What follows belongs to an exercise in optimizing a design on an open flow for small area, a short achievable clock period and few clock cycles; a production flow would make more cautious choices. At most, simulation tests tie the RTL to the original design; equivalence was not proved. Not every run is shown, and edits may drop behaviour that the tests do not exercise. Only the layout flow was run in runs 2 and 5 to 9; the RTL was not checked for function there. No activity file was given, so power comes from the tool's default toggle rates.

`flow/design.v`:
```
module CHIP (	clk,
				rst_n,
				mem_read_D,
				mem_write_D,
				mem_addr_D,
				mem_wdata_D,
				mem_rdata_D,
				mem_ready_D,
				mem_read_I,
				mem_write_I,
				mem_addr_I,
				mem_wdata_I,
				mem_rdata_I,
				mem_ready_I,
				DCACHE_addr, 
				DCACHE_wdata,
				DCACHE_wen   
			);
input			clk, rst_n;
output			mem_read_D;
output			mem_write_D;
output	[31:4]	mem_addr_D;
output	[127:0]	mem_wdata_D;
input	[127:0]	mem_rdata_D;
input			mem_ready_D;
output			mem_read_I;
output			mem_write_I;
output	[31:4]	mem_addr_I;
output	[127:0]	mem_wdata_I;
input	[127:0]	mem_rdata_I;
input			mem_ready_I;
output	[29:0]	DCACHE_addr;
output	[31:0]	DCACHE_wdata;
output			DCACHE_wen;
wire        ICACHE_ren;
wire        ICACHE_wen;
wire [29:0] ICACHE_addr;
wire [31:0] ICACHE_wdata;
wire        ICACHE_stall;
wire [31:0] ICACHE_rdata;
wire        DCACHE_ren;
wire        DCACHE_wen;
wire [29:0] DCACHE_addr;
wire [31:0] DCACHE_wdata;
wire        DCACHE_stall;
wire [31:0] DCACHE_rdata;
	MIPS_Pipeline i_MIPS(
		.clk            (clk)           , 
		.rst_n          (rst_n)         ,
		.ICACHE_ren     (ICACHE_ren)    ,
		.ICACHE_wen     (ICACHE_wen)    ,
		.ICACHE_addr    (ICACHE_addr)   ,
		.ICACHE_wdata   (ICACHE_wdata)  ,
		.ICACHE_stall   (ICACHE_stall)  ,
		.ICACHE_rdata   (ICACHE_rdata)  ,
		.DCACHE_ren     (DCACHE_ren)    ,
		.DCACHE_wen     (DCACHE_wen)    ,
		.DCACHE_addr    (DCACHE_addr)   ,
		.DCACHE_wdata   (DCACHE_wdata)  ,
		.DCACHE_stall   (DCACHE_stall)  ,
		.DCACHE_rdata   (DCACHE_rdata)
	);
	cache D_cache(
        .clk        (clk)         ,
        .proc_reset (~rst_n)      ,
        .proc_read  (DCACHE_ren)  ,
        .proc_write (DCACHE_wen)  ,
        .proc_addr  (DCACHE_addr) ,
        .proc_rdata (DCACHE_rdata),
        .proc_wdata (DCACHE_wdata),
        .proc_stall (DCACHE_stall),
        .mem_read   (mem_read_D)  ,
        .mem_write  (mem_write_D) ,
        .mem_addr   (mem_addr_D)  ,
        .mem_wdata  (mem_wdata_D) ,
        .mem_rdata  (mem_rdata_D) ,
        .mem_ready  (mem_ready_D)
	);
	cache_read_only I_cache(
        .clk        (clk)         ,
        .proc_reset (~rst_n)      ,
        .proc_read  (ICACHE_ren)  ,
        .proc_write (ICACHE_wen)  ,
        .proc_addr  (ICACHE_addr) ,
        .proc_rdata (ICACHE_rdata),
        .proc_wdata (ICACHE_wdata),
        .proc_stall (ICACHE_stall),
        .mem_read   (mem_read_I)  ,
        .mem_write  (mem_write_I) ,
        .mem_addr   (mem_addr_I)  ,
        .mem_wdata  (mem_wdata_I) ,
        .mem_rdata  (mem_rdata_I) ,
        .mem_ready  (mem_ready_I)
	);
endmodule
module alu(
    ctrl,
    shamt,
    x,
    y,
    out 
);
    input  [3:0] ctrl;
    input  [4:0] shamt;
    input  [31:0] x;
    input  [31:0] y;
    output [31:0] out;
    reg [31:0] out;
    always@(*) begin
        case (ctrl)
            4'b0000: out = x & y;
            4'b0001: out = x | y;
            4'b0010: out = x + y;
            4'b0110: out = x - y;
            4'b1001: out = x ^ y;
            4'b1100: out = ~ (x | y);
            4'b0100: out = y << shamt;
            4'b0111: out = y >> shamt;
            4'b1000: out = $signed(y) >>> shamt;
            4'b1111: out = ($signed(x) < $signed(y)) ? 1 : 0;
            default: out = 0;
        endcase
    end
endmodule
module register_file(
    Clk  ,
    rst  ,
    WEN  ,
    RW   ,
    busW ,
    RX   ,
    RY   ,
    busX ,
    busY
);
    input        Clk, rst, WEN;
    input  [4:0] RW, RX, RY;
    input  [31:0] busW;
    output [31:0] busX, busY;
    reg [31:0] r [0:31];
    reg [31:0] r_n [0:31];
    assign busX = r[RX];
    assign busY = r[RY];
    integer i;
    always@(*) begin
        r_n[0] = 0;
        for (i = 1; i < 32; i = i + 1)
            r_n[i] = r[i];
        if (WEN && RW != 0) r_n[RW] = busW;
    end
    always@(posedge Clk) begin
        if (!rst) begin
            for (i = 0; i < 32; i = i + 1)
                r[i] <= 0;
        end
        else begin
            for (i = 0; i < 32; i = i + 1)
                r[i] <= r_n[i];
        end
    end	
endmodule
module control(
    op,
    Funct_field,
    RegDst,
    Jump,
    Jr,
    Branch,
    bne,
    MemtoReg,
    ALUOp,
    REN,
    WEN,
    ALUSrc,
    RegWrite,
    ui
);
    input  [5:0] op;
    input  [5:0] Funct_field;
    output       Jump, Jr, Branch, bne, REN, WEN, ALUSrc, RegWrite, ui;
    output [1:0] RegDst, MemtoReg;
    output [2:0] ALUOp;
    reg       Jump, Jr, Branch, bne, REN, WEN, ALUSrc, RegWrite, ui;
    reg [1:0] RegDst, MemtoReg;
    reg [2:0] ALUOp;
    always@(*) begin
        Jump = 0;
        Jr = 0;
        Branch = 0;
        bne = 0;
        REN = 0;
        WEN = 0;
        ALUSrc = 0;
        RegWrite = 0;
        ui = 0;
        RegDst = 0;
        MemtoReg = 0;
        ALUOp = 3'b000;
        case (op)  
            6'b000000: begin  
                RegDst = 1;
                RegWrite = (Funct_field[5:0] != 6'b001000);  
                ALUOp = 3'b010;
                Jr = (Funct_field[5:1] == 5'b00100);  
                MemtoReg = (Funct_field[5:0] == 6'b001001) ? 2 : 0;
            end
            6'b001000: begin  
                ALUOp = 3'b000;
                ALUSrc = 1;
                RegWrite = 1;
            end
            6'b001100: begin  
                ALUOp = 3'b100;
                ALUSrc = 1;
                RegWrite = 1;
                ui = 1;  
            end
            6'b001101: begin  
                ALUOp = 3'b101;
                ALUSrc = 1;
                RegWrite = 1;
                ui = 1;  
            end
            6'b001110: begin  
                ALUOp = 3'b110;
                ALUSrc = 1;
                RegWrite = 1;
                ui = 1;  
            end
            6'b001010: begin  
                ALUOp = 3'b111;
                ALUSrc = 1;
                RegWrite = 1;
            end
            6'b100011: begin  
                REN = 1;
                MemtoReg = 1;
                ALUSrc = 1;
                RegWrite = 1;
            end
            6'b101011: begin  
                WEN = 1;
                ALUSrc = 1;
            end
            6'b000100: begin  
                ALUOp = 3'b001;
                Branch = 1;
            end
            6'b000101: begin 
                ALUOp = 3'b001;
                bne = 1;
            end
            6'b000010:  
                Jump = 1;
            6'b000011: begin  
                RegDst = 2;
                Jump = 1;
                MemtoReg = 2;
                RegWrite = 1;
            end
        endcase
    end
endmodule
module alu_control(
    ALUOp,
    Funct_field,
    ALUOperation
);
    input  [2:0] ALUOp;
    input  [5:0] Funct_field;
    output [3:0] ALUOperation;
    reg [3:0] ALUOperation;
    always@(*) begin
        case (ALUOp)
            3'b000: ALUOperation = 4'b0010;  
            3'b001: ALUOperation = 4'b0110;  
            3'b010: begin 
                case (Funct_field[5:0])
                    6'b100000: ALUOperation = 4'b0010;  
                    6'b100010: ALUOperation = 4'b0110;  
                    6'b100100: ALUOperation = 4'b0000;  
                    6'b100101: ALUOperation = 4'b0001;  
                    6'b100110: ALUOperation = 4'b1001;  
                    6'b100111: ALUOperation = 4'b1100;  
                    6'b000000: ALUOperation = 4'b0100;  
                    6'b000011: ALUOperation = 4'b1000;  
                    6'b000010: ALUOperation = 4'b0111;  
                    6'b101010: ALUOperation = 4'b1111;  
                    default: ALUOperation = 0;
                endcase
            end
            3'b100: ALUOperation = 4'b0000;  
            3'b101: ALUOperation = 4'b0001;  
            3'b110: ALUOperation = 4'b1001;  
            3'b111: ALUOperation = 4'b1111;  
            default: ALUOperation = 0;
        endcase
    end
endmodule
module PC_adder(pc, PC_plus4);
    input  [31:0] pc;
    output [31:0] PC_plus4;
    assign PC_plus4 = pc + 4;
endmodule
module shift_and_add(
    imm, 
    PC_plus4,
    out
);
    input  [31:0] imm, PC_plus4;
    output [31:0] out;
    wire [31:0] address;
    assign address = imm << 2;
    assign out = address + PC_plus4;
endmodule
module jump_calc(j_imm, PC_plus4, jump_address);
    input  [25:0] j_imm;
    input  [31:0] PC_plus4;
    output [31:0] jump_address;
    wire [27:0] address;
    assign address = j_imm << 2;
    assign jump_address = {PC_plus4[31:28], address};
endmodule
module PC_mux(
    jump_address,
    PC_plus4,  
    adder_out,
    busX,  
    Branch,
    bne,
    Zero,
    Jump,
    Jr,
    IF_Flush,
    newPC
);
    input  [31:0] jump_address;
    input  [31:0] PC_plus4, adder_out, busX;
    input Branch, bne, Zero, Jump, Jr;
    output IF_Flush;
    output [31:0] newPC;
    wire [27:0] address;
    wire [31:0] branch_out;
    wire [31:0] mux2_out;
    wire ctrl;
    assign ctrl = (Branch & Zero) | (bne & ~Zero);
    assign branch_out = ctrl ? adder_out : PC_plus4;
    assign mux2_out = Jump ? jump_address : branch_out;
    assign newPC = Jr ? busX : mux2_out;
    assign IF_Flush = ctrl | Jump | Jr;
endmodule
module alu_mux(x, y, ctrl, out);
    input  [31:0] x, y;
    input  ctrl;
    output [31:0] out;
    assign out = (ctrl) ? x : y;
endmodule
module WR_mux(x, y, ctrl, out);
    input  [4:0] x, y;
    input  [1:0] ctrl;
    output [4:0] out;
    assign out = (ctrl[1]) ? 31 : (ctrl[0] ? y : x);
endmodule
module busW_mux(x, y, PC_plus4, ctrl, out);
    input  [31:0] x, y, PC_plus4;  
    input  [1:0]  ctrl;
    output [31:0] out;
    assign out = (ctrl[1]) ? PC_plus4 : (ctrl[0] ? y : x);
endmodule
module sign_extend(x, ui, out);
    input  [15:0] x;
    input  ui;
    output [31:0] out;
    assign out = ui ? {{16{1'b0}}, x} : {{16{x[15]}}, x};
endmodule
module forwarding_unit(IDEXRs, IDEXRt, EXMEMRd, MEMWBRd, EXMEMRegWrite, MEMWBRegWrite, A_ctrl, B_ctrl);
    input  [4:0] IDEXRs, IDEXRt, EXMEMRd, MEMWBRd;
    input  EXMEMRegWrite, MEMWBRegWrite;
    output [1:0] A_ctrl, B_ctrl;
    reg [1:0] A_ctrl, B_ctrl;
    always@(*) begin
        A_ctrl = 0;
        B_ctrl = 0;
        if (EXMEMRegWrite & (EXMEMRd != 0) & (EXMEMRd == IDEXRs)) A_ctrl = 2'b10;
        if (EXMEMRegWrite & (EXMEMRd != 0) & (EXMEMRd == IDEXRt)) B_ctrl = 2'b10;
        if (MEMWBRegWrite & (MEMWBRd != 0) & (MEMWBRd == IDEXRs)) A_ctrl = 2'b01;
        if (MEMWBRegWrite & (MEMWBRd != 0) & (MEMWBRd == IDEXRt)) B_ctrl = 2'b01;
    end
endmodule
module forwarding_mux(ctrl, dataIDEX, dataEXMEM, dataMEMWB, out);
    input  [1:0] ctrl;
    input  [31:0] dataIDEX, dataEXMEM, dataMEMWB;
    output [31:0] out;
    assign out = (ctrl == 2'b01) ? dataMEMWB : 
            ((ctrl == 2'b10) ? dataEXMEM : dataIDEX);
endmodule
module hazard_detection_unit(IDEXRt, IFIDRs, IFIDRt, IDEXMemRead, stall_ctrl);
    input  [4:0] IDEXRt, IFIDRs, IFIDRt;
    input  IDEXMemRead;
    output stall_ctrl;
    reg stall_ctrl;
    always@(*) begin
        stall_ctrl = 0;
        if (IDEXMemRead & ((IDEXRt == IFIDRs) | (IDEXRt == IFIDRt))) stall_ctrl = 1'b1;
    end
endmodule
module stall_mux(stall,
    RegDst_in, MemtoReg_in, ALUOp_in, REN_in, WEN_in, ALUSrc_in, RegWrite_in,
    RegDst, MemtoReg, ALUOp, REN, WEN, ALUSrc, RegWrite
);
    input stall;
    input       REN_in, WEN_in, ALUSrc_in, RegWrite_in;
    input [1:0] RegDst_in, MemtoReg_in;
    input [2:0] ALUOp_in;
    output       REN, WEN, ALUSrc, RegWrite;
    output [1:0] RegDst, MemtoReg;
    output [2:0] ALUOp;
    assign RegDst = stall ? 0 : RegDst_in;
    assign MemtoReg = stall ? 0 : MemtoReg_in;
    assign ALUOp = stall ? 0 : ALUOp_in;
    assign REN = stall ? 0 : REN_in;
    assign WEN = stall ? 0 : WEN_in;
    assign ALUSrc = stall ? 0 : ALUSrc_in;
    assign RegWrite = stall ? 0 : RegWrite_in;
endmodule
module branch_forwarding(IFIDRs, IFIDRt, IDEXRd, EXMEMRd, MEMWBRd, 
        IDEXRegWrite, EXMEMRegWrite, MEMWBRegWrite, EXMEMNotALU, x_ctrl, y_ctrl, stall);
    input  [4:0] IFIDRs, IFIDRt, IDEXRd, EXMEMRd, MEMWBRd;
    input  IDEXRegWrite, EXMEMRegWrite, MEMWBRegWrite;
    input  EXMEMNotALU;  
    output [1:0] x_ctrl, y_ctrl;
    output stall;
    reg [1:0] x_ctrl, y_ctrl;
    reg stall;
    always@(*) begin
        x_ctrl = 0;
        y_ctrl = 0;
        stall = 0;
        if (IDEXRegWrite & (IDEXRd != 0) & (IDEXRd == IFIDRs)) stall = 1'b1;
        if (IDEXRegWrite & (IDEXRd != 0) & (IDEXRd == IFIDRt)) stall = 1'b1;
        if (EXMEMNotALU & EXMEMRegWrite & (EXMEMRd != 0) & (EXMEMRd == IFIDRs)) stall = 1'b1;
        if (EXMEMNotALU & EXMEMRegWrite & (EXMEMRd != 0) & (EXMEMRd == IFIDRt)) stall = 1'b1;
        if (MEMWBRegWrite & (MEMWBRd != 0) & (MEMWBRd == IFIDRs)) x_ctrl = 2'b11;
        if (MEMWBRegWrite & (MEMWBRd != 0) & (MEMWBRd == IFIDRt)) y_ctrl = 2'b11;
        if (EXMEMRegWrite & (EXMEMRd != 0) & (EXMEMRd == IFIDRs)) x_ctrl = 2'b01;  
        if (EXMEMRegWrite & (EXMEMRd != 0) & (EXMEMRd == IFIDRt)) y_ctrl = 2'b01;
    end
endmodule
module branch_forwarding_mux(ctrl, orig, dataEXMEM, dataMEMWB, out);
    input  [1:0] ctrl;
    input  [31:0] orig, dataEXMEM, dataMEMWB;
    output [31:0] out;
    assign out = (ctrl == 2'b11) ? dataMEMWB : 
        ((ctrl == 2'b01) ? dataEXMEM : orig);
endmodule
module zero_unit(dataX, dataY, zero);
    input [31:0] dataX, dataY;
    output zero;
    assign zero = (dataX == dataY);
endmodule
module MIPS_Pipeline (
	clk            , 
	rst_n          ,
	ICACHE_ren     ,
	ICACHE_wen     ,
	ICACHE_addr    ,
	ICACHE_wdata   ,
	ICACHE_stall   ,
	ICACHE_rdata   ,
	DCACHE_ren     ,
	DCACHE_wen     ,
	DCACHE_addr    ,
	DCACHE_wdata   ,
	DCACHE_stall   ,
	DCACHE_rdata   
);
    input  clk, rst_n, ICACHE_stall, DCACHE_stall;
    input  [31:0] ICACHE_rdata, DCACHE_rdata;
    output ICACHE_ren, ICACHE_wen, DCACHE_ren, DCACHE_wen;
    output [31:0] ICACHE_wdata, DCACHE_wdata;
    output [29:0] ICACHE_addr, DCACHE_addr;
    reg [31:0] PC;
    reg [31:0] instr_IFID_out;
    reg [31:0] PC_plus4_IFID_out;
    reg [5:0] EXtype_IDEX_out;
    reg [5:0] MEMtype_IDEX_out;
    reg [2:0] WBtype_IDEX_out;
    reg [31:0] PC_plus4_IDEX_out;
    reg [31:0] dataX_IDEX_out;
    reg [31:0] dataY_IDEX_out;
    reg [31:0] extended_IDEX_out;
    reg [4:0] instrRs_IDEX_out;
    reg [4:0] instrRt_IDEX_out;
    reg [5:0] MEMtype_EXMEM_out;
    reg [2:0] WBtype_EXMEM_out;
    reg [31:0] PC_plus4_EXMEM_out;
    reg [31:0] ALUresult_EXMEM_out;
    reg [31:0] dataY_EXMEM_out;
    reg [4:0] RFwreg_EXMEM_out;
    reg [2:0] WBtype_MEMWB_out;
    reg [31:0] PC_plus4_MEMWB_out;
    reg [31:0] memdata_MEMWB_out;
    reg [31:0] ALUresult_MEMWB_out;
    reg [4:0] RFwreg_MEMWB_out;
    wire [31:0] PC_plus4_IF, PC_plus4_ID, PC_plus4_EX, PC_plus4_MEM, PC_plus4_WB;
    wire [31:0] instr_IF, instr_ID;
    wire [5:0] EXtype_ID, EXtype_EX; 
    wire [1:0] RegDst_c, RegDst_ID, RegDst_EX;
    wire [2:0] ALUOp_c, ALUOp_ID, ALUOp_EX;
    wire ALUSrc_c, ALUSrc_ID, ALUSrc_EX;
    wire [1:0] MEMtype_ID, MEMtype_EX, MEMtype_MEM; 
    wire REN_c, REN_ID, REN_EX, REN_MEM;
    wire WEN_c, WEN_ID, WEN_EX, WEN_MEM;
    wire [2:0] WBtype_ID, WBtype_EX, WBtype_MEM, WBtype_WB; 
    wire RegWrite_c, RegWrite_ID, RegWrite_EX, RegWrite_MEM, RegWrite_WB;
    wire [1:0] MemtoReg_c, MemtoReg_ID, MemtoReg_EX, MemtoReg_MEM, MemtoReg_WB;
    wire Jump, Jr, Branch, bne;
    wire [31:0] dataX_ID, dataX_EX;
    wire [31:0] dataY_ID, dataY_EX, dataY_MEM;
    wire ui;
    wire [31:0] jaddr;
    wire [31:0] extended_ID, extended_EX;
    wire [31:0] adderout;
    wire [31:0] aluY;
    wire [3:0] alu_ctrl;
    wire zero;
    wire [31:0] ALUresult_EX, ALUresult_MEM, ALUresult_WB;
    wire [4:0] instrRs, instrRt, instrRd;
    wire [4:0] RFwreg_EX, RFwreg_MEM, RFwreg_WB;
    wire [31:0] newPC;
    wire [31:0] memdata_MEM, memdata_WB;
    wire [31:0] RFwdata_WB;
    wire [1:0] A_ctrl, B_ctrl;
    wire [31:0] A_out, B_out;
    wire stall_ctrl;
    wire [1:0] x_ctrl, y_ctrl;
    wire [31:0] x_out, y_out;
    wire IF_Flush;
    wire branch_stall;
    assign ICACHE_ren = 1;
    assign ICACHE_wen = 0;
    assign ICACHE_addr = PC[31:2];
    assign ICACHE_wdata = 0;
    assign instr_IF = ICACHE_rdata;
    PC_adder pc_adder0(.pc({ICACHE_addr, 2'b00}), .PC_plus4(PC_plus4_IF));
    assign EXtype_ID = {RegDst_ID, ALUOp_ID, ALUSrc_ID};  
    assign MEMtype_ID = {REN_ID, WEN_ID};  
    assign WBtype_ID = {RegWrite_ID, MemtoReg_ID};  
    assign instr_ID = instr_IFID_out;
    assign PC_plus4_ID = PC_plus4_IFID_out;
    control control0(.op(instr_ID[31:26]), .Funct_field(instr_ID[5:0]), .RegDst(RegDst_c), 
            .Jump(Jump), .Jr(Jr), .Branch(Branch), .bne(bne),
            .MemtoReg(MemtoReg_c), .ALUOp(ALUOp_c), .REN(REN_c), .WEN(WEN_c),
            .ALUSrc(ALUSrc_c), .RegWrite(RegWrite_c), .ui(ui));
    register_file reg_file0(.Clk(clk), .rst(rst_n), .WEN(RegWrite_WB), .RW(RFwreg_WB), 
            .busW(RFwdata_WB), .RX(instr_ID[25:21]), .RY(instr_ID[20:16]), 
            .busX(dataX_ID), .busY(dataY_ID));
    sign_extend sign0(.x(instr_ID[15:0]), .ui(ui), .out(extended_ID));
    jump_calc jump_calc0(.j_imm(instr_ID[25:0]),
            .PC_plus4(PC_plus4_ID), .jump_address(jaddr));
    shift_and_add adder0(.imm(extended_ID), .PC_plus4(PC_plus4_ID), .out(adderout));
    PC_mux pm0(.jump_address(jaddr), .PC_plus4(PC_plus4_IF), .adder_out(adderout),
            .busX(x_out), .Branch(Branch), .bne(bne), .Zero(zero), 
            .Jump(Jump), .Jr(Jr), .IF_Flush(IF_Flush), .newPC(newPC));
    zero_unit z0(.dataX(x_out), .dataY(y_out), .zero(zero));
    assign EXtype_EX = {RegDst_EX, ALUOp_EX, ALUSrc_EX};  
    assign RegDst_EX = EXtype_IDEX_out[5:4];
    assign ALUOp_EX = EXtype_IDEX_out[3:1];
    assign ALUSrc_EX = EXtype_IDEX_out[0];
    assign MEMtype_EX = {REN_EX, WEN_EX};  
    assign REN_EX = MEMtype_IDEX_out[1];
    assign WEN_EX = MEMtype_IDEX_out[0];
    assign WBtype_EX = {RegWrite_EX, MemtoReg_EX};  
    assign RegWrite_EX = WBtype_IDEX_out[2];
    assign MemtoReg_EX = WBtype_IDEX_out[1:0];
    assign PC_plus4_EX = PC_plus4_IDEX_out;
    assign dataX_EX = dataX_IDEX_out;
    assign dataY_EX = dataY_IDEX_out;
    assign extended_EX = extended_IDEX_out;  
    assign instrRs = instrRs_IDEX_out;  
    assign instrRt = instrRt_IDEX_out;  
    assign instrRd = extended_IDEX_out[15:11];  
    alu_mux am0(.x(extended_EX), .y(B_out), .ctrl(ALUSrc_EX), .out(aluY));
    alu alu0(.ctrl(alu_ctrl), .shamt(extended_EX[10:6]), .x(A_out), .y(aluY), .out(ALUresult_EX));
    alu_control alu_control0(.ALUOp(ALUOp_EX), .Funct_field(extended_EX[5:0]), .ALUOperation(alu_ctrl));
    WR_mux wm0(.x(instrRt), .y(instrRd), .ctrl(RegDst_EX), .out(RFwreg_EX));
    assign MEMtype_MEM = {REN_MEM, WEN_MEM};  
    assign REN_MEM = MEMtype_EXMEM_out[1];
    assign WEN_MEM = MEMtype_EXMEM_out[0];
    assign WBtype_MEM = {RegWrite_MEM, MemtoReg_MEM};  
    assign RegWrite_MEM = WBtype_EXMEM_out[2];
    assign MemtoReg_MEM = WBtype_EXMEM_out[1:0];
    assign PC_plus4_MEM = PC_plus4_EXMEM_out;
    assign ALUresult_MEM = ALUresult_EXMEM_out;
    assign dataY_MEM = dataY_EXMEM_out;
    assign RFwreg_MEM = RFwreg_EXMEM_out;
    assign DCACHE_ren = REN_MEM;
    assign DCACHE_wen = WEN_MEM;
    assign DCACHE_addr = ALUresult_MEM[31:2];
    assign DCACHE_wdata = dataY_MEM;
    assign memdata_MEM = DCACHE_rdata;
    assign RegWrite_WB = WBtype_MEMWB_out[2];
    assign MemtoReg_WB = WBtype_MEMWB_out[1:0];
    assign PC_plus4_WB = PC_plus4_MEMWB_out;
    assign memdata_WB = memdata_MEMWB_out;
    assign ALUresult_WB = ALUresult_MEMWB_out;
    assign RFwreg_WB = RFwreg_MEMWB_out;
    busW_mux bum0(.x(ALUresult_WB), .y(memdata_WB), .PC_plus4(PC_plus4_WB), 
            .ctrl(MemtoReg_WB), .out(RFwdata_WB));
    forwarding_unit forw0(.IDEXRs(instrRs), .IDEXRt(instrRt), .EXMEMRd(RFwreg_MEM), .MEMWBRd(RFwreg_WB),
            .EXMEMRegWrite(RegWrite_MEM), .MEMWBRegWrite(RegWrite_WB), .A_ctrl(A_ctrl), .B_ctrl(B_ctrl));
    forwarding_mux muxA(.ctrl(A_ctrl), .dataIDEX(dataX_EX), .dataEXMEM(ALUresult_MEM), .dataMEMWB(RFwdata_WB), .out(A_out));
    forwarding_mux muxB(.ctrl(B_ctrl), .dataIDEX(dataY_EX), .dataEXMEM(ALUresult_MEM), .dataMEMWB(RFwdata_WB), .out(B_out));
    stall_mux s_mux(.stall(branch_stall), .RegDst_in(RegDst_c), .MemtoReg_in(MemtoReg_c), .ALUOp_in(ALUOp_c),
            .REN_in(REN_c), .WEN_in(WEN_c), .ALUSrc_in(ALUSrc_c), .RegWrite_in(RegWrite_c),
            .RegDst(RegDst_ID), .MemtoReg(MemtoReg_ID), .ALUOp(ALUOp_ID), .REN(REN_ID), .WEN(WEN_ID),
            .ALUSrc(ALUSrc_ID), .RegWrite(RegWrite_ID));
    branch_forwarding bforw0(.IFIDRs(instr_ID[25:21]), .IFIDRt(instr_ID[20:16]), .IDEXRd(RFwreg_EX), 
            .EXMEMRd(RFwreg_MEM), .MEMWBRd(RFwreg_WB), .IDEXRegWrite(RegWrite_EX), .EXMEMRegWrite(RegWrite_MEM), 
            .MEMWBRegWrite(RegWrite_WB), .EXMEMNotALU(MemtoReg_MEM != 2'b00), .x_ctrl(x_ctrl), .y_ctrl(y_ctrl), .stall(branch_stall));
    branch_forwarding_mux muxx(.ctrl(x_ctrl), .orig(dataX_ID), 
            .dataEXMEM(ALUresult_MEM), .dataMEMWB(RFwdata_WB), .out(x_out));
    branch_forwarding_mux muxy(.ctrl(y_ctrl), .orig(dataY_ID), 
            .dataEXMEM(ALUresult_MEM), .dataMEMWB(RFwdata_WB), .out(y_out));
    always@(posedge clk) begin
        if (!rst_n) begin
            PC <= 0;
            instr_IFID_out <= 0;
            PC_plus4_IFID_out <= 0;
            EXtype_IDEX_out <= 0;
            MEMtype_IDEX_out <= 0;
            WBtype_IDEX_out <= 0;
            PC_plus4_IDEX_out <= 0;
            dataX_IDEX_out <= 0;
            dataY_IDEX_out <= 0;
            extended_IDEX_out <= 0;
            instrRs_IDEX_out <= 0;
            instrRt_IDEX_out <= 0;
            MEMtype_EXMEM_out <= 0;
            WBtype_EXMEM_out <= 0;
            PC_plus4_EXMEM_out <= 0;
            ALUresult_EXMEM_out <= 0;
            dataY_EXMEM_out <= 0;
            RFwreg_EXMEM_out <= 0;
            WBtype_MEMWB_out <= 0;
            PC_plus4_MEMWB_out <= 0;
            memdata_MEMWB_out <= 0;
            ALUresult_MEMWB_out <= 0;
            RFwreg_MEMWB_out <= 0;
        end
        else begin
            if (ICACHE_stall || DCACHE_stall) begin
                PC <= PC;
                instr_IFID_out <= instr_IFID_out;
                PC_plus4_IFID_out <= PC_plus4_IFID_out;
                EXtype_IDEX_out <= EXtype_IDEX_out;
                MEMtype_IDEX_out <= MEMtype_IDEX_out;
                WBtype_IDEX_out <= WBtype_IDEX_out;
                PC_plus4_IDEX_out <= PC_plus4_IDEX_out;
                dataX_IDEX_out <= dataX_IDEX_out;
                dataY_IDEX_out <= dataY_IDEX_out;
                extended_IDEX_out <= extended_IDEX_out;
                instrRs_IDEX_out <= instrRs_IDEX_out;
                instrRt_IDEX_out <= instrRt_IDEX_out;
                MEMtype_EXMEM_out <= MEMtype_EXMEM_out;
                WBtype_EXMEM_out <= WBtype_EXMEM_out;
                PC_plus4_EXMEM_out <= PC_plus4_EXMEM_out;
                ALUresult_EXMEM_out <= ALUresult_EXMEM_out;
                dataY_EXMEM_out <= dataY_EXMEM_out;
                RFwreg_EXMEM_out <= RFwreg_EXMEM_out;
                WBtype_MEMWB_out <= WBtype_MEMWB_out;
                PC_plus4_MEMWB_out <= PC_plus4_MEMWB_out;
                memdata_MEMWB_out <= memdata_MEMWB_out;
                ALUresult_MEMWB_out <= ALUresult_MEMWB_out;
                RFwreg_MEMWB_out <= RFwreg_MEMWB_out;
            end
            else begin
                if (branch_stall) begin
                    PC <= PC;
                    instr_IFID_out <= instr_IFID_out;
                    PC_plus4_IFID_out <= PC_plus4_IFID_out;
                end
                else begin
                    PC <= newPC;
                    instr_IFID_out <= (IF_Flush) ? {1'b1, {31{1'b0}}} : instr_IF;  
                    PC_plus4_IFID_out <= PC_plus4_IF;
                end
                EXtype_IDEX_out <= EXtype_ID;
                MEMtype_IDEX_out <= MEMtype_ID;
                WBtype_IDEX_out <= WBtype_ID;
                PC_plus4_IDEX_out <= PC_plus4_ID;
                dataX_IDEX_out <= x_out;
                dataY_IDEX_out <= y_out;
                extended_IDEX_out <= extended_ID;
                instrRs_IDEX_out <= instr_ID[25:21];
                instrRt_IDEX_out <= instr_ID[20:16];
                MEMtype_EXMEM_out <= MEMtype_EX;
                WBtype_EXMEM_out <= WBtype_EX;
                PC_plus4_EXMEM_out <= PC_plus4_EX;
                ALUresult_EXMEM_out <= ALUresult_EX;
                dataY_EXMEM_out <= dataY_EX;
                RFwreg_EXMEM_out <= RFwreg_EX;
                WBtype_MEMWB_out <= WBtype_MEM;
                PC_plus4_MEMWB_out <= PC_plus4_MEM;
                memdata_MEMWB_out <= memdata_MEM;
                ALUresult_MEMWB_out <= ALUresult_MEM;
                RFwreg_MEMWB_out <= RFwreg_MEM;
            end
        end
    end
endmodule
module cache(
    clk,
    proc_reset,
    proc_read,
    proc_write,
    proc_addr,
    proc_rdata,
    proc_wdata,
    proc_stall,
    mem_read,
    mem_write,
    mem_addr,
    mem_rdata,
    mem_wdata,
    mem_ready
);
    input          clk;
    input          proc_reset;
    input          proc_read, proc_write;
    input   [29:0] proc_addr;
    input   [31:0] proc_wdata;
    output         proc_stall;
    output  [31:0] proc_rdata;
    input  [127:0] mem_rdata;
    input          mem_ready;
    output         mem_read, mem_write;
    output  [27:0] mem_addr;
    output [127:0] mem_wdata;
    localparam IN_CACHE = 2'b00;
    localparam UPDATE_MEM = 2'b01;
    localparam READ_MEM = 2'b10;
    localparam WRITE_CACHE = 2'b11;
    wire [24:0] data_tag;
    wire [2:0] index;
    wire [1:0] block_offset;
    wire hit;
    reg proc_stall;
    reg mem_read, nxt_mem_read;
    reg mem_write, nxt_mem_write;
    reg [27:0] mem_addr, nxt_mem_addr;
    reg [1:0] state, nxt_state;
    reg [31:0] data [0:7][0:3];
    reg [31:0] nxt_data [0:7][0:3];
    reg [25:0] tag [0:7];
    reg [25:0] nxt_tag [0:7];
    reg valid [0:7];
    reg nxt_valid [0:7];
    reg dirty [0:7];
    reg nxt_dirty [0:7];
    reg mem_ready_reg; 
    integer i, j;
    assign data_tag = proc_addr[29:5];
    assign index = proc_addr[4:2];
    assign block_offset = proc_addr[1:0];
    assign hit = valid[index] & (tag[index] == data_tag);
    assign proc_rdata = data[index][block_offset];
    assign mem_wdata = {data[index][3], data[index][2], data[index][1], data[index][0]};
    always@(*) begin
        for (i = 0; i < 8; i = i + 1) nxt_valid[i] = valid[i];
        for (i = 0; i < 8; i = i + 1) nxt_tag[i] = tag[i];
        for (i = 0; i < 8; i = i + 1) nxt_dirty[i] = dirty[i];
        for (i = 0; i < 8; i = i + 1) begin
            for (j = 0; j < 4; j = j + 1) begin
                nxt_data[i][j] = data[i][j];
            end
        end
        proc_stall = 0;
        nxt_state = IN_CACHE;
        nxt_mem_read = 0;
        nxt_mem_write = 0;
        nxt_mem_addr = 0;
        case(state)
            IN_CACHE: begin
                if (hit) begin
                    nxt_state = IN_CACHE;
                    proc_stall = 0;
                    nxt_mem_read = 0;
                    nxt_mem_write = 0;
                    nxt_mem_addr = proc_addr[29:2];
                    if (proc_write) begin
                        nxt_dirty[index] = 1;
                        nxt_data[index][block_offset] = proc_wdata;
                    end
                end
                else if (proc_read | proc_write) begin
                    proc_stall = 1;
                    if (dirty[index]) begin
                        nxt_state = UPDATE_MEM;
                        nxt_mem_read = 0;
                        nxt_mem_write = 1;
                        nxt_mem_addr = {tag[index], index};
                    end
                    else begin
                        nxt_state = READ_MEM;
                        nxt_mem_read = 1;
                        nxt_mem_write = 0;
                        nxt_mem_addr = proc_addr[29:2];
                    end
                end
            end
            UPDATE_MEM: begin
                proc_stall = 1;
                if (mem_ready_reg) begin  
                    nxt_state = READ_MEM;
                    nxt_dirty[index] = 0;
                    nxt_mem_read = 1;
                    nxt_mem_write = 0;
                    nxt_mem_addr = proc_addr[29:2];
                end
                else begin
                    nxt_state = UPDATE_MEM;
                    nxt_mem_read = 0;
                    nxt_mem_write = 1;
                    nxt_mem_addr = mem_addr;
                end
            end
            READ_MEM: begin
                if (mem_ready) nxt_mem_read = 0;  
                else nxt_mem_read = mem_read;  
                nxt_mem_addr = proc_addr[29:2];
                if (mem_ready_reg) begin  
                    proc_stall = 1;
                    nxt_mem_write = 0;
                    nxt_valid[index] = 1;
                    nxt_tag[index] = data_tag;
                    nxt_data[index][0] = mem_rdata[31:0];
                    nxt_data[index][1] = mem_rdata[63:32];
                    nxt_data[index][2] = mem_rdata[95:64];
                    nxt_data[index][3] = mem_rdata[127:96];
                    if (proc_write) begin
                        nxt_state = WRITE_CACHE;
                    end
                    else begin
                        nxt_state = IN_CACHE;
                    end
                end
                else begin
                    nxt_state = READ_MEM;
                    proc_stall = 1;
                    nxt_mem_write = 0;
                end
            end
            WRITE_CACHE: begin
                nxt_state = IN_CACHE;
                proc_stall = 1;
                nxt_mem_read = 0;
                nxt_mem_write = 0;
                nxt_mem_addr = proc_addr[29:2];
                nxt_dirty[index] = 1;
                nxt_data[index][block_offset] = proc_wdata;
            end
        endcase
    end
    always@( posedge clk ) begin
        if( proc_reset ) begin
            state <= IN_CACHE;
            mem_read <= 0;
            mem_write <= 0;
            mem_addr <= 0;
            for (i = 0; i < 8; i = i + 1) valid[i] <= 0;
            for (i = 0; i < 8; i = i + 1) tag[i] <= 0;
            for (i = 0; i < 8; i = i + 1) dirty[i] <= 0;
            for (i = 0; i < 8; i = i + 1) begin
                for (j = 0; j < 4; j = j + 1) begin
                    data[i][j] <= 0;
                end
            end
            mem_ready_reg <= 0; 
        end
        else begin
            state <= nxt_state;   
            mem_read <= nxt_mem_read;
            mem_write <= nxt_mem_write;
            mem_addr <= nxt_mem_addr;
            for (i = 0; i < 8; i = i + 1) valid[i] <= nxt_valid[i];
            for (i = 0; i < 8; i = i + 1) tag[i] <= nxt_tag[i];
            for (i = 0; i < 8; i = i + 1) dirty[i] <= nxt_dirty[i];
            for (i = 0; i < 8; i = i + 1) begin
                for (j = 0; j < 4; j = j + 1) begin
                    data[i][j] <= nxt_data[i][j];
                end
            end
            mem_ready_reg <= mem_ready; 
        end
    end
endmodule
module cache_not_used(
    clk,
    proc_reset,
    proc_read,
    proc_write,
    proc_addr,
    proc_rdata,
    proc_wdata,
    proc_stall,
    mem_read,
    mem_write,
    mem_addr,
    mem_rdata,
    mem_wdata,
    mem_ready
);
    input          clk;
    input          proc_reset;
    input          proc_read, proc_write;
    input   [29:0] proc_addr;
    input   [31:0] proc_wdata;
    output         proc_stall;
    output  [31:0] proc_rdata;
    input  [127:0] mem_rdata;
    input          mem_ready;
    output         mem_read, mem_write;
    output  [27:0] mem_addr;
    output [127:0] mem_wdata;
    localparam IN_CACHE = 2'b00;
    localparam UPDATE_MEM = 2'b01;
    localparam READ_MEM = 2'b10;
    localparam WRITE_CACHE = 2'b11;
    wire [25:0] data_tag;
    wire [1:0] index;
    wire [1:0] block_offset;
    wire hit0, hit1, hit;
    wire set_choose_temp;
    reg proc_stall;
    reg mem_read, nxt_mem_read;
    reg mem_write, nxt_mem_write;
    reg [27:0] mem_addr, nxt_mem_addr;
    reg [1:0] state, nxt_state;
    reg [31:0] data [0:1][0:3][0:3];
    reg [31:0] nxt_data [0:1][0:3][0:3];
    reg [25:0] tag [0:1][0:3];
    reg [25:0] nxt_tag [0:1][0:3];
    reg valid [0:1][0:3];
    reg nxt_valid [0:1][0:3];
    reg dirty [0:1][0:3];
    reg nxt_dirty [0:1][0:3];
    reg set_choose, nxt_set_choose;
    reg set_use [0:3];
    reg nxt_set_use [0:3];
    integer i, j;
    assign data_tag = proc_addr[29:4];
    assign index = proc_addr[3:2];
    assign block_offset = proc_addr[1:0];
    assign hit0 = valid[0][index] & (tag[0][index] == data_tag);
    assign hit1 = valid[1][index] & (tag[1][index] == data_tag);
    assign hit = hit0 ^ hit1;
    assign proc_rdata = (hit0) ? data[0][index][block_offset] : data[1][index][block_offset];
    assign mem_wdata = {data[set_choose][index][3], data[set_choose][index][2], data[set_choose][index][1], data[set_choose][index][0]};
    assign set_choose_temp = ~set_use[index];
    always@(*) begin
        for (i = 0; i < 4; i = i + 1) nxt_valid[0][i] = valid[0][i];
        for (i = 0; i < 4; i = i + 1) nxt_valid[1][i] = valid[1][i];
        for (i = 0; i < 4; i = i + 1) nxt_tag[0][i] = tag[0][i];
        for (i = 0; i < 4; i = i + 1) nxt_tag[1][i] = tag[1][i];
        for (i = 0; i < 4; i = i + 1) nxt_dirty[0][i] = dirty[0][i];
        for (i = 0; i < 4; i = i + 1) nxt_dirty[1][i] = dirty[1][i];
        for (i = 0; i < 4; i = i + 1) begin
            for (j = 0; j < 4; j = j + 1) begin
                nxt_data[0][i][j] = data[0][i][j];
            end
        end
        for (i = 0; i < 4; i = i + 1) begin
            for (j = 0; j < 4; j = j + 1) begin
                nxt_data[1][i][j] = data[1][i][j];
            end
        end
        nxt_set_choose = set_choose;
        for (i = 0; i < 4; i = i + 1) nxt_set_use[i] = set_use[i];
        proc_stall = 0;
        nxt_state = IN_CACHE;
        nxt_mem_read = 0;
        nxt_mem_write = 0;
        nxt_mem_addr = 0;
        case(state)
            IN_CACHE: begin
                if (hit) begin
                    nxt_state = IN_CACHE;
                    proc_stall = 0;
                    nxt_mem_read = 0;
                    nxt_mem_write = 0;
                    nxt_mem_addr = proc_addr[29:2];
                    if (proc_write) begin
                        if (hit0) nxt_dirty[0][index] = 1;
                        else nxt_dirty[1][index] = 1;
                        if (hit0) nxt_data[0][index][block_offset] = proc_wdata;
                        else nxt_data[1][index][block_offset] = proc_wdata;
                    end
                end
                else if (proc_read | proc_write) begin
                    proc_stall = 1;
                    nxt_set_choose = set_choose_temp;
                    if (dirty[set_choose_temp][index]) begin
                        nxt_state = UPDATE_MEM;
                        nxt_mem_read = 0;
                        nxt_mem_write = 1;
                        nxt_mem_addr = {tag[set_choose_temp][index], index};
                    end
                    else begin
                        nxt_state = READ_MEM;
                        nxt_mem_read = 1;
                        nxt_mem_write = 0;
                        nxt_mem_addr = proc_addr[29:2];
                    end
                end
            end
            UPDATE_MEM: begin
                proc_stall = 1;
                if (mem_ready) begin
                    nxt_state = READ_MEM;
                    nxt_dirty[set_choose][index] = 0;
                    nxt_mem_read = 1;
                    nxt_mem_write = 0;
                    nxt_mem_addr = proc_addr[29:2];
                end
                else begin
                    nxt_state = UPDATE_MEM;
                    nxt_mem_read = 0;
                    nxt_mem_write = 1;
                    nxt_mem_addr = mem_addr;
                end
            end
            READ_MEM: begin
                nxt_mem_addr = proc_addr[29:2];
                if (mem_ready) begin
                    proc_stall = 1;
                    nxt_mem_read = 0;
                    nxt_mem_write = 0;
                    nxt_valid[set_choose][index] = 1;
                    nxt_tag[set_choose][index] = data_tag;
                    nxt_data[set_choose][index][0] = mem_rdata[31:0];
                    nxt_data[set_choose][index][1] = mem_rdata[63:32];
                    nxt_data[set_choose][index][2] = mem_rdata[95:64];
                    nxt_data[set_choose][index][3] = mem_rdata[127:96];
                    nxt_set_use[index] = set_choose;
                    if (proc_write) begin
                        nxt_state = WRITE_CACHE;
                    end
                    else begin
                        nxt_state = IN_CACHE;
                    end
                end
                else begin
                    nxt_state = READ_MEM;
                    proc_stall = 1;
                    nxt_mem_read = 1;
                    nxt_mem_write = 0;
                end
            end
            WRITE_CACHE: begin
                nxt_state = IN_CACHE;
                proc_stall = 1;
                nxt_mem_read = 0;
                nxt_mem_write = 0;
                nxt_mem_addr = proc_addr[29:2];
                nxt_dirty[set_choose][index] = 1;
                nxt_data[set_choose][index][block_offset] = proc_wdata;
            end
        endcase
    end
always@( posedge clk ) begin
    if( proc_reset ) begin
            state <= IN_CACHE;
            mem_read <= 0;
            mem_write <= 0;
            mem_addr <= 0;
            for (i = 0; i < 4; i = i + 1) valid[0][i] <= 0;
            for (i = 0; i < 4; i = i + 1) tag[0][i] <= 0;
            for (i = 0; i < 4; i = i + 1) dirty[0][i] <= 0;
            for (i = 0; i < 4; i = i + 1) begin
                for (j = 0; j < 4; j = j + 1) begin
                    data[0][i][j] <= 0;
                end
            end
            for (i = 0; i < 4; i = i + 1) valid[1][i] <= 0;
            for (i = 0; i < 4; i = i + 1) tag[1][i] <= 0;
            for (i = 0; i < 4; i = i + 1) dirty[1][i] <= 0;
            for (i = 0; i < 4; i = i + 1) begin
                for (j = 0; j < 4; j = j + 1) begin
                    data[1][i][j] <= 0;
                end
            end
            set_choose <= 0;
            for (i = 0; i < 4; i = i + 1) set_use[i] <= 1;
    end
    else begin
            state <= nxt_state;   
            mem_read <= nxt_mem_read;
            mem_write <= nxt_mem_write;
            mem_addr <= nxt_mem_addr;
            for (i = 0; i < 4; i = i + 1) valid[0][i] <= nxt_valid[0][i];
            for (i = 0; i < 4; i = i + 1) tag[0][i] <= nxt_tag[0][i];
            for (i = 0; i < 4; i = i + 1) dirty[0][i] <= nxt_dirty[0][i];
            for (i = 0; i < 4; i = i + 1) begin
                for (j = 0; j < 4; j = j + 1) begin
                    data[0][i][j] <= nxt_data[0][i][j];
                end
            end
            for (i = 0; i < 4; i = i + 1) valid[1][i] <= nxt_valid[1][i];
            for (i = 0; i < 4; i = i + 1) tag[1][i] <= nxt_tag[1][i];
            for (i = 0; i < 4; i = i + 1) dirty[1][i] <= nxt_dirty[1][i];
            for (i = 0; i < 4; i = i + 1) begin
                for (j = 0; j < 4; j = j + 1) begin
                    data[1][i][j] <= nxt_data[1][i][j];
                end
            end
            set_choose <= nxt_set_choose;
            for (i = 0; i < 4; i = i + 1) set_use[i] <= nxt_set_use[i];
    end
end
endmodule
module cache_read_only(
    clk,
    proc_reset,
    proc_read,
    proc_write,
    proc_addr,
    proc_rdata,
    proc_wdata,
    proc_stall,
    mem_read,
    mem_write,
    mem_addr,
    mem_rdata,
    mem_wdata,
    mem_ready
);
    input          clk;
    input          proc_reset;
    input          proc_read, proc_write;
    input   [29:0] proc_addr;
    input   [31:0] proc_wdata;
    output         proc_stall;
    output  [31:0] proc_rdata;
    input  [127:0] mem_rdata;
    input          mem_ready;
    output         mem_read, mem_write;
    output  [27:0] mem_addr;
    output [127:0] mem_wdata;
    localparam IN_CACHE = 1'b0;
    localparam READ_MEM = 1'b1;
    wire [24:0] data_tag;
    wire [2:0] index;
    wire [1:0] block_offset;
    wire hit;
    reg proc_stall;
    reg mem_read, nxt_mem_read;
    reg [1:0] state, nxt_state;
    reg [31:0] data [0:7][0:3];
    reg [31:0] nxt_data [0:7][0:3];
    reg [25:0] tag [0:7];
    reg [25:0] nxt_tag [0:7];
    reg valid [0:7];
    reg nxt_valid [0:7];
    reg mem_ready_reg;  
    integer i, j;
    assign data_tag = proc_addr[29:5];
    assign index = proc_addr[4:2];
    assign block_offset = proc_addr[1:0];
    assign hit = valid[index] & (tag[index] == data_tag);
    assign proc_rdata = data[index][block_offset];
    assign mem_wdata = 0;
    assign mem_write = 0;
    assign mem_addr = proc_addr[29:2];
    always@(*) begin
        for (i = 0; i < 8; i = i + 1) nxt_valid[i] = valid[i];
        for (i = 0; i < 8; i = i + 1) nxt_tag[i] = tag[i];
        for (i = 0; i < 8; i = i + 1) begin
            for (j = 0; j < 4; j = j + 1) begin
                nxt_data[i][j] = data[i][j];
            end
        end
        proc_stall = 0;
        nxt_state = IN_CACHE;
        nxt_mem_read = 0;
        case(state)
            IN_CACHE: begin
                if (hit) begin
                    nxt_state = IN_CACHE;
                    proc_stall = 0;
                    nxt_mem_read = 0;
                end
                else if (proc_read) begin
                    proc_stall = 1;
                    nxt_state = READ_MEM;
                    nxt_mem_read = 1;
                end
            end
            READ_MEM: begin
                if (mem_ready) nxt_mem_read = 0;  
                else nxt_mem_read = mem_read;  
                if (mem_ready_reg) begin  
                    proc_stall = 1;
                    nxt_valid[index] = 1;
                    nxt_tag[index] = data_tag;
                    nxt_data[index][0] = mem_rdata[31:0];
                    nxt_data[index][1] = mem_rdata[63:32];
                    nxt_data[index][2] = mem_rdata[95:64];
                    nxt_data[index][3] = mem_rdata[127:96];
                    nxt_state = IN_CACHE;
                end
                else begin
                    nxt_state = READ_MEM;
                    proc_stall = 1;
                end
            end
        endcase
    end
    always@( posedge clk ) begin
        if( proc_reset ) begin
            state <= IN_CACHE;
            mem_read <= 0;
            for (i = 0; i < 8; i = i + 1) valid[i] <= 0;
            for (i = 0; i < 8; i = i + 1) tag[i] <= 0;
            for (i = 0; i < 8; i = i + 1) begin
                for (j = 0; j < 4; j = j + 1) begin
                    data[i][j] <= 0;
                end
            end
            mem_ready_reg <= 0; 
        end
        else begin
            state <= nxt_state;   
            mem_read <= nxt_mem_read;
            for (i = 0; i < 8; i = i + 1) valid[i] <= nxt_valid[i];
            for (i = 0; i < 8; i = i + 1) tag[i] <= nxt_tag[i];
            for (i = 0; i < 8; i = i + 1) begin
                for (j = 0; j < 4; j = j + 1) begin
                    data[i][j] <= nxt_data[i][j];
                end
            end
            mem_ready_reg <= mem_ready; 
        end
    end
endmodule
```
`flow/run.sh`:
```
#!/bin/bash
# synth_recipe.tcl (not shown) runs the flow's synth.tcl, then flattens the netlist and writes it again
# the make line also repeats each setting of config.mk as NAME=value (left out here)
make -C /OpenROAD-flow-scripts/flow DESIGN_CONFIG=/design/flow/config.mk WORK_HOME=/design/flow/orfs CLKGATE_MAP_FILE= SYNTH_SCRIPT=/design/flow/synth_recipe.tcl finish
```
`flow/config.mk`:
```
export PLATFORM = sky130hd
export DESIGN_NAME = CHIP
export DESIGN_NICKNAME = CHIP
export VERILOG_FILES = /design/flow/design.v
export SDC_FILE = /design/flow/constraint.sdc
export NUM_CORES = 8
export LEC_CHECK = 0
export CAP_MARGIN = 20
export CORE_MARGIN = 2
export CORE_UTILIZATION = 30
export SLEW_MARGIN = 20
```
`flow/constraint.sdc`:
```
create_clock -name core_clock -period 9.0 [get_ports {clk}]
set_input_delay 1.8000 -clock core_clock [delete_from_list [all_inputs] [get_ports {clk}]]
set_output_delay 1.8000 -clock core_clock [all_outputs]
set_load 0.01 [all_outputs]
```
==> flow_summary.toml, run 1 <==
[status]
status = "no timing/DRC/antenna violations"

[critical_path]
critical_path_arrival_ns = 6.34
critical_path_peak_fanout = 42
timing.setup.critical_path_class = "reg -> out"
start_kind = "flip-flop"
worstPathBufferInverterCount = 4
timing.critical_path.cells = "clkinv_2, nand2_4, buf_4, buf_4, nor2_1, nor2_1, clkdlybuf4s50_1"
max_stage_delay_ns = 0.95
cpMaxStageDelayCell = "sky130_fd_sc_hd__dfxtp_4"
critical_path_required_ns = 7.20
critical_path.endpoint_type = "output pin"
r2r_slack_ns = 0.88

[route]
wirelength_um = 1060000
detailroute.wirelength.met2_um = 425000
top_layer = "met5"
dr_total_vias = 201645
drt-met1-wl_um = 391000
vias_per_cell = 6.16
initialDrtViolationCount = 34227
detailedRoute.firstPassIterationCount = 14
detailroute.wirelength.met3_um = 151000

[power]
vdd_ir_drop_max_uv = 215
power.total_mw = 47.1
powerDensity_nw_per_um2 = 218
p_leak_nw = 68.9
total_switching_power_mw = 15.9
switching_share_pct = 33.7
clkPwrFrac_pct = 40.2
pwr-share-seq_pct = 38.5
intPower_mw = 31.3

[yosys]
yosysWarningCount = 25
synthXorXnorAreaFrac_pct = 0.882
synth.area.mux_share_pct = 3.22
post_synth_fa_ha_maj_area_fraction_pct = 0.921
ys_ff_latch = 3962
distinct_cells_synth = 105
synth_area_per_cell_sq_um = 7.63
synthFlopType = "sky130_fd_sc_hd__dfxtp_1"
synthArstFlopShare_pct = 0
postSynthCellCount = 24717
yosysTopAreaCell = "sky130_fd_sc_hd__dfxtp_1"
post_synth_instance_area_sq_um = 189000
post-synth-top-count-cell = "sky130_fd_sc_hd__nand2_1"
synth_top_cell_area_share_pct = 42.1
seq_area_frac_synth_pct = 42.1
synth.top_cells.by_area = "sky130_fd_sc_hd__dfxtp_1 (42%), sky130_fd_sc_hd__nand2_1 (12%), sky130_fd_sc_hd__a21oi_1 (9.6%), sky130_fd_sc_hd__a22oi_1 (4.6%), sky130_fd_sc_hd__a211oi_1 (4.5%)"
number_of_enable_flip_flop_cells_after_synthesis = 0
combinational_family_with_the_most_area_after_synthesis = "compound AO/OA/AOI/OAI gates"
synth.top_cells.by_count = "sky130_fd_sc_hd__nand2_1 (6193), sky130_fd_sc_hd__dfxtp_1 (3962), sky130_fd_sc_hd__a21oi_1 (3636), sky130_fd_sc_hd__clkbuf_1 (1956), sky130_fd_sc_hd__nor2_1 (1783)"
synth_simple_gate_area_share_pct = 21.2

[flow_run]
max-cap-violations = 0

[clock_network]
cts_buffers = 432
cts-resized-gates = 0
count_of_buffers_added_by_post_cts_timing_repair_for_setup = 0
clock_path_buffers = 4
worst_skew_pair.late_latency_ns = 1.14
tritoncts = "built"
clkSlewWorstSetupHoldPaths_ns = 0.07
cts_hold_buffers = 0
clockRootBuffer = "sky130_fd_sc_hd__clkbuf_16"

[grt]
use_met3_pct = 11.4
grt_overflow_total = 0
busiest_layer = "met2"
grtUsageMet2_pct = 44.6
global_route_wire_length_before_repair_um = 1440000
grt_util_met1_pct = 39.5
number_of_global_route_vias_before_repair = 178919
grt_max_degree = 221
antenna_found_initial = 180

[placement]
place_worst_setup_slack_ns = 1.64
io_buffer_count = 509
place_area_sq_um = 201000
gp_routability_congestion = 1.04
dpl.hpwl_um = 657000

[final_layout]
fill_cells = 65408
syn_to_final_growth_pct = 14.8
post_layout_nonfiller_instances = 32739
final_nets = 24303
post_route_cells_drive_above_1_share_pct = 8.44
combined_area_of_the_multi_input_logic_cells_sq_um = 100000
layout.area.seq_sq_um = 79400
layout_commonest_cell = "sky130_fd_sc_hd__nand2_1"
final_cell_mix = "sky130_fd_sc_hd__nand2_1 (6163), sky130_fd_sc_hd__dfxtp_1 (3932), sky130_fd_sc_hd__a21oi_1 (3625)"

[floorplan]
core_region_area_sq_um = 627000
floorplan.die_area_sq_um = 635000
die_height_um = 797
dieWidth_um = 797
io-pin-count = 639
initial_utilization_pct = 30.1

[timing]
drv_slew = 0
postLayoutSetupSlackWorst_ns = 0.864
timing.fmax_ghz = 0.123
timing.hold.ws_ns = 0.450
final.period_utilization_pct = 90.4
rsz0062_at_grt = "false"
clock_skew_ns = 0.171
timing.setup.tns_ns = 0
worst_slew_margin_rel_pct = 7.25
timing.final.crit_period_ns = 8.14
finalHoldViolations = 0

[hold_path]
worstHoldPathType = "reg -> reg"
Testbench counts for the RTL of run 1, summed over its fixed seeds: cycles 35,795.
## run 1: final cells by class
type | instances | share of cell area, %
timing repair buffer | 1204 | 5.05
multi-input combinational | 18155 | 46.2
tap | 8350 | 4.82
clock inverter | 165 | 1.07
clock buffer | 626 | 5.79
sequential | 3962 | 36.6
inverter | 151 | 0.268
antenna | 126 | 0.146
## run 1: worst paths after layout
kind | to | from | cells after the start
hold / removal | D_cache.tag[1][2]$_SDFFE_PN0P_ | D_cache.tag[1][2]$_SDFFE_PN0P_ | 2
hold reg to reg | D_cache.tag[1][2]$_SDFFE_PN0P_ | D_cache.tag[1][2]$_SDFFE_PN0P_ | 2
setup reg to reg | i_MIPS.PC[14]$_SDFFE_PN0P_ | i_MIPS.instr_IFID_out[25]$_SDFFE_PN0P_ | 15
setup / recovery | mem_wdata_D[23] | i_MIPS.ALUresult_EXMEM_out[6]$_SDFFE_PN0N_ | 7
## run 1: power groups by stage
stage	sequential [mW]	combinational, mW	clock, mW
final	18.2	10.0	19.0
after global placement	18.5	9.46	0
after detailed placement	18.5	9.46	0
after floorplan	18.2	5.35	0
after global routing	18.1	10.2	19.7
after CTS	18.1	9.48	19.0
### Congestion heat map, run 1

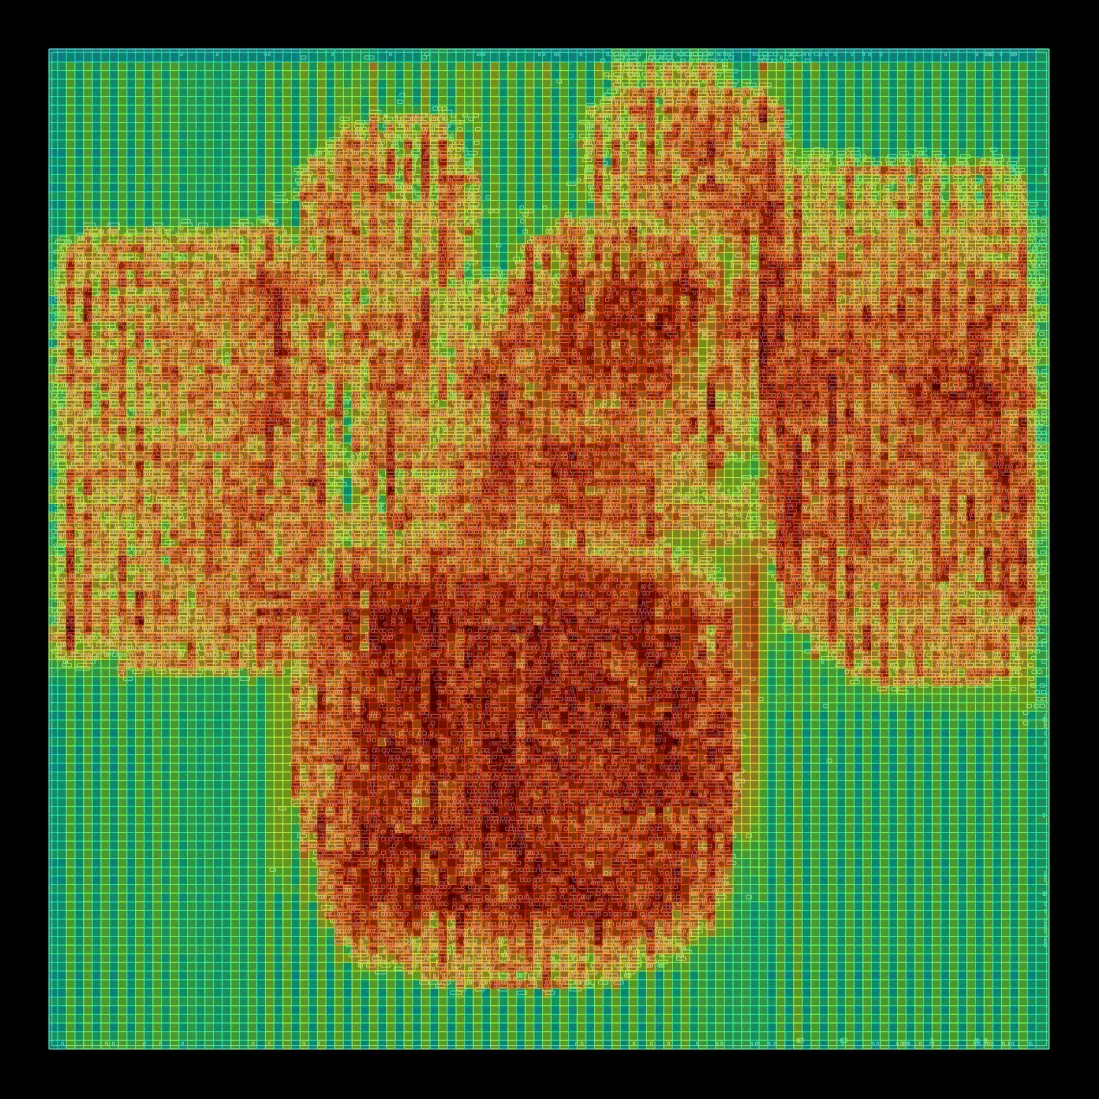
Routed wire per std cell: 32.3 um
Layout Utilization: 34.5%

### Placed cells, one color a class, run 1

Scale bar: 200 um.
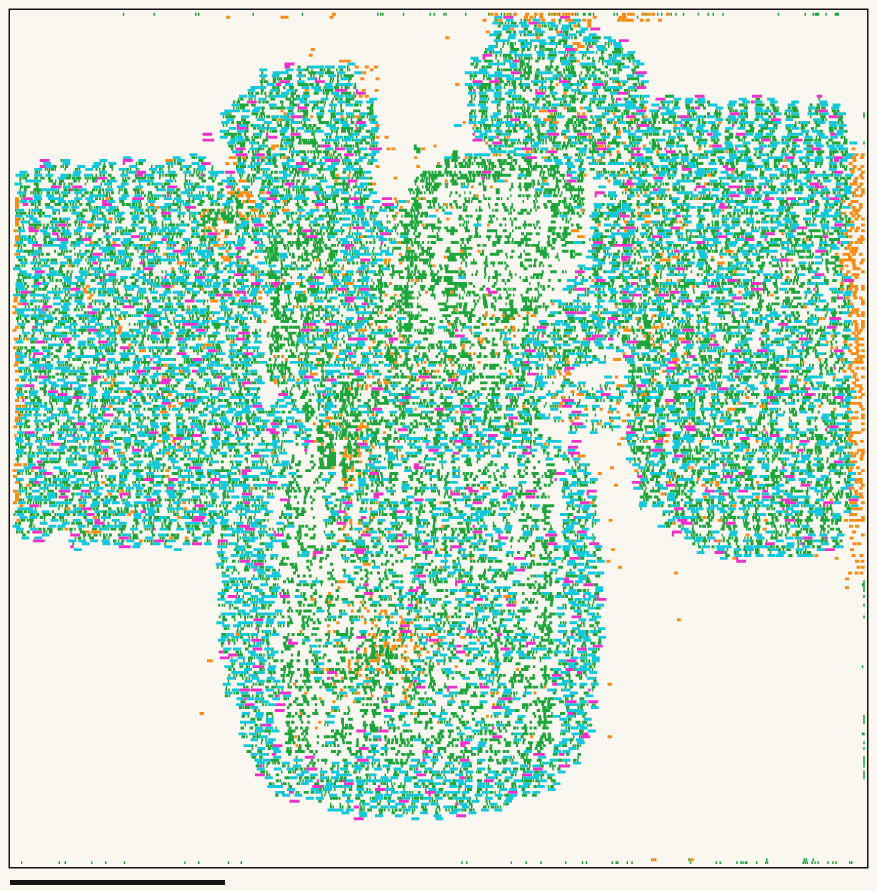
remaining buffers and delay cells -> orange  # cells 1204
clock drivers and dummy loads -> magenta  # cells 791
sequential cells -> cyan  # cells 3962
remaining logic cells -> green  # cells 18306
Post-Layout Inst Area: 217000 sq um
standard-cell row count: 291

### Clock tree after CTS, run 1

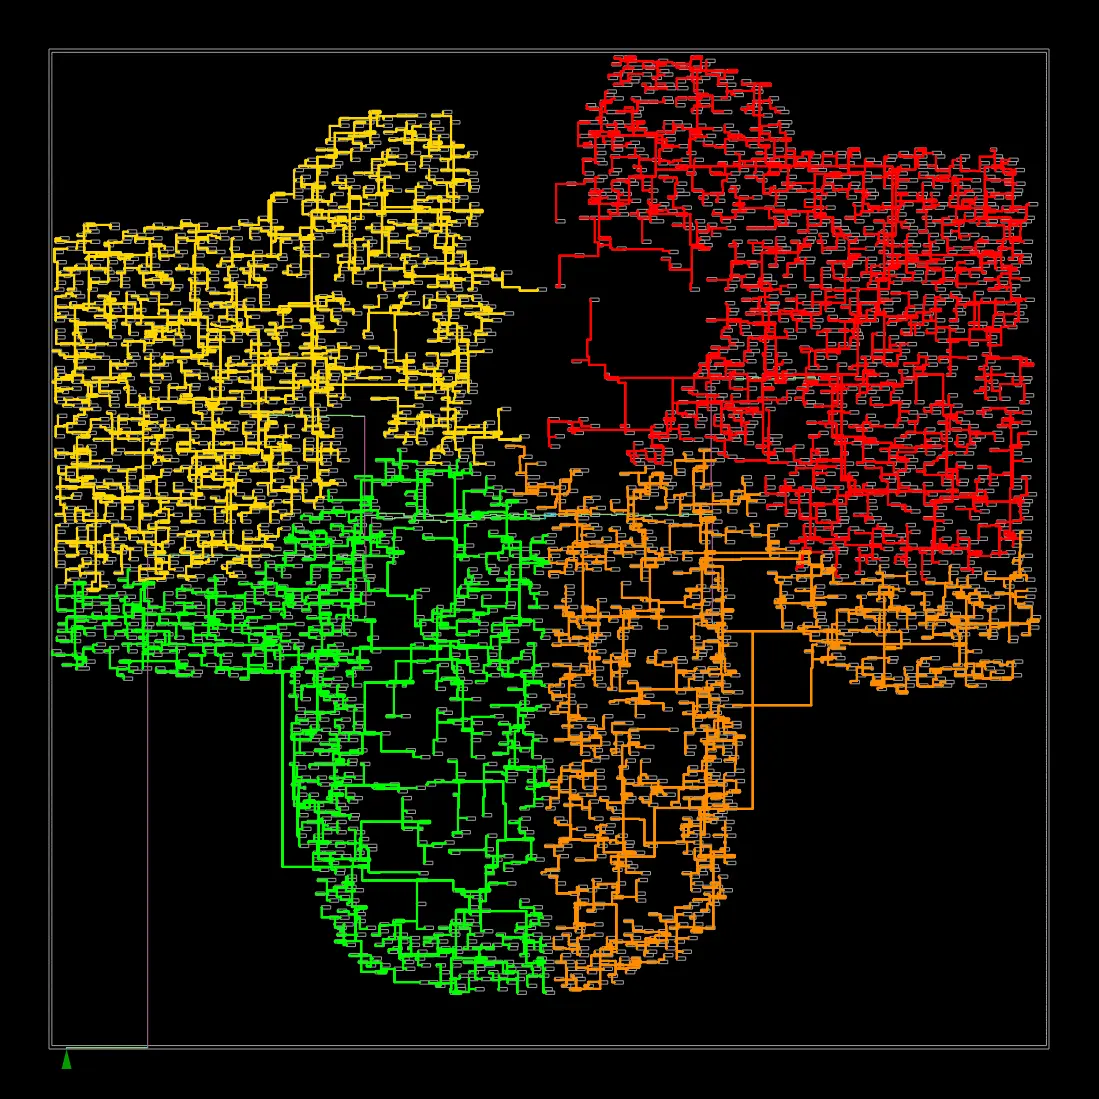
# H-tree levels: 5
CTS sink cnt: 3962
layout sequential cell count: 3962

### Wiring by layer, run 1

Only two layers are drawn.
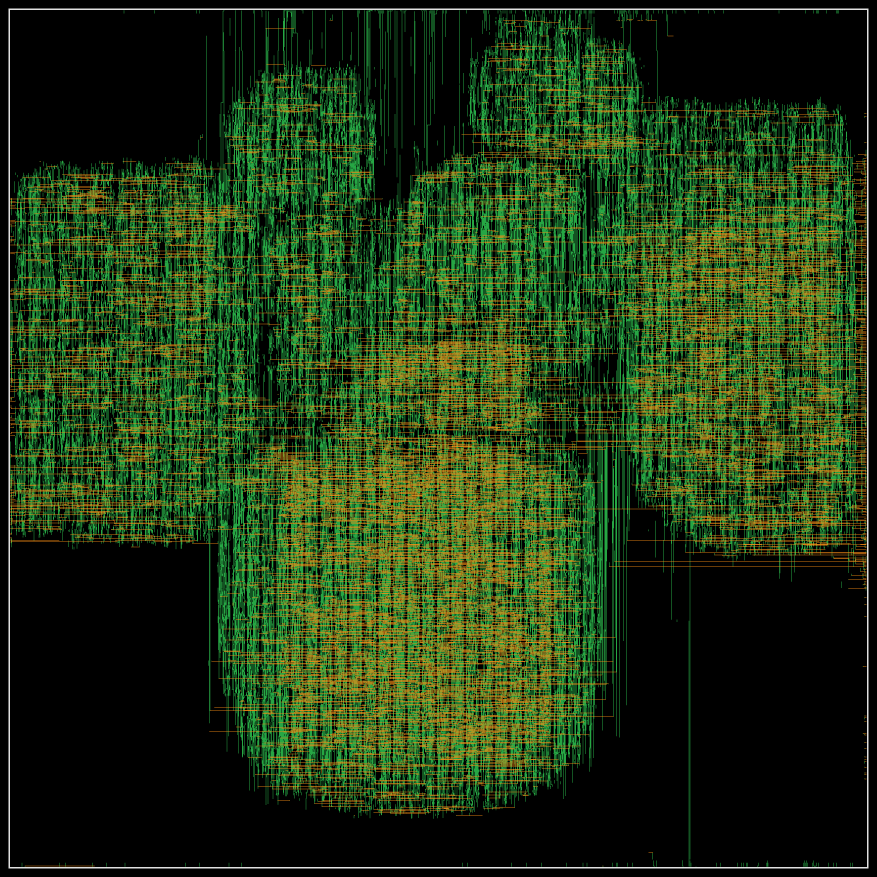

## Run 2: files that changed since run 1, shown whole
==> flow/design.v <==
module CHIP (
    clk, rst_n,
    mem_read_D, mem_write_D, mem_addr_D, mem_wdata_D, mem_rdata_D, mem_ready_D,
    mem_read_I, mem_write_I, mem_addr_I, mem_wdata_I, mem_rdata_I, mem_ready_I,
    DCACHE_addr, DCACHE_wdata, DCACHE_wen
);
    input          clk, rst_n;
    output         mem_read_D;
    output         mem_write_D;
    output [31:4]  mem_addr_D;
    output [127:0] mem_wdata_D;
    input  [127:0] mem_rdata_D;
    input          mem_ready_D;
    output         mem_read_I;
    output         mem_write_I;
    output [31:4]  mem_addr_I;
    output [127:0] mem_wdata_I;
    input  [127:0] mem_rdata_I;
    input          mem_ready_I;
    output [29:0]  DCACHE_addr;
    output [31:0]  DCACHE_wdata;
    output         DCACHE_wen;
    localparam IIB = 2;               
    localparam IW  = 2;               
    localparam IS  = 1 << IIB;
    localparam ITW = 28 - IIB;
    localparam DIB = 1;               
    localparam DW  = 2;               
    localparam DS  = 1 << DIB;
    localparam DTW = 28 - DIB;
    localparam DVB = (DW == 2) ? DIB + 1 : DIB;
    localparam MS_IDLE = 2'd0, MS_REQ = 2'd1, MS_WAIT = 2'd2;
    reg  [29:0] pc;                  
    reg         d_v;                 
    reg  [31:0] d_ir;
    reg  [29:0] d_pc1;               
    reg         e_v;                 
    reg  [15:0] e_im;                
    reg         e_yr, e_ui, e_sub, e_slt, e_shf, e_sra, e_srl, e_lgc, e_lnk, e_bne;
    reg  [1:0]  e_lop;
    reg         e_fw;                
    reg         e_sam, e_saw, e_sbm, e_sbw;    
    reg  [29:0] e_pc1;               
    reg  [29:0] e_alt;               
    reg         e_pt;                
    reg  [31:0] e_a, e_b;
    reg  [4:0]  e_rd;
    reg         e_we, e_ld, e_st, e_br, e_jr;
    reg  [31:0] m_res;               
    reg  [31:0] m_sd;
    reg  [4:0]  m_rd;
    reg         m_we, m_ld, m_st, m_fw;
    reg  [31:0] w_val;               
    reg  [4:0]  w_rd;
    reg         w_we;
    reg  [31:0] rf [1:31];
    wire freeze;                     
    reg  [127:0]   ic_data  [0:IW*IS-1];
    reg  [ITW-1:0] ic_tag   [0:IW*IS-1];
    reg            ic_valid [0:IW*IS-1];
    reg  [IS-1:0]  ic_lru;           
    reg  [1:0]  is_st;
    reg         i_req;
    reg  [27:0] i_addr;
    wire [27:0]    f_line = pc[29:2];
    wire [IIB-1:0] f_idx  = f_line[IIB-1:0];
    wire [ITW-1:0] f_tag  = f_line[27:IIB];
    wire f_h0 = ic_valid[f_idx] & (ic_tag[f_idx] == f_tag);
    wire f_h1;
    wire [127:0] f_l0 = ic_data[f_idx];
    wire [127:0] f_l1;
    generate if (IW == 2) begin : g_iw2
        assign f_h1 = ic_valid[IS + f_idx] & (ic_tag[IS + f_idx] == f_tag);
        assign f_l1 = ic_data[IS + f_idx];
    end else begin : g_iw1
        assign f_h1 = 1'b0;
        assign f_l1 = 128'd0;
    end endgenerate
    wire f_hit = f_h0 | f_h1;
    wire [127:0] f_lsel = f_h1 ? f_l1 : f_l0;
    wire f_byp = (is_st == MS_WAIT) & mem_ready_I & (i_addr == f_line);
    wire [127:0] f_lw = f_hit ? f_lsel : mem_rdata_I;
    reg  [31:0] f_ir;
    always @(*) begin
        case (pc[1:0])
            2'd0: f_ir = f_lw[31:0];
            2'd1: f_ir = f_lw[63:32];
            2'd2: f_ir = f_lw[95:64];
            default: f_ir = f_lw[127:96];
        endcase
    end
    wire f_ok = f_hit | f_byp;
    wire [29:0] f_pc1 = pc + 30'd1;
    wire [27:0]    n_line = f_line + 28'd1;
    wire [IIB-1:0] n_idx  = n_line[IIB-1:0];
    wire [ITW-1:0] n_tag  = n_line[27:IIB];
    wire n_h0 = ic_valid[n_idx] & (ic_tag[n_idx] == n_tag);
    wire n_h1;
    generate if (IW == 2) begin : g_nw2
        assign n_h1 = ic_valid[IS + n_idx] & (ic_tag[IS + n_idx] == n_tag);
    end else begin : g_nw1
        assign n_h1 = 1'b0;
    end endgenerate
    wire n_hit = n_h0 | n_h1;
    wire [5:0] d_op = d_ir[31:26];
    wire [5:0] d_fn = d_ir[5:0];
    wire [4:0] d_rs = d_ir[25:21];
    wire [4:0] d_rt = d_ir[20:16];
    wire [4:0] d_rdf = d_ir[15:11];
    wire d_rtype = (d_op == 6'b000000);
    wire d_jr    = d_rtype & (d_fn[5:1] == 5'b00100);          
    wire d_jalr  = d_rtype & (d_fn == 6'b001001);
    wire d_j     = (d_op == 6'b000010);
    wire d_jal   = (d_op == 6'b000011);
    wire d_br    = (d_op[5:1] == 5'b00010);                   
    wire d_lw    = (d_op == 6'b100011);
    wire d_sw    = (d_op == 6'b101011);
    wire d_imm   = (d_op[5:3] == 3'b001);                     
    wire d_rtalu = d_rtype & ~d_jr;
    wire d_use_rs = ~(d_j | d_jal) & ~(d_rtype & (d_fn[5:2] == 4'b0000));   
    wire d_use_rt = d_rtype | d_br | d_sw;
    wire [4:0] d_rd  = d_jal ? 5'd31 : (d_rtype ? d_rdf : d_rt);
    wire       d_we  = (d_rtalu | d_jalr | d_jal | d_imm | d_lw) & (d_rd != 5'd0);
    wire [29:0] d_btgt = d_pc1 + {{14{d_ir[15]}}, d_ir[15:0]};
    wire [29:0] d_jtgt = {d_pc1[29:26], d_ir[25:0]};
    wire        d_bpt  = d_br & d_ir[15];                      
    wire [31:0] d_rsv = (d_rs == 5'd0) ? 32'd0 : ((w_we & (w_rd == d_rs)) ? w_val : rf[d_rs]);
    wire [31:0] d_rtv = (d_rt == 5'd0) ? 32'd0 : ((w_we & (w_rd == d_rt)) ? w_val : rf[d_rt]);
    wire [2:0] d_code = d_rtype ? d_fn[2:0] : (d_op[5] ? 3'b000 : d_op[2:0]);
    wire d_sub = (d_code == 3'b010);                           
    wire d_slt = d_sub & (~d_rtype | d_fn[3]);
    wire d_shf = d_rtype & ~d_fn[5];
    wire d_haz = d_v & e_ld & ((d_use_rs & (e_rd == d_rs)) | (d_use_rt & (e_rd == d_rt)));
    wire [31:0] e_fa = e_sam ? m_res : (e_saw ? w_val : e_a);
    wire [31:0] e_fb = e_sbm ? m_res : (e_sbw ? w_val : e_b);
    wire [31:0] e_imm = {{16{~e_ui & e_im[15]}}, e_im};
    wire [31:0] e_y   = e_yr ? e_fb : e_imm;
    wire [31:0] e_sum = e_fa + (e_sub ? ~e_y : e_y) + {31'd0, e_sub};
    wire e_lt = (e_fa[31] ^ e_y[31]) ? e_fa[31] : e_sum[31];
    wire [4:0] e_sh = e_im[10:6];
    wire [31:0] e_shr = $signed({e_sra & e_fb[31], e_fb}) >>> e_sh;
    wire [31:0] e_shl = e_fb << e_sh;
    reg  [31:0] e_log;
    always @(*) begin
        case (e_lop)
            2'd0: e_log = e_fa & e_y;
            2'd1: e_log = e_fa | e_y;
            2'd2: e_log = e_fa ^ e_y;
            default: e_log = ~(e_fa | e_y);
        endcase
    end
    wire [31:0] e_res = e_lnk ? {e_pc1, 2'b00} :
                        e_shf ? (e_srl ? e_shr : e_shl) :
                        e_slt ? {31'd0, e_lt} :
                        e_lgc ? e_log : e_sum;
    wire e_eq  = (e_fa == e_fb);
    wire e_tk  = e_bne ? ~e_eq : e_eq;
    wire e_mis = e_v & e_br & (e_tk != e_pt);
    wire e_red = e_mis | (e_v & e_jr);
    wire [29:0] e_tgt = e_jr ? e_fa[31:2] : e_alt;
    reg  [127:0]   dc_data  [0:DW*DS-1];
    reg  [DTW-1:0] dc_tag   [0:DW*DS-1];
    reg            dc_valid [0:DW*DS-1];
    reg            dc_dirty [0:DW*DS-1];
    reg  [DS-1:0]  dc_lru;
    localparam D_IDLE = 3'd0, D_RREQ = 3'd1, D_RWAIT = 3'd2, D_WB1 = 3'd3, D_WB2 = 3'd4, D_WWAIT = 3'd5;
    reg  [2:0]     ds_st;
    reg            dm_rd, dm_wr;
    reg  [27:0]    dm_addr;
    reg  [DVB-1:0] d_vi;             
    reg            d_wb;             
    reg  [27:0]    d_wba;            
    reg            d_wsel;           
    reg            d_st;             
    reg  [1:0]     ps_wo;            
    reg  [31:0]    ps_d;             
    wire [27:0]    m_line = m_res[31:4];
    wire [DIB-1:0] m_idx  = m_line[DIB-1:0];
    wire [DTW-1:0] m_tag  = m_line[27:DIB];
    wire [1:0]     m_wo   = m_res[3:2];
    wire m_h0 = dc_valid[m_idx] & (dc_tag[m_idx] == m_tag);
    wire m_h1;
    wire [127:0] m_l1;
    generate if (DW == 2) begin : g_dw2
        assign m_h1 = dc_valid[DS + m_idx] & (dc_tag[DS + m_idx] == m_tag);
        assign m_l1 = dc_data[DS + m_idx];
    end else begin : g_dw1
        assign m_h1 = 1'b0;
        assign m_l1 = 128'd0;
    end endgenerate
    wire m_hit = m_h0 | m_h1;
    wire m_acc = m_ld | m_st;
    wire d_idle = (ds_st == D_IDLE);
    wire d_busy = (ds_st == D_RREQ) | (ds_st == D_RWAIT) | (ds_st == D_WB1) | (ds_st == D_WB2);
    wire d_rdy  = (ds_st == D_RWAIT) & mem_ready_D;
    wire d_go   = d_rdy & ~d_st;                           
    assign freeze = m_acc & ((m_st & d_busy) | (~m_hit & ~(m_st & d_idle) & ~d_go));
    wire [127:0] m_lsel = d_go ? mem_rdata_D : (m_h1 ? m_l1 : dc_data[m_idx]);
    reg  [31:0] m_ldv;
    always @(*) begin
        case (m_wo)
            2'd0: m_ldv = m_lsel[31:0];
            2'd1: m_ldv = m_lsel[63:32];
            2'd2: m_ldv = m_lsel[95:64];
            default: m_ldv = m_lsel[127:96];
        endcase
    end
    wire m_vw = (DW == 2) ? (~dc_valid[m_idx] ? 1'b0 : ~dc_valid[DS + m_idx] ? 1'b1 : dc_lru[m_idx]) : 1'b0;
    wire [DVB-1:0] m_vi = (DW == 2) ? {m_vw, m_idx} : m_idx;
    wire [127:0] d_new;
    genvar gw;
    generate for (gw = 0; gw < 4; gw = gw + 1) begin : g_merge
        assign d_new[32*gw +: 32] = (d_st & (ps_wo == gw)) ? ps_d : mem_rdata_D[32*gw +: 32];
    end endgenerate
    assign mem_read_D  = dm_rd;
    assign mem_write_D = dm_wr;
    assign mem_addr_D  = d_wsel ? d_wba : dm_addr;
    assign mem_wdata_D = dc_data[d_vi];
    assign DCACHE_wen   = m_st;
    assign DCACHE_addr  = m_res[31:2];
    assign DCACHE_wdata = m_sd;
    assign mem_read_I  = i_req;
    assign mem_write_I = 1'b0;
    assign mem_addr_I  = i_addr;
    assign mem_wdata_I = 128'd0;
    wire d_red  = d_v & ~d_haz & (d_j | d_jal | d_bpt);
    wire [29:0] d_tgt = d_br ? d_btgt : d_jtgt;
    integer k;
    always @(posedge clk) begin
        if (!rst_n) begin
            pc   <= 30'd0;
            d_v  <= 1'b0;
            e_v  <= 1'b0;
            e_we <= 1'b0; e_ld <= 1'b0; e_st <= 1'b0; e_br <= 1'b0; e_jr <= 1'b0; e_fw <= 1'b0;
            m_we <= 1'b0; m_ld <= 1'b0; m_st <= 1'b0; m_fw <= 1'b0;
            w_we <= 1'b0;
        end else if (!freeze) begin
            w_we  <= m_we;
            w_rd  <= m_rd;
            w_val <= m_ld ? m_ldv : m_res;
            m_we  <= e_v & e_we;
            m_fw  <= e_v & e_fw;
            m_ld  <= e_v & e_ld;
            m_st  <= e_v & e_st;
            m_rd  <= e_rd;
            m_res <= e_res;
            m_sd  <= e_fb;
            if (e_red | d_haz | ~d_v) begin
                e_v <= 1'b0;
                e_we <= 1'b0; e_ld <= 1'b0; e_st <= 1'b0; e_br <= 1'b0; e_jr <= 1'b0; e_fw <= 1'b0;
            end else begin
                e_v  <= 1'b1;
                e_we <= d_we;
                e_ld <= d_lw;
                e_st <= d_sw;
                e_br <= d_br;
                e_jr <= d_jr;
                e_fw <= d_we & ~d_lw;
            end
            e_im  <= d_ir[15:0];
            e_yr  <= d_rtype;
            e_ui  <= (d_op[5:2] == 4'b0011);
            e_sub <= d_sub;
            e_slt <= d_slt;
            e_shf <= d_shf;
            e_sra <= d_fn[0];
            e_srl <= d_fn[1];
            e_lgc <= d_code[2];
            e_lop <= d_code[1:0];
            e_lnk <= d_jal | d_jalr;
            e_bne <= d_op[0];
            e_sam <= e_v & e_fw & (e_rd == d_rs);
            e_saw <= m_we & (m_rd == d_rs);
            e_sbm <= e_v & e_fw & (e_rd == d_rt);
            e_sbw <= m_we & (m_rd == d_rt);
            e_pc1 <= d_pc1;
            e_alt <= d_bpt ? d_pc1 : d_btgt;
            e_pt  <= d_bpt;
            e_a   <= d_rsv;
            e_b   <= d_rtv;
            e_rd  <= d_rd;
            if (e_red) begin
                pc  <= e_tgt;
                d_v <= 1'b0;
            end else if (d_haz) begin
            end else if (d_red) begin
                pc  <= d_tgt;
                d_v <= 1'b0;
            end else begin
                d_v <= f_ok;
                if (f_ok) begin
                    pc    <= f_pc1;
                    d_ir  <= f_ir;
                    d_pc1 <= f_pc1;
                end
            end
        end
    end
    always @(posedge clk) begin
        if (!rst_n) begin
            for (k = 1; k < 32; k = k + 1) rf[k] <= 32'd0;
        end else if (w_we) begin
            rf[w_rd] <= w_val;
        end
    end
    wire i_redirect = ~freeze & d_red;
    wire i_dem  = ~f_hit & ~i_redirect;
    wire i_pref = f_hit & ~n_hit & ~i_redirect;
    wire i_ivw  = (IW == 2) ? (~ic_valid[i_addr[IIB-1:0]] ? 1'b0 : ~ic_valid[IS + i_addr[IIB-1:0]] ? 1'b1 : ic_lru[i_addr[IIB-1:0]]) : 1'b0;
    always @(posedge clk) begin
        if (!rst_n) begin
            is_st <= MS_IDLE;
            i_req <= 1'b0;
            for (k = 0; k < IW*IS; k = k + 1) ic_valid[k] <= 1'b0;
            ic_lru <= {IS{1'b0}};
        end else begin
            if (IW == 2 && f_hit) ic_lru[f_idx] <= ~f_h1;
            case (is_st)
                MS_IDLE: begin
                    if (i_dem | i_pref) begin
                        i_req  <= 1'b1;
                        i_addr <= i_dem ? f_line : n_line;
                        is_st  <= MS_REQ;
                    end
                end
                MS_REQ: begin
                    i_req <= 1'b0;
                    is_st <= MS_WAIT;
                end
                default: begin
                    if (mem_ready_I) begin
                        is_st <= MS_IDLE;
                        if (IW == 2) begin
                            ic_data [{i_ivw, i_addr[IIB-1:0]}] <= mem_rdata_I;
                            ic_tag  [{i_ivw, i_addr[IIB-1:0]}] <= i_addr[27:IIB];
                            ic_valid[{i_ivw, i_addr[IIB-1:0]}] <= 1'b1;
                            ic_lru[i_addr[IIB-1:0]] <= ~i_ivw;
                        end else begin
                            ic_data [i_addr[IIB-1:0]] <= mem_rdata_I;
                            ic_tag  [i_addr[IIB-1:0]] <= i_addr[27:IIB];
                            ic_valid[i_addr[IIB-1:0]] <= 1'b1;
                        end
                    end
                end
            endcase
        end
    end
    always @(posedge clk) begin
        if (!rst_n) begin
            ds_st <= D_IDLE;
            dm_rd <= 1'b0;
            dm_wr <= 1'b0;
            d_wsel <= 1'b0;
            for (k = 0; k < DW*DS; k = k + 1) dc_valid[k] <= 1'b0;
            dc_lru <= {DS{1'b0}};
        end else begin
            if (m_acc && m_hit && !(m_st && d_busy)) begin
                if (DW == 2) dc_lru[m_idx] <= ~m_h1;
                if (m_st) begin
                    dc_dirty[m_h1 ? DS + m_idx : m_idx] <= 1'b1;
                    case (m_wo)
                        2'd0: dc_data[m_h1 ? DS + m_idx : m_idx][31:0]   <= m_sd;
                        2'd1: dc_data[m_h1 ? DS + m_idx : m_idx][63:32]  <= m_sd;
                        2'd2: dc_data[m_h1 ? DS + m_idx : m_idx][95:64]  <= m_sd;
                        default: dc_data[m_h1 ? DS + m_idx : m_idx][127:96] <= m_sd;
                    endcase
                end
            end
            case (ds_st)
                D_IDLE: begin
                    if (m_acc && !m_hit) begin
                        dm_rd   <= 1'b1;
                        dm_addr <= m_line;
                        d_vi    <= m_vi;
                        d_wb    <= dc_valid[m_vi] & dc_dirty[m_vi];
                        d_wba   <= {dc_tag[m_vi], m_idx};
                        d_st    <= m_st;
                        ps_wo   <= m_wo;
                        ps_d    <= m_sd;
                        ds_st   <= D_RREQ;
                    end
                end
                D_RREQ: begin
                    dm_rd <= 1'b0;
                    ds_st <= D_RWAIT;
                end
                D_RWAIT: begin
                    if (mem_ready_D) begin
                        if (d_wb) begin
                            ds_st <= D_WB1;
                        end else begin
                            ds_st <= D_IDLE;
                            dc_data [d_vi] <= d_new;
                            dc_tag  [d_vi] <= dm_addr[27:DIB];
                            dc_valid[d_vi] <= 1'b1;
                            dc_dirty[d_vi] <= d_st;
                            if (DW == 2) dc_lru[dm_addr[DIB-1:0]] <= ~d_vi[DVB-1];
                        end
                    end
                end
                D_WB1: begin
                    dm_wr   <= 1'b1;
                    d_wsel  <= 1'b1;
                    ds_st   <= D_WB2;
                end
                D_WB2: begin
                    dm_wr  <= 1'b0;
                    d_wsel <= 1'b0;
                    dc_data [d_vi] <= d_new;
                    dc_tag  [d_vi] <= dm_addr[27:DIB];
                    dc_valid[d_vi] <= 1'b1;
                    dc_dirty[d_vi] <= d_st;
                    if (DW == 2) dc_lru[d_vi[DIB-1:0]] <= ~d_vi[DVB-1];
                    ds_st <= D_WWAIT;
                end
                default: begin
                    if (mem_ready_D) ds_st <= D_IDLE;
                end
            endcase
        end
    end
endmodule
==> flow/config.mk <==
export PLATFORM = sky130hd
export DESIGN_NAME = CHIP
export DESIGN_NICKNAME = CHIP
export VERILOG_FILES = /design/flow/design.v
export SDC_FILE = /design/flow/constraint.sdc
export NUM_CORES = 8
export LEC_CHECK = 0
export ABC_CLOCK_PERIOD_IN_PS = 4000
export CAP_MARGIN = 20
export CORE_MARGIN = 2
export CORE_UTILIZATION = 40
export SETUP_SLACK_MARGIN = 4.5
export SLEW_MARGIN = 20
### Wiring by layer, run 2

Only two layers are drawn.
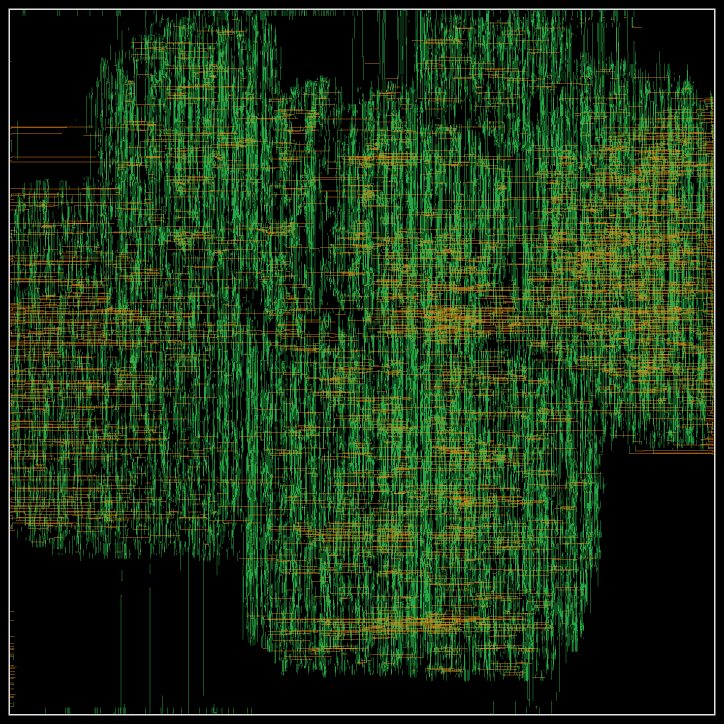
M2 -> green  # wire length 285 mm
M3 -> orange  # wire length 67.2 mm
Routed Wire Length: 628000 um
Routed wire per std cell: 34.6 um
overall via count from detail_route: 113383
overall fraction of global-route tracks in use: 28.2%

### M2 wires, run 2

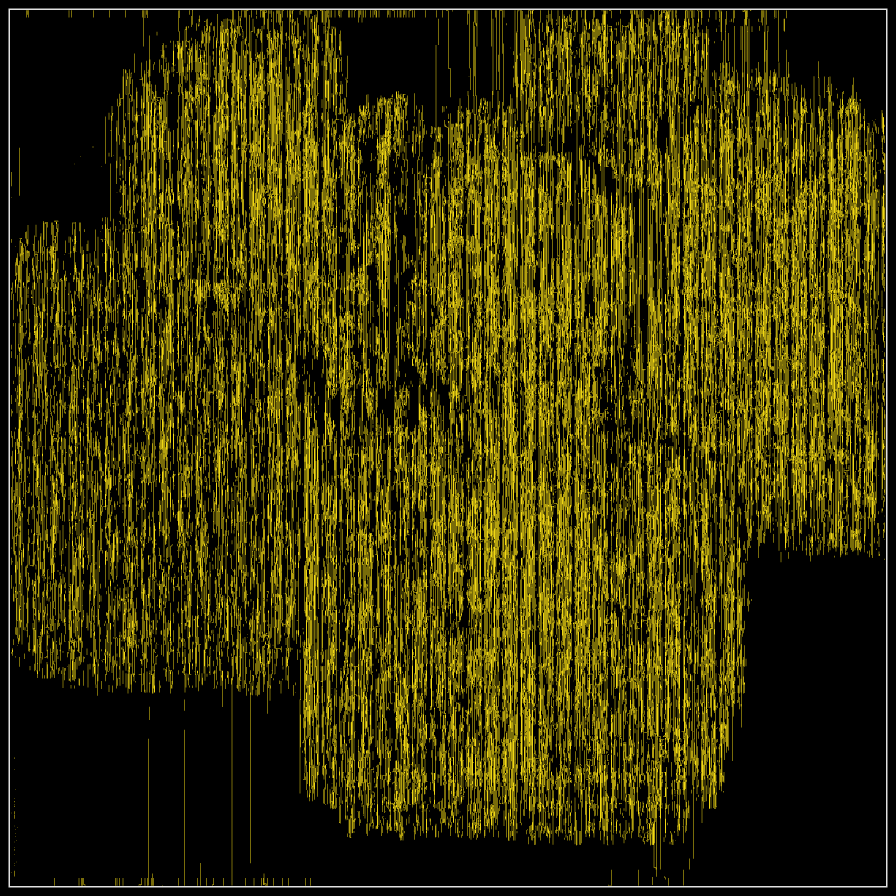
main direction = vertical
wire length on this layer = 285 mm
nets with wire on the layer = 10907
longest straight run = 162 um
met2 demand-to-capacity share in global routing: 43.6%

### Clock tree after CTS, run 2

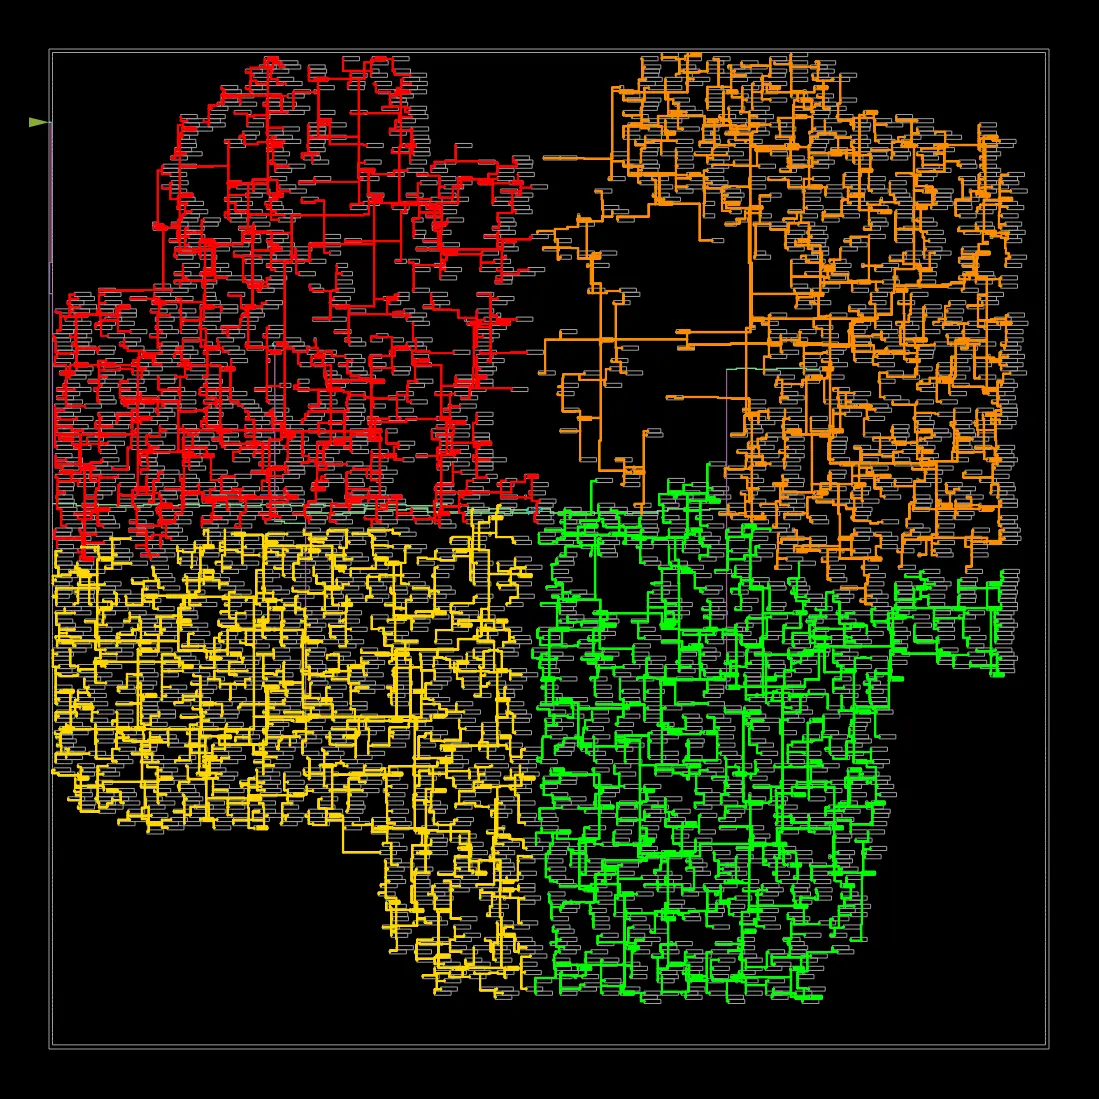
clock tree root buffer cell: sky130_fd_sc_hd__clkbuf_16
layout sequential cell count: 3403
total CTS buffers: 372
CTS sink cnt: 3403

==> run 2 against run 1 <==
  * Combinational power shrank 73%
  * Power shrank 25%
  * Worst hold slack gained 0.015 ns
  * Cell count shrank 44%
  * Register-to-register slack gained 3.5 ns
  * First-iteration DRC count shrank 53%
  * Die area shrank 32%
  * Worst setup slack gained 3.5 ns
  * Non-clock buffer count shrank 69
  * Sequential cell count shrank 559
==> flow_summary.toml, run 2 <==
[final_layout]
syn_to_final_growth_pct = 16.4
layout.core_utilization_pct = 46.7
signal_buffers = 1135
area_share_nonclk_buffers_pct = 5.80
multiInputCombCellCount = 7044
clk_share_pct = 5.88
post_route_cells_drive_above_1_share_pct = 23.2
fill_cells = 36854
sh_seq_area_pct = 51.0
post_layout_nonfiller_instances = 18175

[grt]
use_met3_pct = 6.91
global_route_wire_length_before_repair_um = 868000
busiest_layer = "met2"
grt_max_degree = 146
grt_util_met1_pct = 36.9
grt_overflow_total = 0
antenna_found_initial = 124
number_of_global_route_vias_before_repair = 110761

[yosys]
synth_area_per_cell_sq_um = 14.7
seq_area_frac_synth_pct = 59.3
synthFlopType = "sky130_fd_sc_hd__edfxtp_1"
synth.area.mux_share_pct = 19.6
post_synth_instance_area_sq_um = 171000
synth.top_cells.by_area = "sky130_fd_sc_hd__edfxtp_1 (58%), sky130_fd_sc_hd__mux4_2 (14%), sky130_fd_sc_hd__and2_1 (3.7%), sky130_fd_sc_hd__mux2i_1 (3.4%), sky130_fd_sc_hd__mux2_2 (1.8%)"
number_of_enable_flip_flop_cells_after_synthesis = 3329
synth_top_cell_area_share_pct = 58.5
post-synth-top-count-cell = "sky130_fd_sc_hd__edfxtp_1"
yosysWarningCount = 1
synthArstFlopShare_pct = 0
post_synth_fa_ha_maj_area_fraction_pct = 1.02
distinct_cells_synth = 84

[status]
status = "no timing/DRC/antenna violations"

[critical_path]
critical_path.endpoint = "m_res[25]$_DFFE_PP_"
critical_path_required_ns = 9.68
critical_path_depth = 19
critical_path_arrival_ns = 5.30
cp-startpoint = "e_sbw$_DFFE_PP_"
critical_path.endpoint_type = "flip-flop"
cpMaxStageDelayCell = "sky130_fd_sc_hd__edfxtp_1"

[route]
detailroute.wirelength.met2_um = 285000
detailroute.wirelength.met3_um = 67200
vias_per_cell = 6.24
top_layer = "met5"

[clock_network]
clkSlewWorstSetupHoldPaths_ns = 0.06
tritoncts = "built"
clock_path_buffers = 4

[hold_path]
hp-start = "e_we$_SDFFE_PN0N_"
worstHoldPathType = "reg -> reg"

[timing]
rsz0062_at_grt = "true"
clock_skew_ns = 0.0580
postLayoutSetupSlackWorst_ns = 4.38
worst_slew_margin_rel_pct = 14.0
timing.setup.tns_ns = 0
timing.final.crit_period_ns = 4.62
timing.hold.ws_ns = 0.465
timing.fmax_ghz = 0.217
finalHoldViolations = 0

[power]
p_leak_nw = 68.0
vdd_ir_drop_max_uv = 178

[placement]
dpl.hpwl_um = 388000
io_buffer_count = 509

[floorplan]
floorplan.die_area_sq_um = 433000
dieWidth_um = 658
die_height_um = 658
initial_utilization_pct = 40.1
io-pin-count = 639
-- run 2: cell types whose count changed after synthesis, moves of 192 or more --
cell,delta
sky130_fd_sc_hd__a211oi_1,-918
sky130_fd_sc_hd__a21oi_1,-3262
sky130_fd_sc_hd__a22oi_1,-1134
sky130_fd_sc_hd__and2_1,+937
sky130_fd_sc_hd__and3_1,-340
sky130_fd_sc_hd__clkbuf_1,-1183
sky130_fd_sc_hd__dfxtp_1,-3888
sky130_fd_sc_hd__edfxtp_1,+3329
sky130_fd_sc_hd__mux2i_1,+320
sky130_fd_sc_hd__mux4_2,+1000
sky130_fd_sc_hd__nand2_1,-5417
sky130_fd_sc_hd__nand3_1,-192
sky130_fd_sc_hd__nand4_1,-301
sky130_fd_sc_hd__nor2_1,-1395
-- run 2: what timing repair did --
action | in CTS | in global routing
endpoints found under the setup margin | 1191 | 1000
hold endpoints to repair | 0 | 0
gates resized for setup | 555 | 209
setup buffers | 174 | 67
hold buffers | 0 | 0
pin swaps | 27 | 20
cloned | 32 | 2
-- run 2: report_power, final --
part / switching (mW) / leakage (nW) / internal (mW)
logic: 1.70 / 30.0 / 0.969
registers: 0.233 / 32.3 / 17.7
clock network: 6.52 / 5.72 / 8.44
### Placed cells, one color a class, run 2

Scale bar: 200 um.
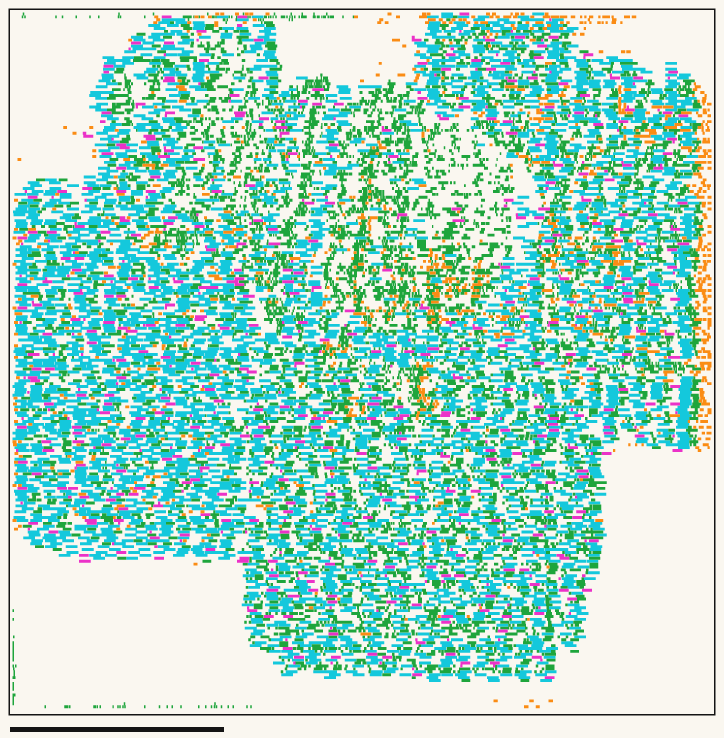

--- run 3 (diff from run 2) ---
--- a/flow/design.v
+++ b/flow/design.v
@@ -67,35 +67,38 @@
     wire [ITW-1:0] f_tag  = f_line[27:IIB];
+    function [31:0] word_of;
+        input [127:0] l;
+        input [1:0]   w;
+        begin
+            case (w)
+                2'd0: word_of = l[31:0];
+                2'd1: word_of = l[63:32];
+                2'd2: word_of = l[95:64];
+                default: word_of = l[127:96];
+            endcase
+        end
+    endfunction
     wire f_h0 = ic_valid[f_idx] & (ic_tag[f_idx] == f_tag);
     wire f_h1;
-    wire [127:0] f_l0 = ic_data[f_idx];
-    wire [127:0] f_l1;
+    wire [31:0] f_w0 = word_of(ic_data[f_idx], pc[1:0]);
+    wire [31:0] f_w1;
     generate if (IW == 2) begin : g_iw2
         assign f_h1 = ic_valid[IS + f_idx] & (ic_tag[IS + f_idx] == f_tag);
-        assign f_l1 = ic_data[IS + f_idx];
+        assign f_w1 = word_of(ic_data[IS + f_idx], pc[1:0]);
     end else begin : g_iw1
         assign f_h1 = 1'b0;
-        assign f_l1 = 128'd0;
+        assign f_w1 = 32'd0;
     end endgenerate
     wire f_hit = f_h0 | f_h1;
-    wire [127:0] f_lsel = f_h1 ? f_l1 : f_l0;
     wire f_byp = (is_st == MS_WAIT) & mem_ready_I & (i_addr == f_line);
-    wire [127:0] f_lw = f_hit ? f_lsel : mem_rdata_I;
-    reg  [31:0] f_ir;
-    always @(*) begin
-        case (pc[1:0])
-            2'd0: f_ir = f_lw[31:0];
-            2'd1: f_ir = f_lw[63:32];
-            2'd2: f_ir = f_lw[95:64];
-            default: f_ir = f_lw[127:96];
-        endcase
-    end
+    wire [31:0] f_ir = f_h1 ? f_w1 : (f_h0 ? f_w0 : word_of(mem_rdata_I, pc[1:0]));
     wire f_ok = f_hit | f_byp;
     wire [29:0] f_pc1 = pc + 30'd1;
-    wire [27:0]    n_line = f_line + 28'd1;
-    wire [IIB-1:0] n_idx  = n_line[IIB-1:0];
-    wire [ITW-1:0] n_tag  = n_line[27:IIB];
-    wire n_h0 = ic_valid[n_idx] & (ic_tag[n_idx] == n_tag);
+    wire [IIB-1:0] n_idx  = f_idx + 1'b1;
+    wire           n_cy   = &f_idx;
+    wire [ITW-1:0] f_tag1 = f_tag + 1'b1;
+    wire [27:0]    n_line = {n_cy ? f_tag1 : f_tag, n_idx};
+    wire n_h0 = ic_valid[n_idx] & (n_cy ? (ic_tag[n_idx] == f_tag1) : (ic_tag[n_idx] == f_tag));
     wire n_h1;
     generate if (IW == 2) begin : g_nw2
-        assign n_h1 = ic_valid[IS + n_idx] & (ic_tag[IS + n_idx] == n_tag);
+        assign n_h1 = ic_valid[IS + n_idx] & (n_cy ? (ic_tag[IS + n_idx] == f_tag1) : (ic_tag[IS + n_idx] == f_tag));
     end else begin : g_nw1
@@ -182,9 +185,10 @@
     wire m_h1;
-    wire [127:0] m_l1;
+    wire [31:0] m_w0 = word_of(dc_data[m_idx], m_wo);
+    wire [31:0] m_w1;
     generate if (DW == 2) begin : g_dw2
         assign m_h1 = dc_valid[DS + m_idx] & (dc_tag[DS + m_idx] == m_tag);
-        assign m_l1 = dc_data[DS + m_idx];
+        assign m_w1 = word_of(dc_data[DS + m_idx], m_wo);
     end else begin : g_dw1
         assign m_h1 = 1'b0;
-        assign m_l1 = 128'd0;
+        assign m_w1 = 32'd0;
     end endgenerate
@@ -197,12 +201,3 @@
     assign freeze = m_acc & ((m_st & d_busy) | (~m_hit & ~(m_st & d_idle) & ~d_go));
-    wire [127:0] m_lsel = d_go ? mem_rdata_D : (m_h1 ? m_l1 : dc_data[m_idx]);
-    reg  [31:0] m_ldv;
-    always @(*) begin
-        case (m_wo)
-            2'd0: m_ldv = m_lsel[31:0];
-            2'd1: m_ldv = m_lsel[63:32];
-            2'd2: m_ldv = m_lsel[95:64];
-            default: m_ldv = m_lsel[127:96];
-        endcase
-    end
+    wire [31:0] m_ldv = d_go ? word_of(mem_rdata_D, m_wo) : (m_h1 ? m_w1 : m_w0);
     wire m_vw = (DW == 2) ? (~dc_valid[m_idx] ? 1'b0 : ~dc_valid[DS + m_idx] ? 1'b1 : dc_lru[m_idx]) : 1'b0;
@@ -289,8 +284,6 @@
             end else begin
-                d_v <= f_ok;
-                if (f_ok) begin
-                    pc    <= f_pc1;
-                    d_ir  <= f_ir;
-                    d_pc1 <= f_pc1;
-                end
+                d_v   <= f_ok;
+                d_ir  <= f_ir;
+                d_pc1 <= f_pc1;
+                if (f_ok) pc <= f_pc1;
             end
@@ -319,5 +312,5 @@
                 MS_IDLE: begin
+                    i_addr <= f_hit ? n_line : f_line;
                     if (i_dem | i_pref) begin
                         i_req  <= 1'b1;
-                        i_addr <= i_dem ? f_line : n_line;
                         is_st  <= MS_REQ;
--- a/flow/config.mk
+++ b/flow/config.mk
@@ -7,3 +7,3 @@
 export LEC_CHECK = 0
-export ABC_CLOCK_PERIOD_IN_PS = 4000
+export ABC_CLOCK_PERIOD_IN_PS = 3500
 export CAP_MARGIN = 20
@@ -11,3 +11,3 @@
 export CORE_UTILIZATION = 40
-export SETUP_SLACK_MARGIN = 4.5
+export SETUP_SLACK_MARGIN = 5
 export SLEW_MARGIN = 20
### Placed cells, one color a class, run 3

Scale bar: 200 um.
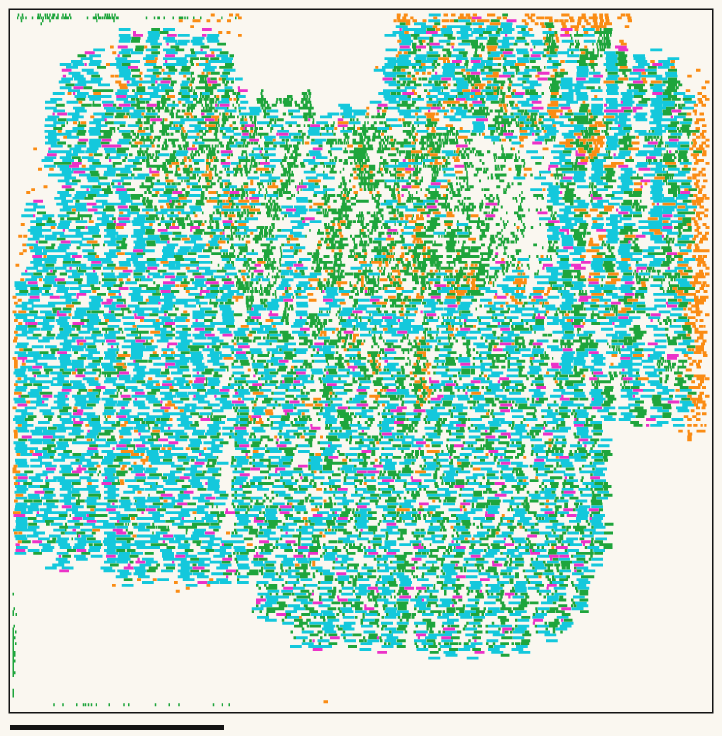
register fraction of the total cell area: 50.3%
Post-Layout Inst Area: 202000 sq um
core outline area: 423000 sq um
standard-cell row count: 239
Layout Utilization: 47.7%

### Wiring by layer, run 3

Only two layers are drawn.
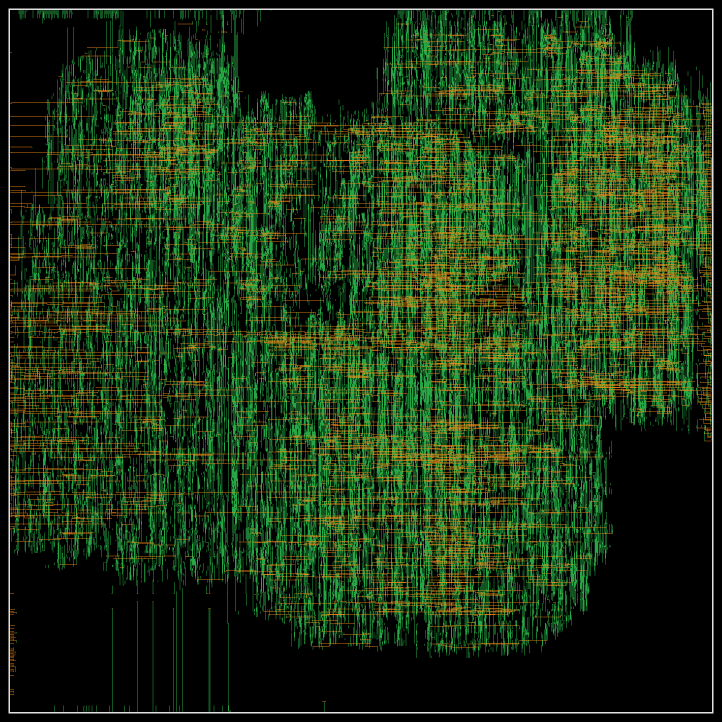
M2 -> green  # wire length 280 mm
M3 -> orange  # wire length 74.2 mm
overall via count from detail_route: 112277
Routed wire per std cell: 35.0 um
Routed Wire Length: 625000 um

### Congestion heat map, run 3

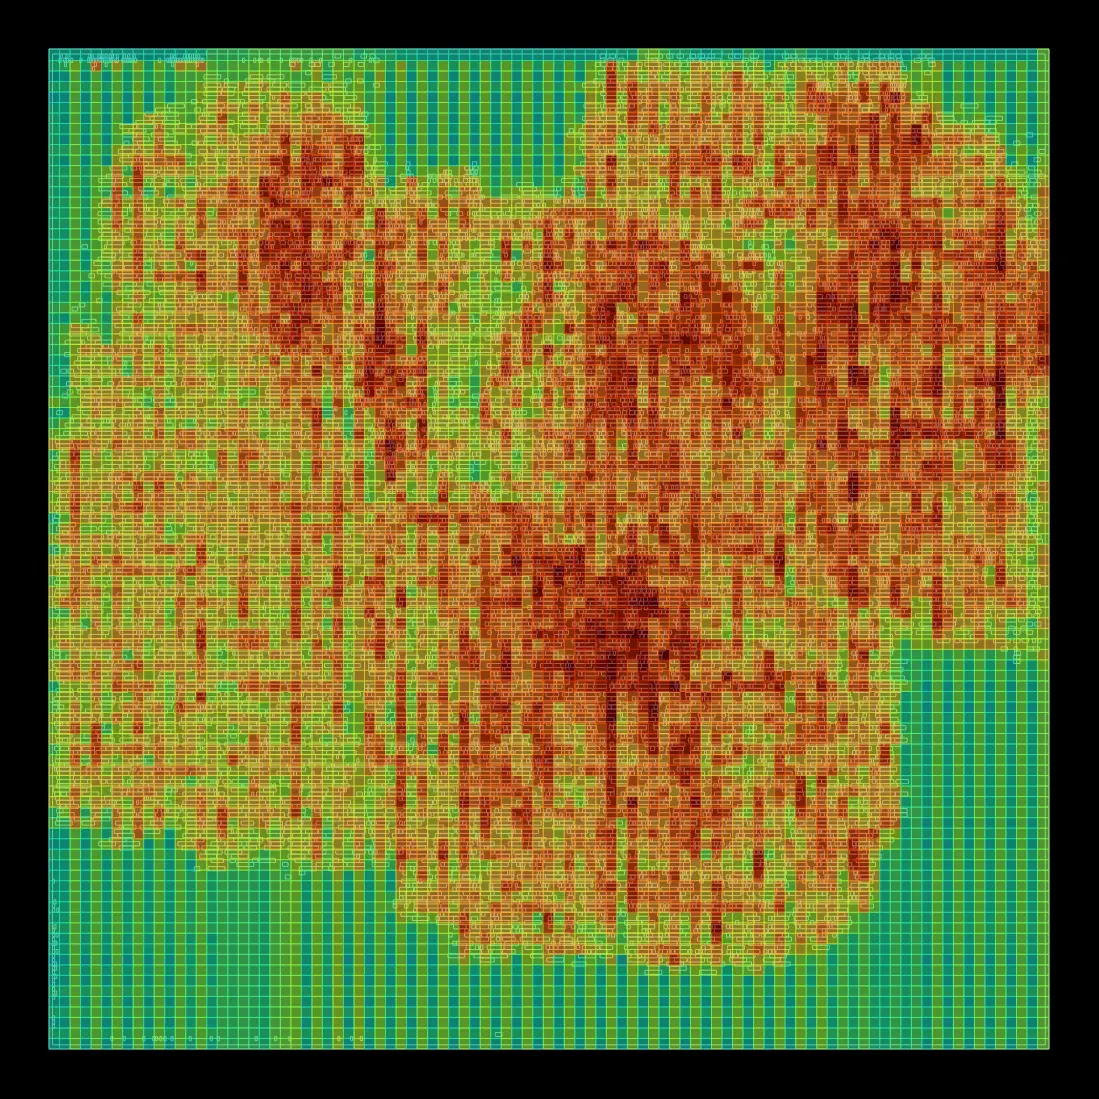
met2 demand-to-capacity share in global routing: 43.1%
overall fraction of global-route tracks in use: 28.2%

==> run 3 against run 2 <==
  * Critical path type unchanged
  * Largest power group unchanged
  * Clock power barely moved
  * Die area is 0.52% lower
  * Still clean
  * First-iteration DRC count grew 0.90%
  * Sequential power about the same
  * Highest routed layer unchanged
==> flow_summary.toml, run 3 <==
[critical_path]
timing.critical_path.cells = "buf_6, mux2_2, mux2i_4, inv_1, a21oi_2, xnor2_1, ha_1, nand2_2, or4_4, o21a_1, a221o_1, a41o_1, o31ai_4, o41ai_2, xnor2_1, a311oi_1, nor3_1"
critical_path.endpoint = "m_res[0]$_SDFFCE_PP0N_"
worstPathBufferInverterCount = 2
cp-startpoint = "e_sbw$_DFFE_PN_"
r2r_cells = 17
rr_endpoint = "m_res[0]$_SDFFCE_PP0N_"
start_kind = "flip-flop"
critical_path_peak_fanout = 6
critical_path.endpoint_type = "flip-flop"
critical_path_required_ns = 9.71
critical_path_arrival_ns = 5.31
max_stage_delay_ns = 0.54
reg2reg_launch_point = "e_sbw$_DFFE_PN_"
critical_path_depth = 17
r2r_slack_ns = 4.40

[floorplan]
dieWidth_um = 656
floorplan.die_area_sq_um = 430000
die_height_um = 656
io-pin-count = 639
tapcell_cnt = 5663

[route]
detailroute.wirelength.met2_um = 280000
vias_per_cell = 6.28
top_layer = "met5"
detailroute.wirelength.met3_um = 74200
detailedRoute.firstPassIterationCount = 7
drt-met1-wl_um = 233000
initialDrtViolationCount = 16387

[power]
comb_power_share_pct = 12.5
powerDensity_nw_per_um2 = 188
vdd_ir_drop_max_uv = 166
comb_cell_power_mw = 4.72
intPower_mw = 28.2
total_switching_power_mw = 9.65
pwr-share-seq_pct = 47.8
largestPowerGroup = "sequential cells"
clkPwrFrac_pct = 39.8
switching_share_pct = 25.5
seq-power_mw = 18.1

[clock_network]
cts_hold_buffers = 0
cts.sink_count = 3403
clkSlewWorstSetupHoldPaths_ns = 0.07
htree_levels = 5
clockRootBuffer = "sky130_fd_sc_hd__clkbuf_16"
worst_skew_pair.late_latency_ns = 1.00
clock_path_buffers = 4
cts_buffers = 369

[yosys]
number_of_enable_flip_flop_cells_after_synthesis = 3329
synth.top_cells.by_count = "sky130_fd_sc_hd__edfxtp_1 (3329), sky130_fd_sc_hd__mux4_2 (1200), sky130_fd_sc_hd__and2_1 (1042), sky130_fd_sc_hd__nand2_1 (721), sky130_fd_sc_hd__clkbuf_1 (665)"
synthArstFlopShare_pct = 0
synth_top_cell_area_share_pct = 58.8
ys_ff_latch = 3403
synth_simple_gate_area_share_pct = 7.78
seq_area_frac_synth_pct = 59.6
yosysWarningCount = 1
post_synth_instance_area_sq_um = 170000
synthFlopType = "sky130_fd_sc_hd__edfxtp_1"
combinational_family_with_the_most_area_after_synthesis = "multiplexers"
postSynthCellCount = 11173
synth.top_cells.by_area = "sky130_fd_sc_hd__edfxtp_1 (59%), sky130_fd_sc_hd__mux4_2 (16%), sky130_fd_sc_hd__and2_1 (3.8%), sky130_fd_sc_hd__mux2i_1 (3.1%), sky130_fd_sc_hd__nand2_1 (1.6%)"
synthXorXnorAreaFrac_pct = 2.14
post-synth-top-count-cell = "sky130_fd_sc_hd__edfxtp_1"
synth.area.mux_share_pct = 20.2
post_synth_fa_ha_maj_area_fraction_pct = 1.06
yosysTopAreaCell = "sky130_fd_sc_hd__edfxtp_1"

[timing]
worst_slew_margin_rel_pct = 10.0
timing.final.crit_period_ns = 4.60
timing.fmax_ghz = 0.217
drv_slew = 0
finalHoldViolations = 0
timing.setup.tns_ns = 0
clock_skew_ns = 0.0712
rsz0062_at_grt = "true"
final.period_utilization_pct = 51.1

[grt]
number_of_global_route_vias_before_repair = 110355
busiest_layer = "met2"
antenna_found_initial = 93
global_route_wire_length_before_repair_um = 864000
use_met3_pct = 7.58
grt_max_degree = 130

[final_layout]
post_layout_nonfiller_instances = 17883
layout.non_clock_inverters = 261
final_nets = 12303
seq_cells = 3403
ant_diodes = 26
final_cell_mix = "sky130_fd_sc_hd__edfxtp_1 (3329), sky130_fd_sc_hd__mux4_2 (1200), sky130_fd_sc_hd__and2_1 (1039)"
syn_to_final_growth_pct = 18.7
area_share_nonclk_buffers_pct = 7.24
largestClassByArea = "sequential cells"
combined_area_of_the_multi_input_logic_cells_sq_um = 65900
layout.area.seq_sq_um = 101000
fill_cells = 35979
multi_input_area_share_pct = 32.6
layout.clock_buffers = 451
post_route_cells_drive_above_1_share_pct = 26.3
multiInputCombCellCount = 6567

[placement]
io_buffer_count = 509
gp_routability_congestion = 0.967
dpl.hpwl_um = 381000
place_area_sq_um = 182000
place_worst_setup_slack_ns = 2.75

[hold_path]
min_delay_path_depth = 2
hp-start = "e_st$_SDFFE_PN0N_"
worstHoldPathType = "reg -> reg"
worstHoldEndpoint = "e_st$_SDFFE_PN0N_"

[status]
status = "no timing/DRC/antenna violations"

[flow_run]
max-cap-violations = 0
Testbench counts for the RTL of run 3, summed over its fixed seeds: cycles 21,746.
==> run 3: cell count changes in the layout (fill, tap and decap cells not counted), moves of 32 or more <==
cell	delta
sky130_fd_sc_hd__nor2b_1	-130
sky130_fd_sc_hd__mux4_2	+108
sky130_fd_sc_hd__a21oi_1	-159
sky130_fd_sc_hd__nand3_1	-45
sky130_fd_sc_hd__nand2_1	-61
sky130_fd_sc_hd__inv_1	+59
sky130_fd_sc_hd__mux2_2	-170
sky130_fd_sc_hd__clkdlybuf4s50_1	-44
sky130_fd_sc_hd__buf_12	+57
sky130_fd_sc_hd__mux2i_1	-93
sky130_fd_sc_hd__a211oi_1	-96
sky130_fd_sc_hd__o21ai_0	-32
sky130_fd_sc_hd__buf_6	+152
==> run 3: stage by stage <==
stage	total power, mW	hold slack (ns)
global route	38.8	0.506
CTS	37.8	0.489
finish	37.9	0.481
global placement	22.4	0.446
floorplan	20.7	0.424
detailed placement	22.5	0.457
==> run 3: timing repair <==
item	4_1_cts	5_1_grt
cloned	49	13
endpoints found under the hold margin	0	0
resized for setup	1213	260
buffers inserted	299	91
pin swaps	76	73
setup endpoints to repair	2269	881
### M2 wires, run 3

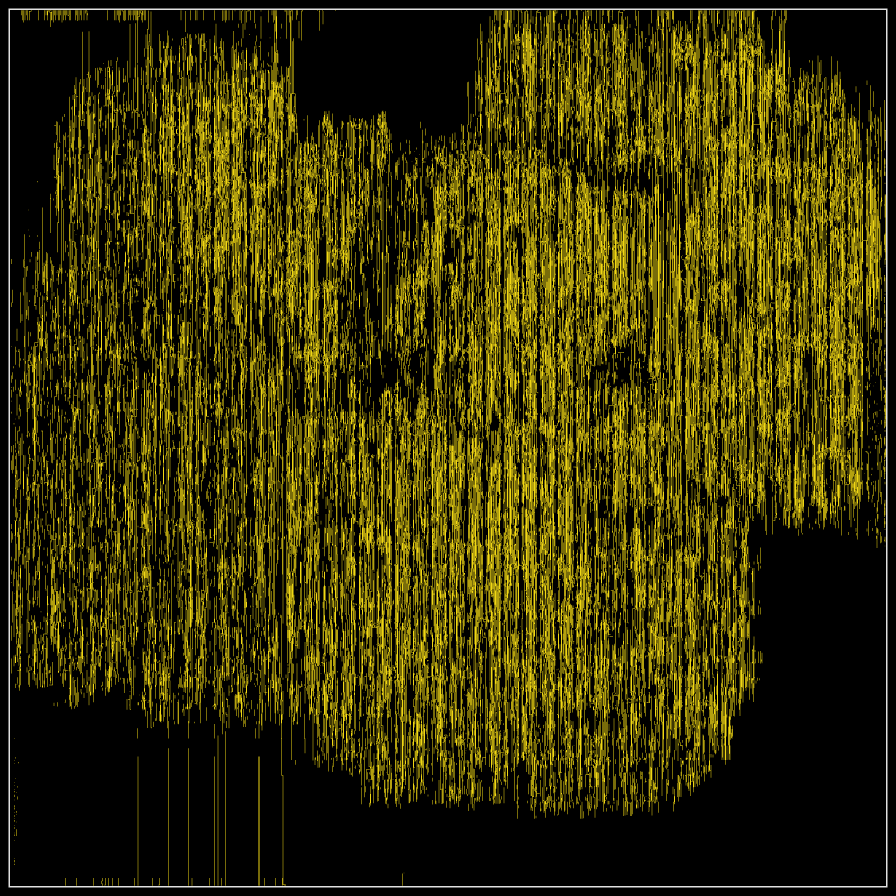

--- run 4 (diff from run 3) ---
--- a/flow/config.mk
+++ b/flow/config.mk
@@ -7,3 +7,3 @@
 export LEC_CHECK = 0
-export ABC_CLOCK_PERIOD_IN_PS = 3500
+export ABC_CLOCK_PERIOD_IN_PS = 4000
 export CAP_MARGIN = 20
@@ -11,3 +11,3 @@
 export CORE_UTILIZATION = 40
-export SETUP_SLACK_MARGIN = 5
+export SETUP_SLACK_MARGIN = 4.5
 export SLEW_MARGIN = 20
### M2 wires, run 4

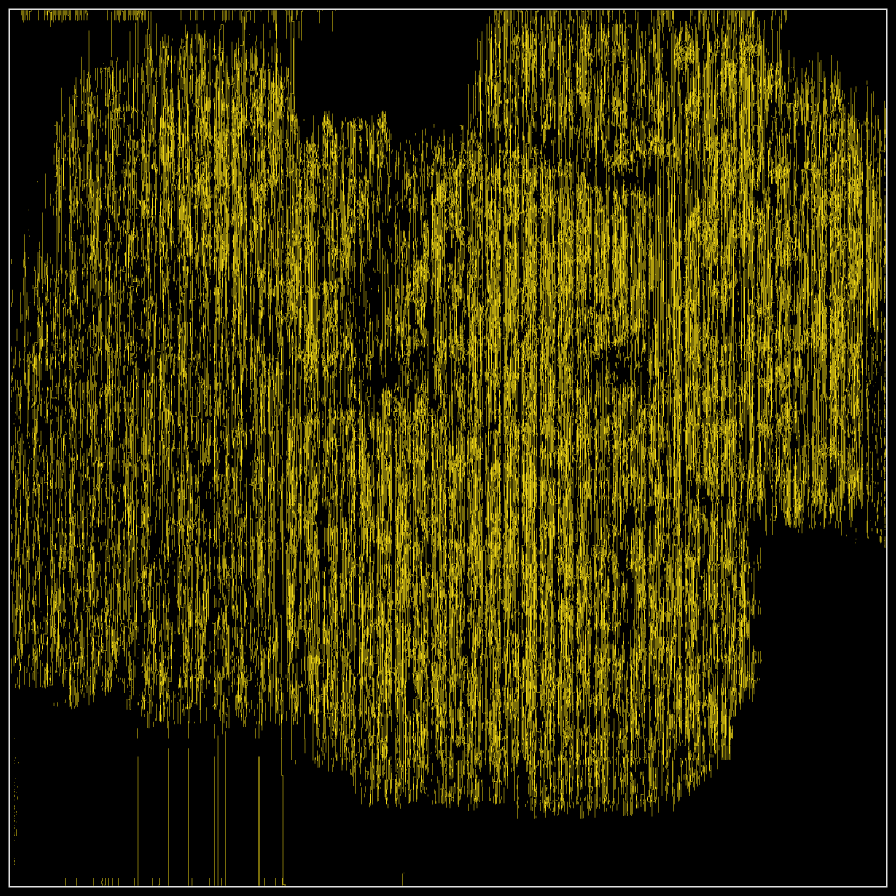
main direction = vertical
longest straight run = 253 um
share of all routed wire = 45%
nets with wire on the layer = 10621
Routed Wire Length: 606000 um
met2 demand-to-capacity share in global routing: 42.0%
overall via count from detail_route: 110475

### Clock tree after CTS, run 4

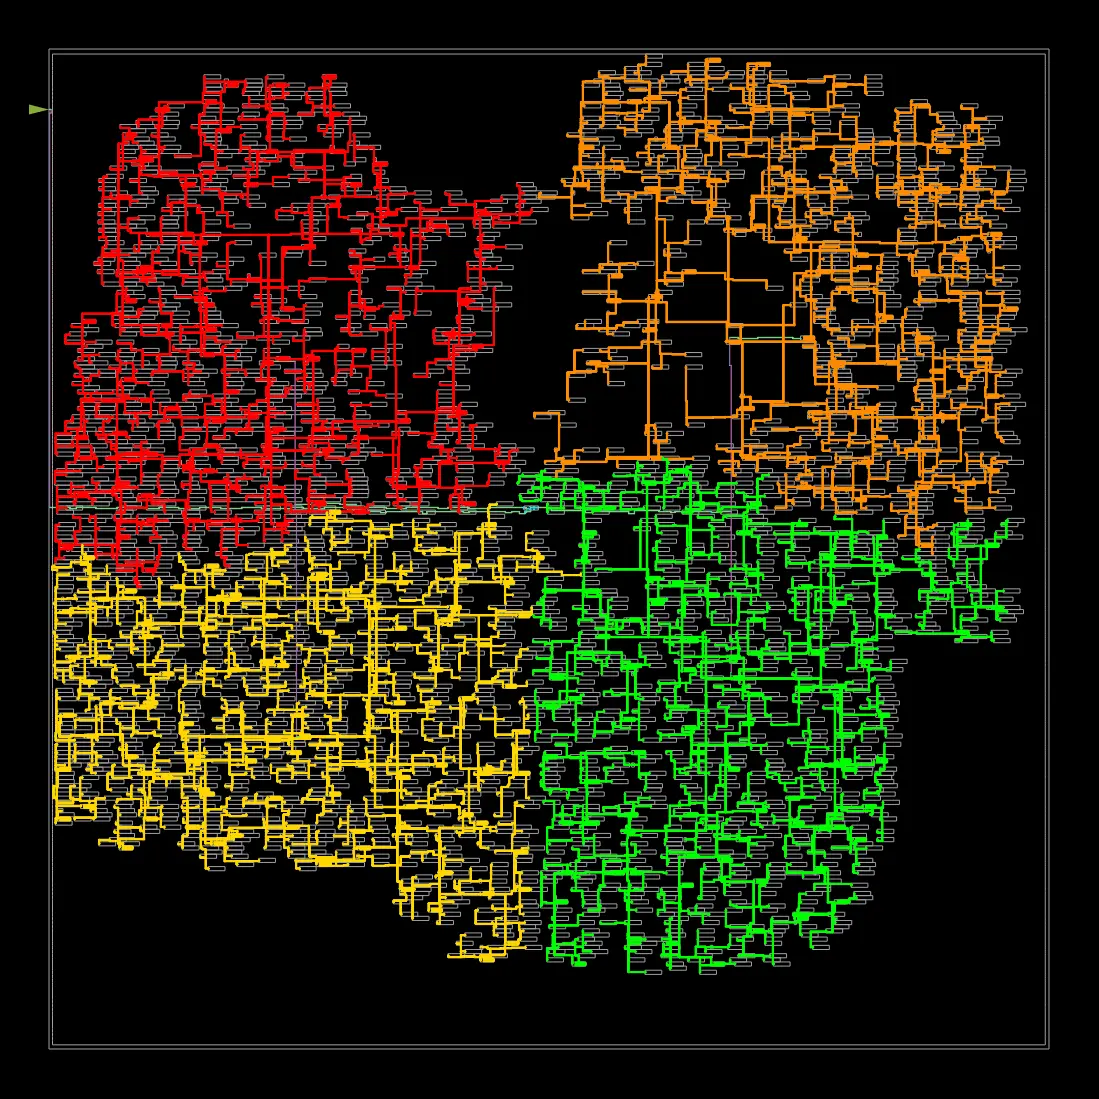
total CTS buffers: 369

==> run 4 against run 3 <==
  * Still clean on timing, DRC and antenna
  * Synthesized area is the same
  * First-iteration DRC count shrank 4.4%
  * Cell area shrank 2.5%
  * Worst setup slack lost 0.037 ns
  * Global-route usage shrank 0.83 points
  * Worst hold slack gained 0.00068 ns
  * Critical endpoint unchanged
==> flow_summary.toml, run 4 <==
[status]
status = "no timing/DRC/antenna violations"

[final_layout]
layout_commonest_cell = "sky130_fd_sc_hd__edfxtp_1"
layout.core_utilization_pct = 46.5
syn_to_final_growth_pct = 15.8
multiInputCombCellCount = 6564
post_route_cells_drive_above_1_share_pct = 22.9
signal_buffers = 1034
final_cell_mix = "sky130_fd_sc_hd__edfxtp_1 (3329), sky130_fd_sc_hd__mux4_2 (1200), sky130_fd_sc_hd__and2_1 (1041)"
largestClassByArea = "sequential cells"
ant_diodes = 32
combined_area_of_the_multi_input_logic_cells_sq_um = 65100
area_share_nonclk_buffers_pct = 5.30
sh_seq_area_pct = 51.5

[grt]
grt_max_degree = 130
number_of_global_route_vias_before_repair = 108439
global_route_wire_length_before_repair_um = 843000
grt_overflow_total = 0

[yosys]
synth_top_cell_area_share_pct = 58.8
post_synth_instance_area_sq_um = 170000
yosysTopAreaCell = "sky130_fd_sc_hd__edfxtp_1"
number_of_enable_flip_flop_cells_after_synthesis = 3329
yosysWarningCount = 1
synth.top_cells.by_count = "sky130_fd_sc_hd__edfxtp_1 (3329), sky130_fd_sc_hd__mux4_2 (1200), sky130_fd_sc_hd__and2_1 (1042), sky130_fd_sc_hd__nand2_1 (721), sky130_fd_sc_hd__clkbuf_1 (665)"
synthArstFlopShare_pct = 0
synth_area_per_cell_sq_um = 15.2
ys_ff_latch = 3403

[clock_network]
count_of_buffers_added_by_post_cts_timing_repair_for_setup = 105
cts.sink_count = 3403
clkSlewWorstSetupHoldPaths_ns = 0.07
cts-resized-gates = 400
tritoncts = "built"
clock_path_buffers = 4
htree_levels = 5

[critical_path]
critical_path_required_ns = 9.71
reg2reg_launch_point = "e_sbw$_DFFE_PN_"
cpMaxStageDelayCell = "sky130_fd_sc_hd__or4_4"
timing.setup.critical_path_class = "reg -> reg"
max_stage_delay_ns = 0.56
start_kind = "flip-flop"
r2r_slack_ns = 4.36
critical_path.endpoint_type = "flip-flop"
critical_path_arrival_ns = 5.35
rr_endpoint = "m_res[0]$_SDFFCE_PP0N_"
worstPathBufferInverterCount = 3

[floorplan]
io-pin-count = 639
die_height_um = 656
core_region_area_sq_um = 423000
floorplan.rows = 239

[route]
drt-met1-wl_um = 231000
initialDrtViolationCount = 15663
vias_per_cell = 6.27
detailroute.wirelength.met3_um = 68800
top_layer = "met5"

[power]
seq-power_mw = 18.2
p_clk_mw = 15.1
intPower_mw = 28.0
clkPwrFrac_pct = 40.1
total_switching_power_mw = 9.51
largestPowerGroup = "sequential cells"
power.total_mw = 37.5
comb_power_share_pct = 11.4
vdd_ir_drop_max_uv = 165

[flow_run]
max-cap-violations = 0

[placement]
place_worst_setup_slack_ns = 2.75
gp_routability_congestion = 0.967
dpl.hpwl_um = 381000

[hold_path]
min_delay_path_depth = 2
hp-start = "e_st$_SDFFE_PN0N_"

[timing]
final.period_utilization_pct = 51.5
timing.setup.tns_ns = 0
clock_skew_ns = 0.0712
worst_slew_margin_rel_pct = 9.35
timing.fmax_ghz = 0.216
drv_slew = 0
postLayoutSetupSlackWorst_ns = 4.36
finalHoldViolations = 0
### Wiring by layer, run 4

Only two layers are drawn.
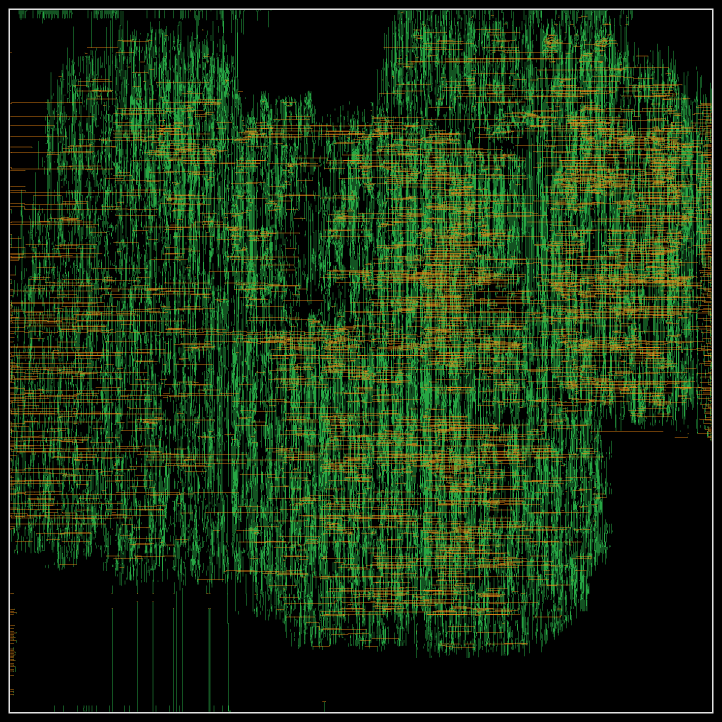
overall fraction of global-route tracks in use: 27.3%
Routed wire per std cell: 34.4 um

-- run 4: routing by layer --
metal | vias to the layer above | track usage, %
met5 | - | 0
met4 | 92 | 12.5
met3 | 1421 | 7.00
met2 | 7093 | 42.0
met1 | 57336 | 36.6
li1 | 44533 | -
-- run 4: cell families (layout without fill, tap and decap cells) --
family | Yosys count | count (layout) | share of synthesized area (%)
other cells | 1 | 161 | 0.00220
flops | 3403 | 3403 | 59.6
xor+xnor | 405 | 405 | 2.14
mux | 1884 | 1884 | 20.2
buf+inv | 1335 | 1960 | 3.42
compound gates | 1445 | 1446 | 5.75
fa+ha+maj | 143 | 143 | 1.06
simple gates | 2557 | 2557 | 7.78
-- run 4: how the worst max path moves through the flow --
stage | end | slack, ns | cells past startpoint
6_report | m_res[0]$_SDFFCE_PP0N_ | 4.36 | 18
5_1_grt | m_res[0]$_SDFFCE_PP0N_ | 4.24 | 18
4_1_cts | mem_wdata_D[65] | 4.23 | 6
3_5_place_dp | dc_data[1][37]$_DFFE_PP_ | 2.75 | 11
3_3_place_gp | dc_data[1][37]$_DFFE_PP_ | 2.90 | 11
2_1_floorplan | d_ir[0]$_DFFE_PP_ | 0.16 | 14
### Placed cells, one color a class, run 4

Scale bar: 200 um.
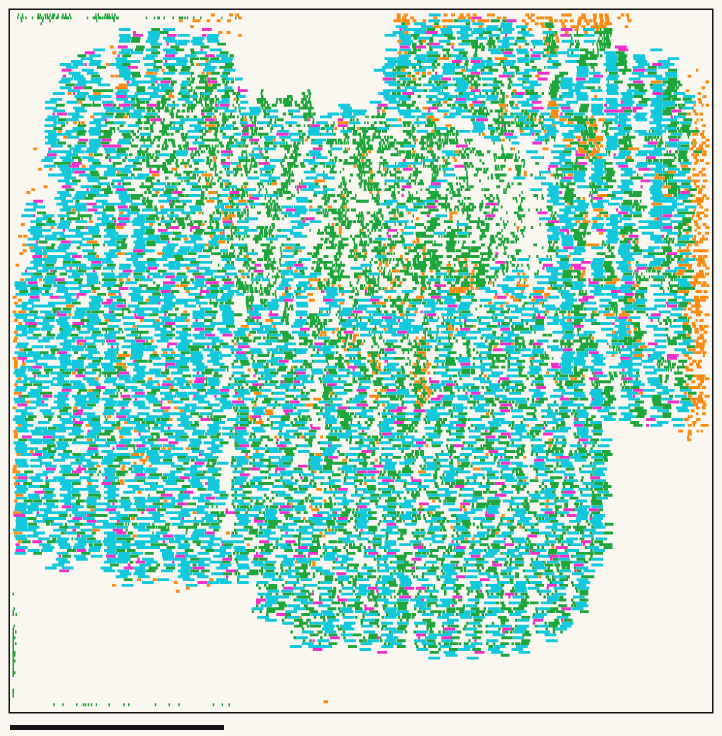

--- run 5 (diff from run 4) ---
--- a/flow/design.v
+++ b/flow/design.v
@@ -25,3 +25,4 @@
     localparam IS  = 1 << IIB;
-    localparam ITW = 28 - IIB;
+    localparam ISB = 10;              
+    localparam ITW = ISB - IIB;       
     localparam DIB = 1;               
@@ -29,3 +30,4 @@
     localparam DS  = 1 << DIB;
-    localparam DTW = 28 - DIB;
+    localparam DSB = 10;              
+    localparam DTW = DSB - DIB;
     localparam DVB = (DW == 2) ? DIB + 1 : DIB;
@@ -37,7 +39,9 @@
     reg         e_v;                 
-    reg  [15:0] e_im;                
-    reg         e_yr, e_ui, e_sub, e_slt, e_shf, e_sra, e_srl, e_lgc, e_lnk, e_bne;
+    reg  [4:0]  e_sa;                
+    reg  [31:0] e_yv;                
+    reg         e_sub, e_sra, e_srl, e_bne;
+    reg         e_osum, e_olog, e_osh, e_oslt, e_olnk;    
     reg  [1:0]  e_lop;
     reg         e_fw;                
-    reg         e_sam, e_saw, e_sbm, e_sbw;    
+    reg         e_sam, e_saw, e_sbm, e_sbw, e_sym, e_syw;    
     reg  [29:0] e_pc1;               
@@ -45,2 +49,3 @@
     reg         e_pt;                
+    reg  [29:0] ras;                 
     reg  [31:0] e_a, e_b;
@@ -49,2 +54,3 @@
     reg  [31:0] m_res;               
+    reg  [31:0] m_fwd;               
     reg  [31:0] m_sd;
@@ -53,2 +59,3 @@
     reg  [31:0] w_val;               
+    reg  [31:0] w_fwd;               
     reg  [4:0]  w_rd;
@@ -61,2 +68,3 @@
     reg  [IS-1:0]  ic_lru;           
+    reg  [27-ISB:0] ic_seg;          
     reg  [1:0]  is_st;
@@ -66,3 +74,4 @@
     wire [IIB-1:0] f_idx  = f_line[IIB-1:0];
-    wire [ITW-1:0] f_tag  = f_line[27:IIB];
+    wire [ITW-1:0] f_tag  = f_line[ISB-1:IIB];
+    wire           f_sh   = (f_line[27:ISB] == ic_seg);
     function [31:0] word_of;
@@ -79,3 +88,3 @@
     endfunction
-    wire f_h0 = ic_valid[f_idx] & (ic_tag[f_idx] == f_tag);
+    wire f_h0 = f_sh & ic_valid[f_idx] & (ic_tag[f_idx] == f_tag);
     wire f_h1;
@@ -84,3 +93,3 @@
     generate if (IW == 2) begin : g_iw2
-        assign f_h1 = ic_valid[IS + f_idx] & (ic_tag[IS + f_idx] == f_tag);
+        assign f_h1 = f_sh & ic_valid[IS + f_idx] & (ic_tag[IS + f_idx] == f_tag);
         assign f_w1 = word_of(ic_data[IS + f_idx], pc[1:0]);
@@ -98,3 +107,4 @@
     wire [ITW-1:0] f_tag1 = f_tag + 1'b1;
-    wire [27:0]    n_line = {n_cy ? f_tag1 : f_tag, n_idx};
+    wire           n_out  = n_cy & (&f_tag);               
+    wire [27:0]    n_line = {f_line[27:ISB], n_cy ? f_tag1 : f_tag, n_idx};
     wire n_h0 = ic_valid[n_idx] & (n_cy ? (ic_tag[n_idx] == f_tag1) : (ic_tag[n_idx] == f_tag));
@@ -122,2 +132,3 @@
     wire d_rtalu = d_rtype & ~d_jr;
+    wire d_ret   = d_rtype & (d_fn == 6'b001000);              
     wire d_use_rs = ~(d_j | d_jal) & ~(d_rtype & (d_fn[5:2] == 4'b0000));   
@@ -135,10 +146,10 @@
     wire d_shf = d_rtype & ~d_fn[5];
+    wire d_ui  = (d_op[5:2] == 4'b0011);                       
     wire d_haz = d_v & e_ld & ((d_use_rs & (e_rd == d_rs)) | (d_use_rt & (e_rd == d_rt)));
-    wire [31:0] e_fa = e_sam ? m_res : (e_saw ? w_val : e_a);
-    wire [31:0] e_fb = e_sbm ? m_res : (e_sbw ? w_val : e_b);
-    wire [31:0] e_imm = {{16{~e_ui & e_im[15]}}, e_im};
-    wire [31:0] e_y   = e_yr ? e_fb : e_imm;
+    wire [31:0] e_fa = e_sam ? m_fwd : (e_saw ? w_fwd : e_a);
+    wire [31:0] e_fb = e_sbm ? m_fwd : (e_sbw ? w_fwd : e_b);
+    wire [31:0] e_y  = e_sym ? m_fwd : (e_syw ? w_fwd : e_yv);
     wire [31:0] e_sum = e_fa + (e_sub ? ~e_y : e_y) + {31'd0, e_sub};
     wire e_lt = (e_fa[31] ^ e_y[31]) ? e_fa[31] : e_sum[31];
-    wire [4:0] e_sh = e_im[10:6];
+    wire [4:0] e_sh = e_sa;
     wire [31:0] e_shr = $signed({e_sra & e_fb[31], e_fb}) >>> e_sh;
@@ -154,6 +165,7 @@
     end
-    wire [31:0] e_res = e_lnk ? {e_pc1, 2'b00} :
-                        e_shf ? (e_srl ? e_shr : e_shl) :
-                        e_slt ? {31'd0, e_lt} :
-                        e_lgc ? e_log : e_sum;
+    wire [31:0] e_res = ({32{e_olnk}} & {e_pc1, 2'b00}) |
+                        ({32{e_osh}}  & (e_srl ? e_shr : e_shl)) |
+                        {31'd0, e_oslt & e_lt} |
+                        ({32{e_olog}} & e_log) |
+                        ({32{e_osum}} & e_sum);
     wire e_eq  = (e_fa == e_fb);
@@ -161,3 +173,3 @@
     wire e_mis = e_v & e_br & (e_tk != e_pt);
-    wire e_red = e_mis | (e_v & e_jr);
+    wire e_red = e_mis | (e_v & e_jr & ~(e_pt & (e_fa[31:2] == e_alt)));
     wire [29:0] e_tgt = e_jr ? e_fa[31:2] : e_alt;
@@ -168,2 +180,3 @@
     reg  [DS-1:0]  dc_lru;
+    reg  [27-DSB:0] dc_seg;          
     localparam D_IDLE = 3'd0, D_RREQ = 3'd1, D_RWAIT = 3'd2, D_WB1 = 3'd3, D_WB2 = 3'd4, D_WWAIT = 3'd5;
@@ -176,2 +189,3 @@
     reg            d_wsel;           
+    reg            d_fl;             
     reg            d_st;             
@@ -181,5 +195,6 @@
     wire [DIB-1:0] m_idx  = m_line[DIB-1:0];
-    wire [DTW-1:0] m_tag  = m_line[27:DIB];
+    wire [DTW-1:0] m_tag  = m_line[DSB-1:DIB];
+    wire           m_sh   = (m_line[27:DSB] == dc_seg);
     wire [1:0]     m_wo   = m_res[3:2];
-    wire m_h0 = dc_valid[m_idx] & (dc_tag[m_idx] == m_tag);
+    wire m_h0 = m_sh & dc_valid[m_idx] & (dc_tag[m_idx] == m_tag);
     wire m_h1;
@@ -188,3 +203,3 @@
     generate if (DW == 2) begin : g_dw2
-        assign m_h1 = dc_valid[DS + m_idx] & (dc_tag[DS + m_idx] == m_tag);
+        assign m_h1 = m_sh & dc_valid[DS + m_idx] & (dc_tag[DS + m_idx] == m_tag);
         assign m_w1 = word_of(dc_data[DS + m_idx], m_wo);
@@ -200,4 +215,16 @@
     wire d_go   = d_rdy & ~d_st;                           
-    assign freeze = m_acc & ((m_st & d_busy) | (~m_hit & ~(m_st & d_idle) & ~d_go));
+    assign freeze = m_acc & ((m_st & d_busy) | (~m_hit & ~(m_st & d_idle & m_sh) & ~d_go));
     wire [31:0] m_ldv = d_go ? word_of(mem_rdata_D, m_wo) : (m_h1 ? m_w1 : m_w0);
+    reg            f_any;
+    reg  [DVB-1:0] f_dl;
+    integer q;
+    always @(*) begin
+        f_any = 1'b0;
+        f_dl  = {DVB{1'b0}};
+        for (q = DW*DS-1; q >= 0; q = q - 1)
+            if (dc_valid[q] & dc_dirty[q]) begin
+                f_any = 1'b1;
+                f_dl  = q;
+            end
+    end
     wire m_vw = (DW == 2) ? (~dc_valid[m_idx] ? 1'b0 : ~dc_valid[DS + m_idx] ? 1'b1 : dc_lru[m_idx]) : 1'b0;
@@ -220,4 +247,4 @@
     assign mem_wdata_I = 128'd0;
-    wire d_red  = d_v & ~d_haz & (d_j | d_jal | d_bpt);
-    wire [29:0] d_tgt = d_br ? d_btgt : d_jtgt;
+    wire d_red  = d_v & ~d_haz & (d_j | d_jal | d_bpt | d_ret);
+    wire [29:0] d_tgt = d_ret ? ras : (d_br ? d_btgt : d_jtgt);
     integer k;
@@ -235,2 +262,3 @@
             w_val <= m_ld ? m_ldv : m_res;
+            if (m_we) w_fwd <= m_ld ? m_ldv : m_res;
             m_we  <= e_v & e_we;
@@ -241,2 +269,3 @@
             m_res <= e_res;
+            if (e_v & e_fw) m_fwd <= e_res;
             m_sd  <= e_fb;
@@ -254,13 +283,13 @@
             end
-            e_im  <= d_ir[15:0];
-            e_yr  <= d_rtype;
-            e_ui  <= (d_op[5:2] == 4'b0011);
+            e_sa  <= d_ir[10:6];
+            e_yv  <= d_rtype ? d_rtv : {{16{~d_ui & d_ir[15]}}, d_ir[15:0]};
             e_sub <= d_sub;
-            e_slt <= d_slt;
-            e_shf <= d_shf;
             e_sra <= d_fn[0];
             e_srl <= d_fn[1];
-            e_lgc <= d_code[2];
             e_lop <= d_code[1:0];
-            e_lnk <= d_jal | d_jalr;
+            e_olnk <= d_jal | d_jalr;
+            e_osh  <= d_shf & ~d_jalr;
+            e_oslt <= d_slt;
+            e_olog <= d_code[2] & ~d_shf & ~d_jal & ~d_jalr;
+            e_osum <= ~d_code[2] & ~d_slt & ~d_shf & ~d_jal & ~d_jalr;
             e_bne <= d_op[0];
@@ -270,5 +299,8 @@
             e_sbw <= m_we & (m_rd == d_rt);
+            e_sym <= d_rtype & e_v & e_fw & (e_rd == d_rt);
+            e_syw <= d_rtype & m_we & (m_rd == d_rt);
             e_pc1 <= d_pc1;
-            e_alt <= d_bpt ? d_pc1 : d_btgt;
-            e_pt  <= d_bpt;
+            e_alt <= d_ret ? ras : (d_bpt ? d_pc1 : d_btgt);
+            e_pt  <= d_bpt | d_ret;
+            if (d_v & ~d_haz & ~e_red & (d_jal | d_jalr)) ras <= d_pc1;
             e_a   <= d_rsv;
@@ -300,3 +332,3 @@
     wire i_dem  = ~f_hit & ~i_redirect;
-    wire i_pref = f_hit & ~n_hit & ~i_redirect;
+    wire i_pref = f_hit & ~n_hit & ~n_out & ~i_redirect;
     wire i_ivw  = (IW == 2) ? (~ic_valid[i_addr[IIB-1:0]] ? 1'b0 : ~ic_valid[IS + i_addr[IIB-1:0]] ? 1'b1 : ic_lru[i_addr[IIB-1:0]]) : 1'b0;
@@ -325,5 +357,9 @@
                         is_st <= MS_IDLE;
+                        if (i_addr[27:ISB] != ic_seg) begin
+                            ic_seg <= i_addr[27:ISB];
+                            for (k = 0; k < IW*IS; k = k + 1) ic_valid[k] <= 1'b0;
+                        end
                         if (IW == 2) begin
                             ic_data [{i_ivw, i_addr[IIB-1:0]}] <= mem_rdata_I;
-                            ic_tag  [{i_ivw, i_addr[IIB-1:0]}] <= i_addr[27:IIB];
+                            ic_tag  [{i_ivw, i_addr[IIB-1:0]}] <= i_addr[ISB-1:IIB];
                             ic_valid[{i_ivw, i_addr[IIB-1:0]}] <= 1'b1;
@@ -332,3 +368,3 @@
                             ic_data [i_addr[IIB-1:0]] <= mem_rdata_I;
-                            ic_tag  [i_addr[IIB-1:0]] <= i_addr[27:IIB];
+                            ic_tag  [i_addr[IIB-1:0]] <= i_addr[ISB-1:IIB];
                             ic_valid[i_addr[IIB-1:0]] <= 1'b1;
@@ -346,2 +382,4 @@
             d_wsel <= 1'b0;
+            d_fl   <= 1'b0;
+            dc_seg <= {(28-DSB){1'b0}};
             for (k = 0; k < DW*DS; k = k + 1) dc_valid[k] <= 1'b0;
@@ -363,3 +401,13 @@
                 D_IDLE: begin
-                    if (m_acc && !m_hit) begin
+                    if (m_acc && !m_sh) begin
+                        if (f_any) begin
+                            d_vi   <= f_dl;
+                            d_wba  <= {dc_seg, dc_tag[f_dl], f_dl[DIB-1:0]};
+                            d_fl   <= 1'b1;
+                            ds_st  <= D_WB1;
+                        end else begin
+                            dc_seg <= m_line[27:DSB];
+                            for (k = 0; k < DW*DS; k = k + 1) dc_valid[k] <= 1'b0;
+                        end
+                    end else if (m_acc && !m_hit) begin
                         dm_rd   <= 1'b1;
@@ -368,3 +416,3 @@
                         d_wb    <= dc_valid[m_vi] & dc_dirty[m_vi];
-                        d_wba   <= {dc_tag[m_vi], m_idx};
+                        d_wba   <= {dc_seg, dc_tag[m_vi], m_idx};
                         d_st    <= m_st;
@@ -386,3 +434,3 @@
                             dc_data [d_vi] <= d_new;
-                            dc_tag  [d_vi] <= dm_addr[27:DIB];
+                            dc_tag  [d_vi] <= dm_addr[DSB-1:DIB];
                             dc_valid[d_vi] <= 1'b1;
@@ -401,7 +449,9 @@
                     d_wsel <= 1'b0;
-                    dc_data [d_vi] <= d_new;
-                    dc_tag  [d_vi] <= dm_addr[27:DIB];
-                    dc_valid[d_vi] <= 1'b1;
-                    dc_dirty[d_vi] <= d_st;
-                    if (DW == 2) dc_lru[d_vi[DIB-1:0]] <= ~d_vi[DVB-1];
+                    if (!d_fl) begin
+                        dc_data [d_vi] <= d_new;
+                        dc_tag  [d_vi] <= dm_addr[DSB-1:DIB];
+                        dc_valid[d_vi] <= 1'b1;
+                        dc_dirty[d_vi] <= d_st;
+                        if (DW == 2) dc_lru[d_vi[DIB-1:0]] <= ~d_vi[DVB-1];
+                    end
                     ds_st <= D_WWAIT;
@@ -409,3 +459,9 @@
                 default: begin
-                    if (mem_ready_D) ds_st <= D_IDLE;
+                    if (mem_ready_D) begin
+                        ds_st <= D_IDLE;
+                        if (d_fl) begin
+                            d_fl <= 1'b0;
+                            dc_dirty[d_vi] <= 1'b0;
+                        end
+                    end
                 end
### Placed cells, one color a class, run 5

Scale bar: 200 um.
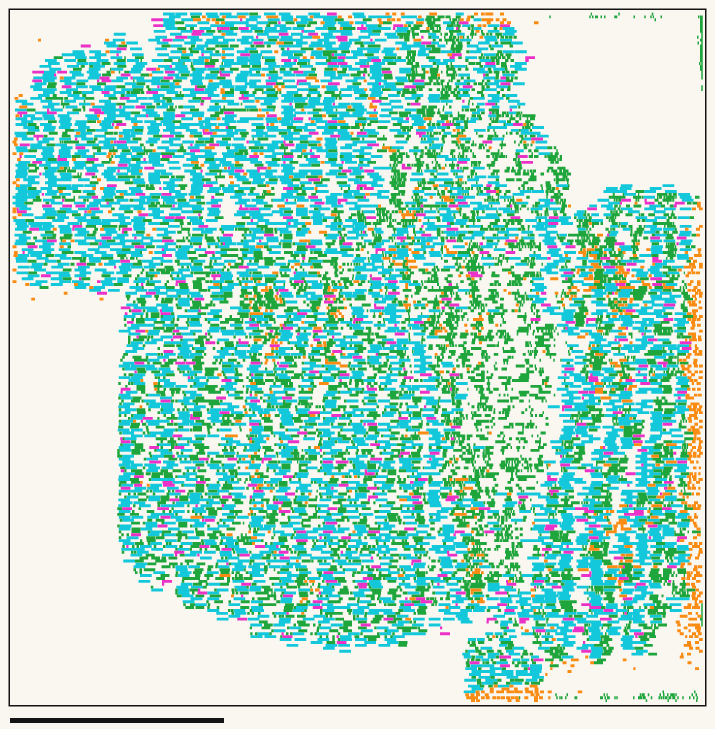
remaining logic cells -> green  # cells 6780
sequential cells -> cyan  # cells 3348
clock drivers and dummy loads -> magenta  # cells 675
remaining buffers and delay cells -> orange  # cells 1018
core outline area: 416000 sq um
Layout Utilization: 46.6%
Post-Layout Inst Area: 194000 sq um
standard-cell row count: 237

### M2 wires, run 5

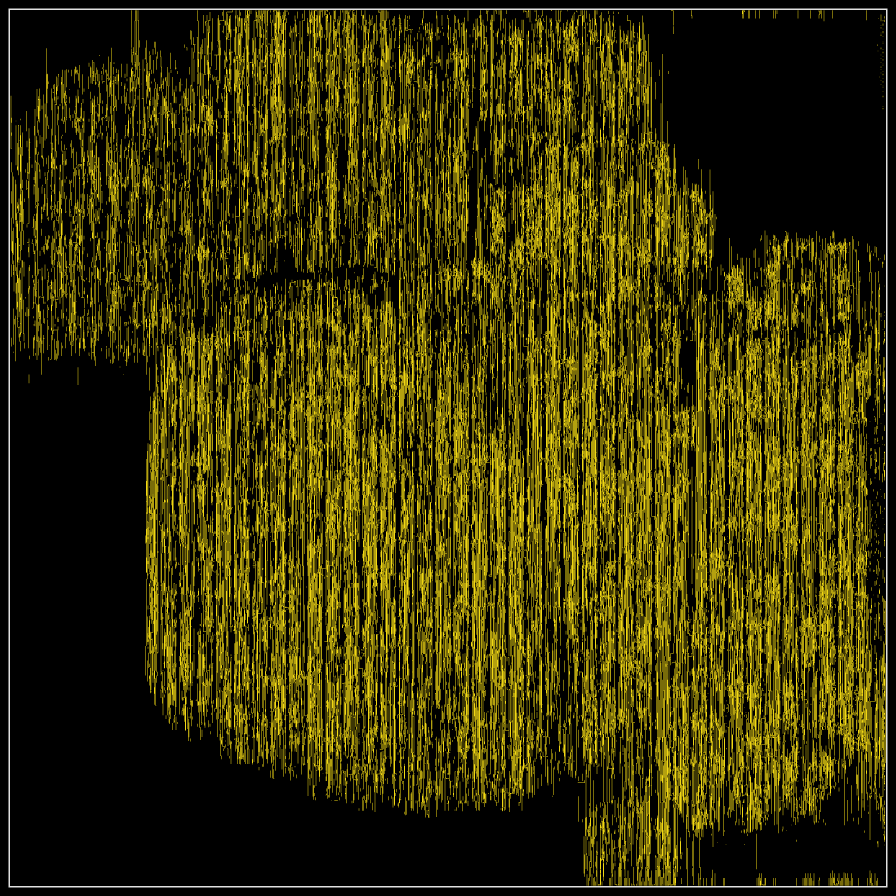
share of all routed wire = 47%
main direction = vertical
longest straight run = 291 um
met2 demand-to-capacity share in global routing: 44.2%
overall via count from detail_route: 107899

### Congestion heat map, run 5

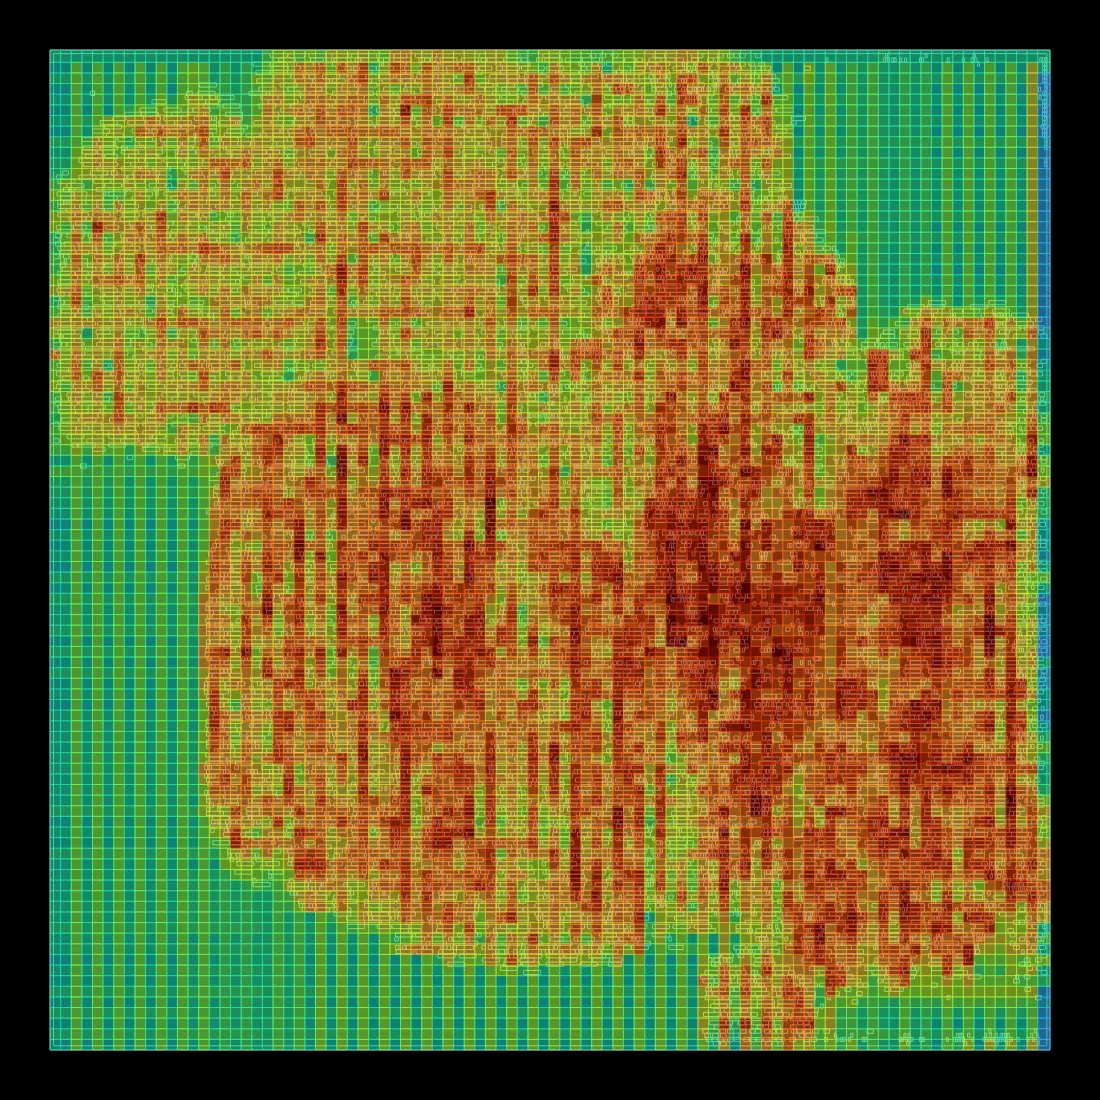
met3 global-route usage: 5.57%
met1 routing resource usage after global routing: 34.0%
Routed wire per std cell: 34.0 um
busiest grt layer: met2
overall fraction of global-route tracks in use: 27.1%

==> run 5 against run 4 <==
  * Highest routed layer unchanged
  * Cell area fell by 1.5%
  * Critical path depth fell by 9
  * Fmax fell by 0.36%
  * Cell count fell by 1.6%
  * Still clean
  * Utilization rose by 0.094 points
  * Power fell by 1.3%
  * Largest power group unchanged
  * Worst hold slack got worse by 0.0065 ns
  * Non-clock buffer count fell by 16
  * Via count fell by 2.3%
  * Synthesized area fell by 2.0%
  * Clock power barely moved
==> flow_summary.toml, run 5 <==
[final_layout]
layout.area.seq_sq_um = 99600
layout.non_clock_inverters = 259
area_share_nonclk_buffers_pct = 5.46
final_nets = 11910
post_route_cells_drive_above_1_share_pct = 23.3
ant_diodes = 30
clk_share_pct = 6.16
seq_cells = 3348
syn_to_final_growth_pct = 16.3

[floorplan]
die_height_um = 650
io-pin-count = 639
dieWidth_um = 650
floorplan.die_area_sq_um = 422000
initial_utilization_pct = 40.1

[status]
status = "no timing/DRC/antenna violations"

[yosys]
postSynthCellCount = 11045
post_synth_instance_area_sq_um = 167000
synth_simple_gate_area_share_pct = 8.10
ys_ff_latch = 3348
area_fraction_in_compound_gates_after_synthesis_pct = 5.95
synth.top_cells.by_area = "sky130_fd_sc_hd__edfxtp_1 (58%), sky130_fd_sc_hd__mux4_2 (16%), sky130_fd_sc_hd__and2_1 (3.8%), sky130_fd_sc_hd__mux2i_1 (2.3%), sky130_fd_sc_hd__nand2_1 (1.6%)"
number_of_enable_flip_flop_cells_after_synthesis = 3245
combinational_family_with_the_most_area_after_synthesis = "multiplexers"
synth.top_cells.by_count = "sky130_fd_sc_hd__edfxtp_1 (3245), sky130_fd_sc_hd__mux4_2 (1218), sky130_fd_sc_hd__and2_1 (1016), sky130_fd_sc_hd__nand2_1 (730), sky130_fd_sc_hd__clkbuf_1 (685)"
synth.area.mux_share_pct = 20.1
synth_top_cell_area_share_pct = 58.4
synth_area_per_cell_sq_um = 15.1

[critical_path]
start_kind = "flip-flop"
critical_path_peak_fanout = 6
reg2reg_launch_point = "e_saw$_DFFE_PP_"
critical_path_arrival_ns = 2.85
cpMaxStageDelayCell = "sky130_fd_sc_hd__mux4_2"
timing.critical_path.cells = "buf_12, buf_12, buf_12, buf_8, buf_16, buf_12, buf_6, mux4_2, buf_6"
rr_endpoint = "ras[29]$_DFFE_PP_"
critical_path.endpoint_type = "output pin"
max_stage_delay_ns = 0.48

[hold_path]
worstHoldPathType = "reg -> reg"
min_delay_path_depth = 0

[timing]
worst_slew_margin_rel_pct = 20.0
timing.hold.ws_ns = 0.475
clock_skew_ns = 0.101
finalHoldViolations = 0
rsz0062_at_grt = "true"
drv_slew = 0
timing.fmax_ghz = 0.215
final.period_utilization_pct = 51.7
timing.setup.tns_ns = 0

[placement]
dpl.hpwl_um = 374000

[route]
detailroute.wirelength.met2_um = 280000
top_layer = "met5"
initialDrtViolationCount = 14059
drt-met1-wl_um = 214000
wirelength_um = 591000
vias_per_cell = 6.22

[clock_network]
cts.sink_count = 3348
clkSlewWorstSetupHoldPaths_ns = 0.06
worst_skew_pair.late_latency_ns = 1.03
cts_buffers = 366
count_of_buffers_added_by_post_cts_timing_repair_for_setup = 117

[power]
vdd_ir_drop_max_uv = 186
p_leak_nw = 66.0
powerDensity_nw_per_um2 = 191

[grt]
antenna_found_initial = 72
grt_overflow_total = 0
number_of_global_route_vias_before_repair = 106529
grt_max_degree = 112
## run 5: worst min-delay path by stage
stage / startpoint / endpoint / slack [ns]
floorplan: pc[12]$_SDFFE_PN0P_ / i_addr[10]$_DFFE_PP_ / 0.41
global placement: dc_seg[2]$_SDFFE_PN0P_ / d_wba[12]$_DFFE_PP_ / 0.46
detailed placement: dc_seg[8]$_SDFFE_PN0P_ / d_wba[18]$_DFFE_PP_ / 0.46
CTS: dc_seg[2]$_SDFFE_PN0P_ / d_wba[12]$_DFFE_PP_ / 0.48
global route: dc_seg[2]$_SDFFE_PN0P_ / d_wba[12]$_DFFE_PP_ / 0.49
finish: dc_seg[1]$_SDFFE_PN0P_ / d_wba[11]$_DFFE_PP_ / 0.48
## run 5: where the power goes
part	switching, mW	internal, mW
Combinational	2.38	1.61
Sequential	0.440	17.5
Clock	6.48	8.61
## run 5: metrics by stage
step	worst slack [ns]	instance area [sq um]	cells
after floorplan	1.69	167000	11173
after global placement	1.92	178000	16407
after detailed placement	1.84	178000	16411
after CTS	4.22	192000	17219
after global routing	4.33	194000	17330
final	4.35	194000	17348
### Clock tree after CTS, run 5

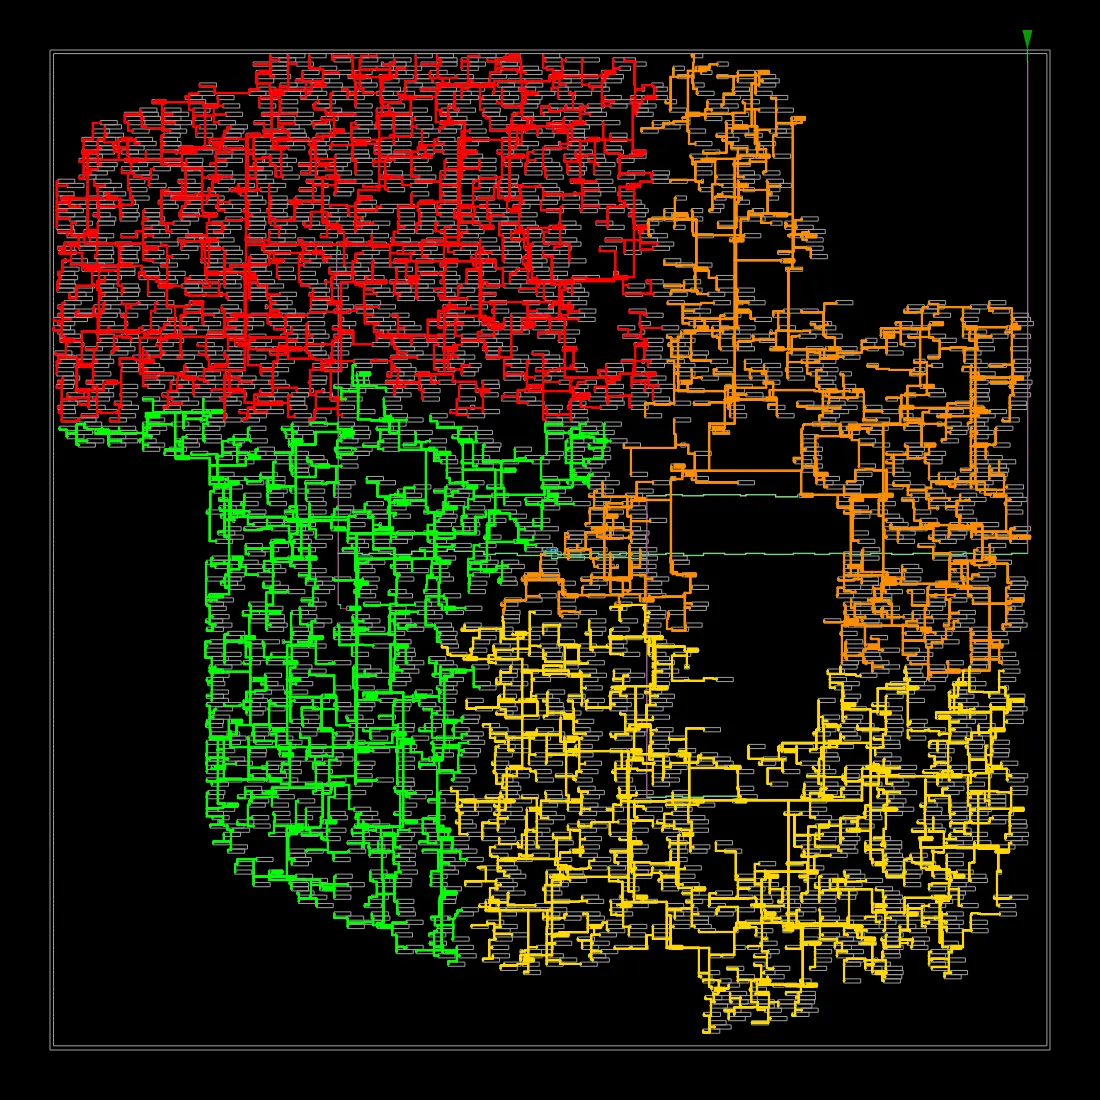

--- run 6 (diff from run 5) ---
--- a/flow/config.mk
+++ b/flow/config.mk
@@ -10,3 +10,3 @@
 export CORE_MARGIN = 2
-export CORE_UTILIZATION = 40
+export CORE_UTILIZATION = 55
 export SETUP_SLACK_MARGIN = 4.5
### Clock tree after CTS, run 6

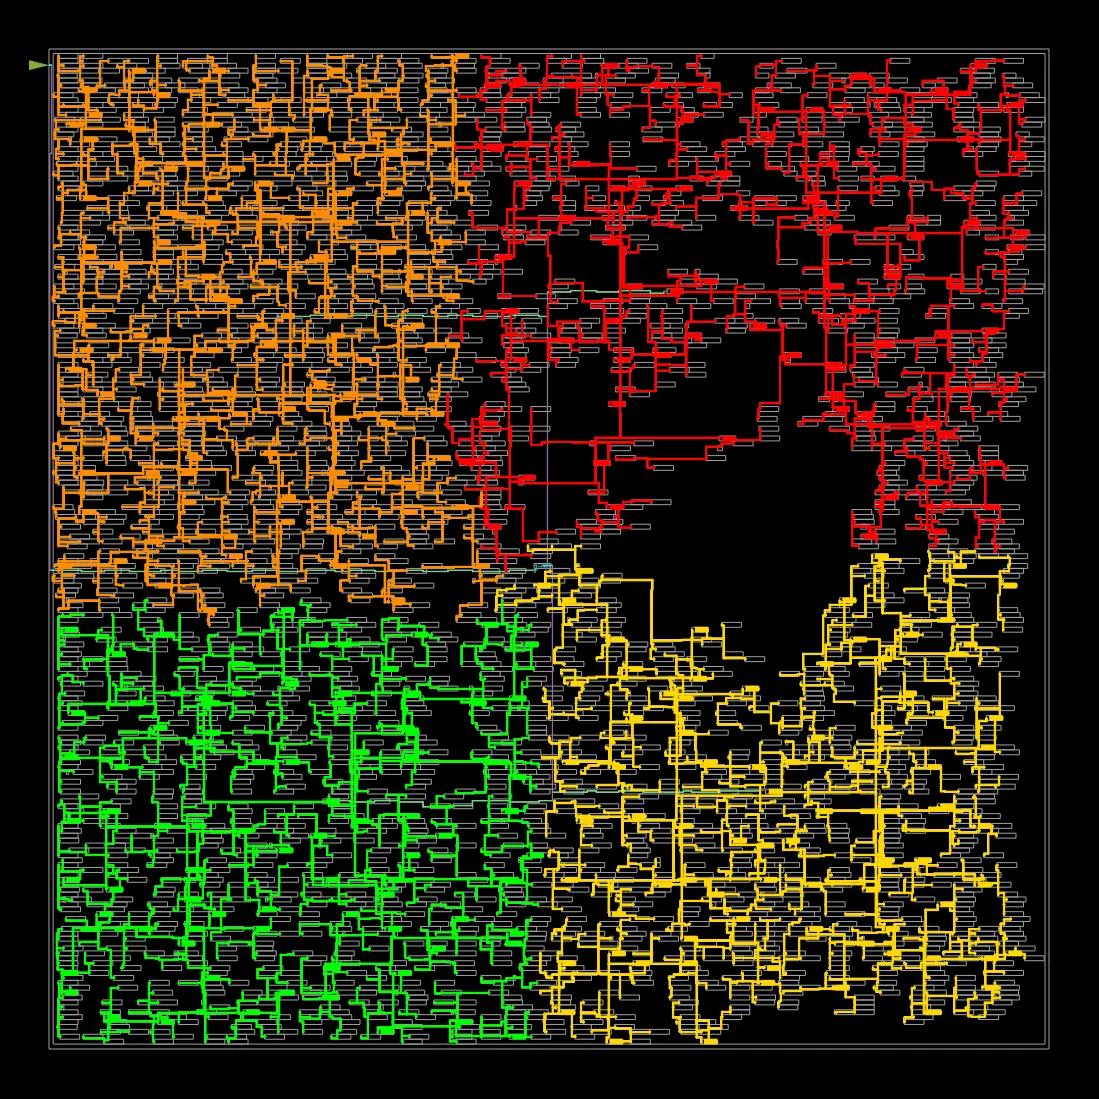
layout sequential cell count: 3348
total CTS buffers: 358
CTS sink cnt: 3348

### M2 wires, run 6

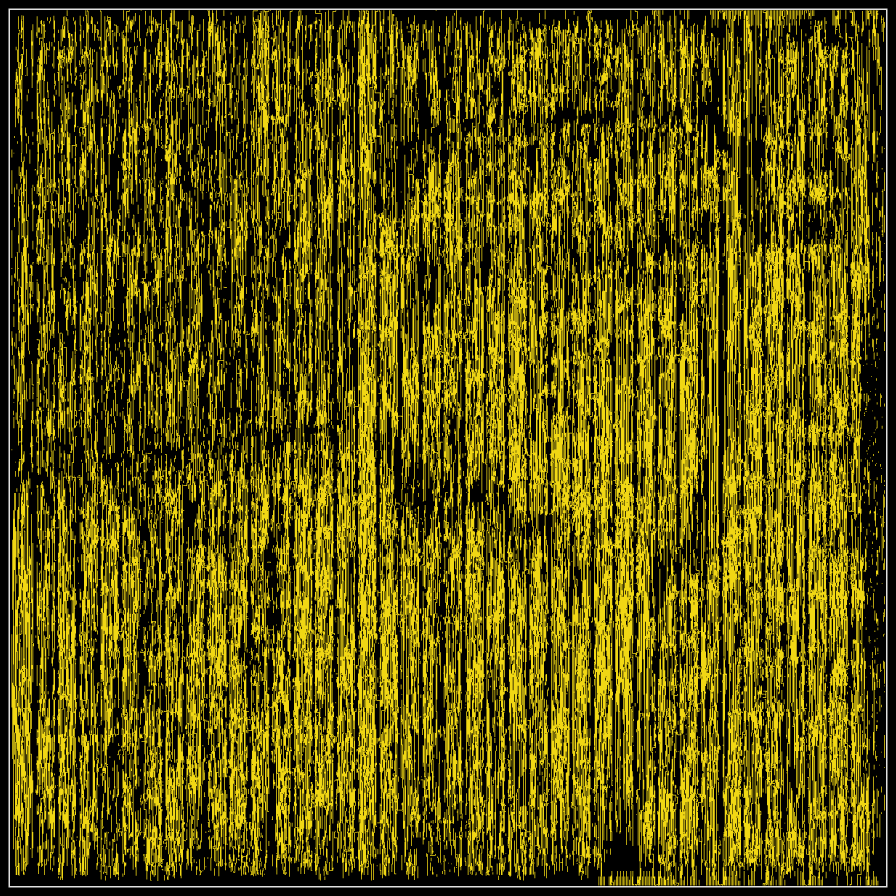
Routed Wire Length: 582000 um
met2 demand-to-capacity share in global routing: 57.0%
overall via count from detail_route: 108502

==> run 6 against run 5 <==
  * Worst hold slack gained 0.0011 ns
  * Clock skew down 0.015 ns
  * Clock power is essentially flat
  * Sequential power is essentially flat
  * First-iteration DRC count grew 16%
  * Critical path type is now reg -> reg
  * Clock-buffer cell count is 9 lower
  * Non-clock buffer count decreased by 24
  * Combinational power is 5.5% higher
  * Power increased by 0.45%
  * Via count is 0.56% higher
  * Still clean on timing, DRC and antenna
  * Cell count is 9.0% lower
  * Cell area decreased by 1.1%
==> flow_summary.toml, run 6 <==
[power]
power.total_mw = 37.2
vdd_ir_drop_max_uv = 180
p_leak_nw = 66.0
powerDensity_nw_per_um2 = 194

[grt]
busiest_layer = "met2"
number_of_global_route_vias_before_repair = 105519
use_met3_pct = 8.24
grt_overflow_total = 0
grt_util_met1_pct = 50.4
antenna_found_initial = 79
grt_max_degree = 132
global_route_wire_length_before_repair_um = 808000

[yosys]
synth.top_cells.by_count = "sky130_fd_sc_hd__edfxtp_1 (3245), sky130_fd_sc_hd__mux4_2 (1218), sky130_fd_sc_hd__and2_1 (1016), sky130_fd_sc_hd__nand2_1 (730), sky130_fd_sc_hd__clkbuf_1 (685)"
number_of_enable_flip_flop_cells_after_synthesis = 3245
synth_area_per_cell_sq_um = 15.1
synth_simple_gate_area_share_pct = 8.10
synth.top_cells.by_area = "sky130_fd_sc_hd__edfxtp_1 (58%), sky130_fd_sc_hd__mux4_2 (16%), sky130_fd_sc_hd__and2_1 (3.8%), sky130_fd_sc_hd__mux2i_1 (2.3%), sky130_fd_sc_hd__nand2_1 (1.6%)"
synthArstFlopShare_pct = 0
combinational_family_with_the_most_area_after_synthesis = "multiplexers"
synth.area.mux_share_pct = 20.1
synth_top_cell_area_share_pct = 58.4
post_synth_instance_area_sq_um = 167000
distinct_cells_synth = 102
synthFlopType = "sky130_fd_sc_hd__edfxtp_1"
postSynthCellCount = 11045
seq_area_frac_synth_pct = 59.7
yosysTopAreaCell = "sky130_fd_sc_hd__edfxtp_1"
area_fraction_in_compound_gates_after_synthesis_pct = 5.95
post-synth-top-count-cell = "sky130_fd_sc_hd__edfxtp_1"
synthXorXnorAreaFrac_pct = 1.79
yosysWarningCount = 1
ys_ff_latch = 3348
post_synth_fa_ha_maj_area_fraction_pct = 1.04

[final_layout]
post_route_cells_drive_above_1_share_pct = 22.8
fin_area_sq_um = 192000
final_cell_mix = "sky130_fd_sc_hd__edfxtp_1 (3245), sky130_fd_sc_hd__mux4_2 (1218), sky130_fd_sc_hd__and2_1 (1016)"
layout.core_utilization_pct = 63.4
syn_to_final_growth_pct = 15.0
fill_cells = 21849
layout_commonest_cell = "sky130_fd_sc_hd__edfxtp_1"
final_nets = 11877
post_layout_nonfiller_instances = 15787

[critical_path]
cpMaxStageDelayCell = "sky130_fd_sc_hd__a21oi_1"
max_stage_delay_ns = 0.73
rr_endpoint = "m_fwd[0]$_DFFE_PP_"
critical_path_depth = 18
critical_path_arrival_ns = 5.27
timing.setup.critical_path_class = "reg -> reg"
start_kind = "flip-flop"
critical_path.endpoint_type = "flip-flop"
timing.critical_path.cells = "buf_12, buf_4, mux2i_1, nor2_1, a21oi_1, xnor2_1, ha_1, a21o_1, a21oi_1, o21bai_1, a21o_1, a21o_1, a21oi_1, nand2_1, o221ai_2, buf_6, mux2_4, o211ai_1"
critical_path_required_ns = 9.74
reg2reg_launch_point = "e_syw$_DFFE_PP_"
cp-startpoint = "e_syw$_DFFE_PP_"
r2r_cells = 18
critical_path.endpoint = "m_fwd[0]$_DFFE_PP_"
worstPathBufferInverterCount = 3
critical_path_peak_fanout = 13
r2r_slack_ns = 4.48

[timing]
timing.hold.ws_ns = 0.477
final.period_utilization_pct = 50.3
finalHoldViolations = 0
timing.setup.tns_ns = 0
postLayoutSetupSlackWorst_ns = 4.48
timing.fmax_ghz = 0.221
rsz0062_at_grt = "true"
timing.final.crit_period_ns = 4.52
worst_slew_margin_rel_pct = 13.6
drv_slew = 0

[floorplan]
initial_utilization_pct = 55.2
floorplan.die_area_sq_um = 308000
core_region_area_sq_um = 302000
floorplan.rows = 202
io-pin-count = 639
die_height_um = 555
dieWidth_um = 555

[clock_network]
clockRootBuffer = "sky130_fd_sc_hd__clkbuf_16"
tritoncts = "built"
worst_skew_pair.late_latency_ns = 0.96
clock_path_buffers = 4
htree_levels = 5
clkSlewWorstSetupHoldPaths_ns = 0.06

[placement]
place_worst_setup_slack_ns = 2.06
io_buffer_count = 509
dpl.hpwl_um = 360000
gp_routability_congestion = 0.965
numPlacedInstances = 14915
place_area_sq_um = 176000

[route]
vias_per_cell = 6.87
drt-met1-wl_um = 215000
antenna_left = 0
detailroute.wirelength.met3_um = 64800
detailedRoute.firstPassIterationCount = 9
initialDrtViolationCount = 16270
detailroute.wirelength.met2_um = 266000
top_layer = "met5"

[hold_path]
worstHoldEndpoint = "d_wba[13]$_DFFE_PP_"
worstHoldPathType = "reg -> reg"
hp-start = "dc_seg[3]$_SDFFE_PN0P_"
min_delay_path_depth = 0

[status]
status = "no timing/DRC/antenna violations"

[flow_run]
max-cap-violations = 0
### Wiring by layer, run 6

Only two layers are drawn.
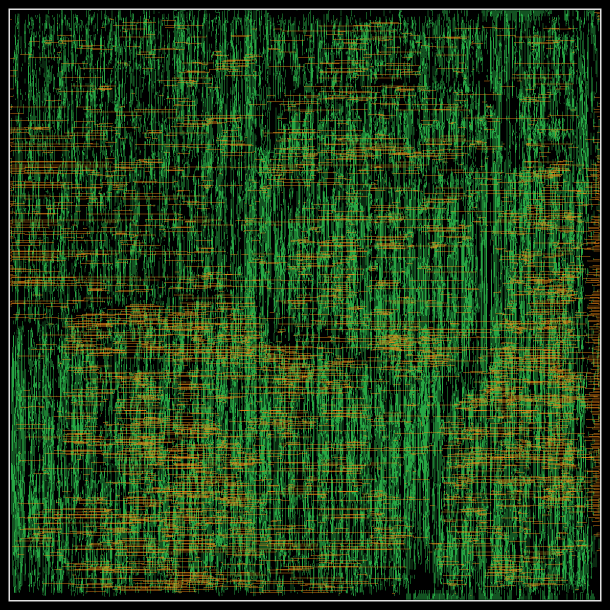
Routed wire per std cell: 36.8 um
overall fraction of global-route tracks in use: 37.2%

[run 6: changes by cell type in the layout (fill, tap and decap cells not counted), moves of 19 or more]
cell and delta:
sky130_fd_sc_hd__buf_12 -28, sky130_fd_sc_hd__buf_4 +23, sky130_fd_sc_hd__buf_6 -31, sky130_fd_sc_hd__clkbuf_2 -19, sky130_fd_sc_hd__dlygate4sd2_1 +19, sky130_fd_sc_hd__dlymetal6s2s_1 +29
[run 6: cell type report]
type	instances	area, sq um	share of cell area [%]
repair buffers	994	10200	5.34
repair inverters	1	5.00	0.00261
clock inverters	222	2520	1.31
clock buffers	435	9390	4.90
well taps	3978	4980	2.60
inverters	257	980	0.511
multi-input cells	6521	64000	33.4
diodes	31	77.6	0.0405
flip-flops and latches	3348	99600	51.9
[run 6: timing repair]
item                       in CTS  in global routing
buffers inserted              117                 33
cloned                         19                  6
setup endpoints to repair    1456                702
gates resized for setup       265                153
hold buffers                    0                  0
pin swaps                      38                 13
[run 6: where the power goes]
part	internal [mW]	switching (mW)	total [mW]
registers	17.5	0.366	17.9
logic	1.63	2.59	4.22
clock network	8.76	6.36	15.1
total	27.9	9.31	37.2
### Placed cells, one color a class, run 6

Scale bar: 200 um.
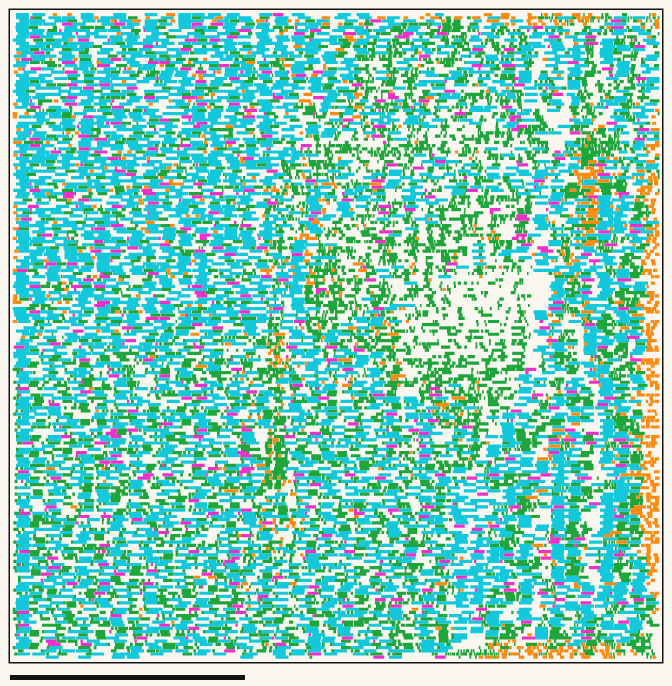

--- run 7 (diff from run 6) ---
--- a/flow/design.v
+++ b/flow/design.v
@@ -45,4 +45,3 @@
     reg         e_fw;                
-    reg         e_sam, e_saw, e_sbm, e_sbw, e_sym, e_syw;    
-    reg  [29:0] e_pc1;               
+    reg         e_sam, e_saw, e_sar, e_sbm, e_sbw, e_sbr, e_sym, e_syw, e_syr;    
     reg  [29:0] e_alt;               
@@ -90,3 +89,12 @@
     wire f_h1;
-    wire [31:0] f_w0 = word_of(ic_data[f_idx], pc[1:0]);
+    reg  [31:0] f_w0, f_w1r;
+    integer fi;
+    always @(*) begin
+        f_w0  = 32'd0;
+        f_w1r = 32'd0;
+        for (fi = 0; fi < IS*4; fi = fi + 1) begin
+            f_w0  = f_w0  | ({32{pc[IIB+1:0] == fi}} & ic_data[fi / 4][32*(fi % 4) +: 32]);
+            f_w1r = f_w1r | ({32{pc[IIB+1:0] == fi}} & ic_data[(IW - 1) * IS + fi / 4][32*(fi % 4) +: 32]);
+        end
+    end
     wire [31:0] f_w1;
@@ -94,3 +102,3 @@
         assign f_h1 = f_sh & ic_valid[IS + f_idx] & (ic_tag[IS + f_idx] == f_tag);
-        assign f_w1 = word_of(ic_data[IS + f_idx], pc[1:0]);
+        assign f_w1 = f_w1r;
     end else begin : g_iw1
@@ -140,4 +148,14 @@
     wire        d_bpt  = d_br & d_ir[15];                      
-    wire [31:0] d_rsv = (d_rs == 5'd0) ? 32'd0 : ((w_we & (w_rd == d_rs)) ? w_val : rf[d_rs]);
-    wire [31:0] d_rtv = (d_rt == 5'd0) ? 32'd0 : ((w_we & (w_rd == d_rt)) ? w_val : rf[d_rt]);
+    reg  [31:0] d_rfs, d_rft;
+    integer r;
+    always @(*) begin
+        d_rfs = 32'd0;
+        d_rft = 32'd0;
+        for (r = 1; r < 32; r = r + 1) begin
+            d_rfs = d_rfs | ({32{d_rs == r}} & rf[r]);
+            d_rft = d_rft | ({32{d_rt == r}} & rf[r]);
+        end
+    end
+    wire [31:0] d_rsv = (w_we & (w_rd == d_rs) & (d_rs != 5'd0)) ? w_val : d_rfs;
+    wire [31:0] d_rtv = (w_we & (w_rd == d_rt) & (d_rt != 5'd0)) ? w_val : d_rft;
     wire [2:0] d_code = d_rtype ? d_fn[2:0] : (d_op[5] ? 3'b000 : d_op[2:0]);
@@ -147,8 +165,15 @@
     wire d_ui  = (d_op[5:2] == 4'b0011);                       
-    wire d_haz = d_v & e_ld & ((d_use_rs & (e_rd == d_rs)) | (d_use_rt & (e_rd == d_rt)));
-    wire [31:0] e_fa = e_sam ? m_fwd : (e_saw ? w_fwd : e_a);
-    wire [31:0] e_fb = e_sbm ? m_fwd : (e_sbw ? w_fwd : e_b);
-    wire [31:0] e_y  = e_sym ? m_fwd : (e_syw ? w_fwd : e_yv);
+    wire d_fam = e_v & e_fw & (e_rd == d_rs);
+    wire d_faw = m_we & (m_rd == d_rs);
+    wire d_fbm = e_v & e_fw & (e_rd == d_rt);
+    wire d_fbw = m_we & (m_rd == d_rt);
+    wire        d_ryv = d_rtype & ~d_jalr;
+    wire [31:0] d_iml = (d_jal | d_jalr) ? {d_pc1, 2'b00} : {{16{~d_ui & d_ir[15]}}, d_ir[15:0]};
+    wire d_haz = d_v & ((e_ld & ((d_use_rs & (e_rd == d_rs)) | (d_use_rt & (e_rd == d_rt)))) |
+                        (pl_v & ((d_use_rs & (d_rs == pl_rd)) | (d_use_rt & (d_rt == pl_rd)) | (d_we & (d_rd == pl_rd)))));
+    wire [31:0] e_fa = ({32{e_sam}} & m_fwd) | ({32{e_saw}} & w_fwd) | ({32{e_sar}} & e_a);
+    wire [31:0] e_fb = ({32{e_sbm}} & m_fwd) | ({32{e_sbw}} & w_fwd) | ({32{e_sbr}} & e_b);
+    wire [31:0] e_y  = ({32{e_sym}} & m_fwd) | ({32{e_syw}} & w_fwd) | ({32{e_syr}} & e_yv);
     wire [31:0] e_sum = e_fa + (e_sub ? ~e_y : e_y) + {31'd0, e_sub};
-    wire e_lt = (e_fa[31] ^ e_y[31]) ? e_fa[31] : e_sum[31];
+    wire e_lt = $signed(e_fa) < $signed(e_y);
     wire [4:0] e_sh = e_sa;
@@ -165,3 +190,3 @@
     end
-    wire [31:0] e_res = ({32{e_olnk}} & {e_pc1, 2'b00}) |
+    wire [31:0] e_res = ({32{e_olnk}} & e_y) |
                         ({32{e_osh}}  & (e_srl ? e_shr : e_shl)) |
@@ -188,5 +213,10 @@
     reg  [27:0]    d_wba;            
-    reg            d_wsel;           
+    reg  [127:0]   d_wbuf;           
     reg            d_fl;             
     reg            d_st;             
+    reg            d_pl;             
+    reg            pl_v;             
+    reg            pl_w;             
+    reg  [4:0]     pl_rd;
+    reg  [31:0]    pl_d;
     reg  [1:0]     ps_wo;            
@@ -200,3 +230,12 @@
     wire m_h1;
-    wire [31:0] m_w0 = word_of(dc_data[m_idx], m_wo);
+    reg  [31:0] m_w0, m_w1r;
+    integer mi;
+    always @(*) begin
+        m_w0  = 32'd0;
+        m_w1r = 32'd0;
+        for (mi = 0; mi < DS*4; mi = mi + 1) begin
+            m_w0  = m_w0  | ({32{m_res[DIB+3:2] == mi}} & dc_data[mi / 4][32*(mi % 4) +: 32]);
+            m_w1r = m_w1r | ({32{m_res[DIB+3:2] == mi}} & dc_data[(DW - 1) * DS + mi / 4][32*(mi % 4) +: 32]);
+        end
+    end
     wire [31:0] m_w1;
@@ -204,3 +243,3 @@
         assign m_h1 = m_sh & dc_valid[DS + m_idx] & (dc_tag[DS + m_idx] == m_tag);
-        assign m_w1 = word_of(dc_data[DS + m_idx], m_wo);
+        assign m_w1 = m_w1r;
     end else begin : g_dw1
@@ -214,4 +253,7 @@
     wire d_rdy  = (ds_st == D_RWAIT) & mem_ready_D;
-    wire d_go   = d_rdy & ~d_st;                           
-    assign freeze = m_acc & ((m_st & d_busy) | (~m_hit & ~(m_st & d_idle & m_sh) & ~d_go));
+    wire m_rel  = m_ld & ~pl_v & ~(e_v & e_we & (e_rd == m_rd)) &
+                  ~(d_v & ((d_use_rs & (d_rs == m_rd)) | (d_use_rt & (d_rt == m_rd)) | (d_we & (d_rd == m_rd))));
+    wire d_go   = d_rdy & ~d_st & ~d_pl;                   
+    assign freeze = m_acc & ((m_st & d_busy) | (~m_hit & ~((m_st | m_rel) & d_idle & m_sh) & ~d_go));
+    wire m_pend = m_ld & ~m_hit & ~d_go;                         
     wire [31:0] m_ldv = d_go ? word_of(mem_rdata_D, m_wo) : (m_h1 ? m_w1 : m_w0);
@@ -238,4 +280,11 @@
     assign mem_write_D = dm_wr;
-    assign mem_addr_D  = d_wsel ? d_wba : dm_addr;
-    assign mem_wdata_D = dc_data[d_vi];
+    assign mem_addr_D  = dm_addr;
+    reg  [127:0] d_wdat;
+    integer wi;
+    always @(*) begin
+        d_wdat = 128'd0;
+        for (wi = 0; wi < DW*DS; wi = wi + 1)
+            d_wdat = d_wdat | ({128{d_vi == wi}} & dc_data[wi]);
+    end
+    assign mem_wdata_D = d_wbuf;
     assign DCACHE_wen   = m_st;
@@ -259,6 +308,6 @@
         end else if (!freeze) begin
-            w_we  <= m_we;
+            w_we  <= m_we & ~m_pend;
             w_rd  <= m_rd;
             w_val <= m_ld ? m_ldv : m_res;
-            if (m_we) w_fwd <= m_ld ? m_ldv : m_res;
+            if (m_we & ~m_pend) w_fwd <= m_ld ? m_ldv : m_res;
             m_we  <= e_v & e_we;
@@ -284,3 +333,3 @@
             e_sa  <= d_ir[10:6];
-            e_yv  <= d_rtype ? d_rtv : {{16{~d_ui & d_ir[15]}}, d_ir[15:0]};
+            e_yv  <= d_ryv ? d_rtv : d_iml;
             e_sub <= d_sub;
@@ -295,9 +344,11 @@
             e_bne <= d_op[0];
-            e_sam <= e_v & e_fw & (e_rd == d_rs);
-            e_saw <= m_we & (m_rd == d_rs);
-            e_sbm <= e_v & e_fw & (e_rd == d_rt);
-            e_sbw <= m_we & (m_rd == d_rt);
-            e_sym <= d_rtype & e_v & e_fw & (e_rd == d_rt);
-            e_syw <= d_rtype & m_we & (m_rd == d_rt);
-            e_pc1 <= d_pc1;
+            e_sam <= d_fam;
+            e_saw <= d_faw & ~d_fam;
+            e_sar <= ~d_fam & ~d_faw;
+            e_sbm <= d_fbm;
+            e_sbw <= d_fbw & ~d_fbm;
+            e_sbr <= ~d_fbm & ~d_fbw;
+            e_sym <= d_ryv & d_fbm;
+            e_syw <= d_ryv & d_fbw & ~d_fbm;
+            e_syr <= ~d_ryv | (~d_fbm & ~d_fbw);
             e_alt <= d_ret ? ras : (d_bpt ? d_pc1 : d_btgt);
@@ -323,2 +374,6 @@
     end
+    wire        pl_wr = pl_w & ~w_we;                  
+    wire        rf_we = w_we | pl_wr;
+    wire [4:0]  rf_wa = w_we ? w_rd : pl_rd;
+    wire [31:0] rf_wd = w_we ? w_val : pl_d;
     always @(posedge clk) begin
@@ -326,4 +381,4 @@
             for (k = 1; k < 32; k = k + 1) rf[k] <= 32'd0;
-        end else if (w_we) begin
-            rf[w_rd] <= w_val;
+        end else if (rf_we) begin
+            rf[rf_wa] <= rf_wd;
         end
@@ -381,4 +436,5 @@
             dm_wr <= 1'b0;
-            d_wsel <= 1'b0;
             d_fl   <= 1'b0;
+            pl_v   <= 1'b0;
+            pl_w   <= 1'b0;
             dc_seg <= {(28-DSB){1'b0}};
@@ -399,2 +455,14 @@
             end
+            if (pl_wr) begin
+                pl_v <= 1'b0;
+                pl_w <= 1'b0;
+            end
+            if (d_idle && m_ld && !m_hit && m_sh && m_rel && !freeze) begin
+                pl_v  <= 1'b1;
+                pl_rd <= m_rd;
+            end
+            if (d_rdy && d_pl) begin
+                pl_w <= 1'b1;
+                pl_d <= word_of(mem_rdata_D, ps_wo);
+            end
             case (ds_st)
@@ -418,2 +486,3 @@
                         d_st    <= m_st;
+                        d_pl    <= m_rel;
                         ps_wo   <= m_wo;
@@ -443,3 +512,5 @@
                     dm_wr   <= 1'b1;
-                    d_wsel  <= 1'b1;
+                    dm_addr <= d_wba;
+                    d_wba   <= dm_addr;
+                    d_wbuf  <= d_wdat;
                     ds_st   <= D_WB2;
@@ -448,6 +519,5 @@
                     dm_wr  <= 1'b0;
-                    d_wsel <= 1'b0;
                     if (!d_fl) begin
                         dc_data [d_vi] <= d_new;
-                        dc_tag  [d_vi] <= dm_addr[DSB-1:DIB];
+                        dc_tag  [d_vi] <= d_wba[DSB-1:DIB];
                         dc_valid[d_vi] <= 1'b1;
--- a/flow/config.mk
+++ b/flow/config.mk
@@ -10,4 +10,4 @@
 export CORE_MARGIN = 2
-export CORE_UTILIZATION = 55
-export SETUP_SLACK_MARGIN = 4.5
+export CORE_UTILIZATION = 45
+export SETUP_SLACK_MARGIN = 5.0
 export SLEW_MARGIN = 20
### Placed cells, one color a class, run 7

Scale bar: 200 um.
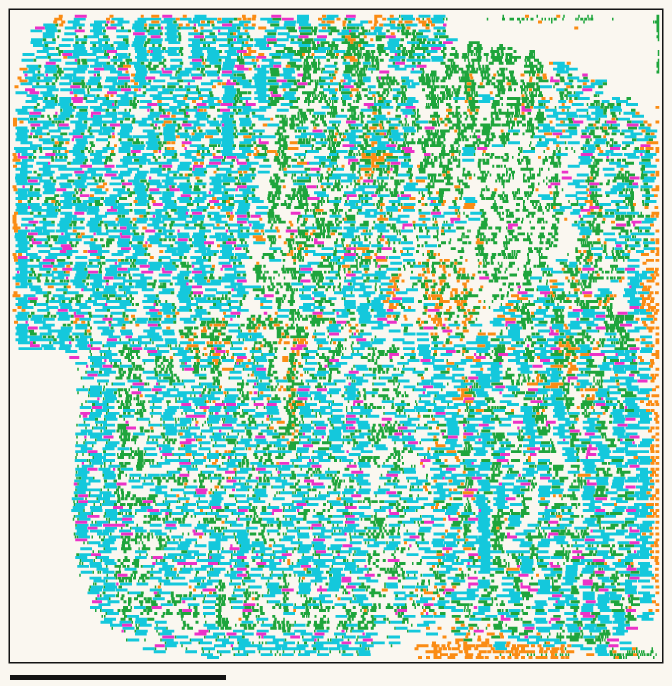
remaining buffers and delay cells -> orange  # cells 1252
sequential cells -> cyan  # cells 3451
remaining logic cells -> green  # cells 8118
clock drivers and dummy loads -> magenta  # cells 696
Post-Layout Inst Area: 191000 sq um
register fraction of the total cell area: 53.8%
core outline area: 356000 sq um
Layout Utilization: 53.6%
standard-cell row count: 219

### Clock tree after CTS, run 7

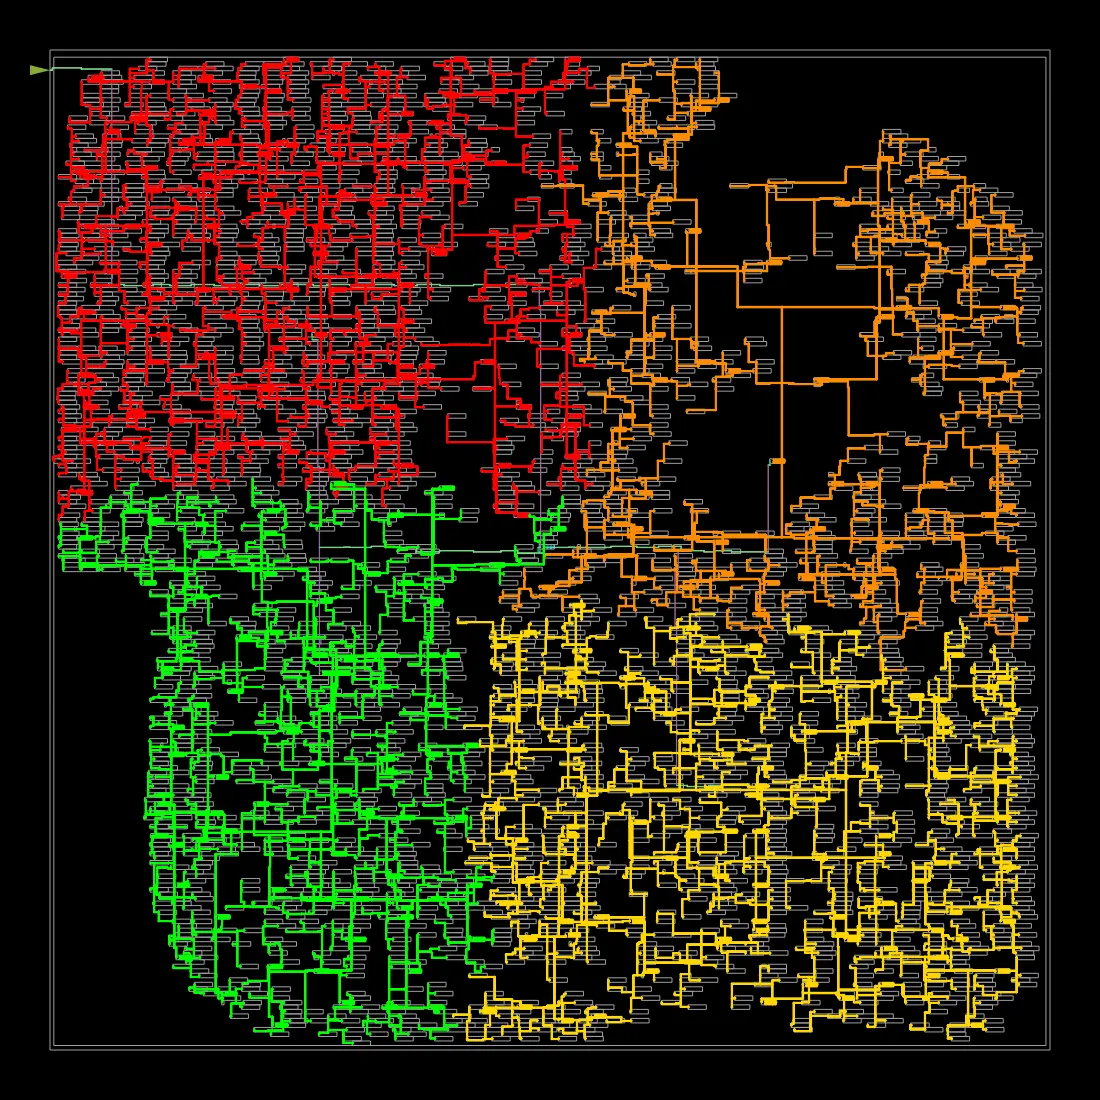
CTS sink cnt: 3451
total CTS buffers: 373
layout sequential cell count: 3451

### M2 wires, run 7

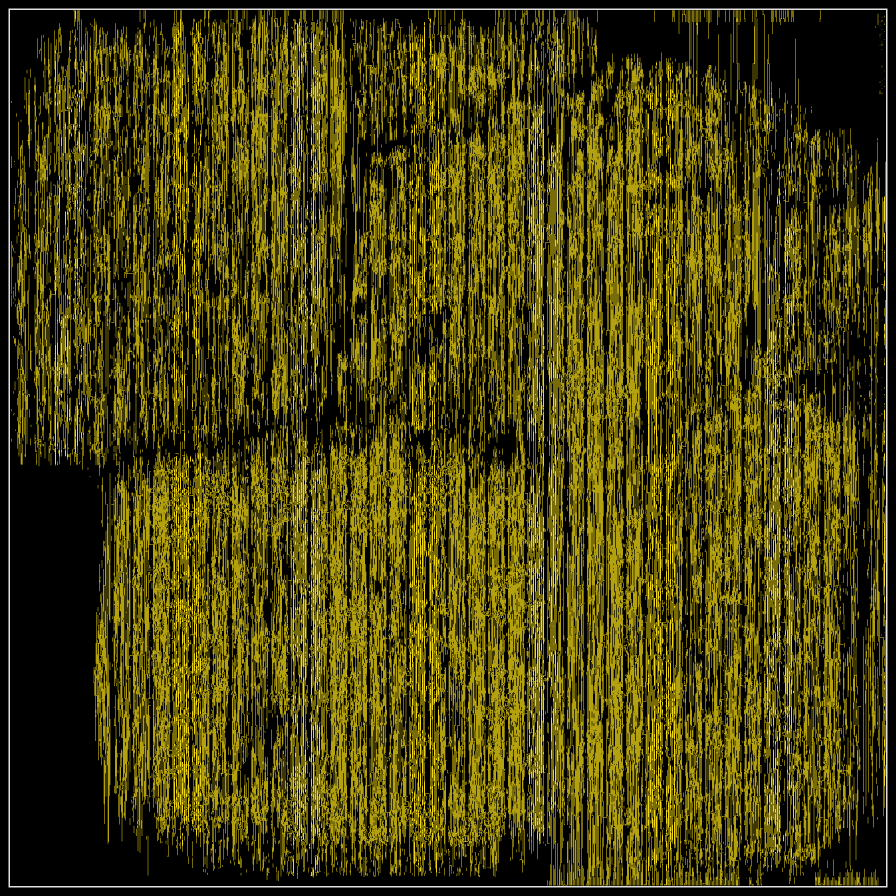
overall via count from detail_route: 129264
met2 demand-to-capacity share in global routing: 58.5%

==> run 7 against run 6 <==
  * Die area up 18%
  * Clock power up 5%
  * Power up 3.2%
  * Cell area down 0.46%
  * Still clean
  * Worst hold slack better by 0.0020 ns
  * Cell count up 16%
  * Global-route usage up 3.2 points
  * Synthesized cell count up 14%
  * Worst setup slack better by 0.22 ns
  * Via count up 19%
  * Non-clock buffer count up 258
  * Sequential cell count up 103
==> flow_summary.toml, run 7 <==
[grt]
grt_max_degree = 139
grt_overflow_total = 0
number_of_global_route_vias_before_repair = 120644
antenna_found_initial = 90

[timing]
timing.setup.tns_ns = 0
timing.hold.ws_ns = 0.479
final.period_utilization_pct = 47.9
drv_slew = 0
postLayoutSetupSlackWorst_ns = 4.69
timing.fmax_ghz = 0.232
finalHoldViolations = 0

[critical_path]
timing.setup.critical_path_class = "reg -> reg"
max_stage_delay_ns = 0.48
critical_path_peak_fanout = 8
timing.critical_path.cells = "buf_12, buf_6, buf_4, a222oi_1, buf_4, buf_6, buf_8, xnor2_1, nor4_2, a41oi_2, or3b_4, buf_16, a2111oi_4, buf_6, buf_12, clkbuf_16"
cpMaxStageDelayCell = "sky130_fd_sc_hd__or3b_4"
critical_path.endpoint_type = "flip-flop"
critical_path_arrival_ns = 5.01
start_kind = "flip-flop"

[yosys]
yosysWarningCount = 1
number_of_enable_flip_flop_cells_after_synthesis = 3353
seq_area_frac_synth_pct = 63.6
synthArstFlopShare_pct = 0
post_synth_fa_ha_maj_area_fraction_pct = 1.35
synth_area_per_cell_sq_um = 12.8
distinct_cells_synth = 92
area_fraction_in_compound_gates_after_synthesis_pct = 14.2
combinational_family_with_the_most_area_after_synthesis = "compound AO/OA/AOI/OAI gates"
post_synth_instance_area_sq_um = 161000
synth_top_cell_area_share_pct = 62.4
synthXorXnorAreaFrac_pct = 1.95
synth_simple_gate_area_share_pct = 9.05
synthFlopType = "sky130_fd_sc_hd__edfxtp_1"
synth.top_cells.by_area = "sky130_fd_sc_hd__edfxtp_1 (62%), sky130_fd_sc_hd__a22oi_1 (4.9%), sky130_fd_sc_hd__nor2_1 (3.7%), sky130_fd_sc_hd__mux4_2 (3.5%), sky130_fd_sc_hd__nand2_1 (2.0%)"
synth.top_cells.by_count = "sky130_fd_sc_hd__edfxtp_1 (3353), sky130_fd_sc_hd__nor2_1 (1607), sky130_fd_sc_hd__a22oi_1 (1053), sky130_fd_sc_hd__nand2_1 (868), sky130_fd_sc_hd__clkbuf_1 (833)"
yosysTopAreaCell = "sky130_fd_sc_hd__edfxtp_1"
synth.area.mux_share_pct = 6.17

[route]
antenna_left = 0
detail_route.wl_per_cell_um = 41.4
detailedRoute.firstPassIterationCount = 19
vias_per_cell = 7.05

[status]
status = "no timing/DRC/antenna violations"

[final_layout]
combined_area_of_the_multi_input_logic_cells_sq_um = 56500
final_nets = 13629
layout.clock_buffers = 452
syn_to_final_growth_pct = 18.3
multi_input_area_share_pct = 29.6
area_share_nonclk_buffers_pct = 6.42
clk_share_pct = 6.52
layout.area.seq_sq_um = 103000
multiInputCombCellCount = 7876
signal_buffers = 1252
fill_cells = 29621
ant_diodes = 60

[clock_network]
clock_path_buffers = 4
htree_levels = 5
cts-resized-gates = 288
clockRootBuffer = "sky130_fd_sc_hd__clkbuf_16"
worst_skew_pair.late_latency_ns = 1.01
tritoncts = "built"

[placement]
gp_routability_congestion = 1.01
io_buffer_count = 509
place_area_sq_um = 173000
place_worst_setup_slack_ns = 2.79

[power]
p_leak_nw = 65.1
largestPowerGroup = "sequential cells"
seq-power_mw = 18.4
total_switching_power_mw = 9.96
powerDensity_nw_per_um2 = 201
intPower_mw = 28.4
p_clk_mw = 15.9
clkPwrFrac_pct = 41.3

[floorplan]
dieWidth_um = 603
tapcell_cnt = 4751
io-pin-count = 639
floorplan.die_area_sq_um = 363000
die_height_um = 603

[hold_path]
worstHoldPathType = "reg -> reg"
run 7: cell count changes in the layout (fill, tap and decap cells not counted), sizes merged, moves of 124 or more:
cell,before,now
a21oi,323,447
nor3,50,178
clkdlybuf4s50,380,505
nand4,53,222
mux4,1229,251
a22oi,22,1053
nor2,491,1609
a221oi,33,296
nand3,83,217
and2,1019,48
a22o,3,271
buf,476,723
nand2,730,869
run 7: final timing paths:
kind                     startpoint            endpoint  slack [ns]  depth (start not counted)
hold reg to reg   e_fw$_SDFFE_PN0N_   e_fw$_SDFFE_PN0N_        0.48                          2
setup / recovery    e_sam$_DFFE_PP_  d_ir[23]$_DFFE_PP_        4.69                         16
setup reg to reg    e_sam$_DFFE_PP_  d_ir[23]$_DFFE_PP_        4.69                         16
hold / removal    e_fw$_SDFFE_PN0N_   e_fw$_SDFFE_PN0N_        0.48                          2
run 7: metal layers:
metal / up-vias / global-route usage (%) / wire, um
li1: 50140 / - / -
met5: - / 1.39 / 896
met3: 3238 / 14.5 / 109000
met2: 12025 / 58.5 / 319000
met1: 63806 / 49.9 / 260000
met4: 55 / 29.0 / 69500
### Wiring by layer, run 7

Only two layers are drawn.
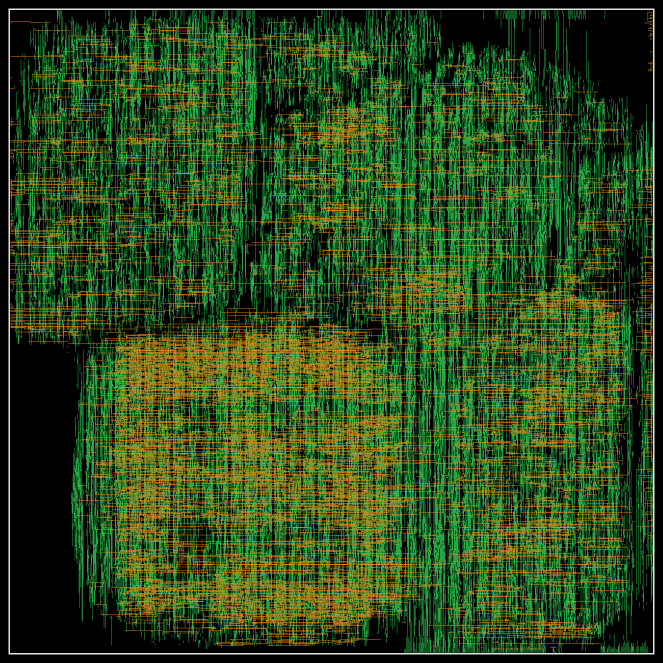

--- run 8 (diff from run 7) ---
--- a/flow/design.v
+++ b/flow/design.v
@@ -27,8 +27,5 @@
     localparam ITW = ISB - IIB;       
-    localparam DIB = 1;               
-    localparam DW  = 2;               
-    localparam DS  = 1 << DIB;
+    localparam DL  = 4;               
     localparam DSB = 10;              
-    localparam DTW = DSB - DIB;
-    localparam DVB = (DW == 2) ? DIB + 1 : DIB;
+    localparam DTW = DSB;
     localparam MS_IDLE = 2'd0, MS_REQ = 2'd1, MS_WAIT = 2'd2;
@@ -45,3 +42,2 @@
     reg         e_fw;                
-    reg         e_sam, e_saw, e_sar, e_sbm, e_sbw, e_sbr, e_sym, e_syw, e_syr;    
     reg  [29:0] e_alt;               
@@ -53,3 +49,2 @@
     reg  [31:0] m_res;               
-    reg  [31:0] m_fwd;               
     reg  [31:0] m_sd;
@@ -58,3 +53,2 @@
     reg  [31:0] w_val;               
-    reg  [31:0] w_fwd;               
     reg  [4:0]  w_rd;
@@ -62,2 +56,3 @@
     reg  [31:0] rf [1:31];
+    reg  [31:1] rv;                  
     wire freeze;                     
@@ -154,4 +149,4 @@
         for (r = 1; r < 32; r = r + 1) begin
-            d_rfs = d_rfs | ({32{d_rs == r}} & rf[r]);
-            d_rft = d_rft | ({32{d_rt == r}} & rf[r]);
+            d_rfs = d_rfs | ({32{(d_rs == r) & rv[r]}} & rf[r]);
+            d_rft = d_rft | ({32{(d_rt == r) & rv[r]}} & rf[r]);
         end
@@ -173,5 +168,5 @@
                         (pl_v & ((d_use_rs & (d_rs == pl_rd)) | (d_use_rt & (d_rt == pl_rd)) | (d_we & (d_rd == pl_rd)))));
-    wire [31:0] e_fa = ({32{e_sam}} & m_fwd) | ({32{e_saw}} & w_fwd) | ({32{e_sar}} & e_a);
-    wire [31:0] e_fb = ({32{e_sbm}} & m_fwd) | ({32{e_sbw}} & w_fwd) | ({32{e_sbr}} & e_b);
-    wire [31:0] e_y  = ({32{e_sym}} & m_fwd) | ({32{e_syw}} & w_fwd) | ({32{e_syr}} & e_yv);
+    wire [31:0] e_fa = e_a;
+    wire [31:0] e_fb = e_b;
+    wire [31:0] e_y  = e_yv;
     wire [31:0] e_sum = e_fa + (e_sub ? ~e_y : e_y) + {31'd0, e_sub};
@@ -200,7 +195,7 @@
     wire [29:0] e_tgt = e_jr ? e_fa[31:2] : e_alt;
-    reg  [127:0]   dc_data  [0:DW*DS-1];
-    reg  [DTW-1:0] dc_tag   [0:DW*DS-1];
-    reg            dc_valid [0:DW*DS-1];
-    reg            dc_dirty [0:DW*DS-1];
-    reg  [DS-1:0]  dc_lru;
+    reg  [127:0]   dc_data  [0:DL-1];
+    reg  [DTW-1:0] dc_tag   [0:DL-1];
+    reg            dc_valid [0:DL-1];
+    reg            dc_dirty [0:DL-1];
+    reg  [2:0]     dc_lru;           
     reg  [27-DSB:0] dc_seg;          
@@ -210,3 +205,3 @@
     reg  [27:0]    dm_addr;
-    reg  [DVB-1:0] d_vi;             
+    reg  [1:0]     d_vi;             
     reg            d_wb;             
@@ -224,27 +219,19 @@
     wire [27:0]    m_line = m_res[31:4];
-    wire [DIB-1:0] m_idx  = m_line[DIB-1:0];
-    wire [DTW-1:0] m_tag  = m_line[DSB-1:DIB];
+    wire [DTW-1:0] m_tag  = m_line[DSB-1:0];
     wire           m_sh   = (m_line[27:DSB] == dc_seg);
     wire [1:0]     m_wo   = m_res[3:2];
-    wire m_h0 = m_sh & dc_valid[m_idx] & (dc_tag[m_idx] == m_tag);
-    wire m_h1;
-    reg  [31:0] m_w0, m_w1r;
+    reg  [DL-1:0]  m_hw;             
+    reg  [31:0]    m_hv;             
+    reg  [1:0]     m_hl;             
     integer mi;
     always @(*) begin
-        m_w0  = 32'd0;
-        m_w1r = 32'd0;
-        for (mi = 0; mi < DS*4; mi = mi + 1) begin
-            m_w0  = m_w0  | ({32{m_res[DIB+3:2] == mi}} & dc_data[mi / 4][32*(mi % 4) +: 32]);
-            m_w1r = m_w1r | ({32{m_res[DIB+3:2] == mi}} & dc_data[(DW - 1) * DS + mi / 4][32*(mi % 4) +: 32]);
+        m_hv = 32'd0;
+        m_hl = 2'd0;
+        for (mi = 0; mi < DL; mi = mi + 1) begin
+            m_hw[mi] = m_sh & dc_valid[mi] & (dc_tag[mi] == m_tag);
+            m_hv = m_hv | ({32{m_hw[mi]}} & word_of(dc_data[mi], m_wo));
+            if (m_hw[mi]) m_hl = mi;
         end
     end
-    wire [31:0] m_w1;
-    generate if (DW == 2) begin : g_dw2
-        assign m_h1 = m_sh & dc_valid[DS + m_idx] & (dc_tag[DS + m_idx] == m_tag);
-        assign m_w1 = m_w1r;
-    end else begin : g_dw1
-        assign m_h1 = 1'b0;
-        assign m_w1 = 32'd0;
-    end endgenerate
-    wire m_hit = m_h0 | m_h1;
+    wire m_hit = |m_hw;
     wire m_acc = m_ld | m_st;
@@ -258,5 +245,15 @@
     wire m_pend = m_ld & ~m_hit & ~d_go;                         
-    wire [31:0] m_ldv = d_go ? word_of(mem_rdata_D, m_wo) : (m_h1 ? m_w1 : m_w0);
+    wire [31:0] m_ldv = d_go ? word_of(mem_rdata_D, m_wo) : m_hv;
+    function [2:0] lru_touch;
+        input [2:0] b;
+        input [1:0] l;
+        begin
+            lru_touch = b;
+            lru_touch[0] = ~l[1];
+            if (l[1]) lru_touch[2] = ~l[0];
+            else      lru_touch[1] = ~l[0];
+        end
+    endfunction
     reg            f_any;
-    reg  [DVB-1:0] f_dl;
+    reg  [1:0]     f_dl;
     integer q;
@@ -264,4 +261,4 @@
         f_any = 1'b0;
-        f_dl  = {DVB{1'b0}};
-        for (q = DW*DS-1; q >= 0; q = q - 1)
+        f_dl  = 2'd0;
+        for (q = DL-1; q >= 0; q = q - 1)
             if (dc_valid[q] & dc_dirty[q]) begin
@@ -271,4 +268,4 @@
     end
-    wire m_vw = (DW == 2) ? (~dc_valid[m_idx] ? 1'b0 : ~dc_valid[DS + m_idx] ? 1'b1 : dc_lru[m_idx]) : 1'b0;
-    wire [DVB-1:0] m_vi = (DW == 2) ? {m_vw, m_idx} : m_idx;
+    wire [1:0] m_vi = ~dc_valid[0] ? 2'd0 : ~dc_valid[1] ? 2'd1 : ~dc_valid[2] ? 2'd2 : ~dc_valid[3] ? 2'd3 :
+                      dc_lru[0] ? {1'b1, dc_lru[2]} : {1'b0, dc_lru[1]};
     wire [127:0] d_new;
@@ -285,3 +282,3 @@
         d_wdat = 128'd0;
-        for (wi = 0; wi < DW*DS; wi = wi + 1)
+        for (wi = 0; wi < DL; wi = wi + 1)
             d_wdat = d_wdat | ({128{d_vi == wi}} & dc_data[wi]);
@@ -296,2 +293,5 @@
     assign mem_wdata_I = 128'd0;
+    wire [31:0] d_mval = m_ld ? m_ldv : m_res;
+    wire [31:0] d_fav  = d_fam ? e_res : (d_faw ? d_mval : d_rsv);
+    wire [31:0] d_fbv  = d_fbm ? e_res : (d_fbw ? d_mval : d_rtv);
     wire d_red  = d_v & ~d_haz & (d_j | d_jal | d_bpt | d_ret);
@@ -311,3 +311,2 @@
             w_val <= m_ld ? m_ldv : m_res;
-            if (m_we & ~m_pend) w_fwd <= m_ld ? m_ldv : m_res;
             m_we  <= e_v & e_we;
@@ -318,3 +317,2 @@
             m_res <= e_res;
-            if (e_v & e_fw) m_fwd <= e_res;
             m_sd  <= e_fb;
@@ -333,3 +331,3 @@
             e_sa  <= d_ir[10:6];
-            e_yv  <= d_ryv ? d_rtv : d_iml;
+            e_yv  <= d_ryv ? d_fbv : d_iml;
             e_sub <= d_sub;
@@ -344,11 +342,2 @@
             e_bne <= d_op[0];
-            e_sam <= d_fam;
-            e_saw <= d_faw & ~d_fam;
-            e_sar <= ~d_fam & ~d_faw;
-            e_sbm <= d_fbm;
-            e_sbw <= d_fbw & ~d_fbm;
-            e_sbr <= ~d_fbm & ~d_fbw;
-            e_sym <= d_ryv & d_fbm;
-            e_syw <= d_ryv & d_fbw & ~d_fbm;
-            e_syr <= ~d_ryv | (~d_fbm & ~d_fbw);
             e_alt <= d_ret ? ras : (d_bpt ? d_pc1 : d_btgt);
@@ -356,5 +345,9 @@
             if (d_v & ~d_haz & ~e_red & (d_jal | d_jalr)) ras <= d_pc1;
-            e_a   <= d_rsv;
-            e_b   <= d_rtv;
+            e_a   <= d_fav;
+            e_b   <= d_fbv;
             e_rd  <= d_rd;
+            if (!d_haz) begin
+                d_ir  <= f_ir;
+                d_pc1 <= f_pc1;
+            end
             if (e_red) begin
@@ -367,5 +360,3 @@
             end else begin
-                d_v   <= f_ok;
-                d_ir  <= f_ir;
-                d_pc1 <= f_pc1;
+                d_v <= f_ok;
                 if (f_ok) pc <= f_pc1;
@@ -379,7 +370,7 @@
     always @(posedge clk) begin
-        if (!rst_n) begin
-            for (k = 1; k < 32; k = k + 1) rf[k] <= 32'd0;
-        end else if (rf_we) begin
-            rf[rf_wa] <= rf_wd;
-        end
+        if (rf_we) rf[rf_wa] <= rf_wd;
+    end
+    always @(posedge clk) begin
+        if (!rst_n) rv <= 31'd0;
+        else if (rf_we && rf_wa != 5'd0) rv[rf_wa] <= 1'b1;
     end
@@ -440,14 +431,14 @@
             dc_seg <= {(28-DSB){1'b0}};
-            for (k = 0; k < DW*DS; k = k + 1) dc_valid[k] <= 1'b0;
-            dc_lru <= {DS{1'b0}};
+            for (k = 0; k < DL; k = k + 1) dc_valid[k] <= 1'b0;
+            dc_lru <= 3'd0;
         end else begin
             if (m_acc && m_hit && !(m_st && d_busy)) begin
-                if (DW == 2) dc_lru[m_idx] <= ~m_h1;
+                dc_lru <= lru_touch(dc_lru, m_hl);
                 if (m_st) begin
-                    dc_dirty[m_h1 ? DS + m_idx : m_idx] <= 1'b1;
+                    dc_dirty[m_hl] <= 1'b1;
                     case (m_wo)
-                        2'd0: dc_data[m_h1 ? DS + m_idx : m_idx][31:0]   <= m_sd;
-                        2'd1: dc_data[m_h1 ? DS + m_idx : m_idx][63:32]  <= m_sd;
-                        2'd2: dc_data[m_h1 ? DS + m_idx : m_idx][95:64]  <= m_sd;
-                        default: dc_data[m_h1 ? DS + m_idx : m_idx][127:96] <= m_sd;
+                        2'd0: dc_data[m_hl][31:0]   <= m_sd;
+                        2'd1: dc_data[m_hl][63:32]  <= m_sd;
+                        2'd2: dc_data[m_hl][95:64]  <= m_sd;
+                        default: dc_data[m_hl][127:96] <= m_sd;
                     endcase
@@ -472,3 +463,3 @@
                             d_vi   <= f_dl;
-                            d_wba  <= {dc_seg, dc_tag[f_dl], f_dl[DIB-1:0]};
+                            d_wba  <= {dc_seg, dc_tag[f_dl]};
                             d_fl   <= 1'b1;
@@ -477,3 +468,3 @@
                             dc_seg <= m_line[27:DSB];
-                            for (k = 0; k < DW*DS; k = k + 1) dc_valid[k] <= 1'b0;
+                            for (k = 0; k < DL; k = k + 1) dc_valid[k] <= 1'b0;
                         end
@@ -484,3 +475,3 @@
                         d_wb    <= dc_valid[m_vi] & dc_dirty[m_vi];
-                        d_wba   <= {dc_seg, dc_tag[m_vi], m_idx};
+                        d_wba   <= {dc_seg, dc_tag[m_vi]};
                         d_st    <= m_st;
@@ -503,6 +494,6 @@
                             dc_data [d_vi] <= d_new;
-                            dc_tag  [d_vi] <= dm_addr[DSB-1:DIB];
+                            dc_tag  [d_vi] <= dm_addr[DSB-1:0];
                             dc_valid[d_vi] <= 1'b1;
                             dc_dirty[d_vi] <= d_st;
-                            if (DW == 2) dc_lru[dm_addr[DIB-1:0]] <= ~d_vi[DVB-1];
+                            dc_lru <= lru_touch(dc_lru, d_vi);
                         end
@@ -521,6 +512,6 @@
                         dc_data [d_vi] <= d_new;
-                        dc_tag  [d_vi] <= d_wba[DSB-1:DIB];
+                        dc_tag  [d_vi] <= d_wba[DSB-1:0];
                         dc_valid[d_vi] <= 1'b1;
                         dc_dirty[d_vi] <= d_st;
-                        if (DW == 2) dc_lru[d_vi[DIB-1:0]] <= ~d_vi[DVB-1];
+                        dc_lru <= lru_touch(dc_lru, d_vi);
                     end
--- a/flow/config.mk
+++ b/flow/config.mk
@@ -10,3 +10,3 @@
 export CORE_MARGIN = 2
-export CORE_UTILIZATION = 45
+export CORE_UTILIZATION = 40
 export SETUP_SLACK_MARGIN = 5.0
### Wiring by layer, run 8

Only two layers are drawn.
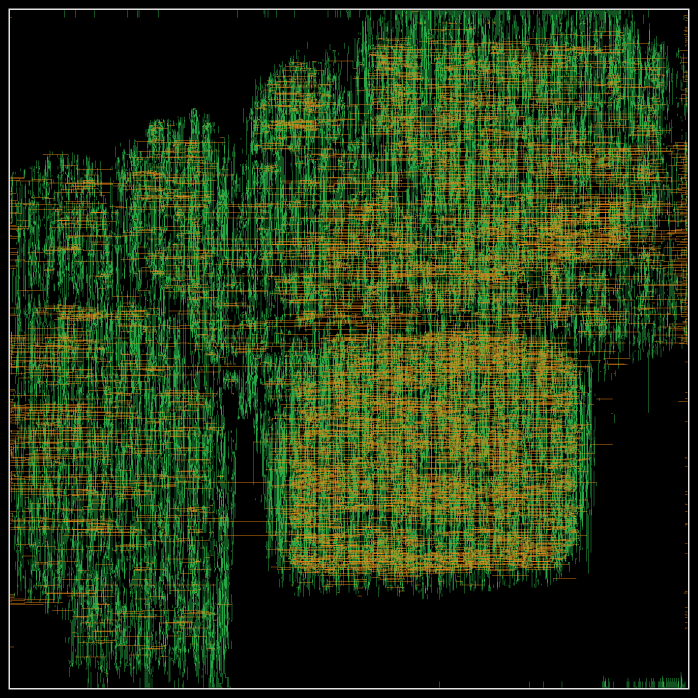
M3 -> orange  # wire length 104 mm
M2 -> green  # wire length 282 mm
Routed wire per std cell: 38.6 um
overall fraction of global-route tracks in use: 32.5%

### Clock tree after CTS, run 8

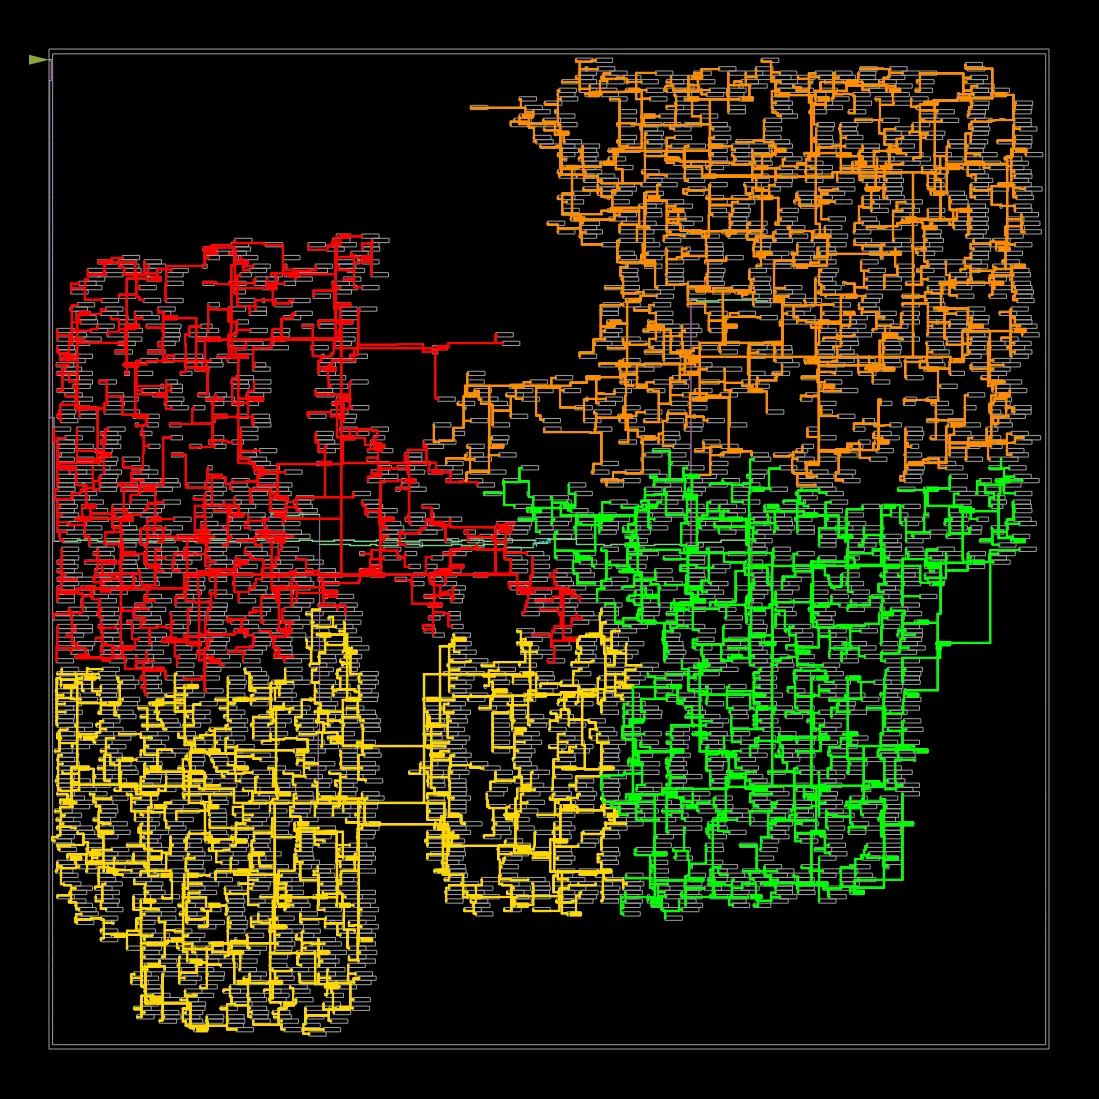
CTS sink cnt: 3413
total CTS buffers: 358
layout sequential cell count: 3413

==> run 8 against run 7 <==
  * Clock-buffer cell count fell by 16
  * Synthesized cell count fell by 8.9%
  * Combinational power fell by 29%
  * Sequential share of layout area rose by 0.89 points
  * Die area rose by 11%
  * Synthesized area fell by 1.6%
  * First-iteration DRC count fell by 11%
  * Critical path type unchanged
==> flow_summary.toml, run 8 <==
[status]
status = "no timing/DRC/antenna violations"

[route]
detailedRoute.firstPassIterationCount = 13
detailroute.wirelength.met2_um = 282000
top_layer = "met5"
antenna_left = 0
detailroute.wirelength.met3_um = 104000
drt-met1-wl_um = 237000

[placement]
numPlacedInstances = 16643
io_buffer_count = 509
dpl.hpwl_um = 409000

[clock_network]
cts-resized-gates = 231
count_of_buffers_added_by_post_cts_timing_repair_for_setup = 122
cts_hold_buffers = 0
clockRootBuffer = "sky130_fd_sc_hd__clkbuf_16"
htree_levels = 5
worst_skew_pair.late_latency_ns = 1.01
tritoncts = "built"
clkSlewWorstSetupHoldPaths_ns = 0.06

[floorplan]
floorplan.die_area_sq_um = 402000
floorplan.rows = 231
die_height_um = 634
tapcell_cnt = 5242
dieWidth_um = 634

[final_layout]
layout.clock_buffers = 436
fin_area_sq_um = 185000
multi_input_area_share_pct = 29.7
area_share_nonclk_buffers_pct = 5.39
post_route_cells_drive_above_1_share_pct = 16.6
layout_commonest_cell = "sky130_fd_sc_hd__edfxtp_1"
layout.area.seq_sq_um = 101000
signal_buffers = 1018
clk_share_pct = 6.24
post_layout_nonfiller_instances = 17517
multiInputCombCellCount = 6965
ant_diodes = 36
layout.non_clock_inverters = 196
sh_seq_area_pct = 54.7
largestClassByArea = "sequential cells"
final_nets = 12397
fill_cells = 34254

[yosys]
synth_area_per_cell_sq_um = 13.9
synth.area.mux_share_pct = 7.75
synthXorXnorAreaFrac_pct = 2.10
distinct_cells_synth = 112
synth_simple_gate_area_share_pct = 7.76
ys_ff_latch = 3413
synth_top_cell_area_share_pct = 62.1
postSynthCellCount = 11463
synthArstFlopShare_pct = 0
post-synth-top-count-cell = "sky130_fd_sc_hd__edfxtp_1"
yosysWarningCount = 1
seq_area_frac_synth_pct = 63.7
synth.top_cells.by_count = "sky130_fd_sc_hd__edfxtp_1 (3284), sky130_fd_sc_hd__a22oi_1 (1114), sky130_fd_sc_hd__nand2_1 (912), sky130_fd_sc_hd__clkbuf_1 (578), sky130_fd_sc_hd__nor2_1 (514)"
synthFlopType = "sky130_fd_sc_hd__edfxtp_1"

[grt]
global_route_wire_length_before_repair_um = 916000
grt_overflow_total = 0
antenna_found_initial = 80
grt_max_degree = 138
grt_util_met1_pct = 41.9
grtUsageMet2_pct = 46.5
busiest_layer = "met2"

[critical_path]
start_kind = "flip-flop"
worstPathBufferInverterCount = 2
timing.critical_path.cells = "xnor2_1, nand4_1, nor4_4, buf_8, and3_2, buf_8, a22oi_1, and3_1, o31ai_4, a211oi_1, a211oi_1"
critical_path_required_ns = 9.82
critical_path_arrival_ns = 5.00
critical_path.endpoint_type = "flip-flop"
timing.setup.critical_path_class = "reg -> reg"
critical_path_peak_fanout = 29
max_stage_delay_ns = 0.57

[power]
switching_share_pct = 24.0
comb_cell_power_mw = 2.91
total_switching_power_mw = 8.50
powerDensity_nw_per_um2 = 192
clkPwrFrac_pct = 41.9
seq-power_mw = 17.7
power.total_mw = 35.5
largestPowerGroup = "sequential cells"
intPower_mw = 27.0

[timing]
rsz0062_at_grt = "true"
finalHoldViolations = 0
postLayoutSetupSlackWorst_ns = 4.82
timing.setup.tns_ns = 0
drv_slew = 0
final.period_utilization_pct = 46.5
worst_slew_margin_rel_pct = 21.1

[flow_run]
max-cap-violations = 0

[hold_path]
worstHoldPathType = "reg -> reg"
### M2 wires, run 8

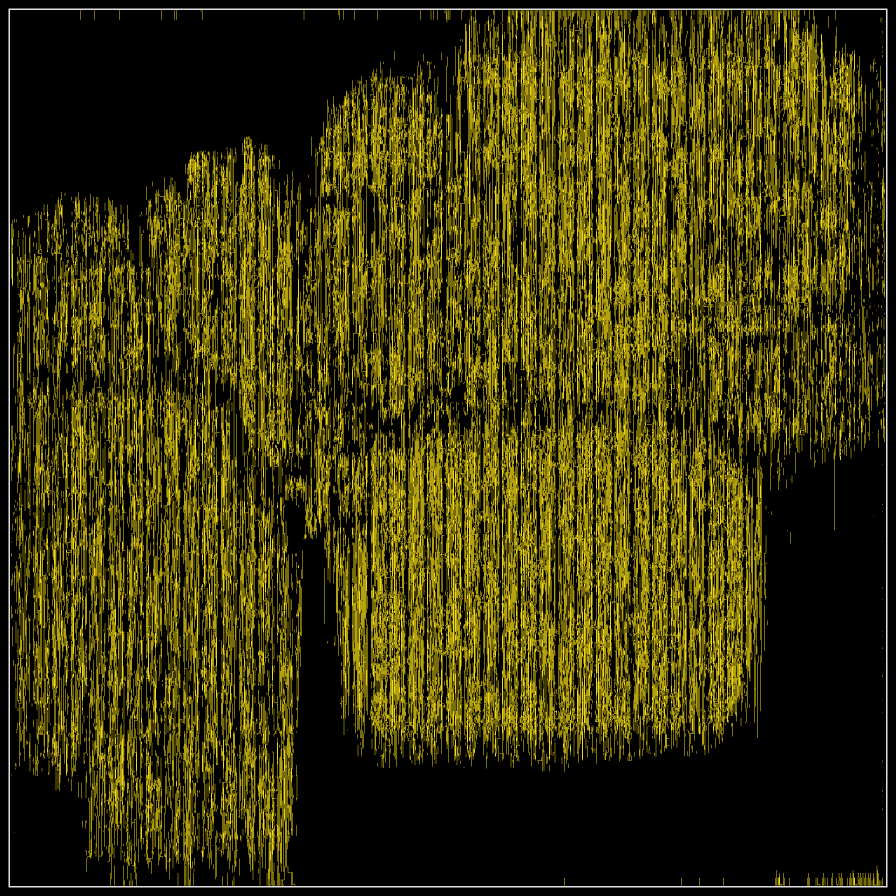
nets with wire on the layer = 10679
wire length on this layer = 282 mm
share of all routed wire = 42%
longest straight run = 158 um
Routed Wire Length: 676000 um
overall via count from detail_route: 120397

==> run 8: cell types whose count changed in the layout (fill, tap and decap cells not counted), moves of 83 or more <==
cell and delta:
sky130_fd_sc_hd__buf_4 -195, sky130_fd_sc_hd__nor2_1 -1057, sky130_fd_sc_hd__a221oi_1 -113, sky130_fd_sc_hd__mux4_2 +164, sky130_fd_sc_hd__a22o_1 -92, sky130_fd_sc_hd__nand2_1 +117, sky130_fd_sc_hd__mux2i_1 -111, sky130_fd_sc_hd__a21oi_1 -83
==> run 8: worst paths after layout <==
kind / to / from / cells past startpoint / slack (ns)
worst max-delay path: e_yv[4]$_DFFE_PP_ / m_res[15]$_DFFE_PP_ / 11 / 4.82
worst min-delay path: e_fw$_SDFFE_PN0N_ / e_fw$_SDFFE_PN0N_ / 2 / 0.46
worst max register to register: e_yv[4]$_DFFE_PP_ / m_res[15]$_DFFE_PP_ / 11 / 4.82
worst min register to register: e_fw$_SDFFE_PN0N_ / e_fw$_SDFFE_PN0N_ / 2 / 0.46
==> run 8: worst min-delay path, delay by kind of cell (launching register included) <==
family / cells / cell delay, ns
flops: 1 / 0.31
compound gates: 1 / 0.05
simple gates: 1 / 0.05
### Placed cells, one color a class, run 8

Scale bar: 200 um.
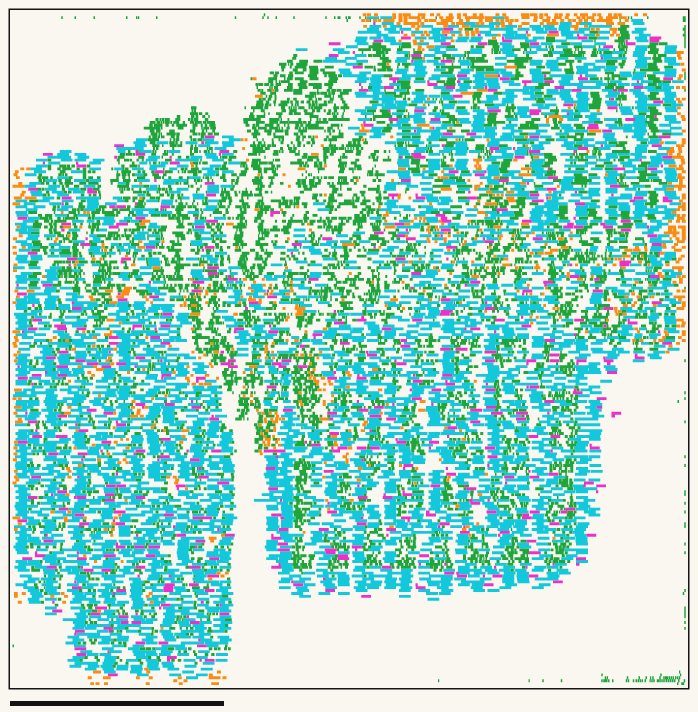

--- run 9 (diff from run 8) ---
--- a/flow/config.mk
+++ b/flow/config.mk
@@ -10,3 +10,3 @@
 export CORE_MARGIN = 2
-export CORE_UTILIZATION = 40
+export CORE_UTILIZATION = 45
 export SETUP_SLACK_MARGIN = 5.0
### Placed cells, one color a class, run 9

Scale bar: 200 um.
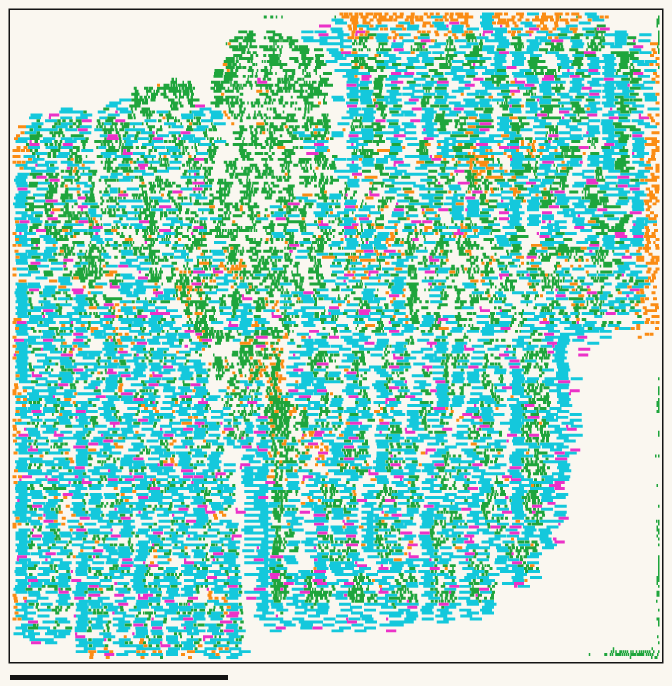
remaining buffers and delay cells -> orange  # cells 1037
sequential cells -> cyan  # cells 3413
clock drivers and dummy loads -> magenta  # cells 654
remaining logic cells -> green  # cells 7161
register fraction of the total cell area: 54.8%
core outline area: 352000 sq um
Layout Utilization: 52.5%

### Clock tree after CTS, run 9

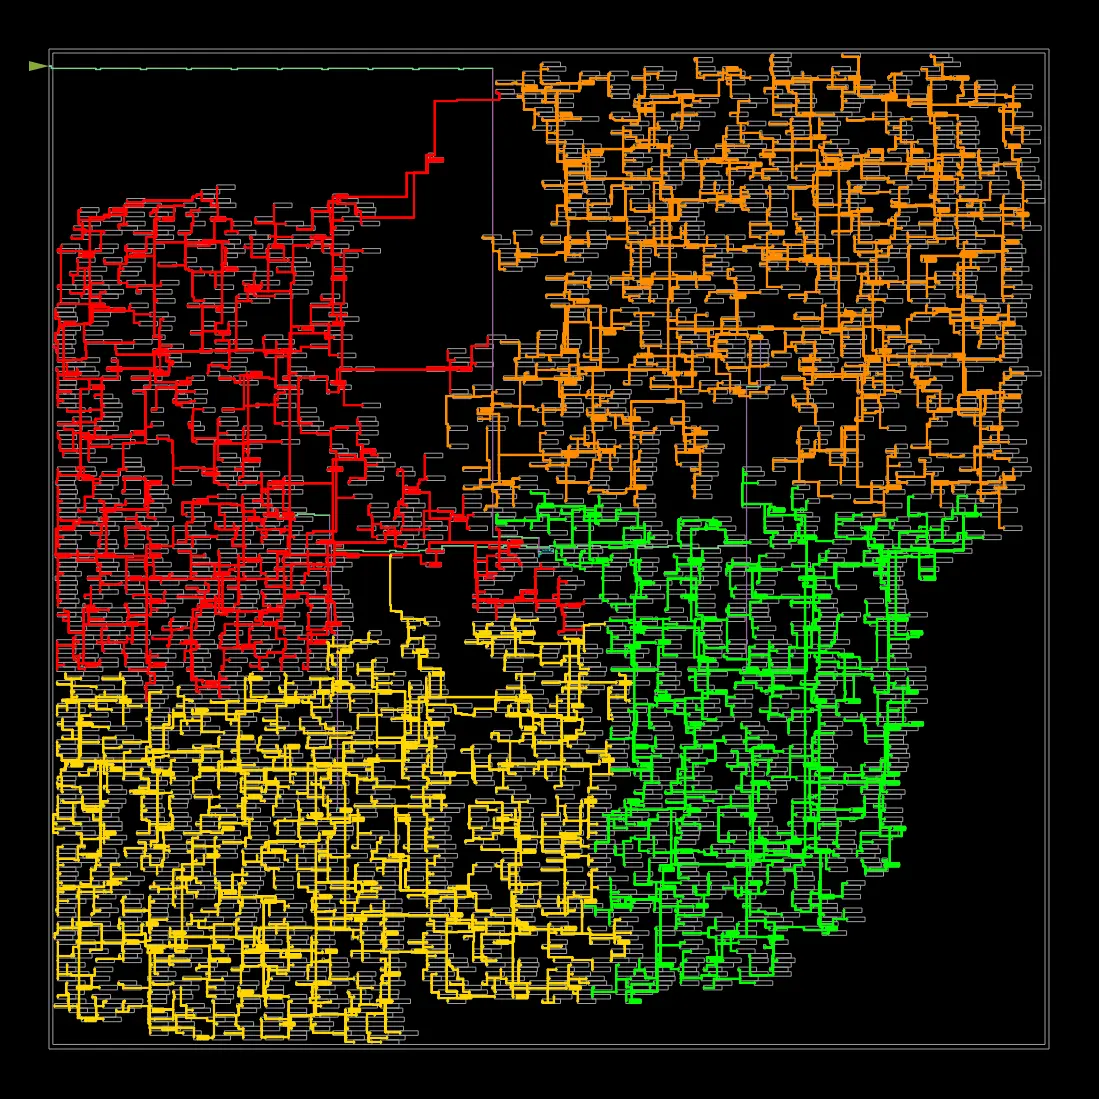
total CTS buffers: 361

==> run 9 against run 8 <==
  * Sequential share of layout area is 0.11 points higher
  * Clock skew rose by 0.0034 ns
  * Via count is essentially flat
  * Die area shrank 11%
  * Worst setup slack worse by 0.043 ns
  * Highest routed layer unchanged
  * Routed wire length is 0.48% higher
  * Still clean on timing, DRC and antenna
  * Cell area decreased by 0.20%
  * Critical endpoint is now e_a[11]$_DFFE_PP_
==> flow_summary.toml, run 9 <==
[floorplan]
die_height_um = 598
dieWidth_um = 598
io-pin-count = 639

[clock_network]
clkSlewWorstSetupHoldPaths_ns = 0.06
cts-resized-gates = 283
cts_hold_buffers = 0
tritoncts = "built"
clock_path_buffers = 4

[yosys]
synth_area_per_cell_sq_um = 13.9
post_synth_fa_ha_maj_area_fraction_pct = 1.47
combinational_family_with_the_most_area_after_synthesis = "compound AO/OA/AOI/OAI gates"
post-synth-top-count-cell = "sky130_fd_sc_hd__edfxtp_1"
distinct_cells_synth = 112
yosysWarningCount = 1
postSynthCellCount = 11463
synthXorXnorAreaFrac_pct = 2.10
synth.area.mux_share_pct = 7.75
number_of_enable_flip_flop_cells_after_synthesis = 3284
seq_area_frac_synth_pct = 63.7
synthArstFlopShare_pct = 0
synthFlopType = "sky130_fd_sc_hd__edfxtp_1"
synth.top_cells.by_area = "sky130_fd_sc_hd__edfxtp_1 (62%), sky130_fd_sc_hd__mux4_2 (5.9%), sky130_fd_sc_hd__a22oi_1 (5.3%), sky130_fd_sc_hd__nand2_1 (2.2%), sky130_fd_sc_hd__dfxtp_1 (1.6%)"
synth.top_cells.by_count = "sky130_fd_sc_hd__edfxtp_1 (3284), sky130_fd_sc_hd__a22oi_1 (1114), sky130_fd_sc_hd__nand2_1 (912), sky130_fd_sc_hd__clkbuf_1 (578), sky130_fd_sc_hd__nor2_1 (514)"
yosysTopAreaCell = "sky130_fd_sc_hd__edfxtp_1"

[power]
pwr-share-seq_pct = 49.9
power.total_mw = 35.6
clkPwrFrac_pct = 42.3
powerDensity_nw_per_um2 = 193
intPower_mw = 27.1
vdd_ir_drop_max_uv = 195
comb_power_share_pct = 7.8
p_leak_nw = 60.8

[grt]
busiest_layer = "met2"
use_met3_pct = 11.8
global_route_wire_length_before_repair_um = 920000
grt_max_degree = 140
grtUsageMet2_pct = 52.8

[critical_path]
worstPathBufferInverterCount = 1
critical_path.endpoint_type = "flip-flop"
critical_path_required_ns = 9.82
critical_path.endpoint = "e_a[11]$_DFFE_PP_"
reg2reg_launch_point = "d_ir[25]$_DFFE_PP_"
rr_endpoint = "e_a[11]$_DFFE_PP_"
cp-startpoint = "d_ir[25]$_DFFE_PP_"
r2r_slack_ns = 4.77
r2r_cells = 10
timing.setup.critical_path_class = "reg -> reg"
max_stage_delay_ns = 0.74
start_kind = "flip-flop"
timing.critical_path.cells = "nor2b_1, and3_2, buf_4, a22oi_1, and4_1, nand4_1, nor4_2, a211oi_1, a211oi_1, nor2_1"
critical_path_arrival_ns = 5.05
cpMaxStageDelayCell = "sky130_fd_sc_hd__buf_4"

[final_layout]
post_layout_nonfiller_instances = 16912
layout_commonest_cell = "sky130_fd_sc_hd__edfxtp_1"
syn_to_final_growth_pct = 16.3
fin_area_sq_um = 185000
post_route_cells_drive_above_1_share_pct = 16.5
final_nets = 12419

[timing]
timing.hold.ws_ns = 0.465
worst_slew_margin_rel_pct = 23.3
final.period_utilization_pct = 47.0
timing.fmax_ghz = 0.237
timing.final.crit_period_ns = 4.23
finalHoldViolations = 0

[placement]
gp_routability_congestion = 1.01
place_worst_setup_slack_ns = 3.07
io_buffer_count = 509
numPlacedInstances = 16014
dpl.hpwl_um = 413000

[route]
top_layer = "met5"
wirelength_um = 679000
drt-met1-wl_um = 235000
detailedRoute.firstPassIterationCount = 10
initialDrtViolationCount = 24689
vias_per_cell = 7.11
antenna_left = 0

[flow_run]
max-cap-violations = 0

[hold_path]
worstHoldEndpoint = "e_we$_SDFFE_PN0N_"

[status]
status = "no timing/DRC/antenna violations"
### Wiring by layer, run 9

Only two layers are drawn.
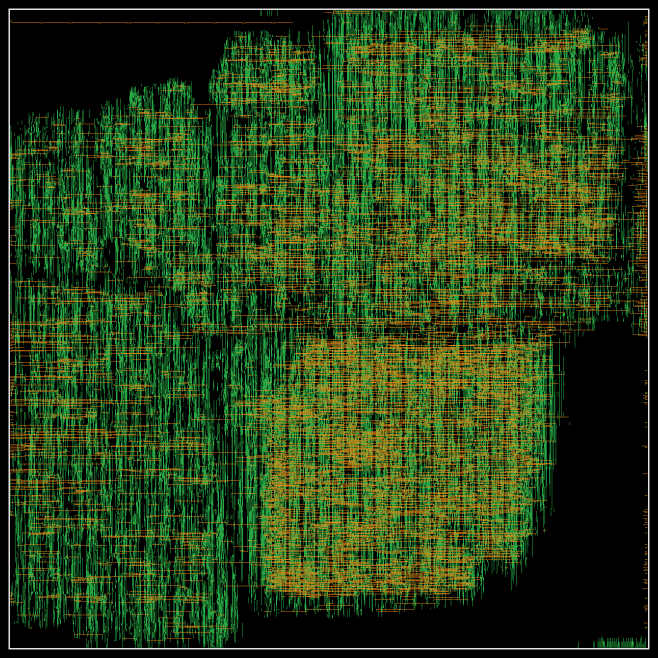
M3 -> orange  # wire length 103 mm
M2 -> green  # wire length 285 mm
overall fraction of global-route tracks in use: 36.8%
overall via count from detail_route: 120304

## run 9: cell types whose count changed in the layout (fill, tap and decap cells not counted), moves of 7 or more
cell / change
sky130_fd_sc_hd__clkdlybuf4s50_1: -13
sky130_fd_sc_hd__clkinv_2: -22
sky130_fd_sc_hd__a21oi_1: +7
sky130_fd_sc_hd__dlygate4sd2_1: +11
sky130_fd_sc_hd__clkbuf_1: +15
sky130_fd_sc_hd__buf_12: +7
sky130_fd_sc_hd__clkbuf_16: +9
sky130_fd_sc_hd__buf_6: +8
sky130_fd_sc_hd__clkinv_1: +14
sky130_fd_sc_hd__diode_2: -9
sky130_fd_sc_hd__a21oi_2: -7
## run 9: power groups by stage
stage               Combinational (mW)  Sequential (mW)  Clock (mW)
floorplan                         1.52             18.0           0
global placement                  2.41             18.1           0
detailed placement                2.44             18.1           0
CTS                               2.63             17.7        15.1
global route                      2.89             17.7        15.7
finish                            2.79             17.7        15.0
## run 9: layout make-up
class                      count  area (sq um)
clock buffer                 448          9520
multi-input combinational   6964         55000
timing repair buffer        1037         10200
sequential                  3413        101000
fill                       28938        167000
antenna                       27          67.6
timing repair inverter         1          5.00
tap                         4620          5780
inverter                     196           747
clock inverter               206          2170
### Congestion heat map, run 9

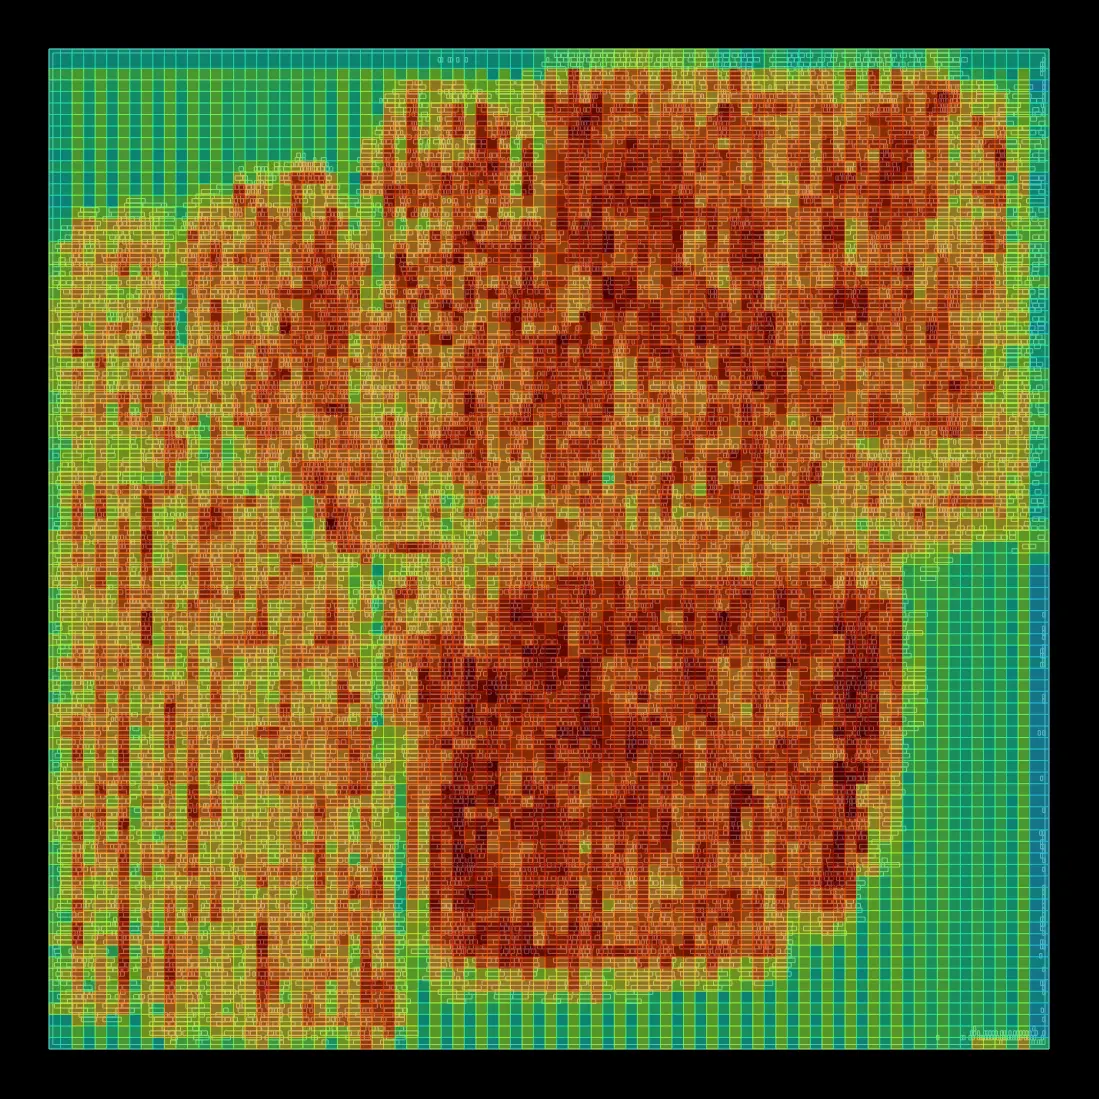

--- run 10 (diff from run 9) ---
--- a/flow/design.v
+++ b/flow/design.v
@@ -61,2 +61,3 @@
     reg            ic_valid [0:IW*IS-1];
+    reg  [3:0]     ic_jr    [0:IW*IS-1];    
     reg  [IS-1:0]  ic_lru;           
@@ -243,3 +244,4 @@
     wire d_go   = d_rdy & ~d_st & ~d_pl;                   
-    assign freeze = m_acc & ((m_st & d_busy) | (~m_hit & ~((m_st | m_rel) & d_idle & m_sh) & ~d_go));
+    wire d_sblk = m_st & d_busy & (~m_hit | (m_hl == d_vi));    
+    assign freeze = m_acc & (d_sblk | (~m_hit & ~((m_st | m_rel) & d_idle & m_sh) & ~d_go));
     wire m_pend = m_ld & ~m_hit & ~d_go;                         
@@ -378,3 +380,10 @@
     wire i_dem  = ~f_hit & ~i_redirect;
-    wire i_pref = f_hit & ~n_hit & ~n_out & ~i_redirect;
+    wire [3:0] i_jrm;
+    genvar gj;
+    generate for (gj = 0; gj < 4; gj = gj + 1) begin : g_jr
+        assign i_jrm[gj] = (mem_rdata_I[32*gj+26 +: 6] == 6'd0) & (mem_rdata_I[32*gj +: 6] == 6'b001000);
+    end endgenerate
+    wire [3:0] f_jrm = f_h1 ? ic_jr[IS + f_idx] : ic_jr[f_idx];
+    wire       f_jmp = |(f_jrm & (4'b1111 << pc[1:0]));
+    wire i_pref = f_hit & ~n_hit & ~n_out & ~i_redirect & ~f_jmp;
     wire i_ivw  = (IW == 2) ? (~ic_valid[i_addr[IIB-1:0]] ? 1'b0 : ~ic_valid[IS + i_addr[IIB-1:0]] ? 1'b1 : ic_lru[i_addr[IIB-1:0]]) : 1'b0;
@@ -411,2 +420,3 @@
                             ic_valid[{i_ivw, i_addr[IIB-1:0]}] <= 1'b1;
+                            ic_jr   [{i_ivw, i_addr[IIB-1:0]}] <= i_jrm;
                             ic_lru[i_addr[IIB-1:0]] <= ~i_ivw;
@@ -416,2 +426,3 @@
                             ic_valid[i_addr[IIB-1:0]] <= 1'b1;
+                            ic_jr   [i_addr[IIB-1:0]] <= i_jrm;
                         end
@@ -434,3 +445,3 @@
         end else begin
-            if (m_acc && m_hit && !(m_st && d_busy)) begin
+            if (m_acc && m_hit && !d_sblk) begin
                 dc_lru <= lru_touch(dc_lru, m_hl);
--- a/flow/config.mk
+++ b/flow/config.mk
@@ -7,6 +7,6 @@
 export LEC_CHECK = 0
-export ABC_CLOCK_PERIOD_IN_PS = 4000
+export ABC_CLOCK_PERIOD_IN_PS = 3000
 export CAP_MARGIN = 20
 export CORE_MARGIN = 2
-export CORE_UTILIZATION = 45
+export CORE_UTILIZATION = 40
 export SETUP_SLACK_MARGIN = 5.0
### Congestion heat map, run 10

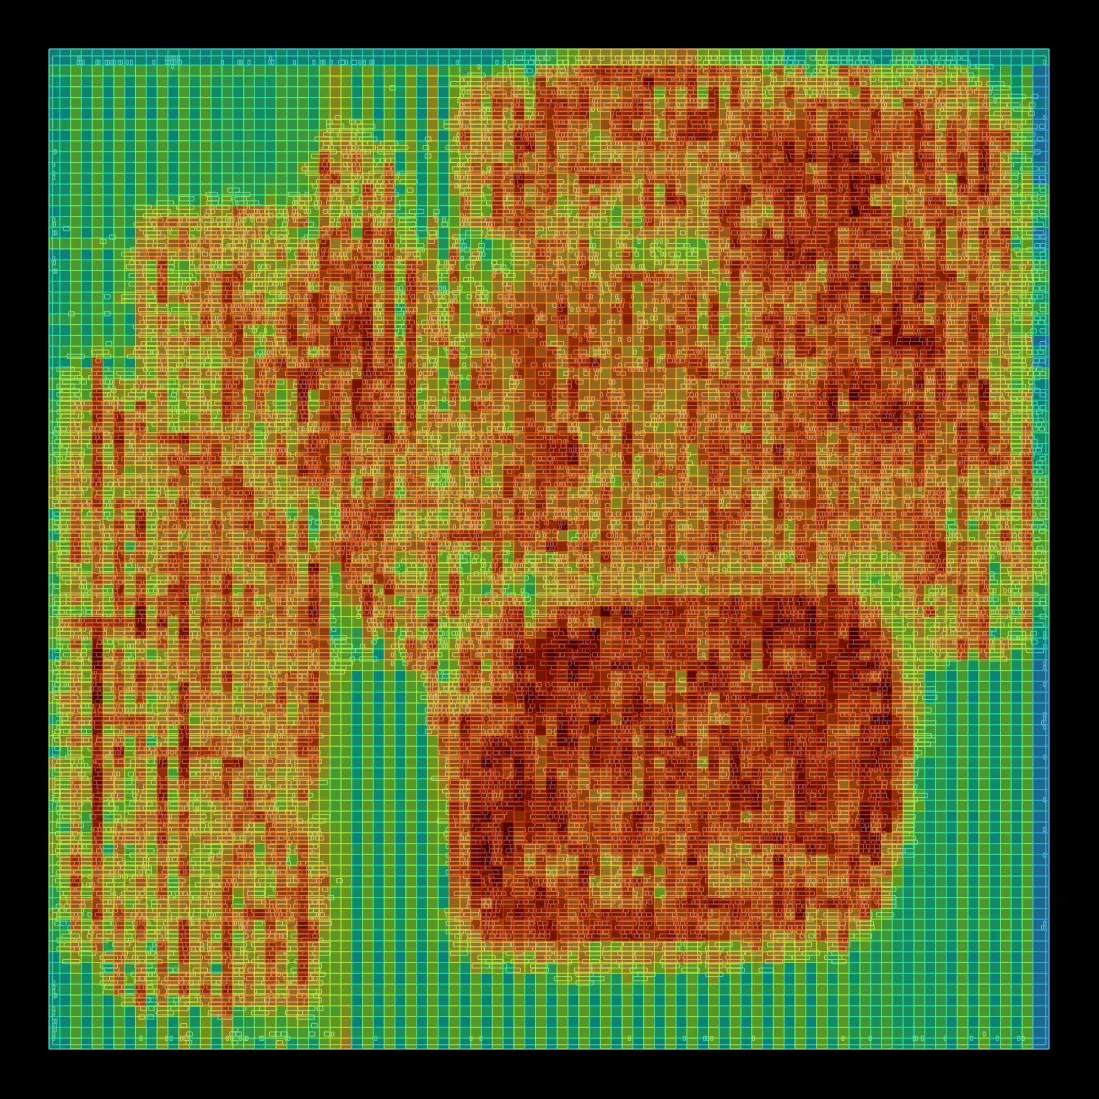
Routed wire per std cell: 39.3 um
Layout Utilization: 47.5%

### M2 wires, run 10

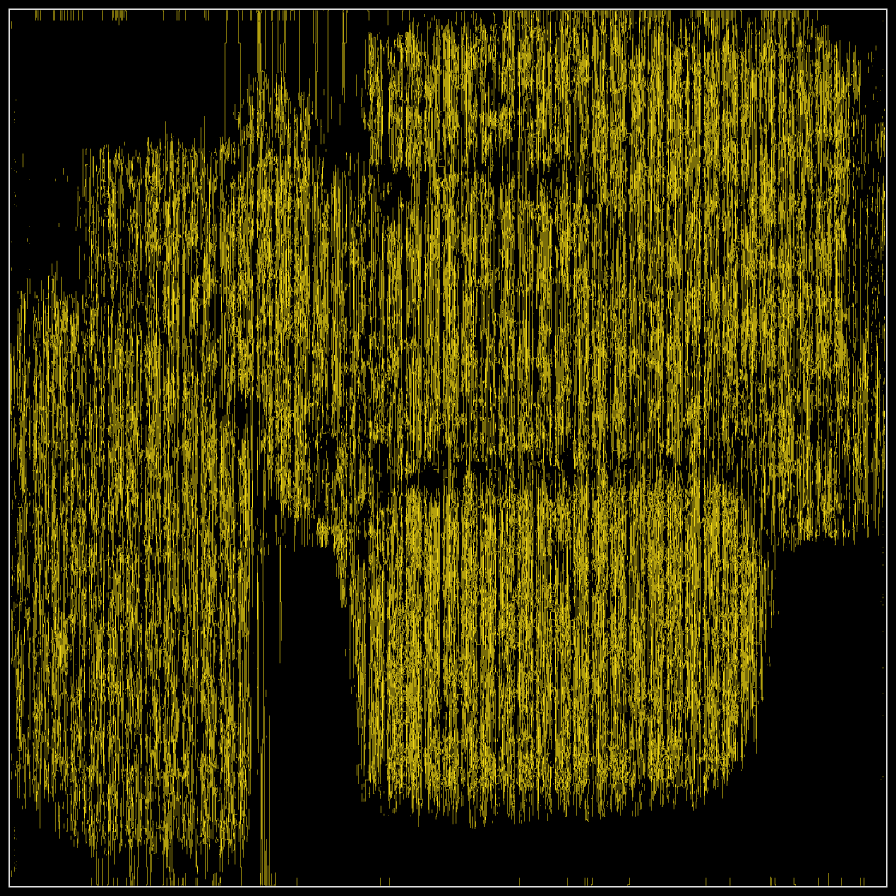
share of all routed wire = 43%
main direction = vertical
wire length on this layer = 299 mm
overall via count from detail_route: 121611
met2 demand-to-capacity share in global routing: 48.7%
Routed Wire Length: 694000 um

### Placed cells, one color a class, run 10

Scale bar: 200 um.
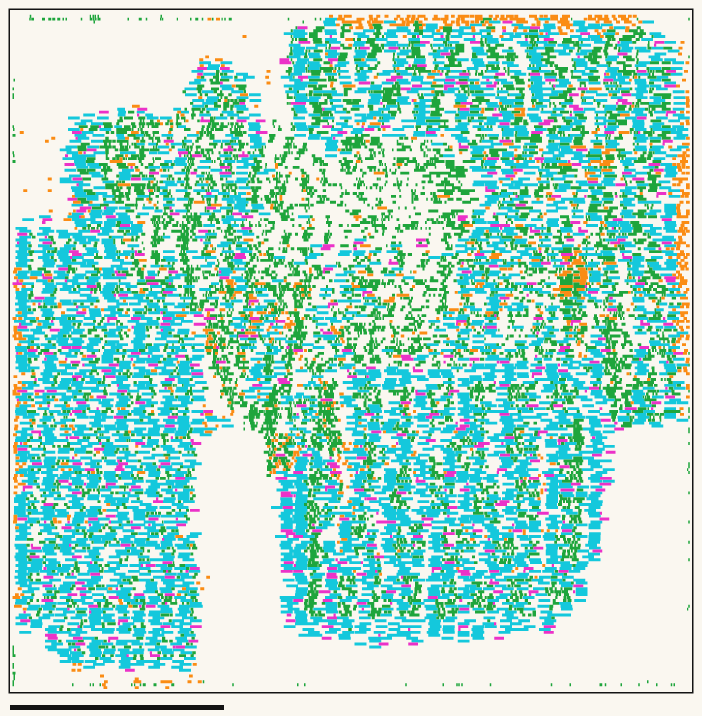
core outline area: 400000 sq um
register fraction of the total cell area: 53.8%

==> run 10 against run 9 <==
  * Utilization decreased by 5.0 points
  * Worst hold slack improved by 0.016 ns
  * Still clean
  * Critical endpoint is now e_yv[19]$_DFFE_PP_
  * Die area increased by 14%
  * Critical path type unchanged
  * Global-route usage shrank 4.0 points
  * Largest cell class unchanged
  * Register-to-register slack better by 0.05 ns
  * Sequential cell count rose by 32
  * Highest routed layer unchanged
  * Clock-buffer cell count fell by 7
==> flow_summary.toml, run 10 <==
[timing]
timing.final.crit_period_ns = 4.18
clock_skew_ns = 0.0710
rsz0062_at_grt = "true"
finalHoldViolations = 0
postLayoutSetupSlackWorst_ns = 4.82
timing.hold.ws_ns = 0.481
drv_slew = 0

[power]
powerDensity_nw_per_um2 = 189
intPower_mw = 27.4
p_leak_nw = 63.0
largestPowerGroup = "sequential cells"
total_switching_power_mw = 8.48
seq-power_mw = 17.8
power.total_mw = 35.8
comb_power_share_pct = 7.1
pwr-share-seq_pct = 49.8

[floorplan]
initial_utilization_pct = 40.2
die_height_um = 638
io-pin-count = 639
floorplan.die_area_sq_um = 407000
dieWidth_um = 638

[route]
initialDrtViolationCount = 23329
antenna_left = 0
detailroute.wirelength.met3_um = 97400
detailedRoute.firstPassIterationCount = 13
vias_per_cell = 6.89
drt-met1-wl_um = 249000

[clock_network]
cts_buffers = 371
tritoncts = "built"
count_of_buffers_added_by_post_cts_timing_repair_for_setup = 170
clock_path_buffers = 4
clockRootBuffer = "sky130_fd_sc_hd__clkbuf_16"
worst_skew_pair.late_latency_ns = 1.01
clkSlewWorstSetupHoldPaths_ns = 0.07

[critical_path]
max_stage_delay_ns = 0.59
r2r_cells = 12
critical_path_arrival_ns = 5.02
timing.critical_path.cells = "buf_4, nor2b_2, and3_4, buf_6, a22o_1, a221oi_1, nand4_1, nor3_2, a211oi_1, a21oi_1, o21ai_0, a2bb2oi_1"
worstPathBufferInverterCount = 2
critical_path_depth = 12
critical_path.endpoint = "e_yv[19]$_DFFE_PP_"
critical_path_required_ns = 9.84
critical_path_peak_fanout = 22
critical_path.endpoint_type = "flip-flop"
rr_endpoint = "e_yv[19]$_DFFE_PP_"

[grt]
track_usage_pct = 32.8
grt_max_degree = 121
grt_overflow_total = 0
busiest_layer = "met2"
number_of_global_route_vias_before_repair = 114850

[hold_path]
worstHoldEndpoint = "e_we$_SDFFE_PN0N_"
hp-start = "e_we$_SDFFE_PN0N_"

[yosys]
yosysWarningCount = 1
ys_ff_latch = 3445
synth.top_cells.by_count = "sky130_fd_sc_hd__edfxtp_1 (3316), sky130_fd_sc_hd__a21oi_1 (861), sky130_fd_sc_hd__clkbuf_1 (720), sky130_fd_sc_hd__nor2_1 (706), sky130_fd_sc_hd__a22oi_1 (595)"
synthArstFlopShare_pct = 0
yosysTopAreaCell = "sky130_fd_sc_hd__edfxtp_1"
distinct_cells_synth = 97
post_synth_instance_area_sq_um = 161000
synth.top_cells.by_area = "sky130_fd_sc_hd__edfxtp_1 (62%), sky130_fd_sc_hd__mux4_2 (6.0%), sky130_fd_sc_hd__a22oi_1 (2.8%), sky130_fd_sc_hd__a21oi_1 (2.7%), sky130_fd_sc_hd__a221oi_1 (2.5%)"
seq_area_frac_synth_pct = 63.5
postSynthCellCount = 11474

[placement]
io_buffer_count = 509
place_worst_setup_slack_ns = 2.73
dpl.hpwl_um = 417000
gp_routability_congestion = 0.987
numPlacedInstances = 16655

[final_layout]
fill_cells = 34436
final_nets = 12492
fin_area_sq_um = 190000
layout_commonest_cell = "sky130_fd_sc_hd__edfxtp_1"

[status]
status = "no timing/DRC/antenna violations"
Testbench counts for the RTL of run 10, summed over its fixed seeds: cycles 19,420.
==> run 10: cell count changes in the layout (fill, tap and decap cells not counted), sizes merged, moves of 48 or more <==
cell    delta
a31oi    -152
mux2i    +162
a221oi   +276
a21oi    +508
nand2    -519
and3      -48
a22oi    -519
nor2     +186
buf       +50
a22o     +277
==> run 10: cell families (layout without fill, tap and decap cells) <==
kind of cell	count (synthesis)	after routing	share of synthesized area [%]
AO/OA/AOI/OAI	3296	3297	14.7
XOR/XNOR	384	384	2.09
adder cells (fa/ha/maj)	186	186	1.46
multiplexers	856	856	8.77
flip-flops	3445	3445	63.5
other	1	152	0.00233
buffers and inverters	1239	1993	3.30
AND/OR/NAND/NOR	2067	2071	6.14
==> run 10: final cells by class <==
type / instances / area [sq um] / share of cell area [%]
Sequential cell: 3445 / 102000 / 53.8
Tap cell: 5265 / 6590 / 3.47
Inverter: 209 / 886 / 0.466
Timing Repair inverter: 3 / 26.3 / 0.0138
Clock inverter: 247 / 2450 / 1.29
Antenna cell: 23 / 57.6 / 0.0303
Multi-Input combinational cell: 6923 / 56600 / 29.8
Clock buffer: 441 / 9690 / 5.10
Timing Repair Buffer: 1093 / 11400 / 6.02
### Wiring by layer, run 10

Only two layers are drawn.
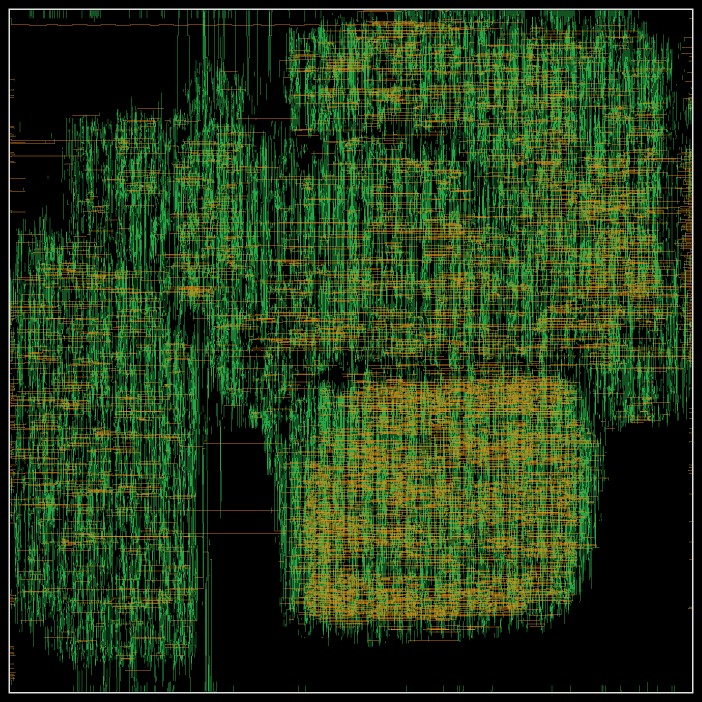

--- run 11 (diff from run 10) ---
--- a/flow/config.mk
+++ b/flow/config.mk
@@ -7,3 +7,3 @@
 export LEC_CHECK = 0
-export ABC_CLOCK_PERIOD_IN_PS = 3000
+export ABC_CLOCK_PERIOD_IN_PS = 4000
 export CAP_MARGIN = 20
@@ -13 +13,2 @@
 export SLEW_MARGIN = 20
+export TNS_END_PERCENT = 20
### Wiring by layer, run 11

Only two layers are drawn.
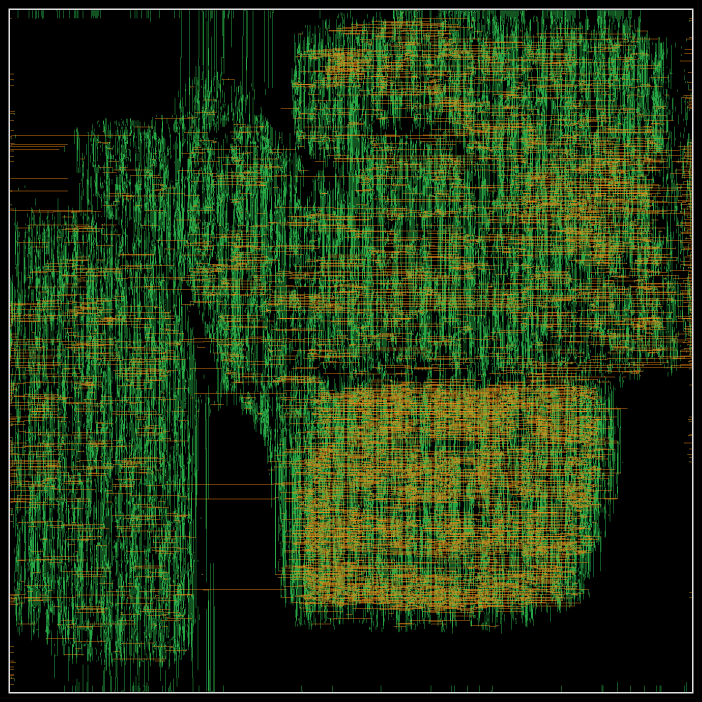
Routed Wire Length: 676000 um
overall fraction of global-route tracks in use: 31.9%
overall via count from detail_route: 120386
Routed wire per std cell: 38.6 um

### Clock tree after CTS, run 11

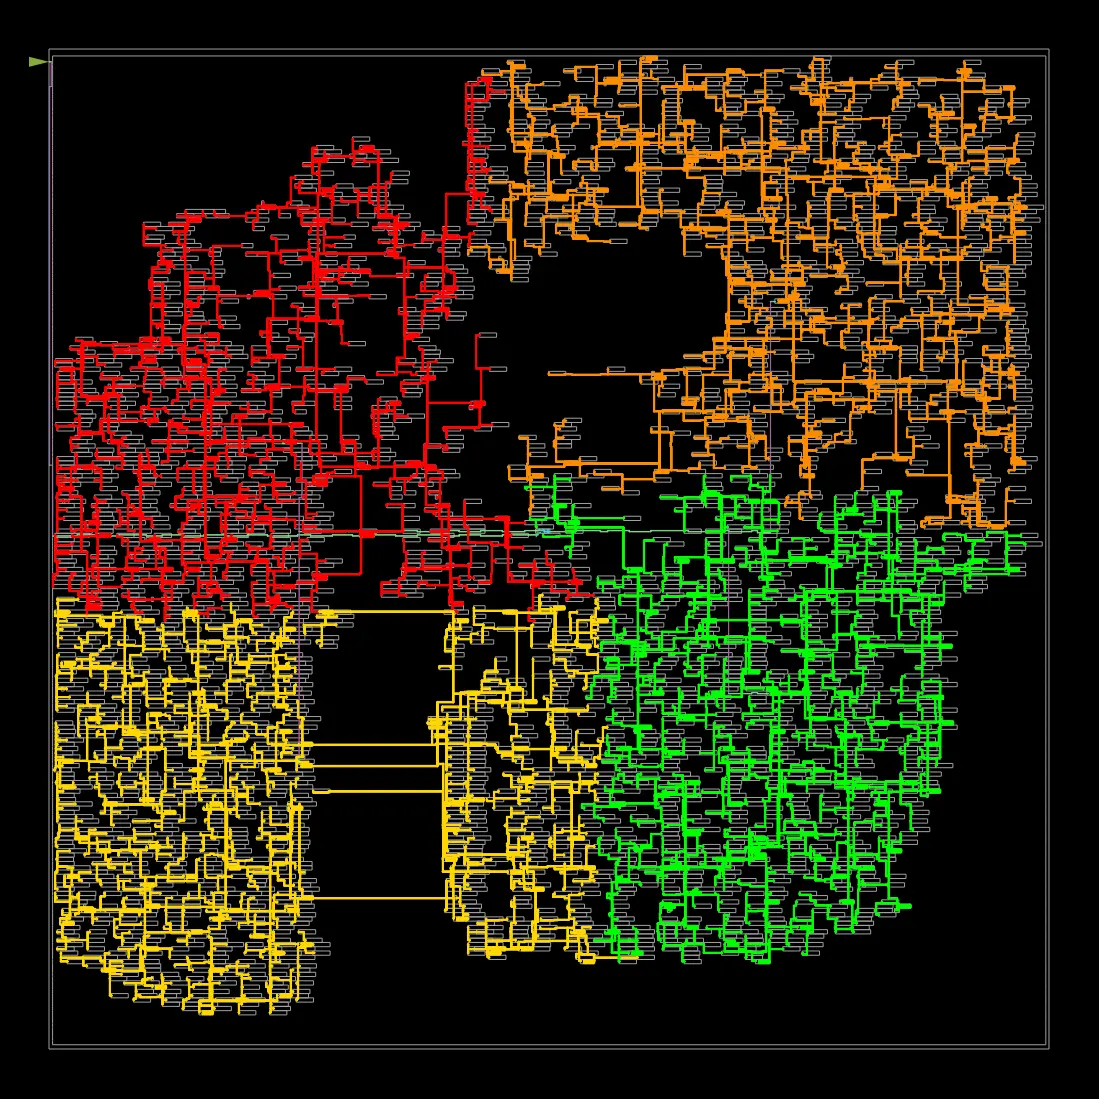
CTS sink cnt: 3445
layout sequential cell count: 3445
total CTS buffers: 374

==> run 11 against run 10 <==
  * Clock-buffer cell count grew 23
  * Largest cell class unchanged
  * Cell count down 0.92%
  * Critical path type is now reg -> out
  * Highest routed layer unchanged
  * Clock skew rose by 0.0073 ns
  * Sequential cell count did not move
  * Still clean on timing, DRC and antenna
  * Clock power is essentially flat
  * Fmax is 3.7% lower
  * Utilization is 0.67 points lower
==> flow_summary.toml, run 11 <==
[yosys]
synth_area_per_cell_sq_um = 14.0
synthArstFlopShare_pct = 0
post_synth_fa_ha_maj_area_fraction_pct = 1.46
seq_area_frac_synth_pct = 63.5
synth_simple_gate_area_share_pct = 6.14
number_of_enable_flip_flop_cells_after_synthesis = 3316
post_synth_instance_area_sq_um = 161000
post-synth-top-count-cell = "sky130_fd_sc_hd__edfxtp_1"
postSynthCellCount = 11474
combinational_family_with_the_most_area_after_synthesis = "compound AO/OA/AOI/OAI gates"

[hold_path]
worstHoldEndpoint = "rv[20]$_SDFFE_PN0P_"

[power]
switching_share_pct = 23.3
vdd_ir_drop_max_uv = 182
comb_cell_power_mw = 2.29
seq-power_mw = 17.9
p_leak_nw = 61.7
clkPwrFrac_pct = 43.9
intPower_mw = 27.6
comb_power_share_pct = 6.4
p_clk_mw = 15.8
largestPowerGroup = "sequential cells"
power.total_mw = 36.0

[floorplan]
floorplan.rows = 232
io-pin-count = 639
tapcell_cnt = 5265
die_height_um = 638

[final_layout]
post_route_cells_drive_above_1_share_pct = 15.4
area_share_nonclk_buffers_pct = 4.91
fin_area_sq_um = 187000
layout.non_clock_inverters = 212
final_cell_mix = "sky130_fd_sc_hd__edfxtp_1 (3316), sky130_fd_sc_hd__a21oi_1 (850), sky130_fd_sc_hd__nor2_1 (659)"
layout.area.seq_sq_um = 102000

[placement]
numPlacedInstances = 16650
place_worst_setup_slack_ns = 2.98
gp_routability_congestion = 0.987
dpl.hpwl_um = 410000
io_buffer_count = 509

[critical_path]
critical_path_required_ns = 7.20
timing.setup.critical_path_class = "reg -> out"
cp-startpoint = "m_res[31]$_DFFE_PP_"
start_kind = "flip-flop"
r2r_cells = 11
worstPathBufferInverterCount = 1
reg2reg_launch_point = "d_ir[23]$_DFFE_PP_"
critical_path.endpoint = "DCACHE_addr[29]"

[grt]
antenna_found_initial = 53

[route]
vias_per_cell = 6.88
antenna_left = 0

[status]
status = "no timing/DRC/antenna violations"

[timing]
timing.final.crit_period_ns = 4.34
timing.hold.ws_ns = 0.482
final.period_utilization_pct = 48.2
postLayoutSetupSlackWorst_ns = 4.66
rsz0062_at_grt = "true"

[clock_network]
cts_hold_buffers = 0
### Congestion heat map, run 11

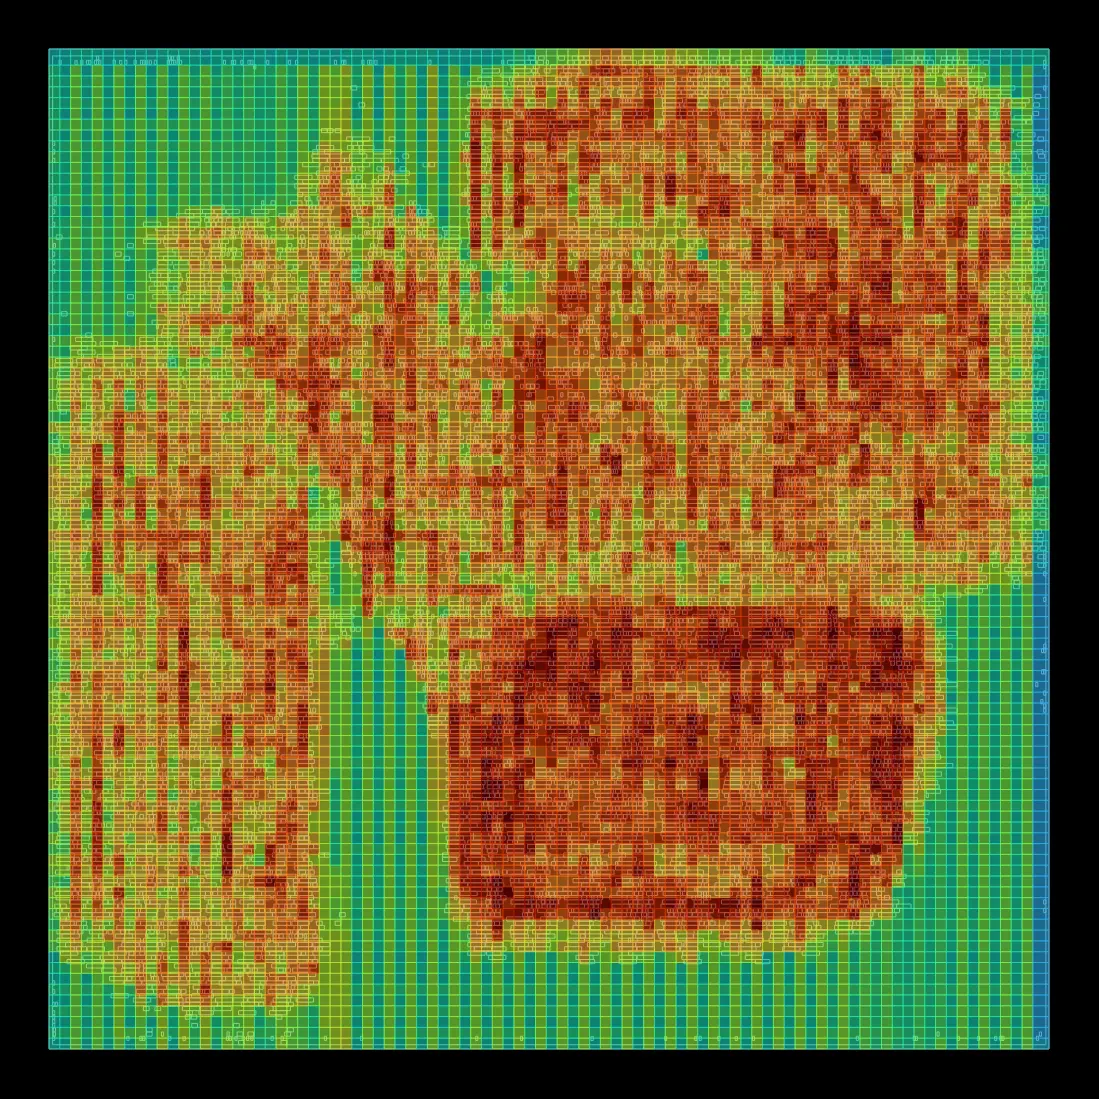
met1 routing resource usage after global routing: 41.0%
Layout Utilization: 46.8%
met2 demand-to-capacity share in global routing: 46.9%

==> run 11: cell types whose count changed in the layout (fill, tap and decap cells not counted), moves of 13 or more <==
cell | previous run | this run
sky130_fd_sc_hd__clkbuf_1 | 61 | 74
sky130_fd_sc_hd__buf_8 | 18 | 5
sky130_fd_sc_hd__nor3_4 | 29 | 16
sky130_fd_sc_hd__buf_6 | 48 | 34
sky130_fd_sc_hd__clkinv_1 | 87 | 71
sky130_fd_sc_hd__dlygate4sd2_1 | 27 | 1
sky130_fd_sc_hd__xnor2_1 | 217 | 234
sky130_fd_sc_hd__buf_16 | 24 | 4
sky130_fd_sc_hd__buf_4 | 414 | 311
sky130_fd_sc_hd__clkdlybuf4s50_1 | 480 | 507
sky130_fd_sc_hd__buf_12 | 62 | 46
==> run 11: layer usage <==
metal / vias up / wire length, um / global-route usage, %
met4: 42 / 49900 / 18.9
li1: 47012 / - / -
met2: 10801 / 288000 / 46.9
met3: 2443 / 100000 / 10.6
met1: 60088 / 238000 / 41.0
met5: - / 299 / 0.0473

Setup slack of run 11, layout unchanged: 4.663 ns with ideal ports, 4.549 ns with driving cells assumed (clock clkbuf_16, inputs buf_2), 3.590 ns with port delays also shifted by the 1.085 ns mid clock arrival.
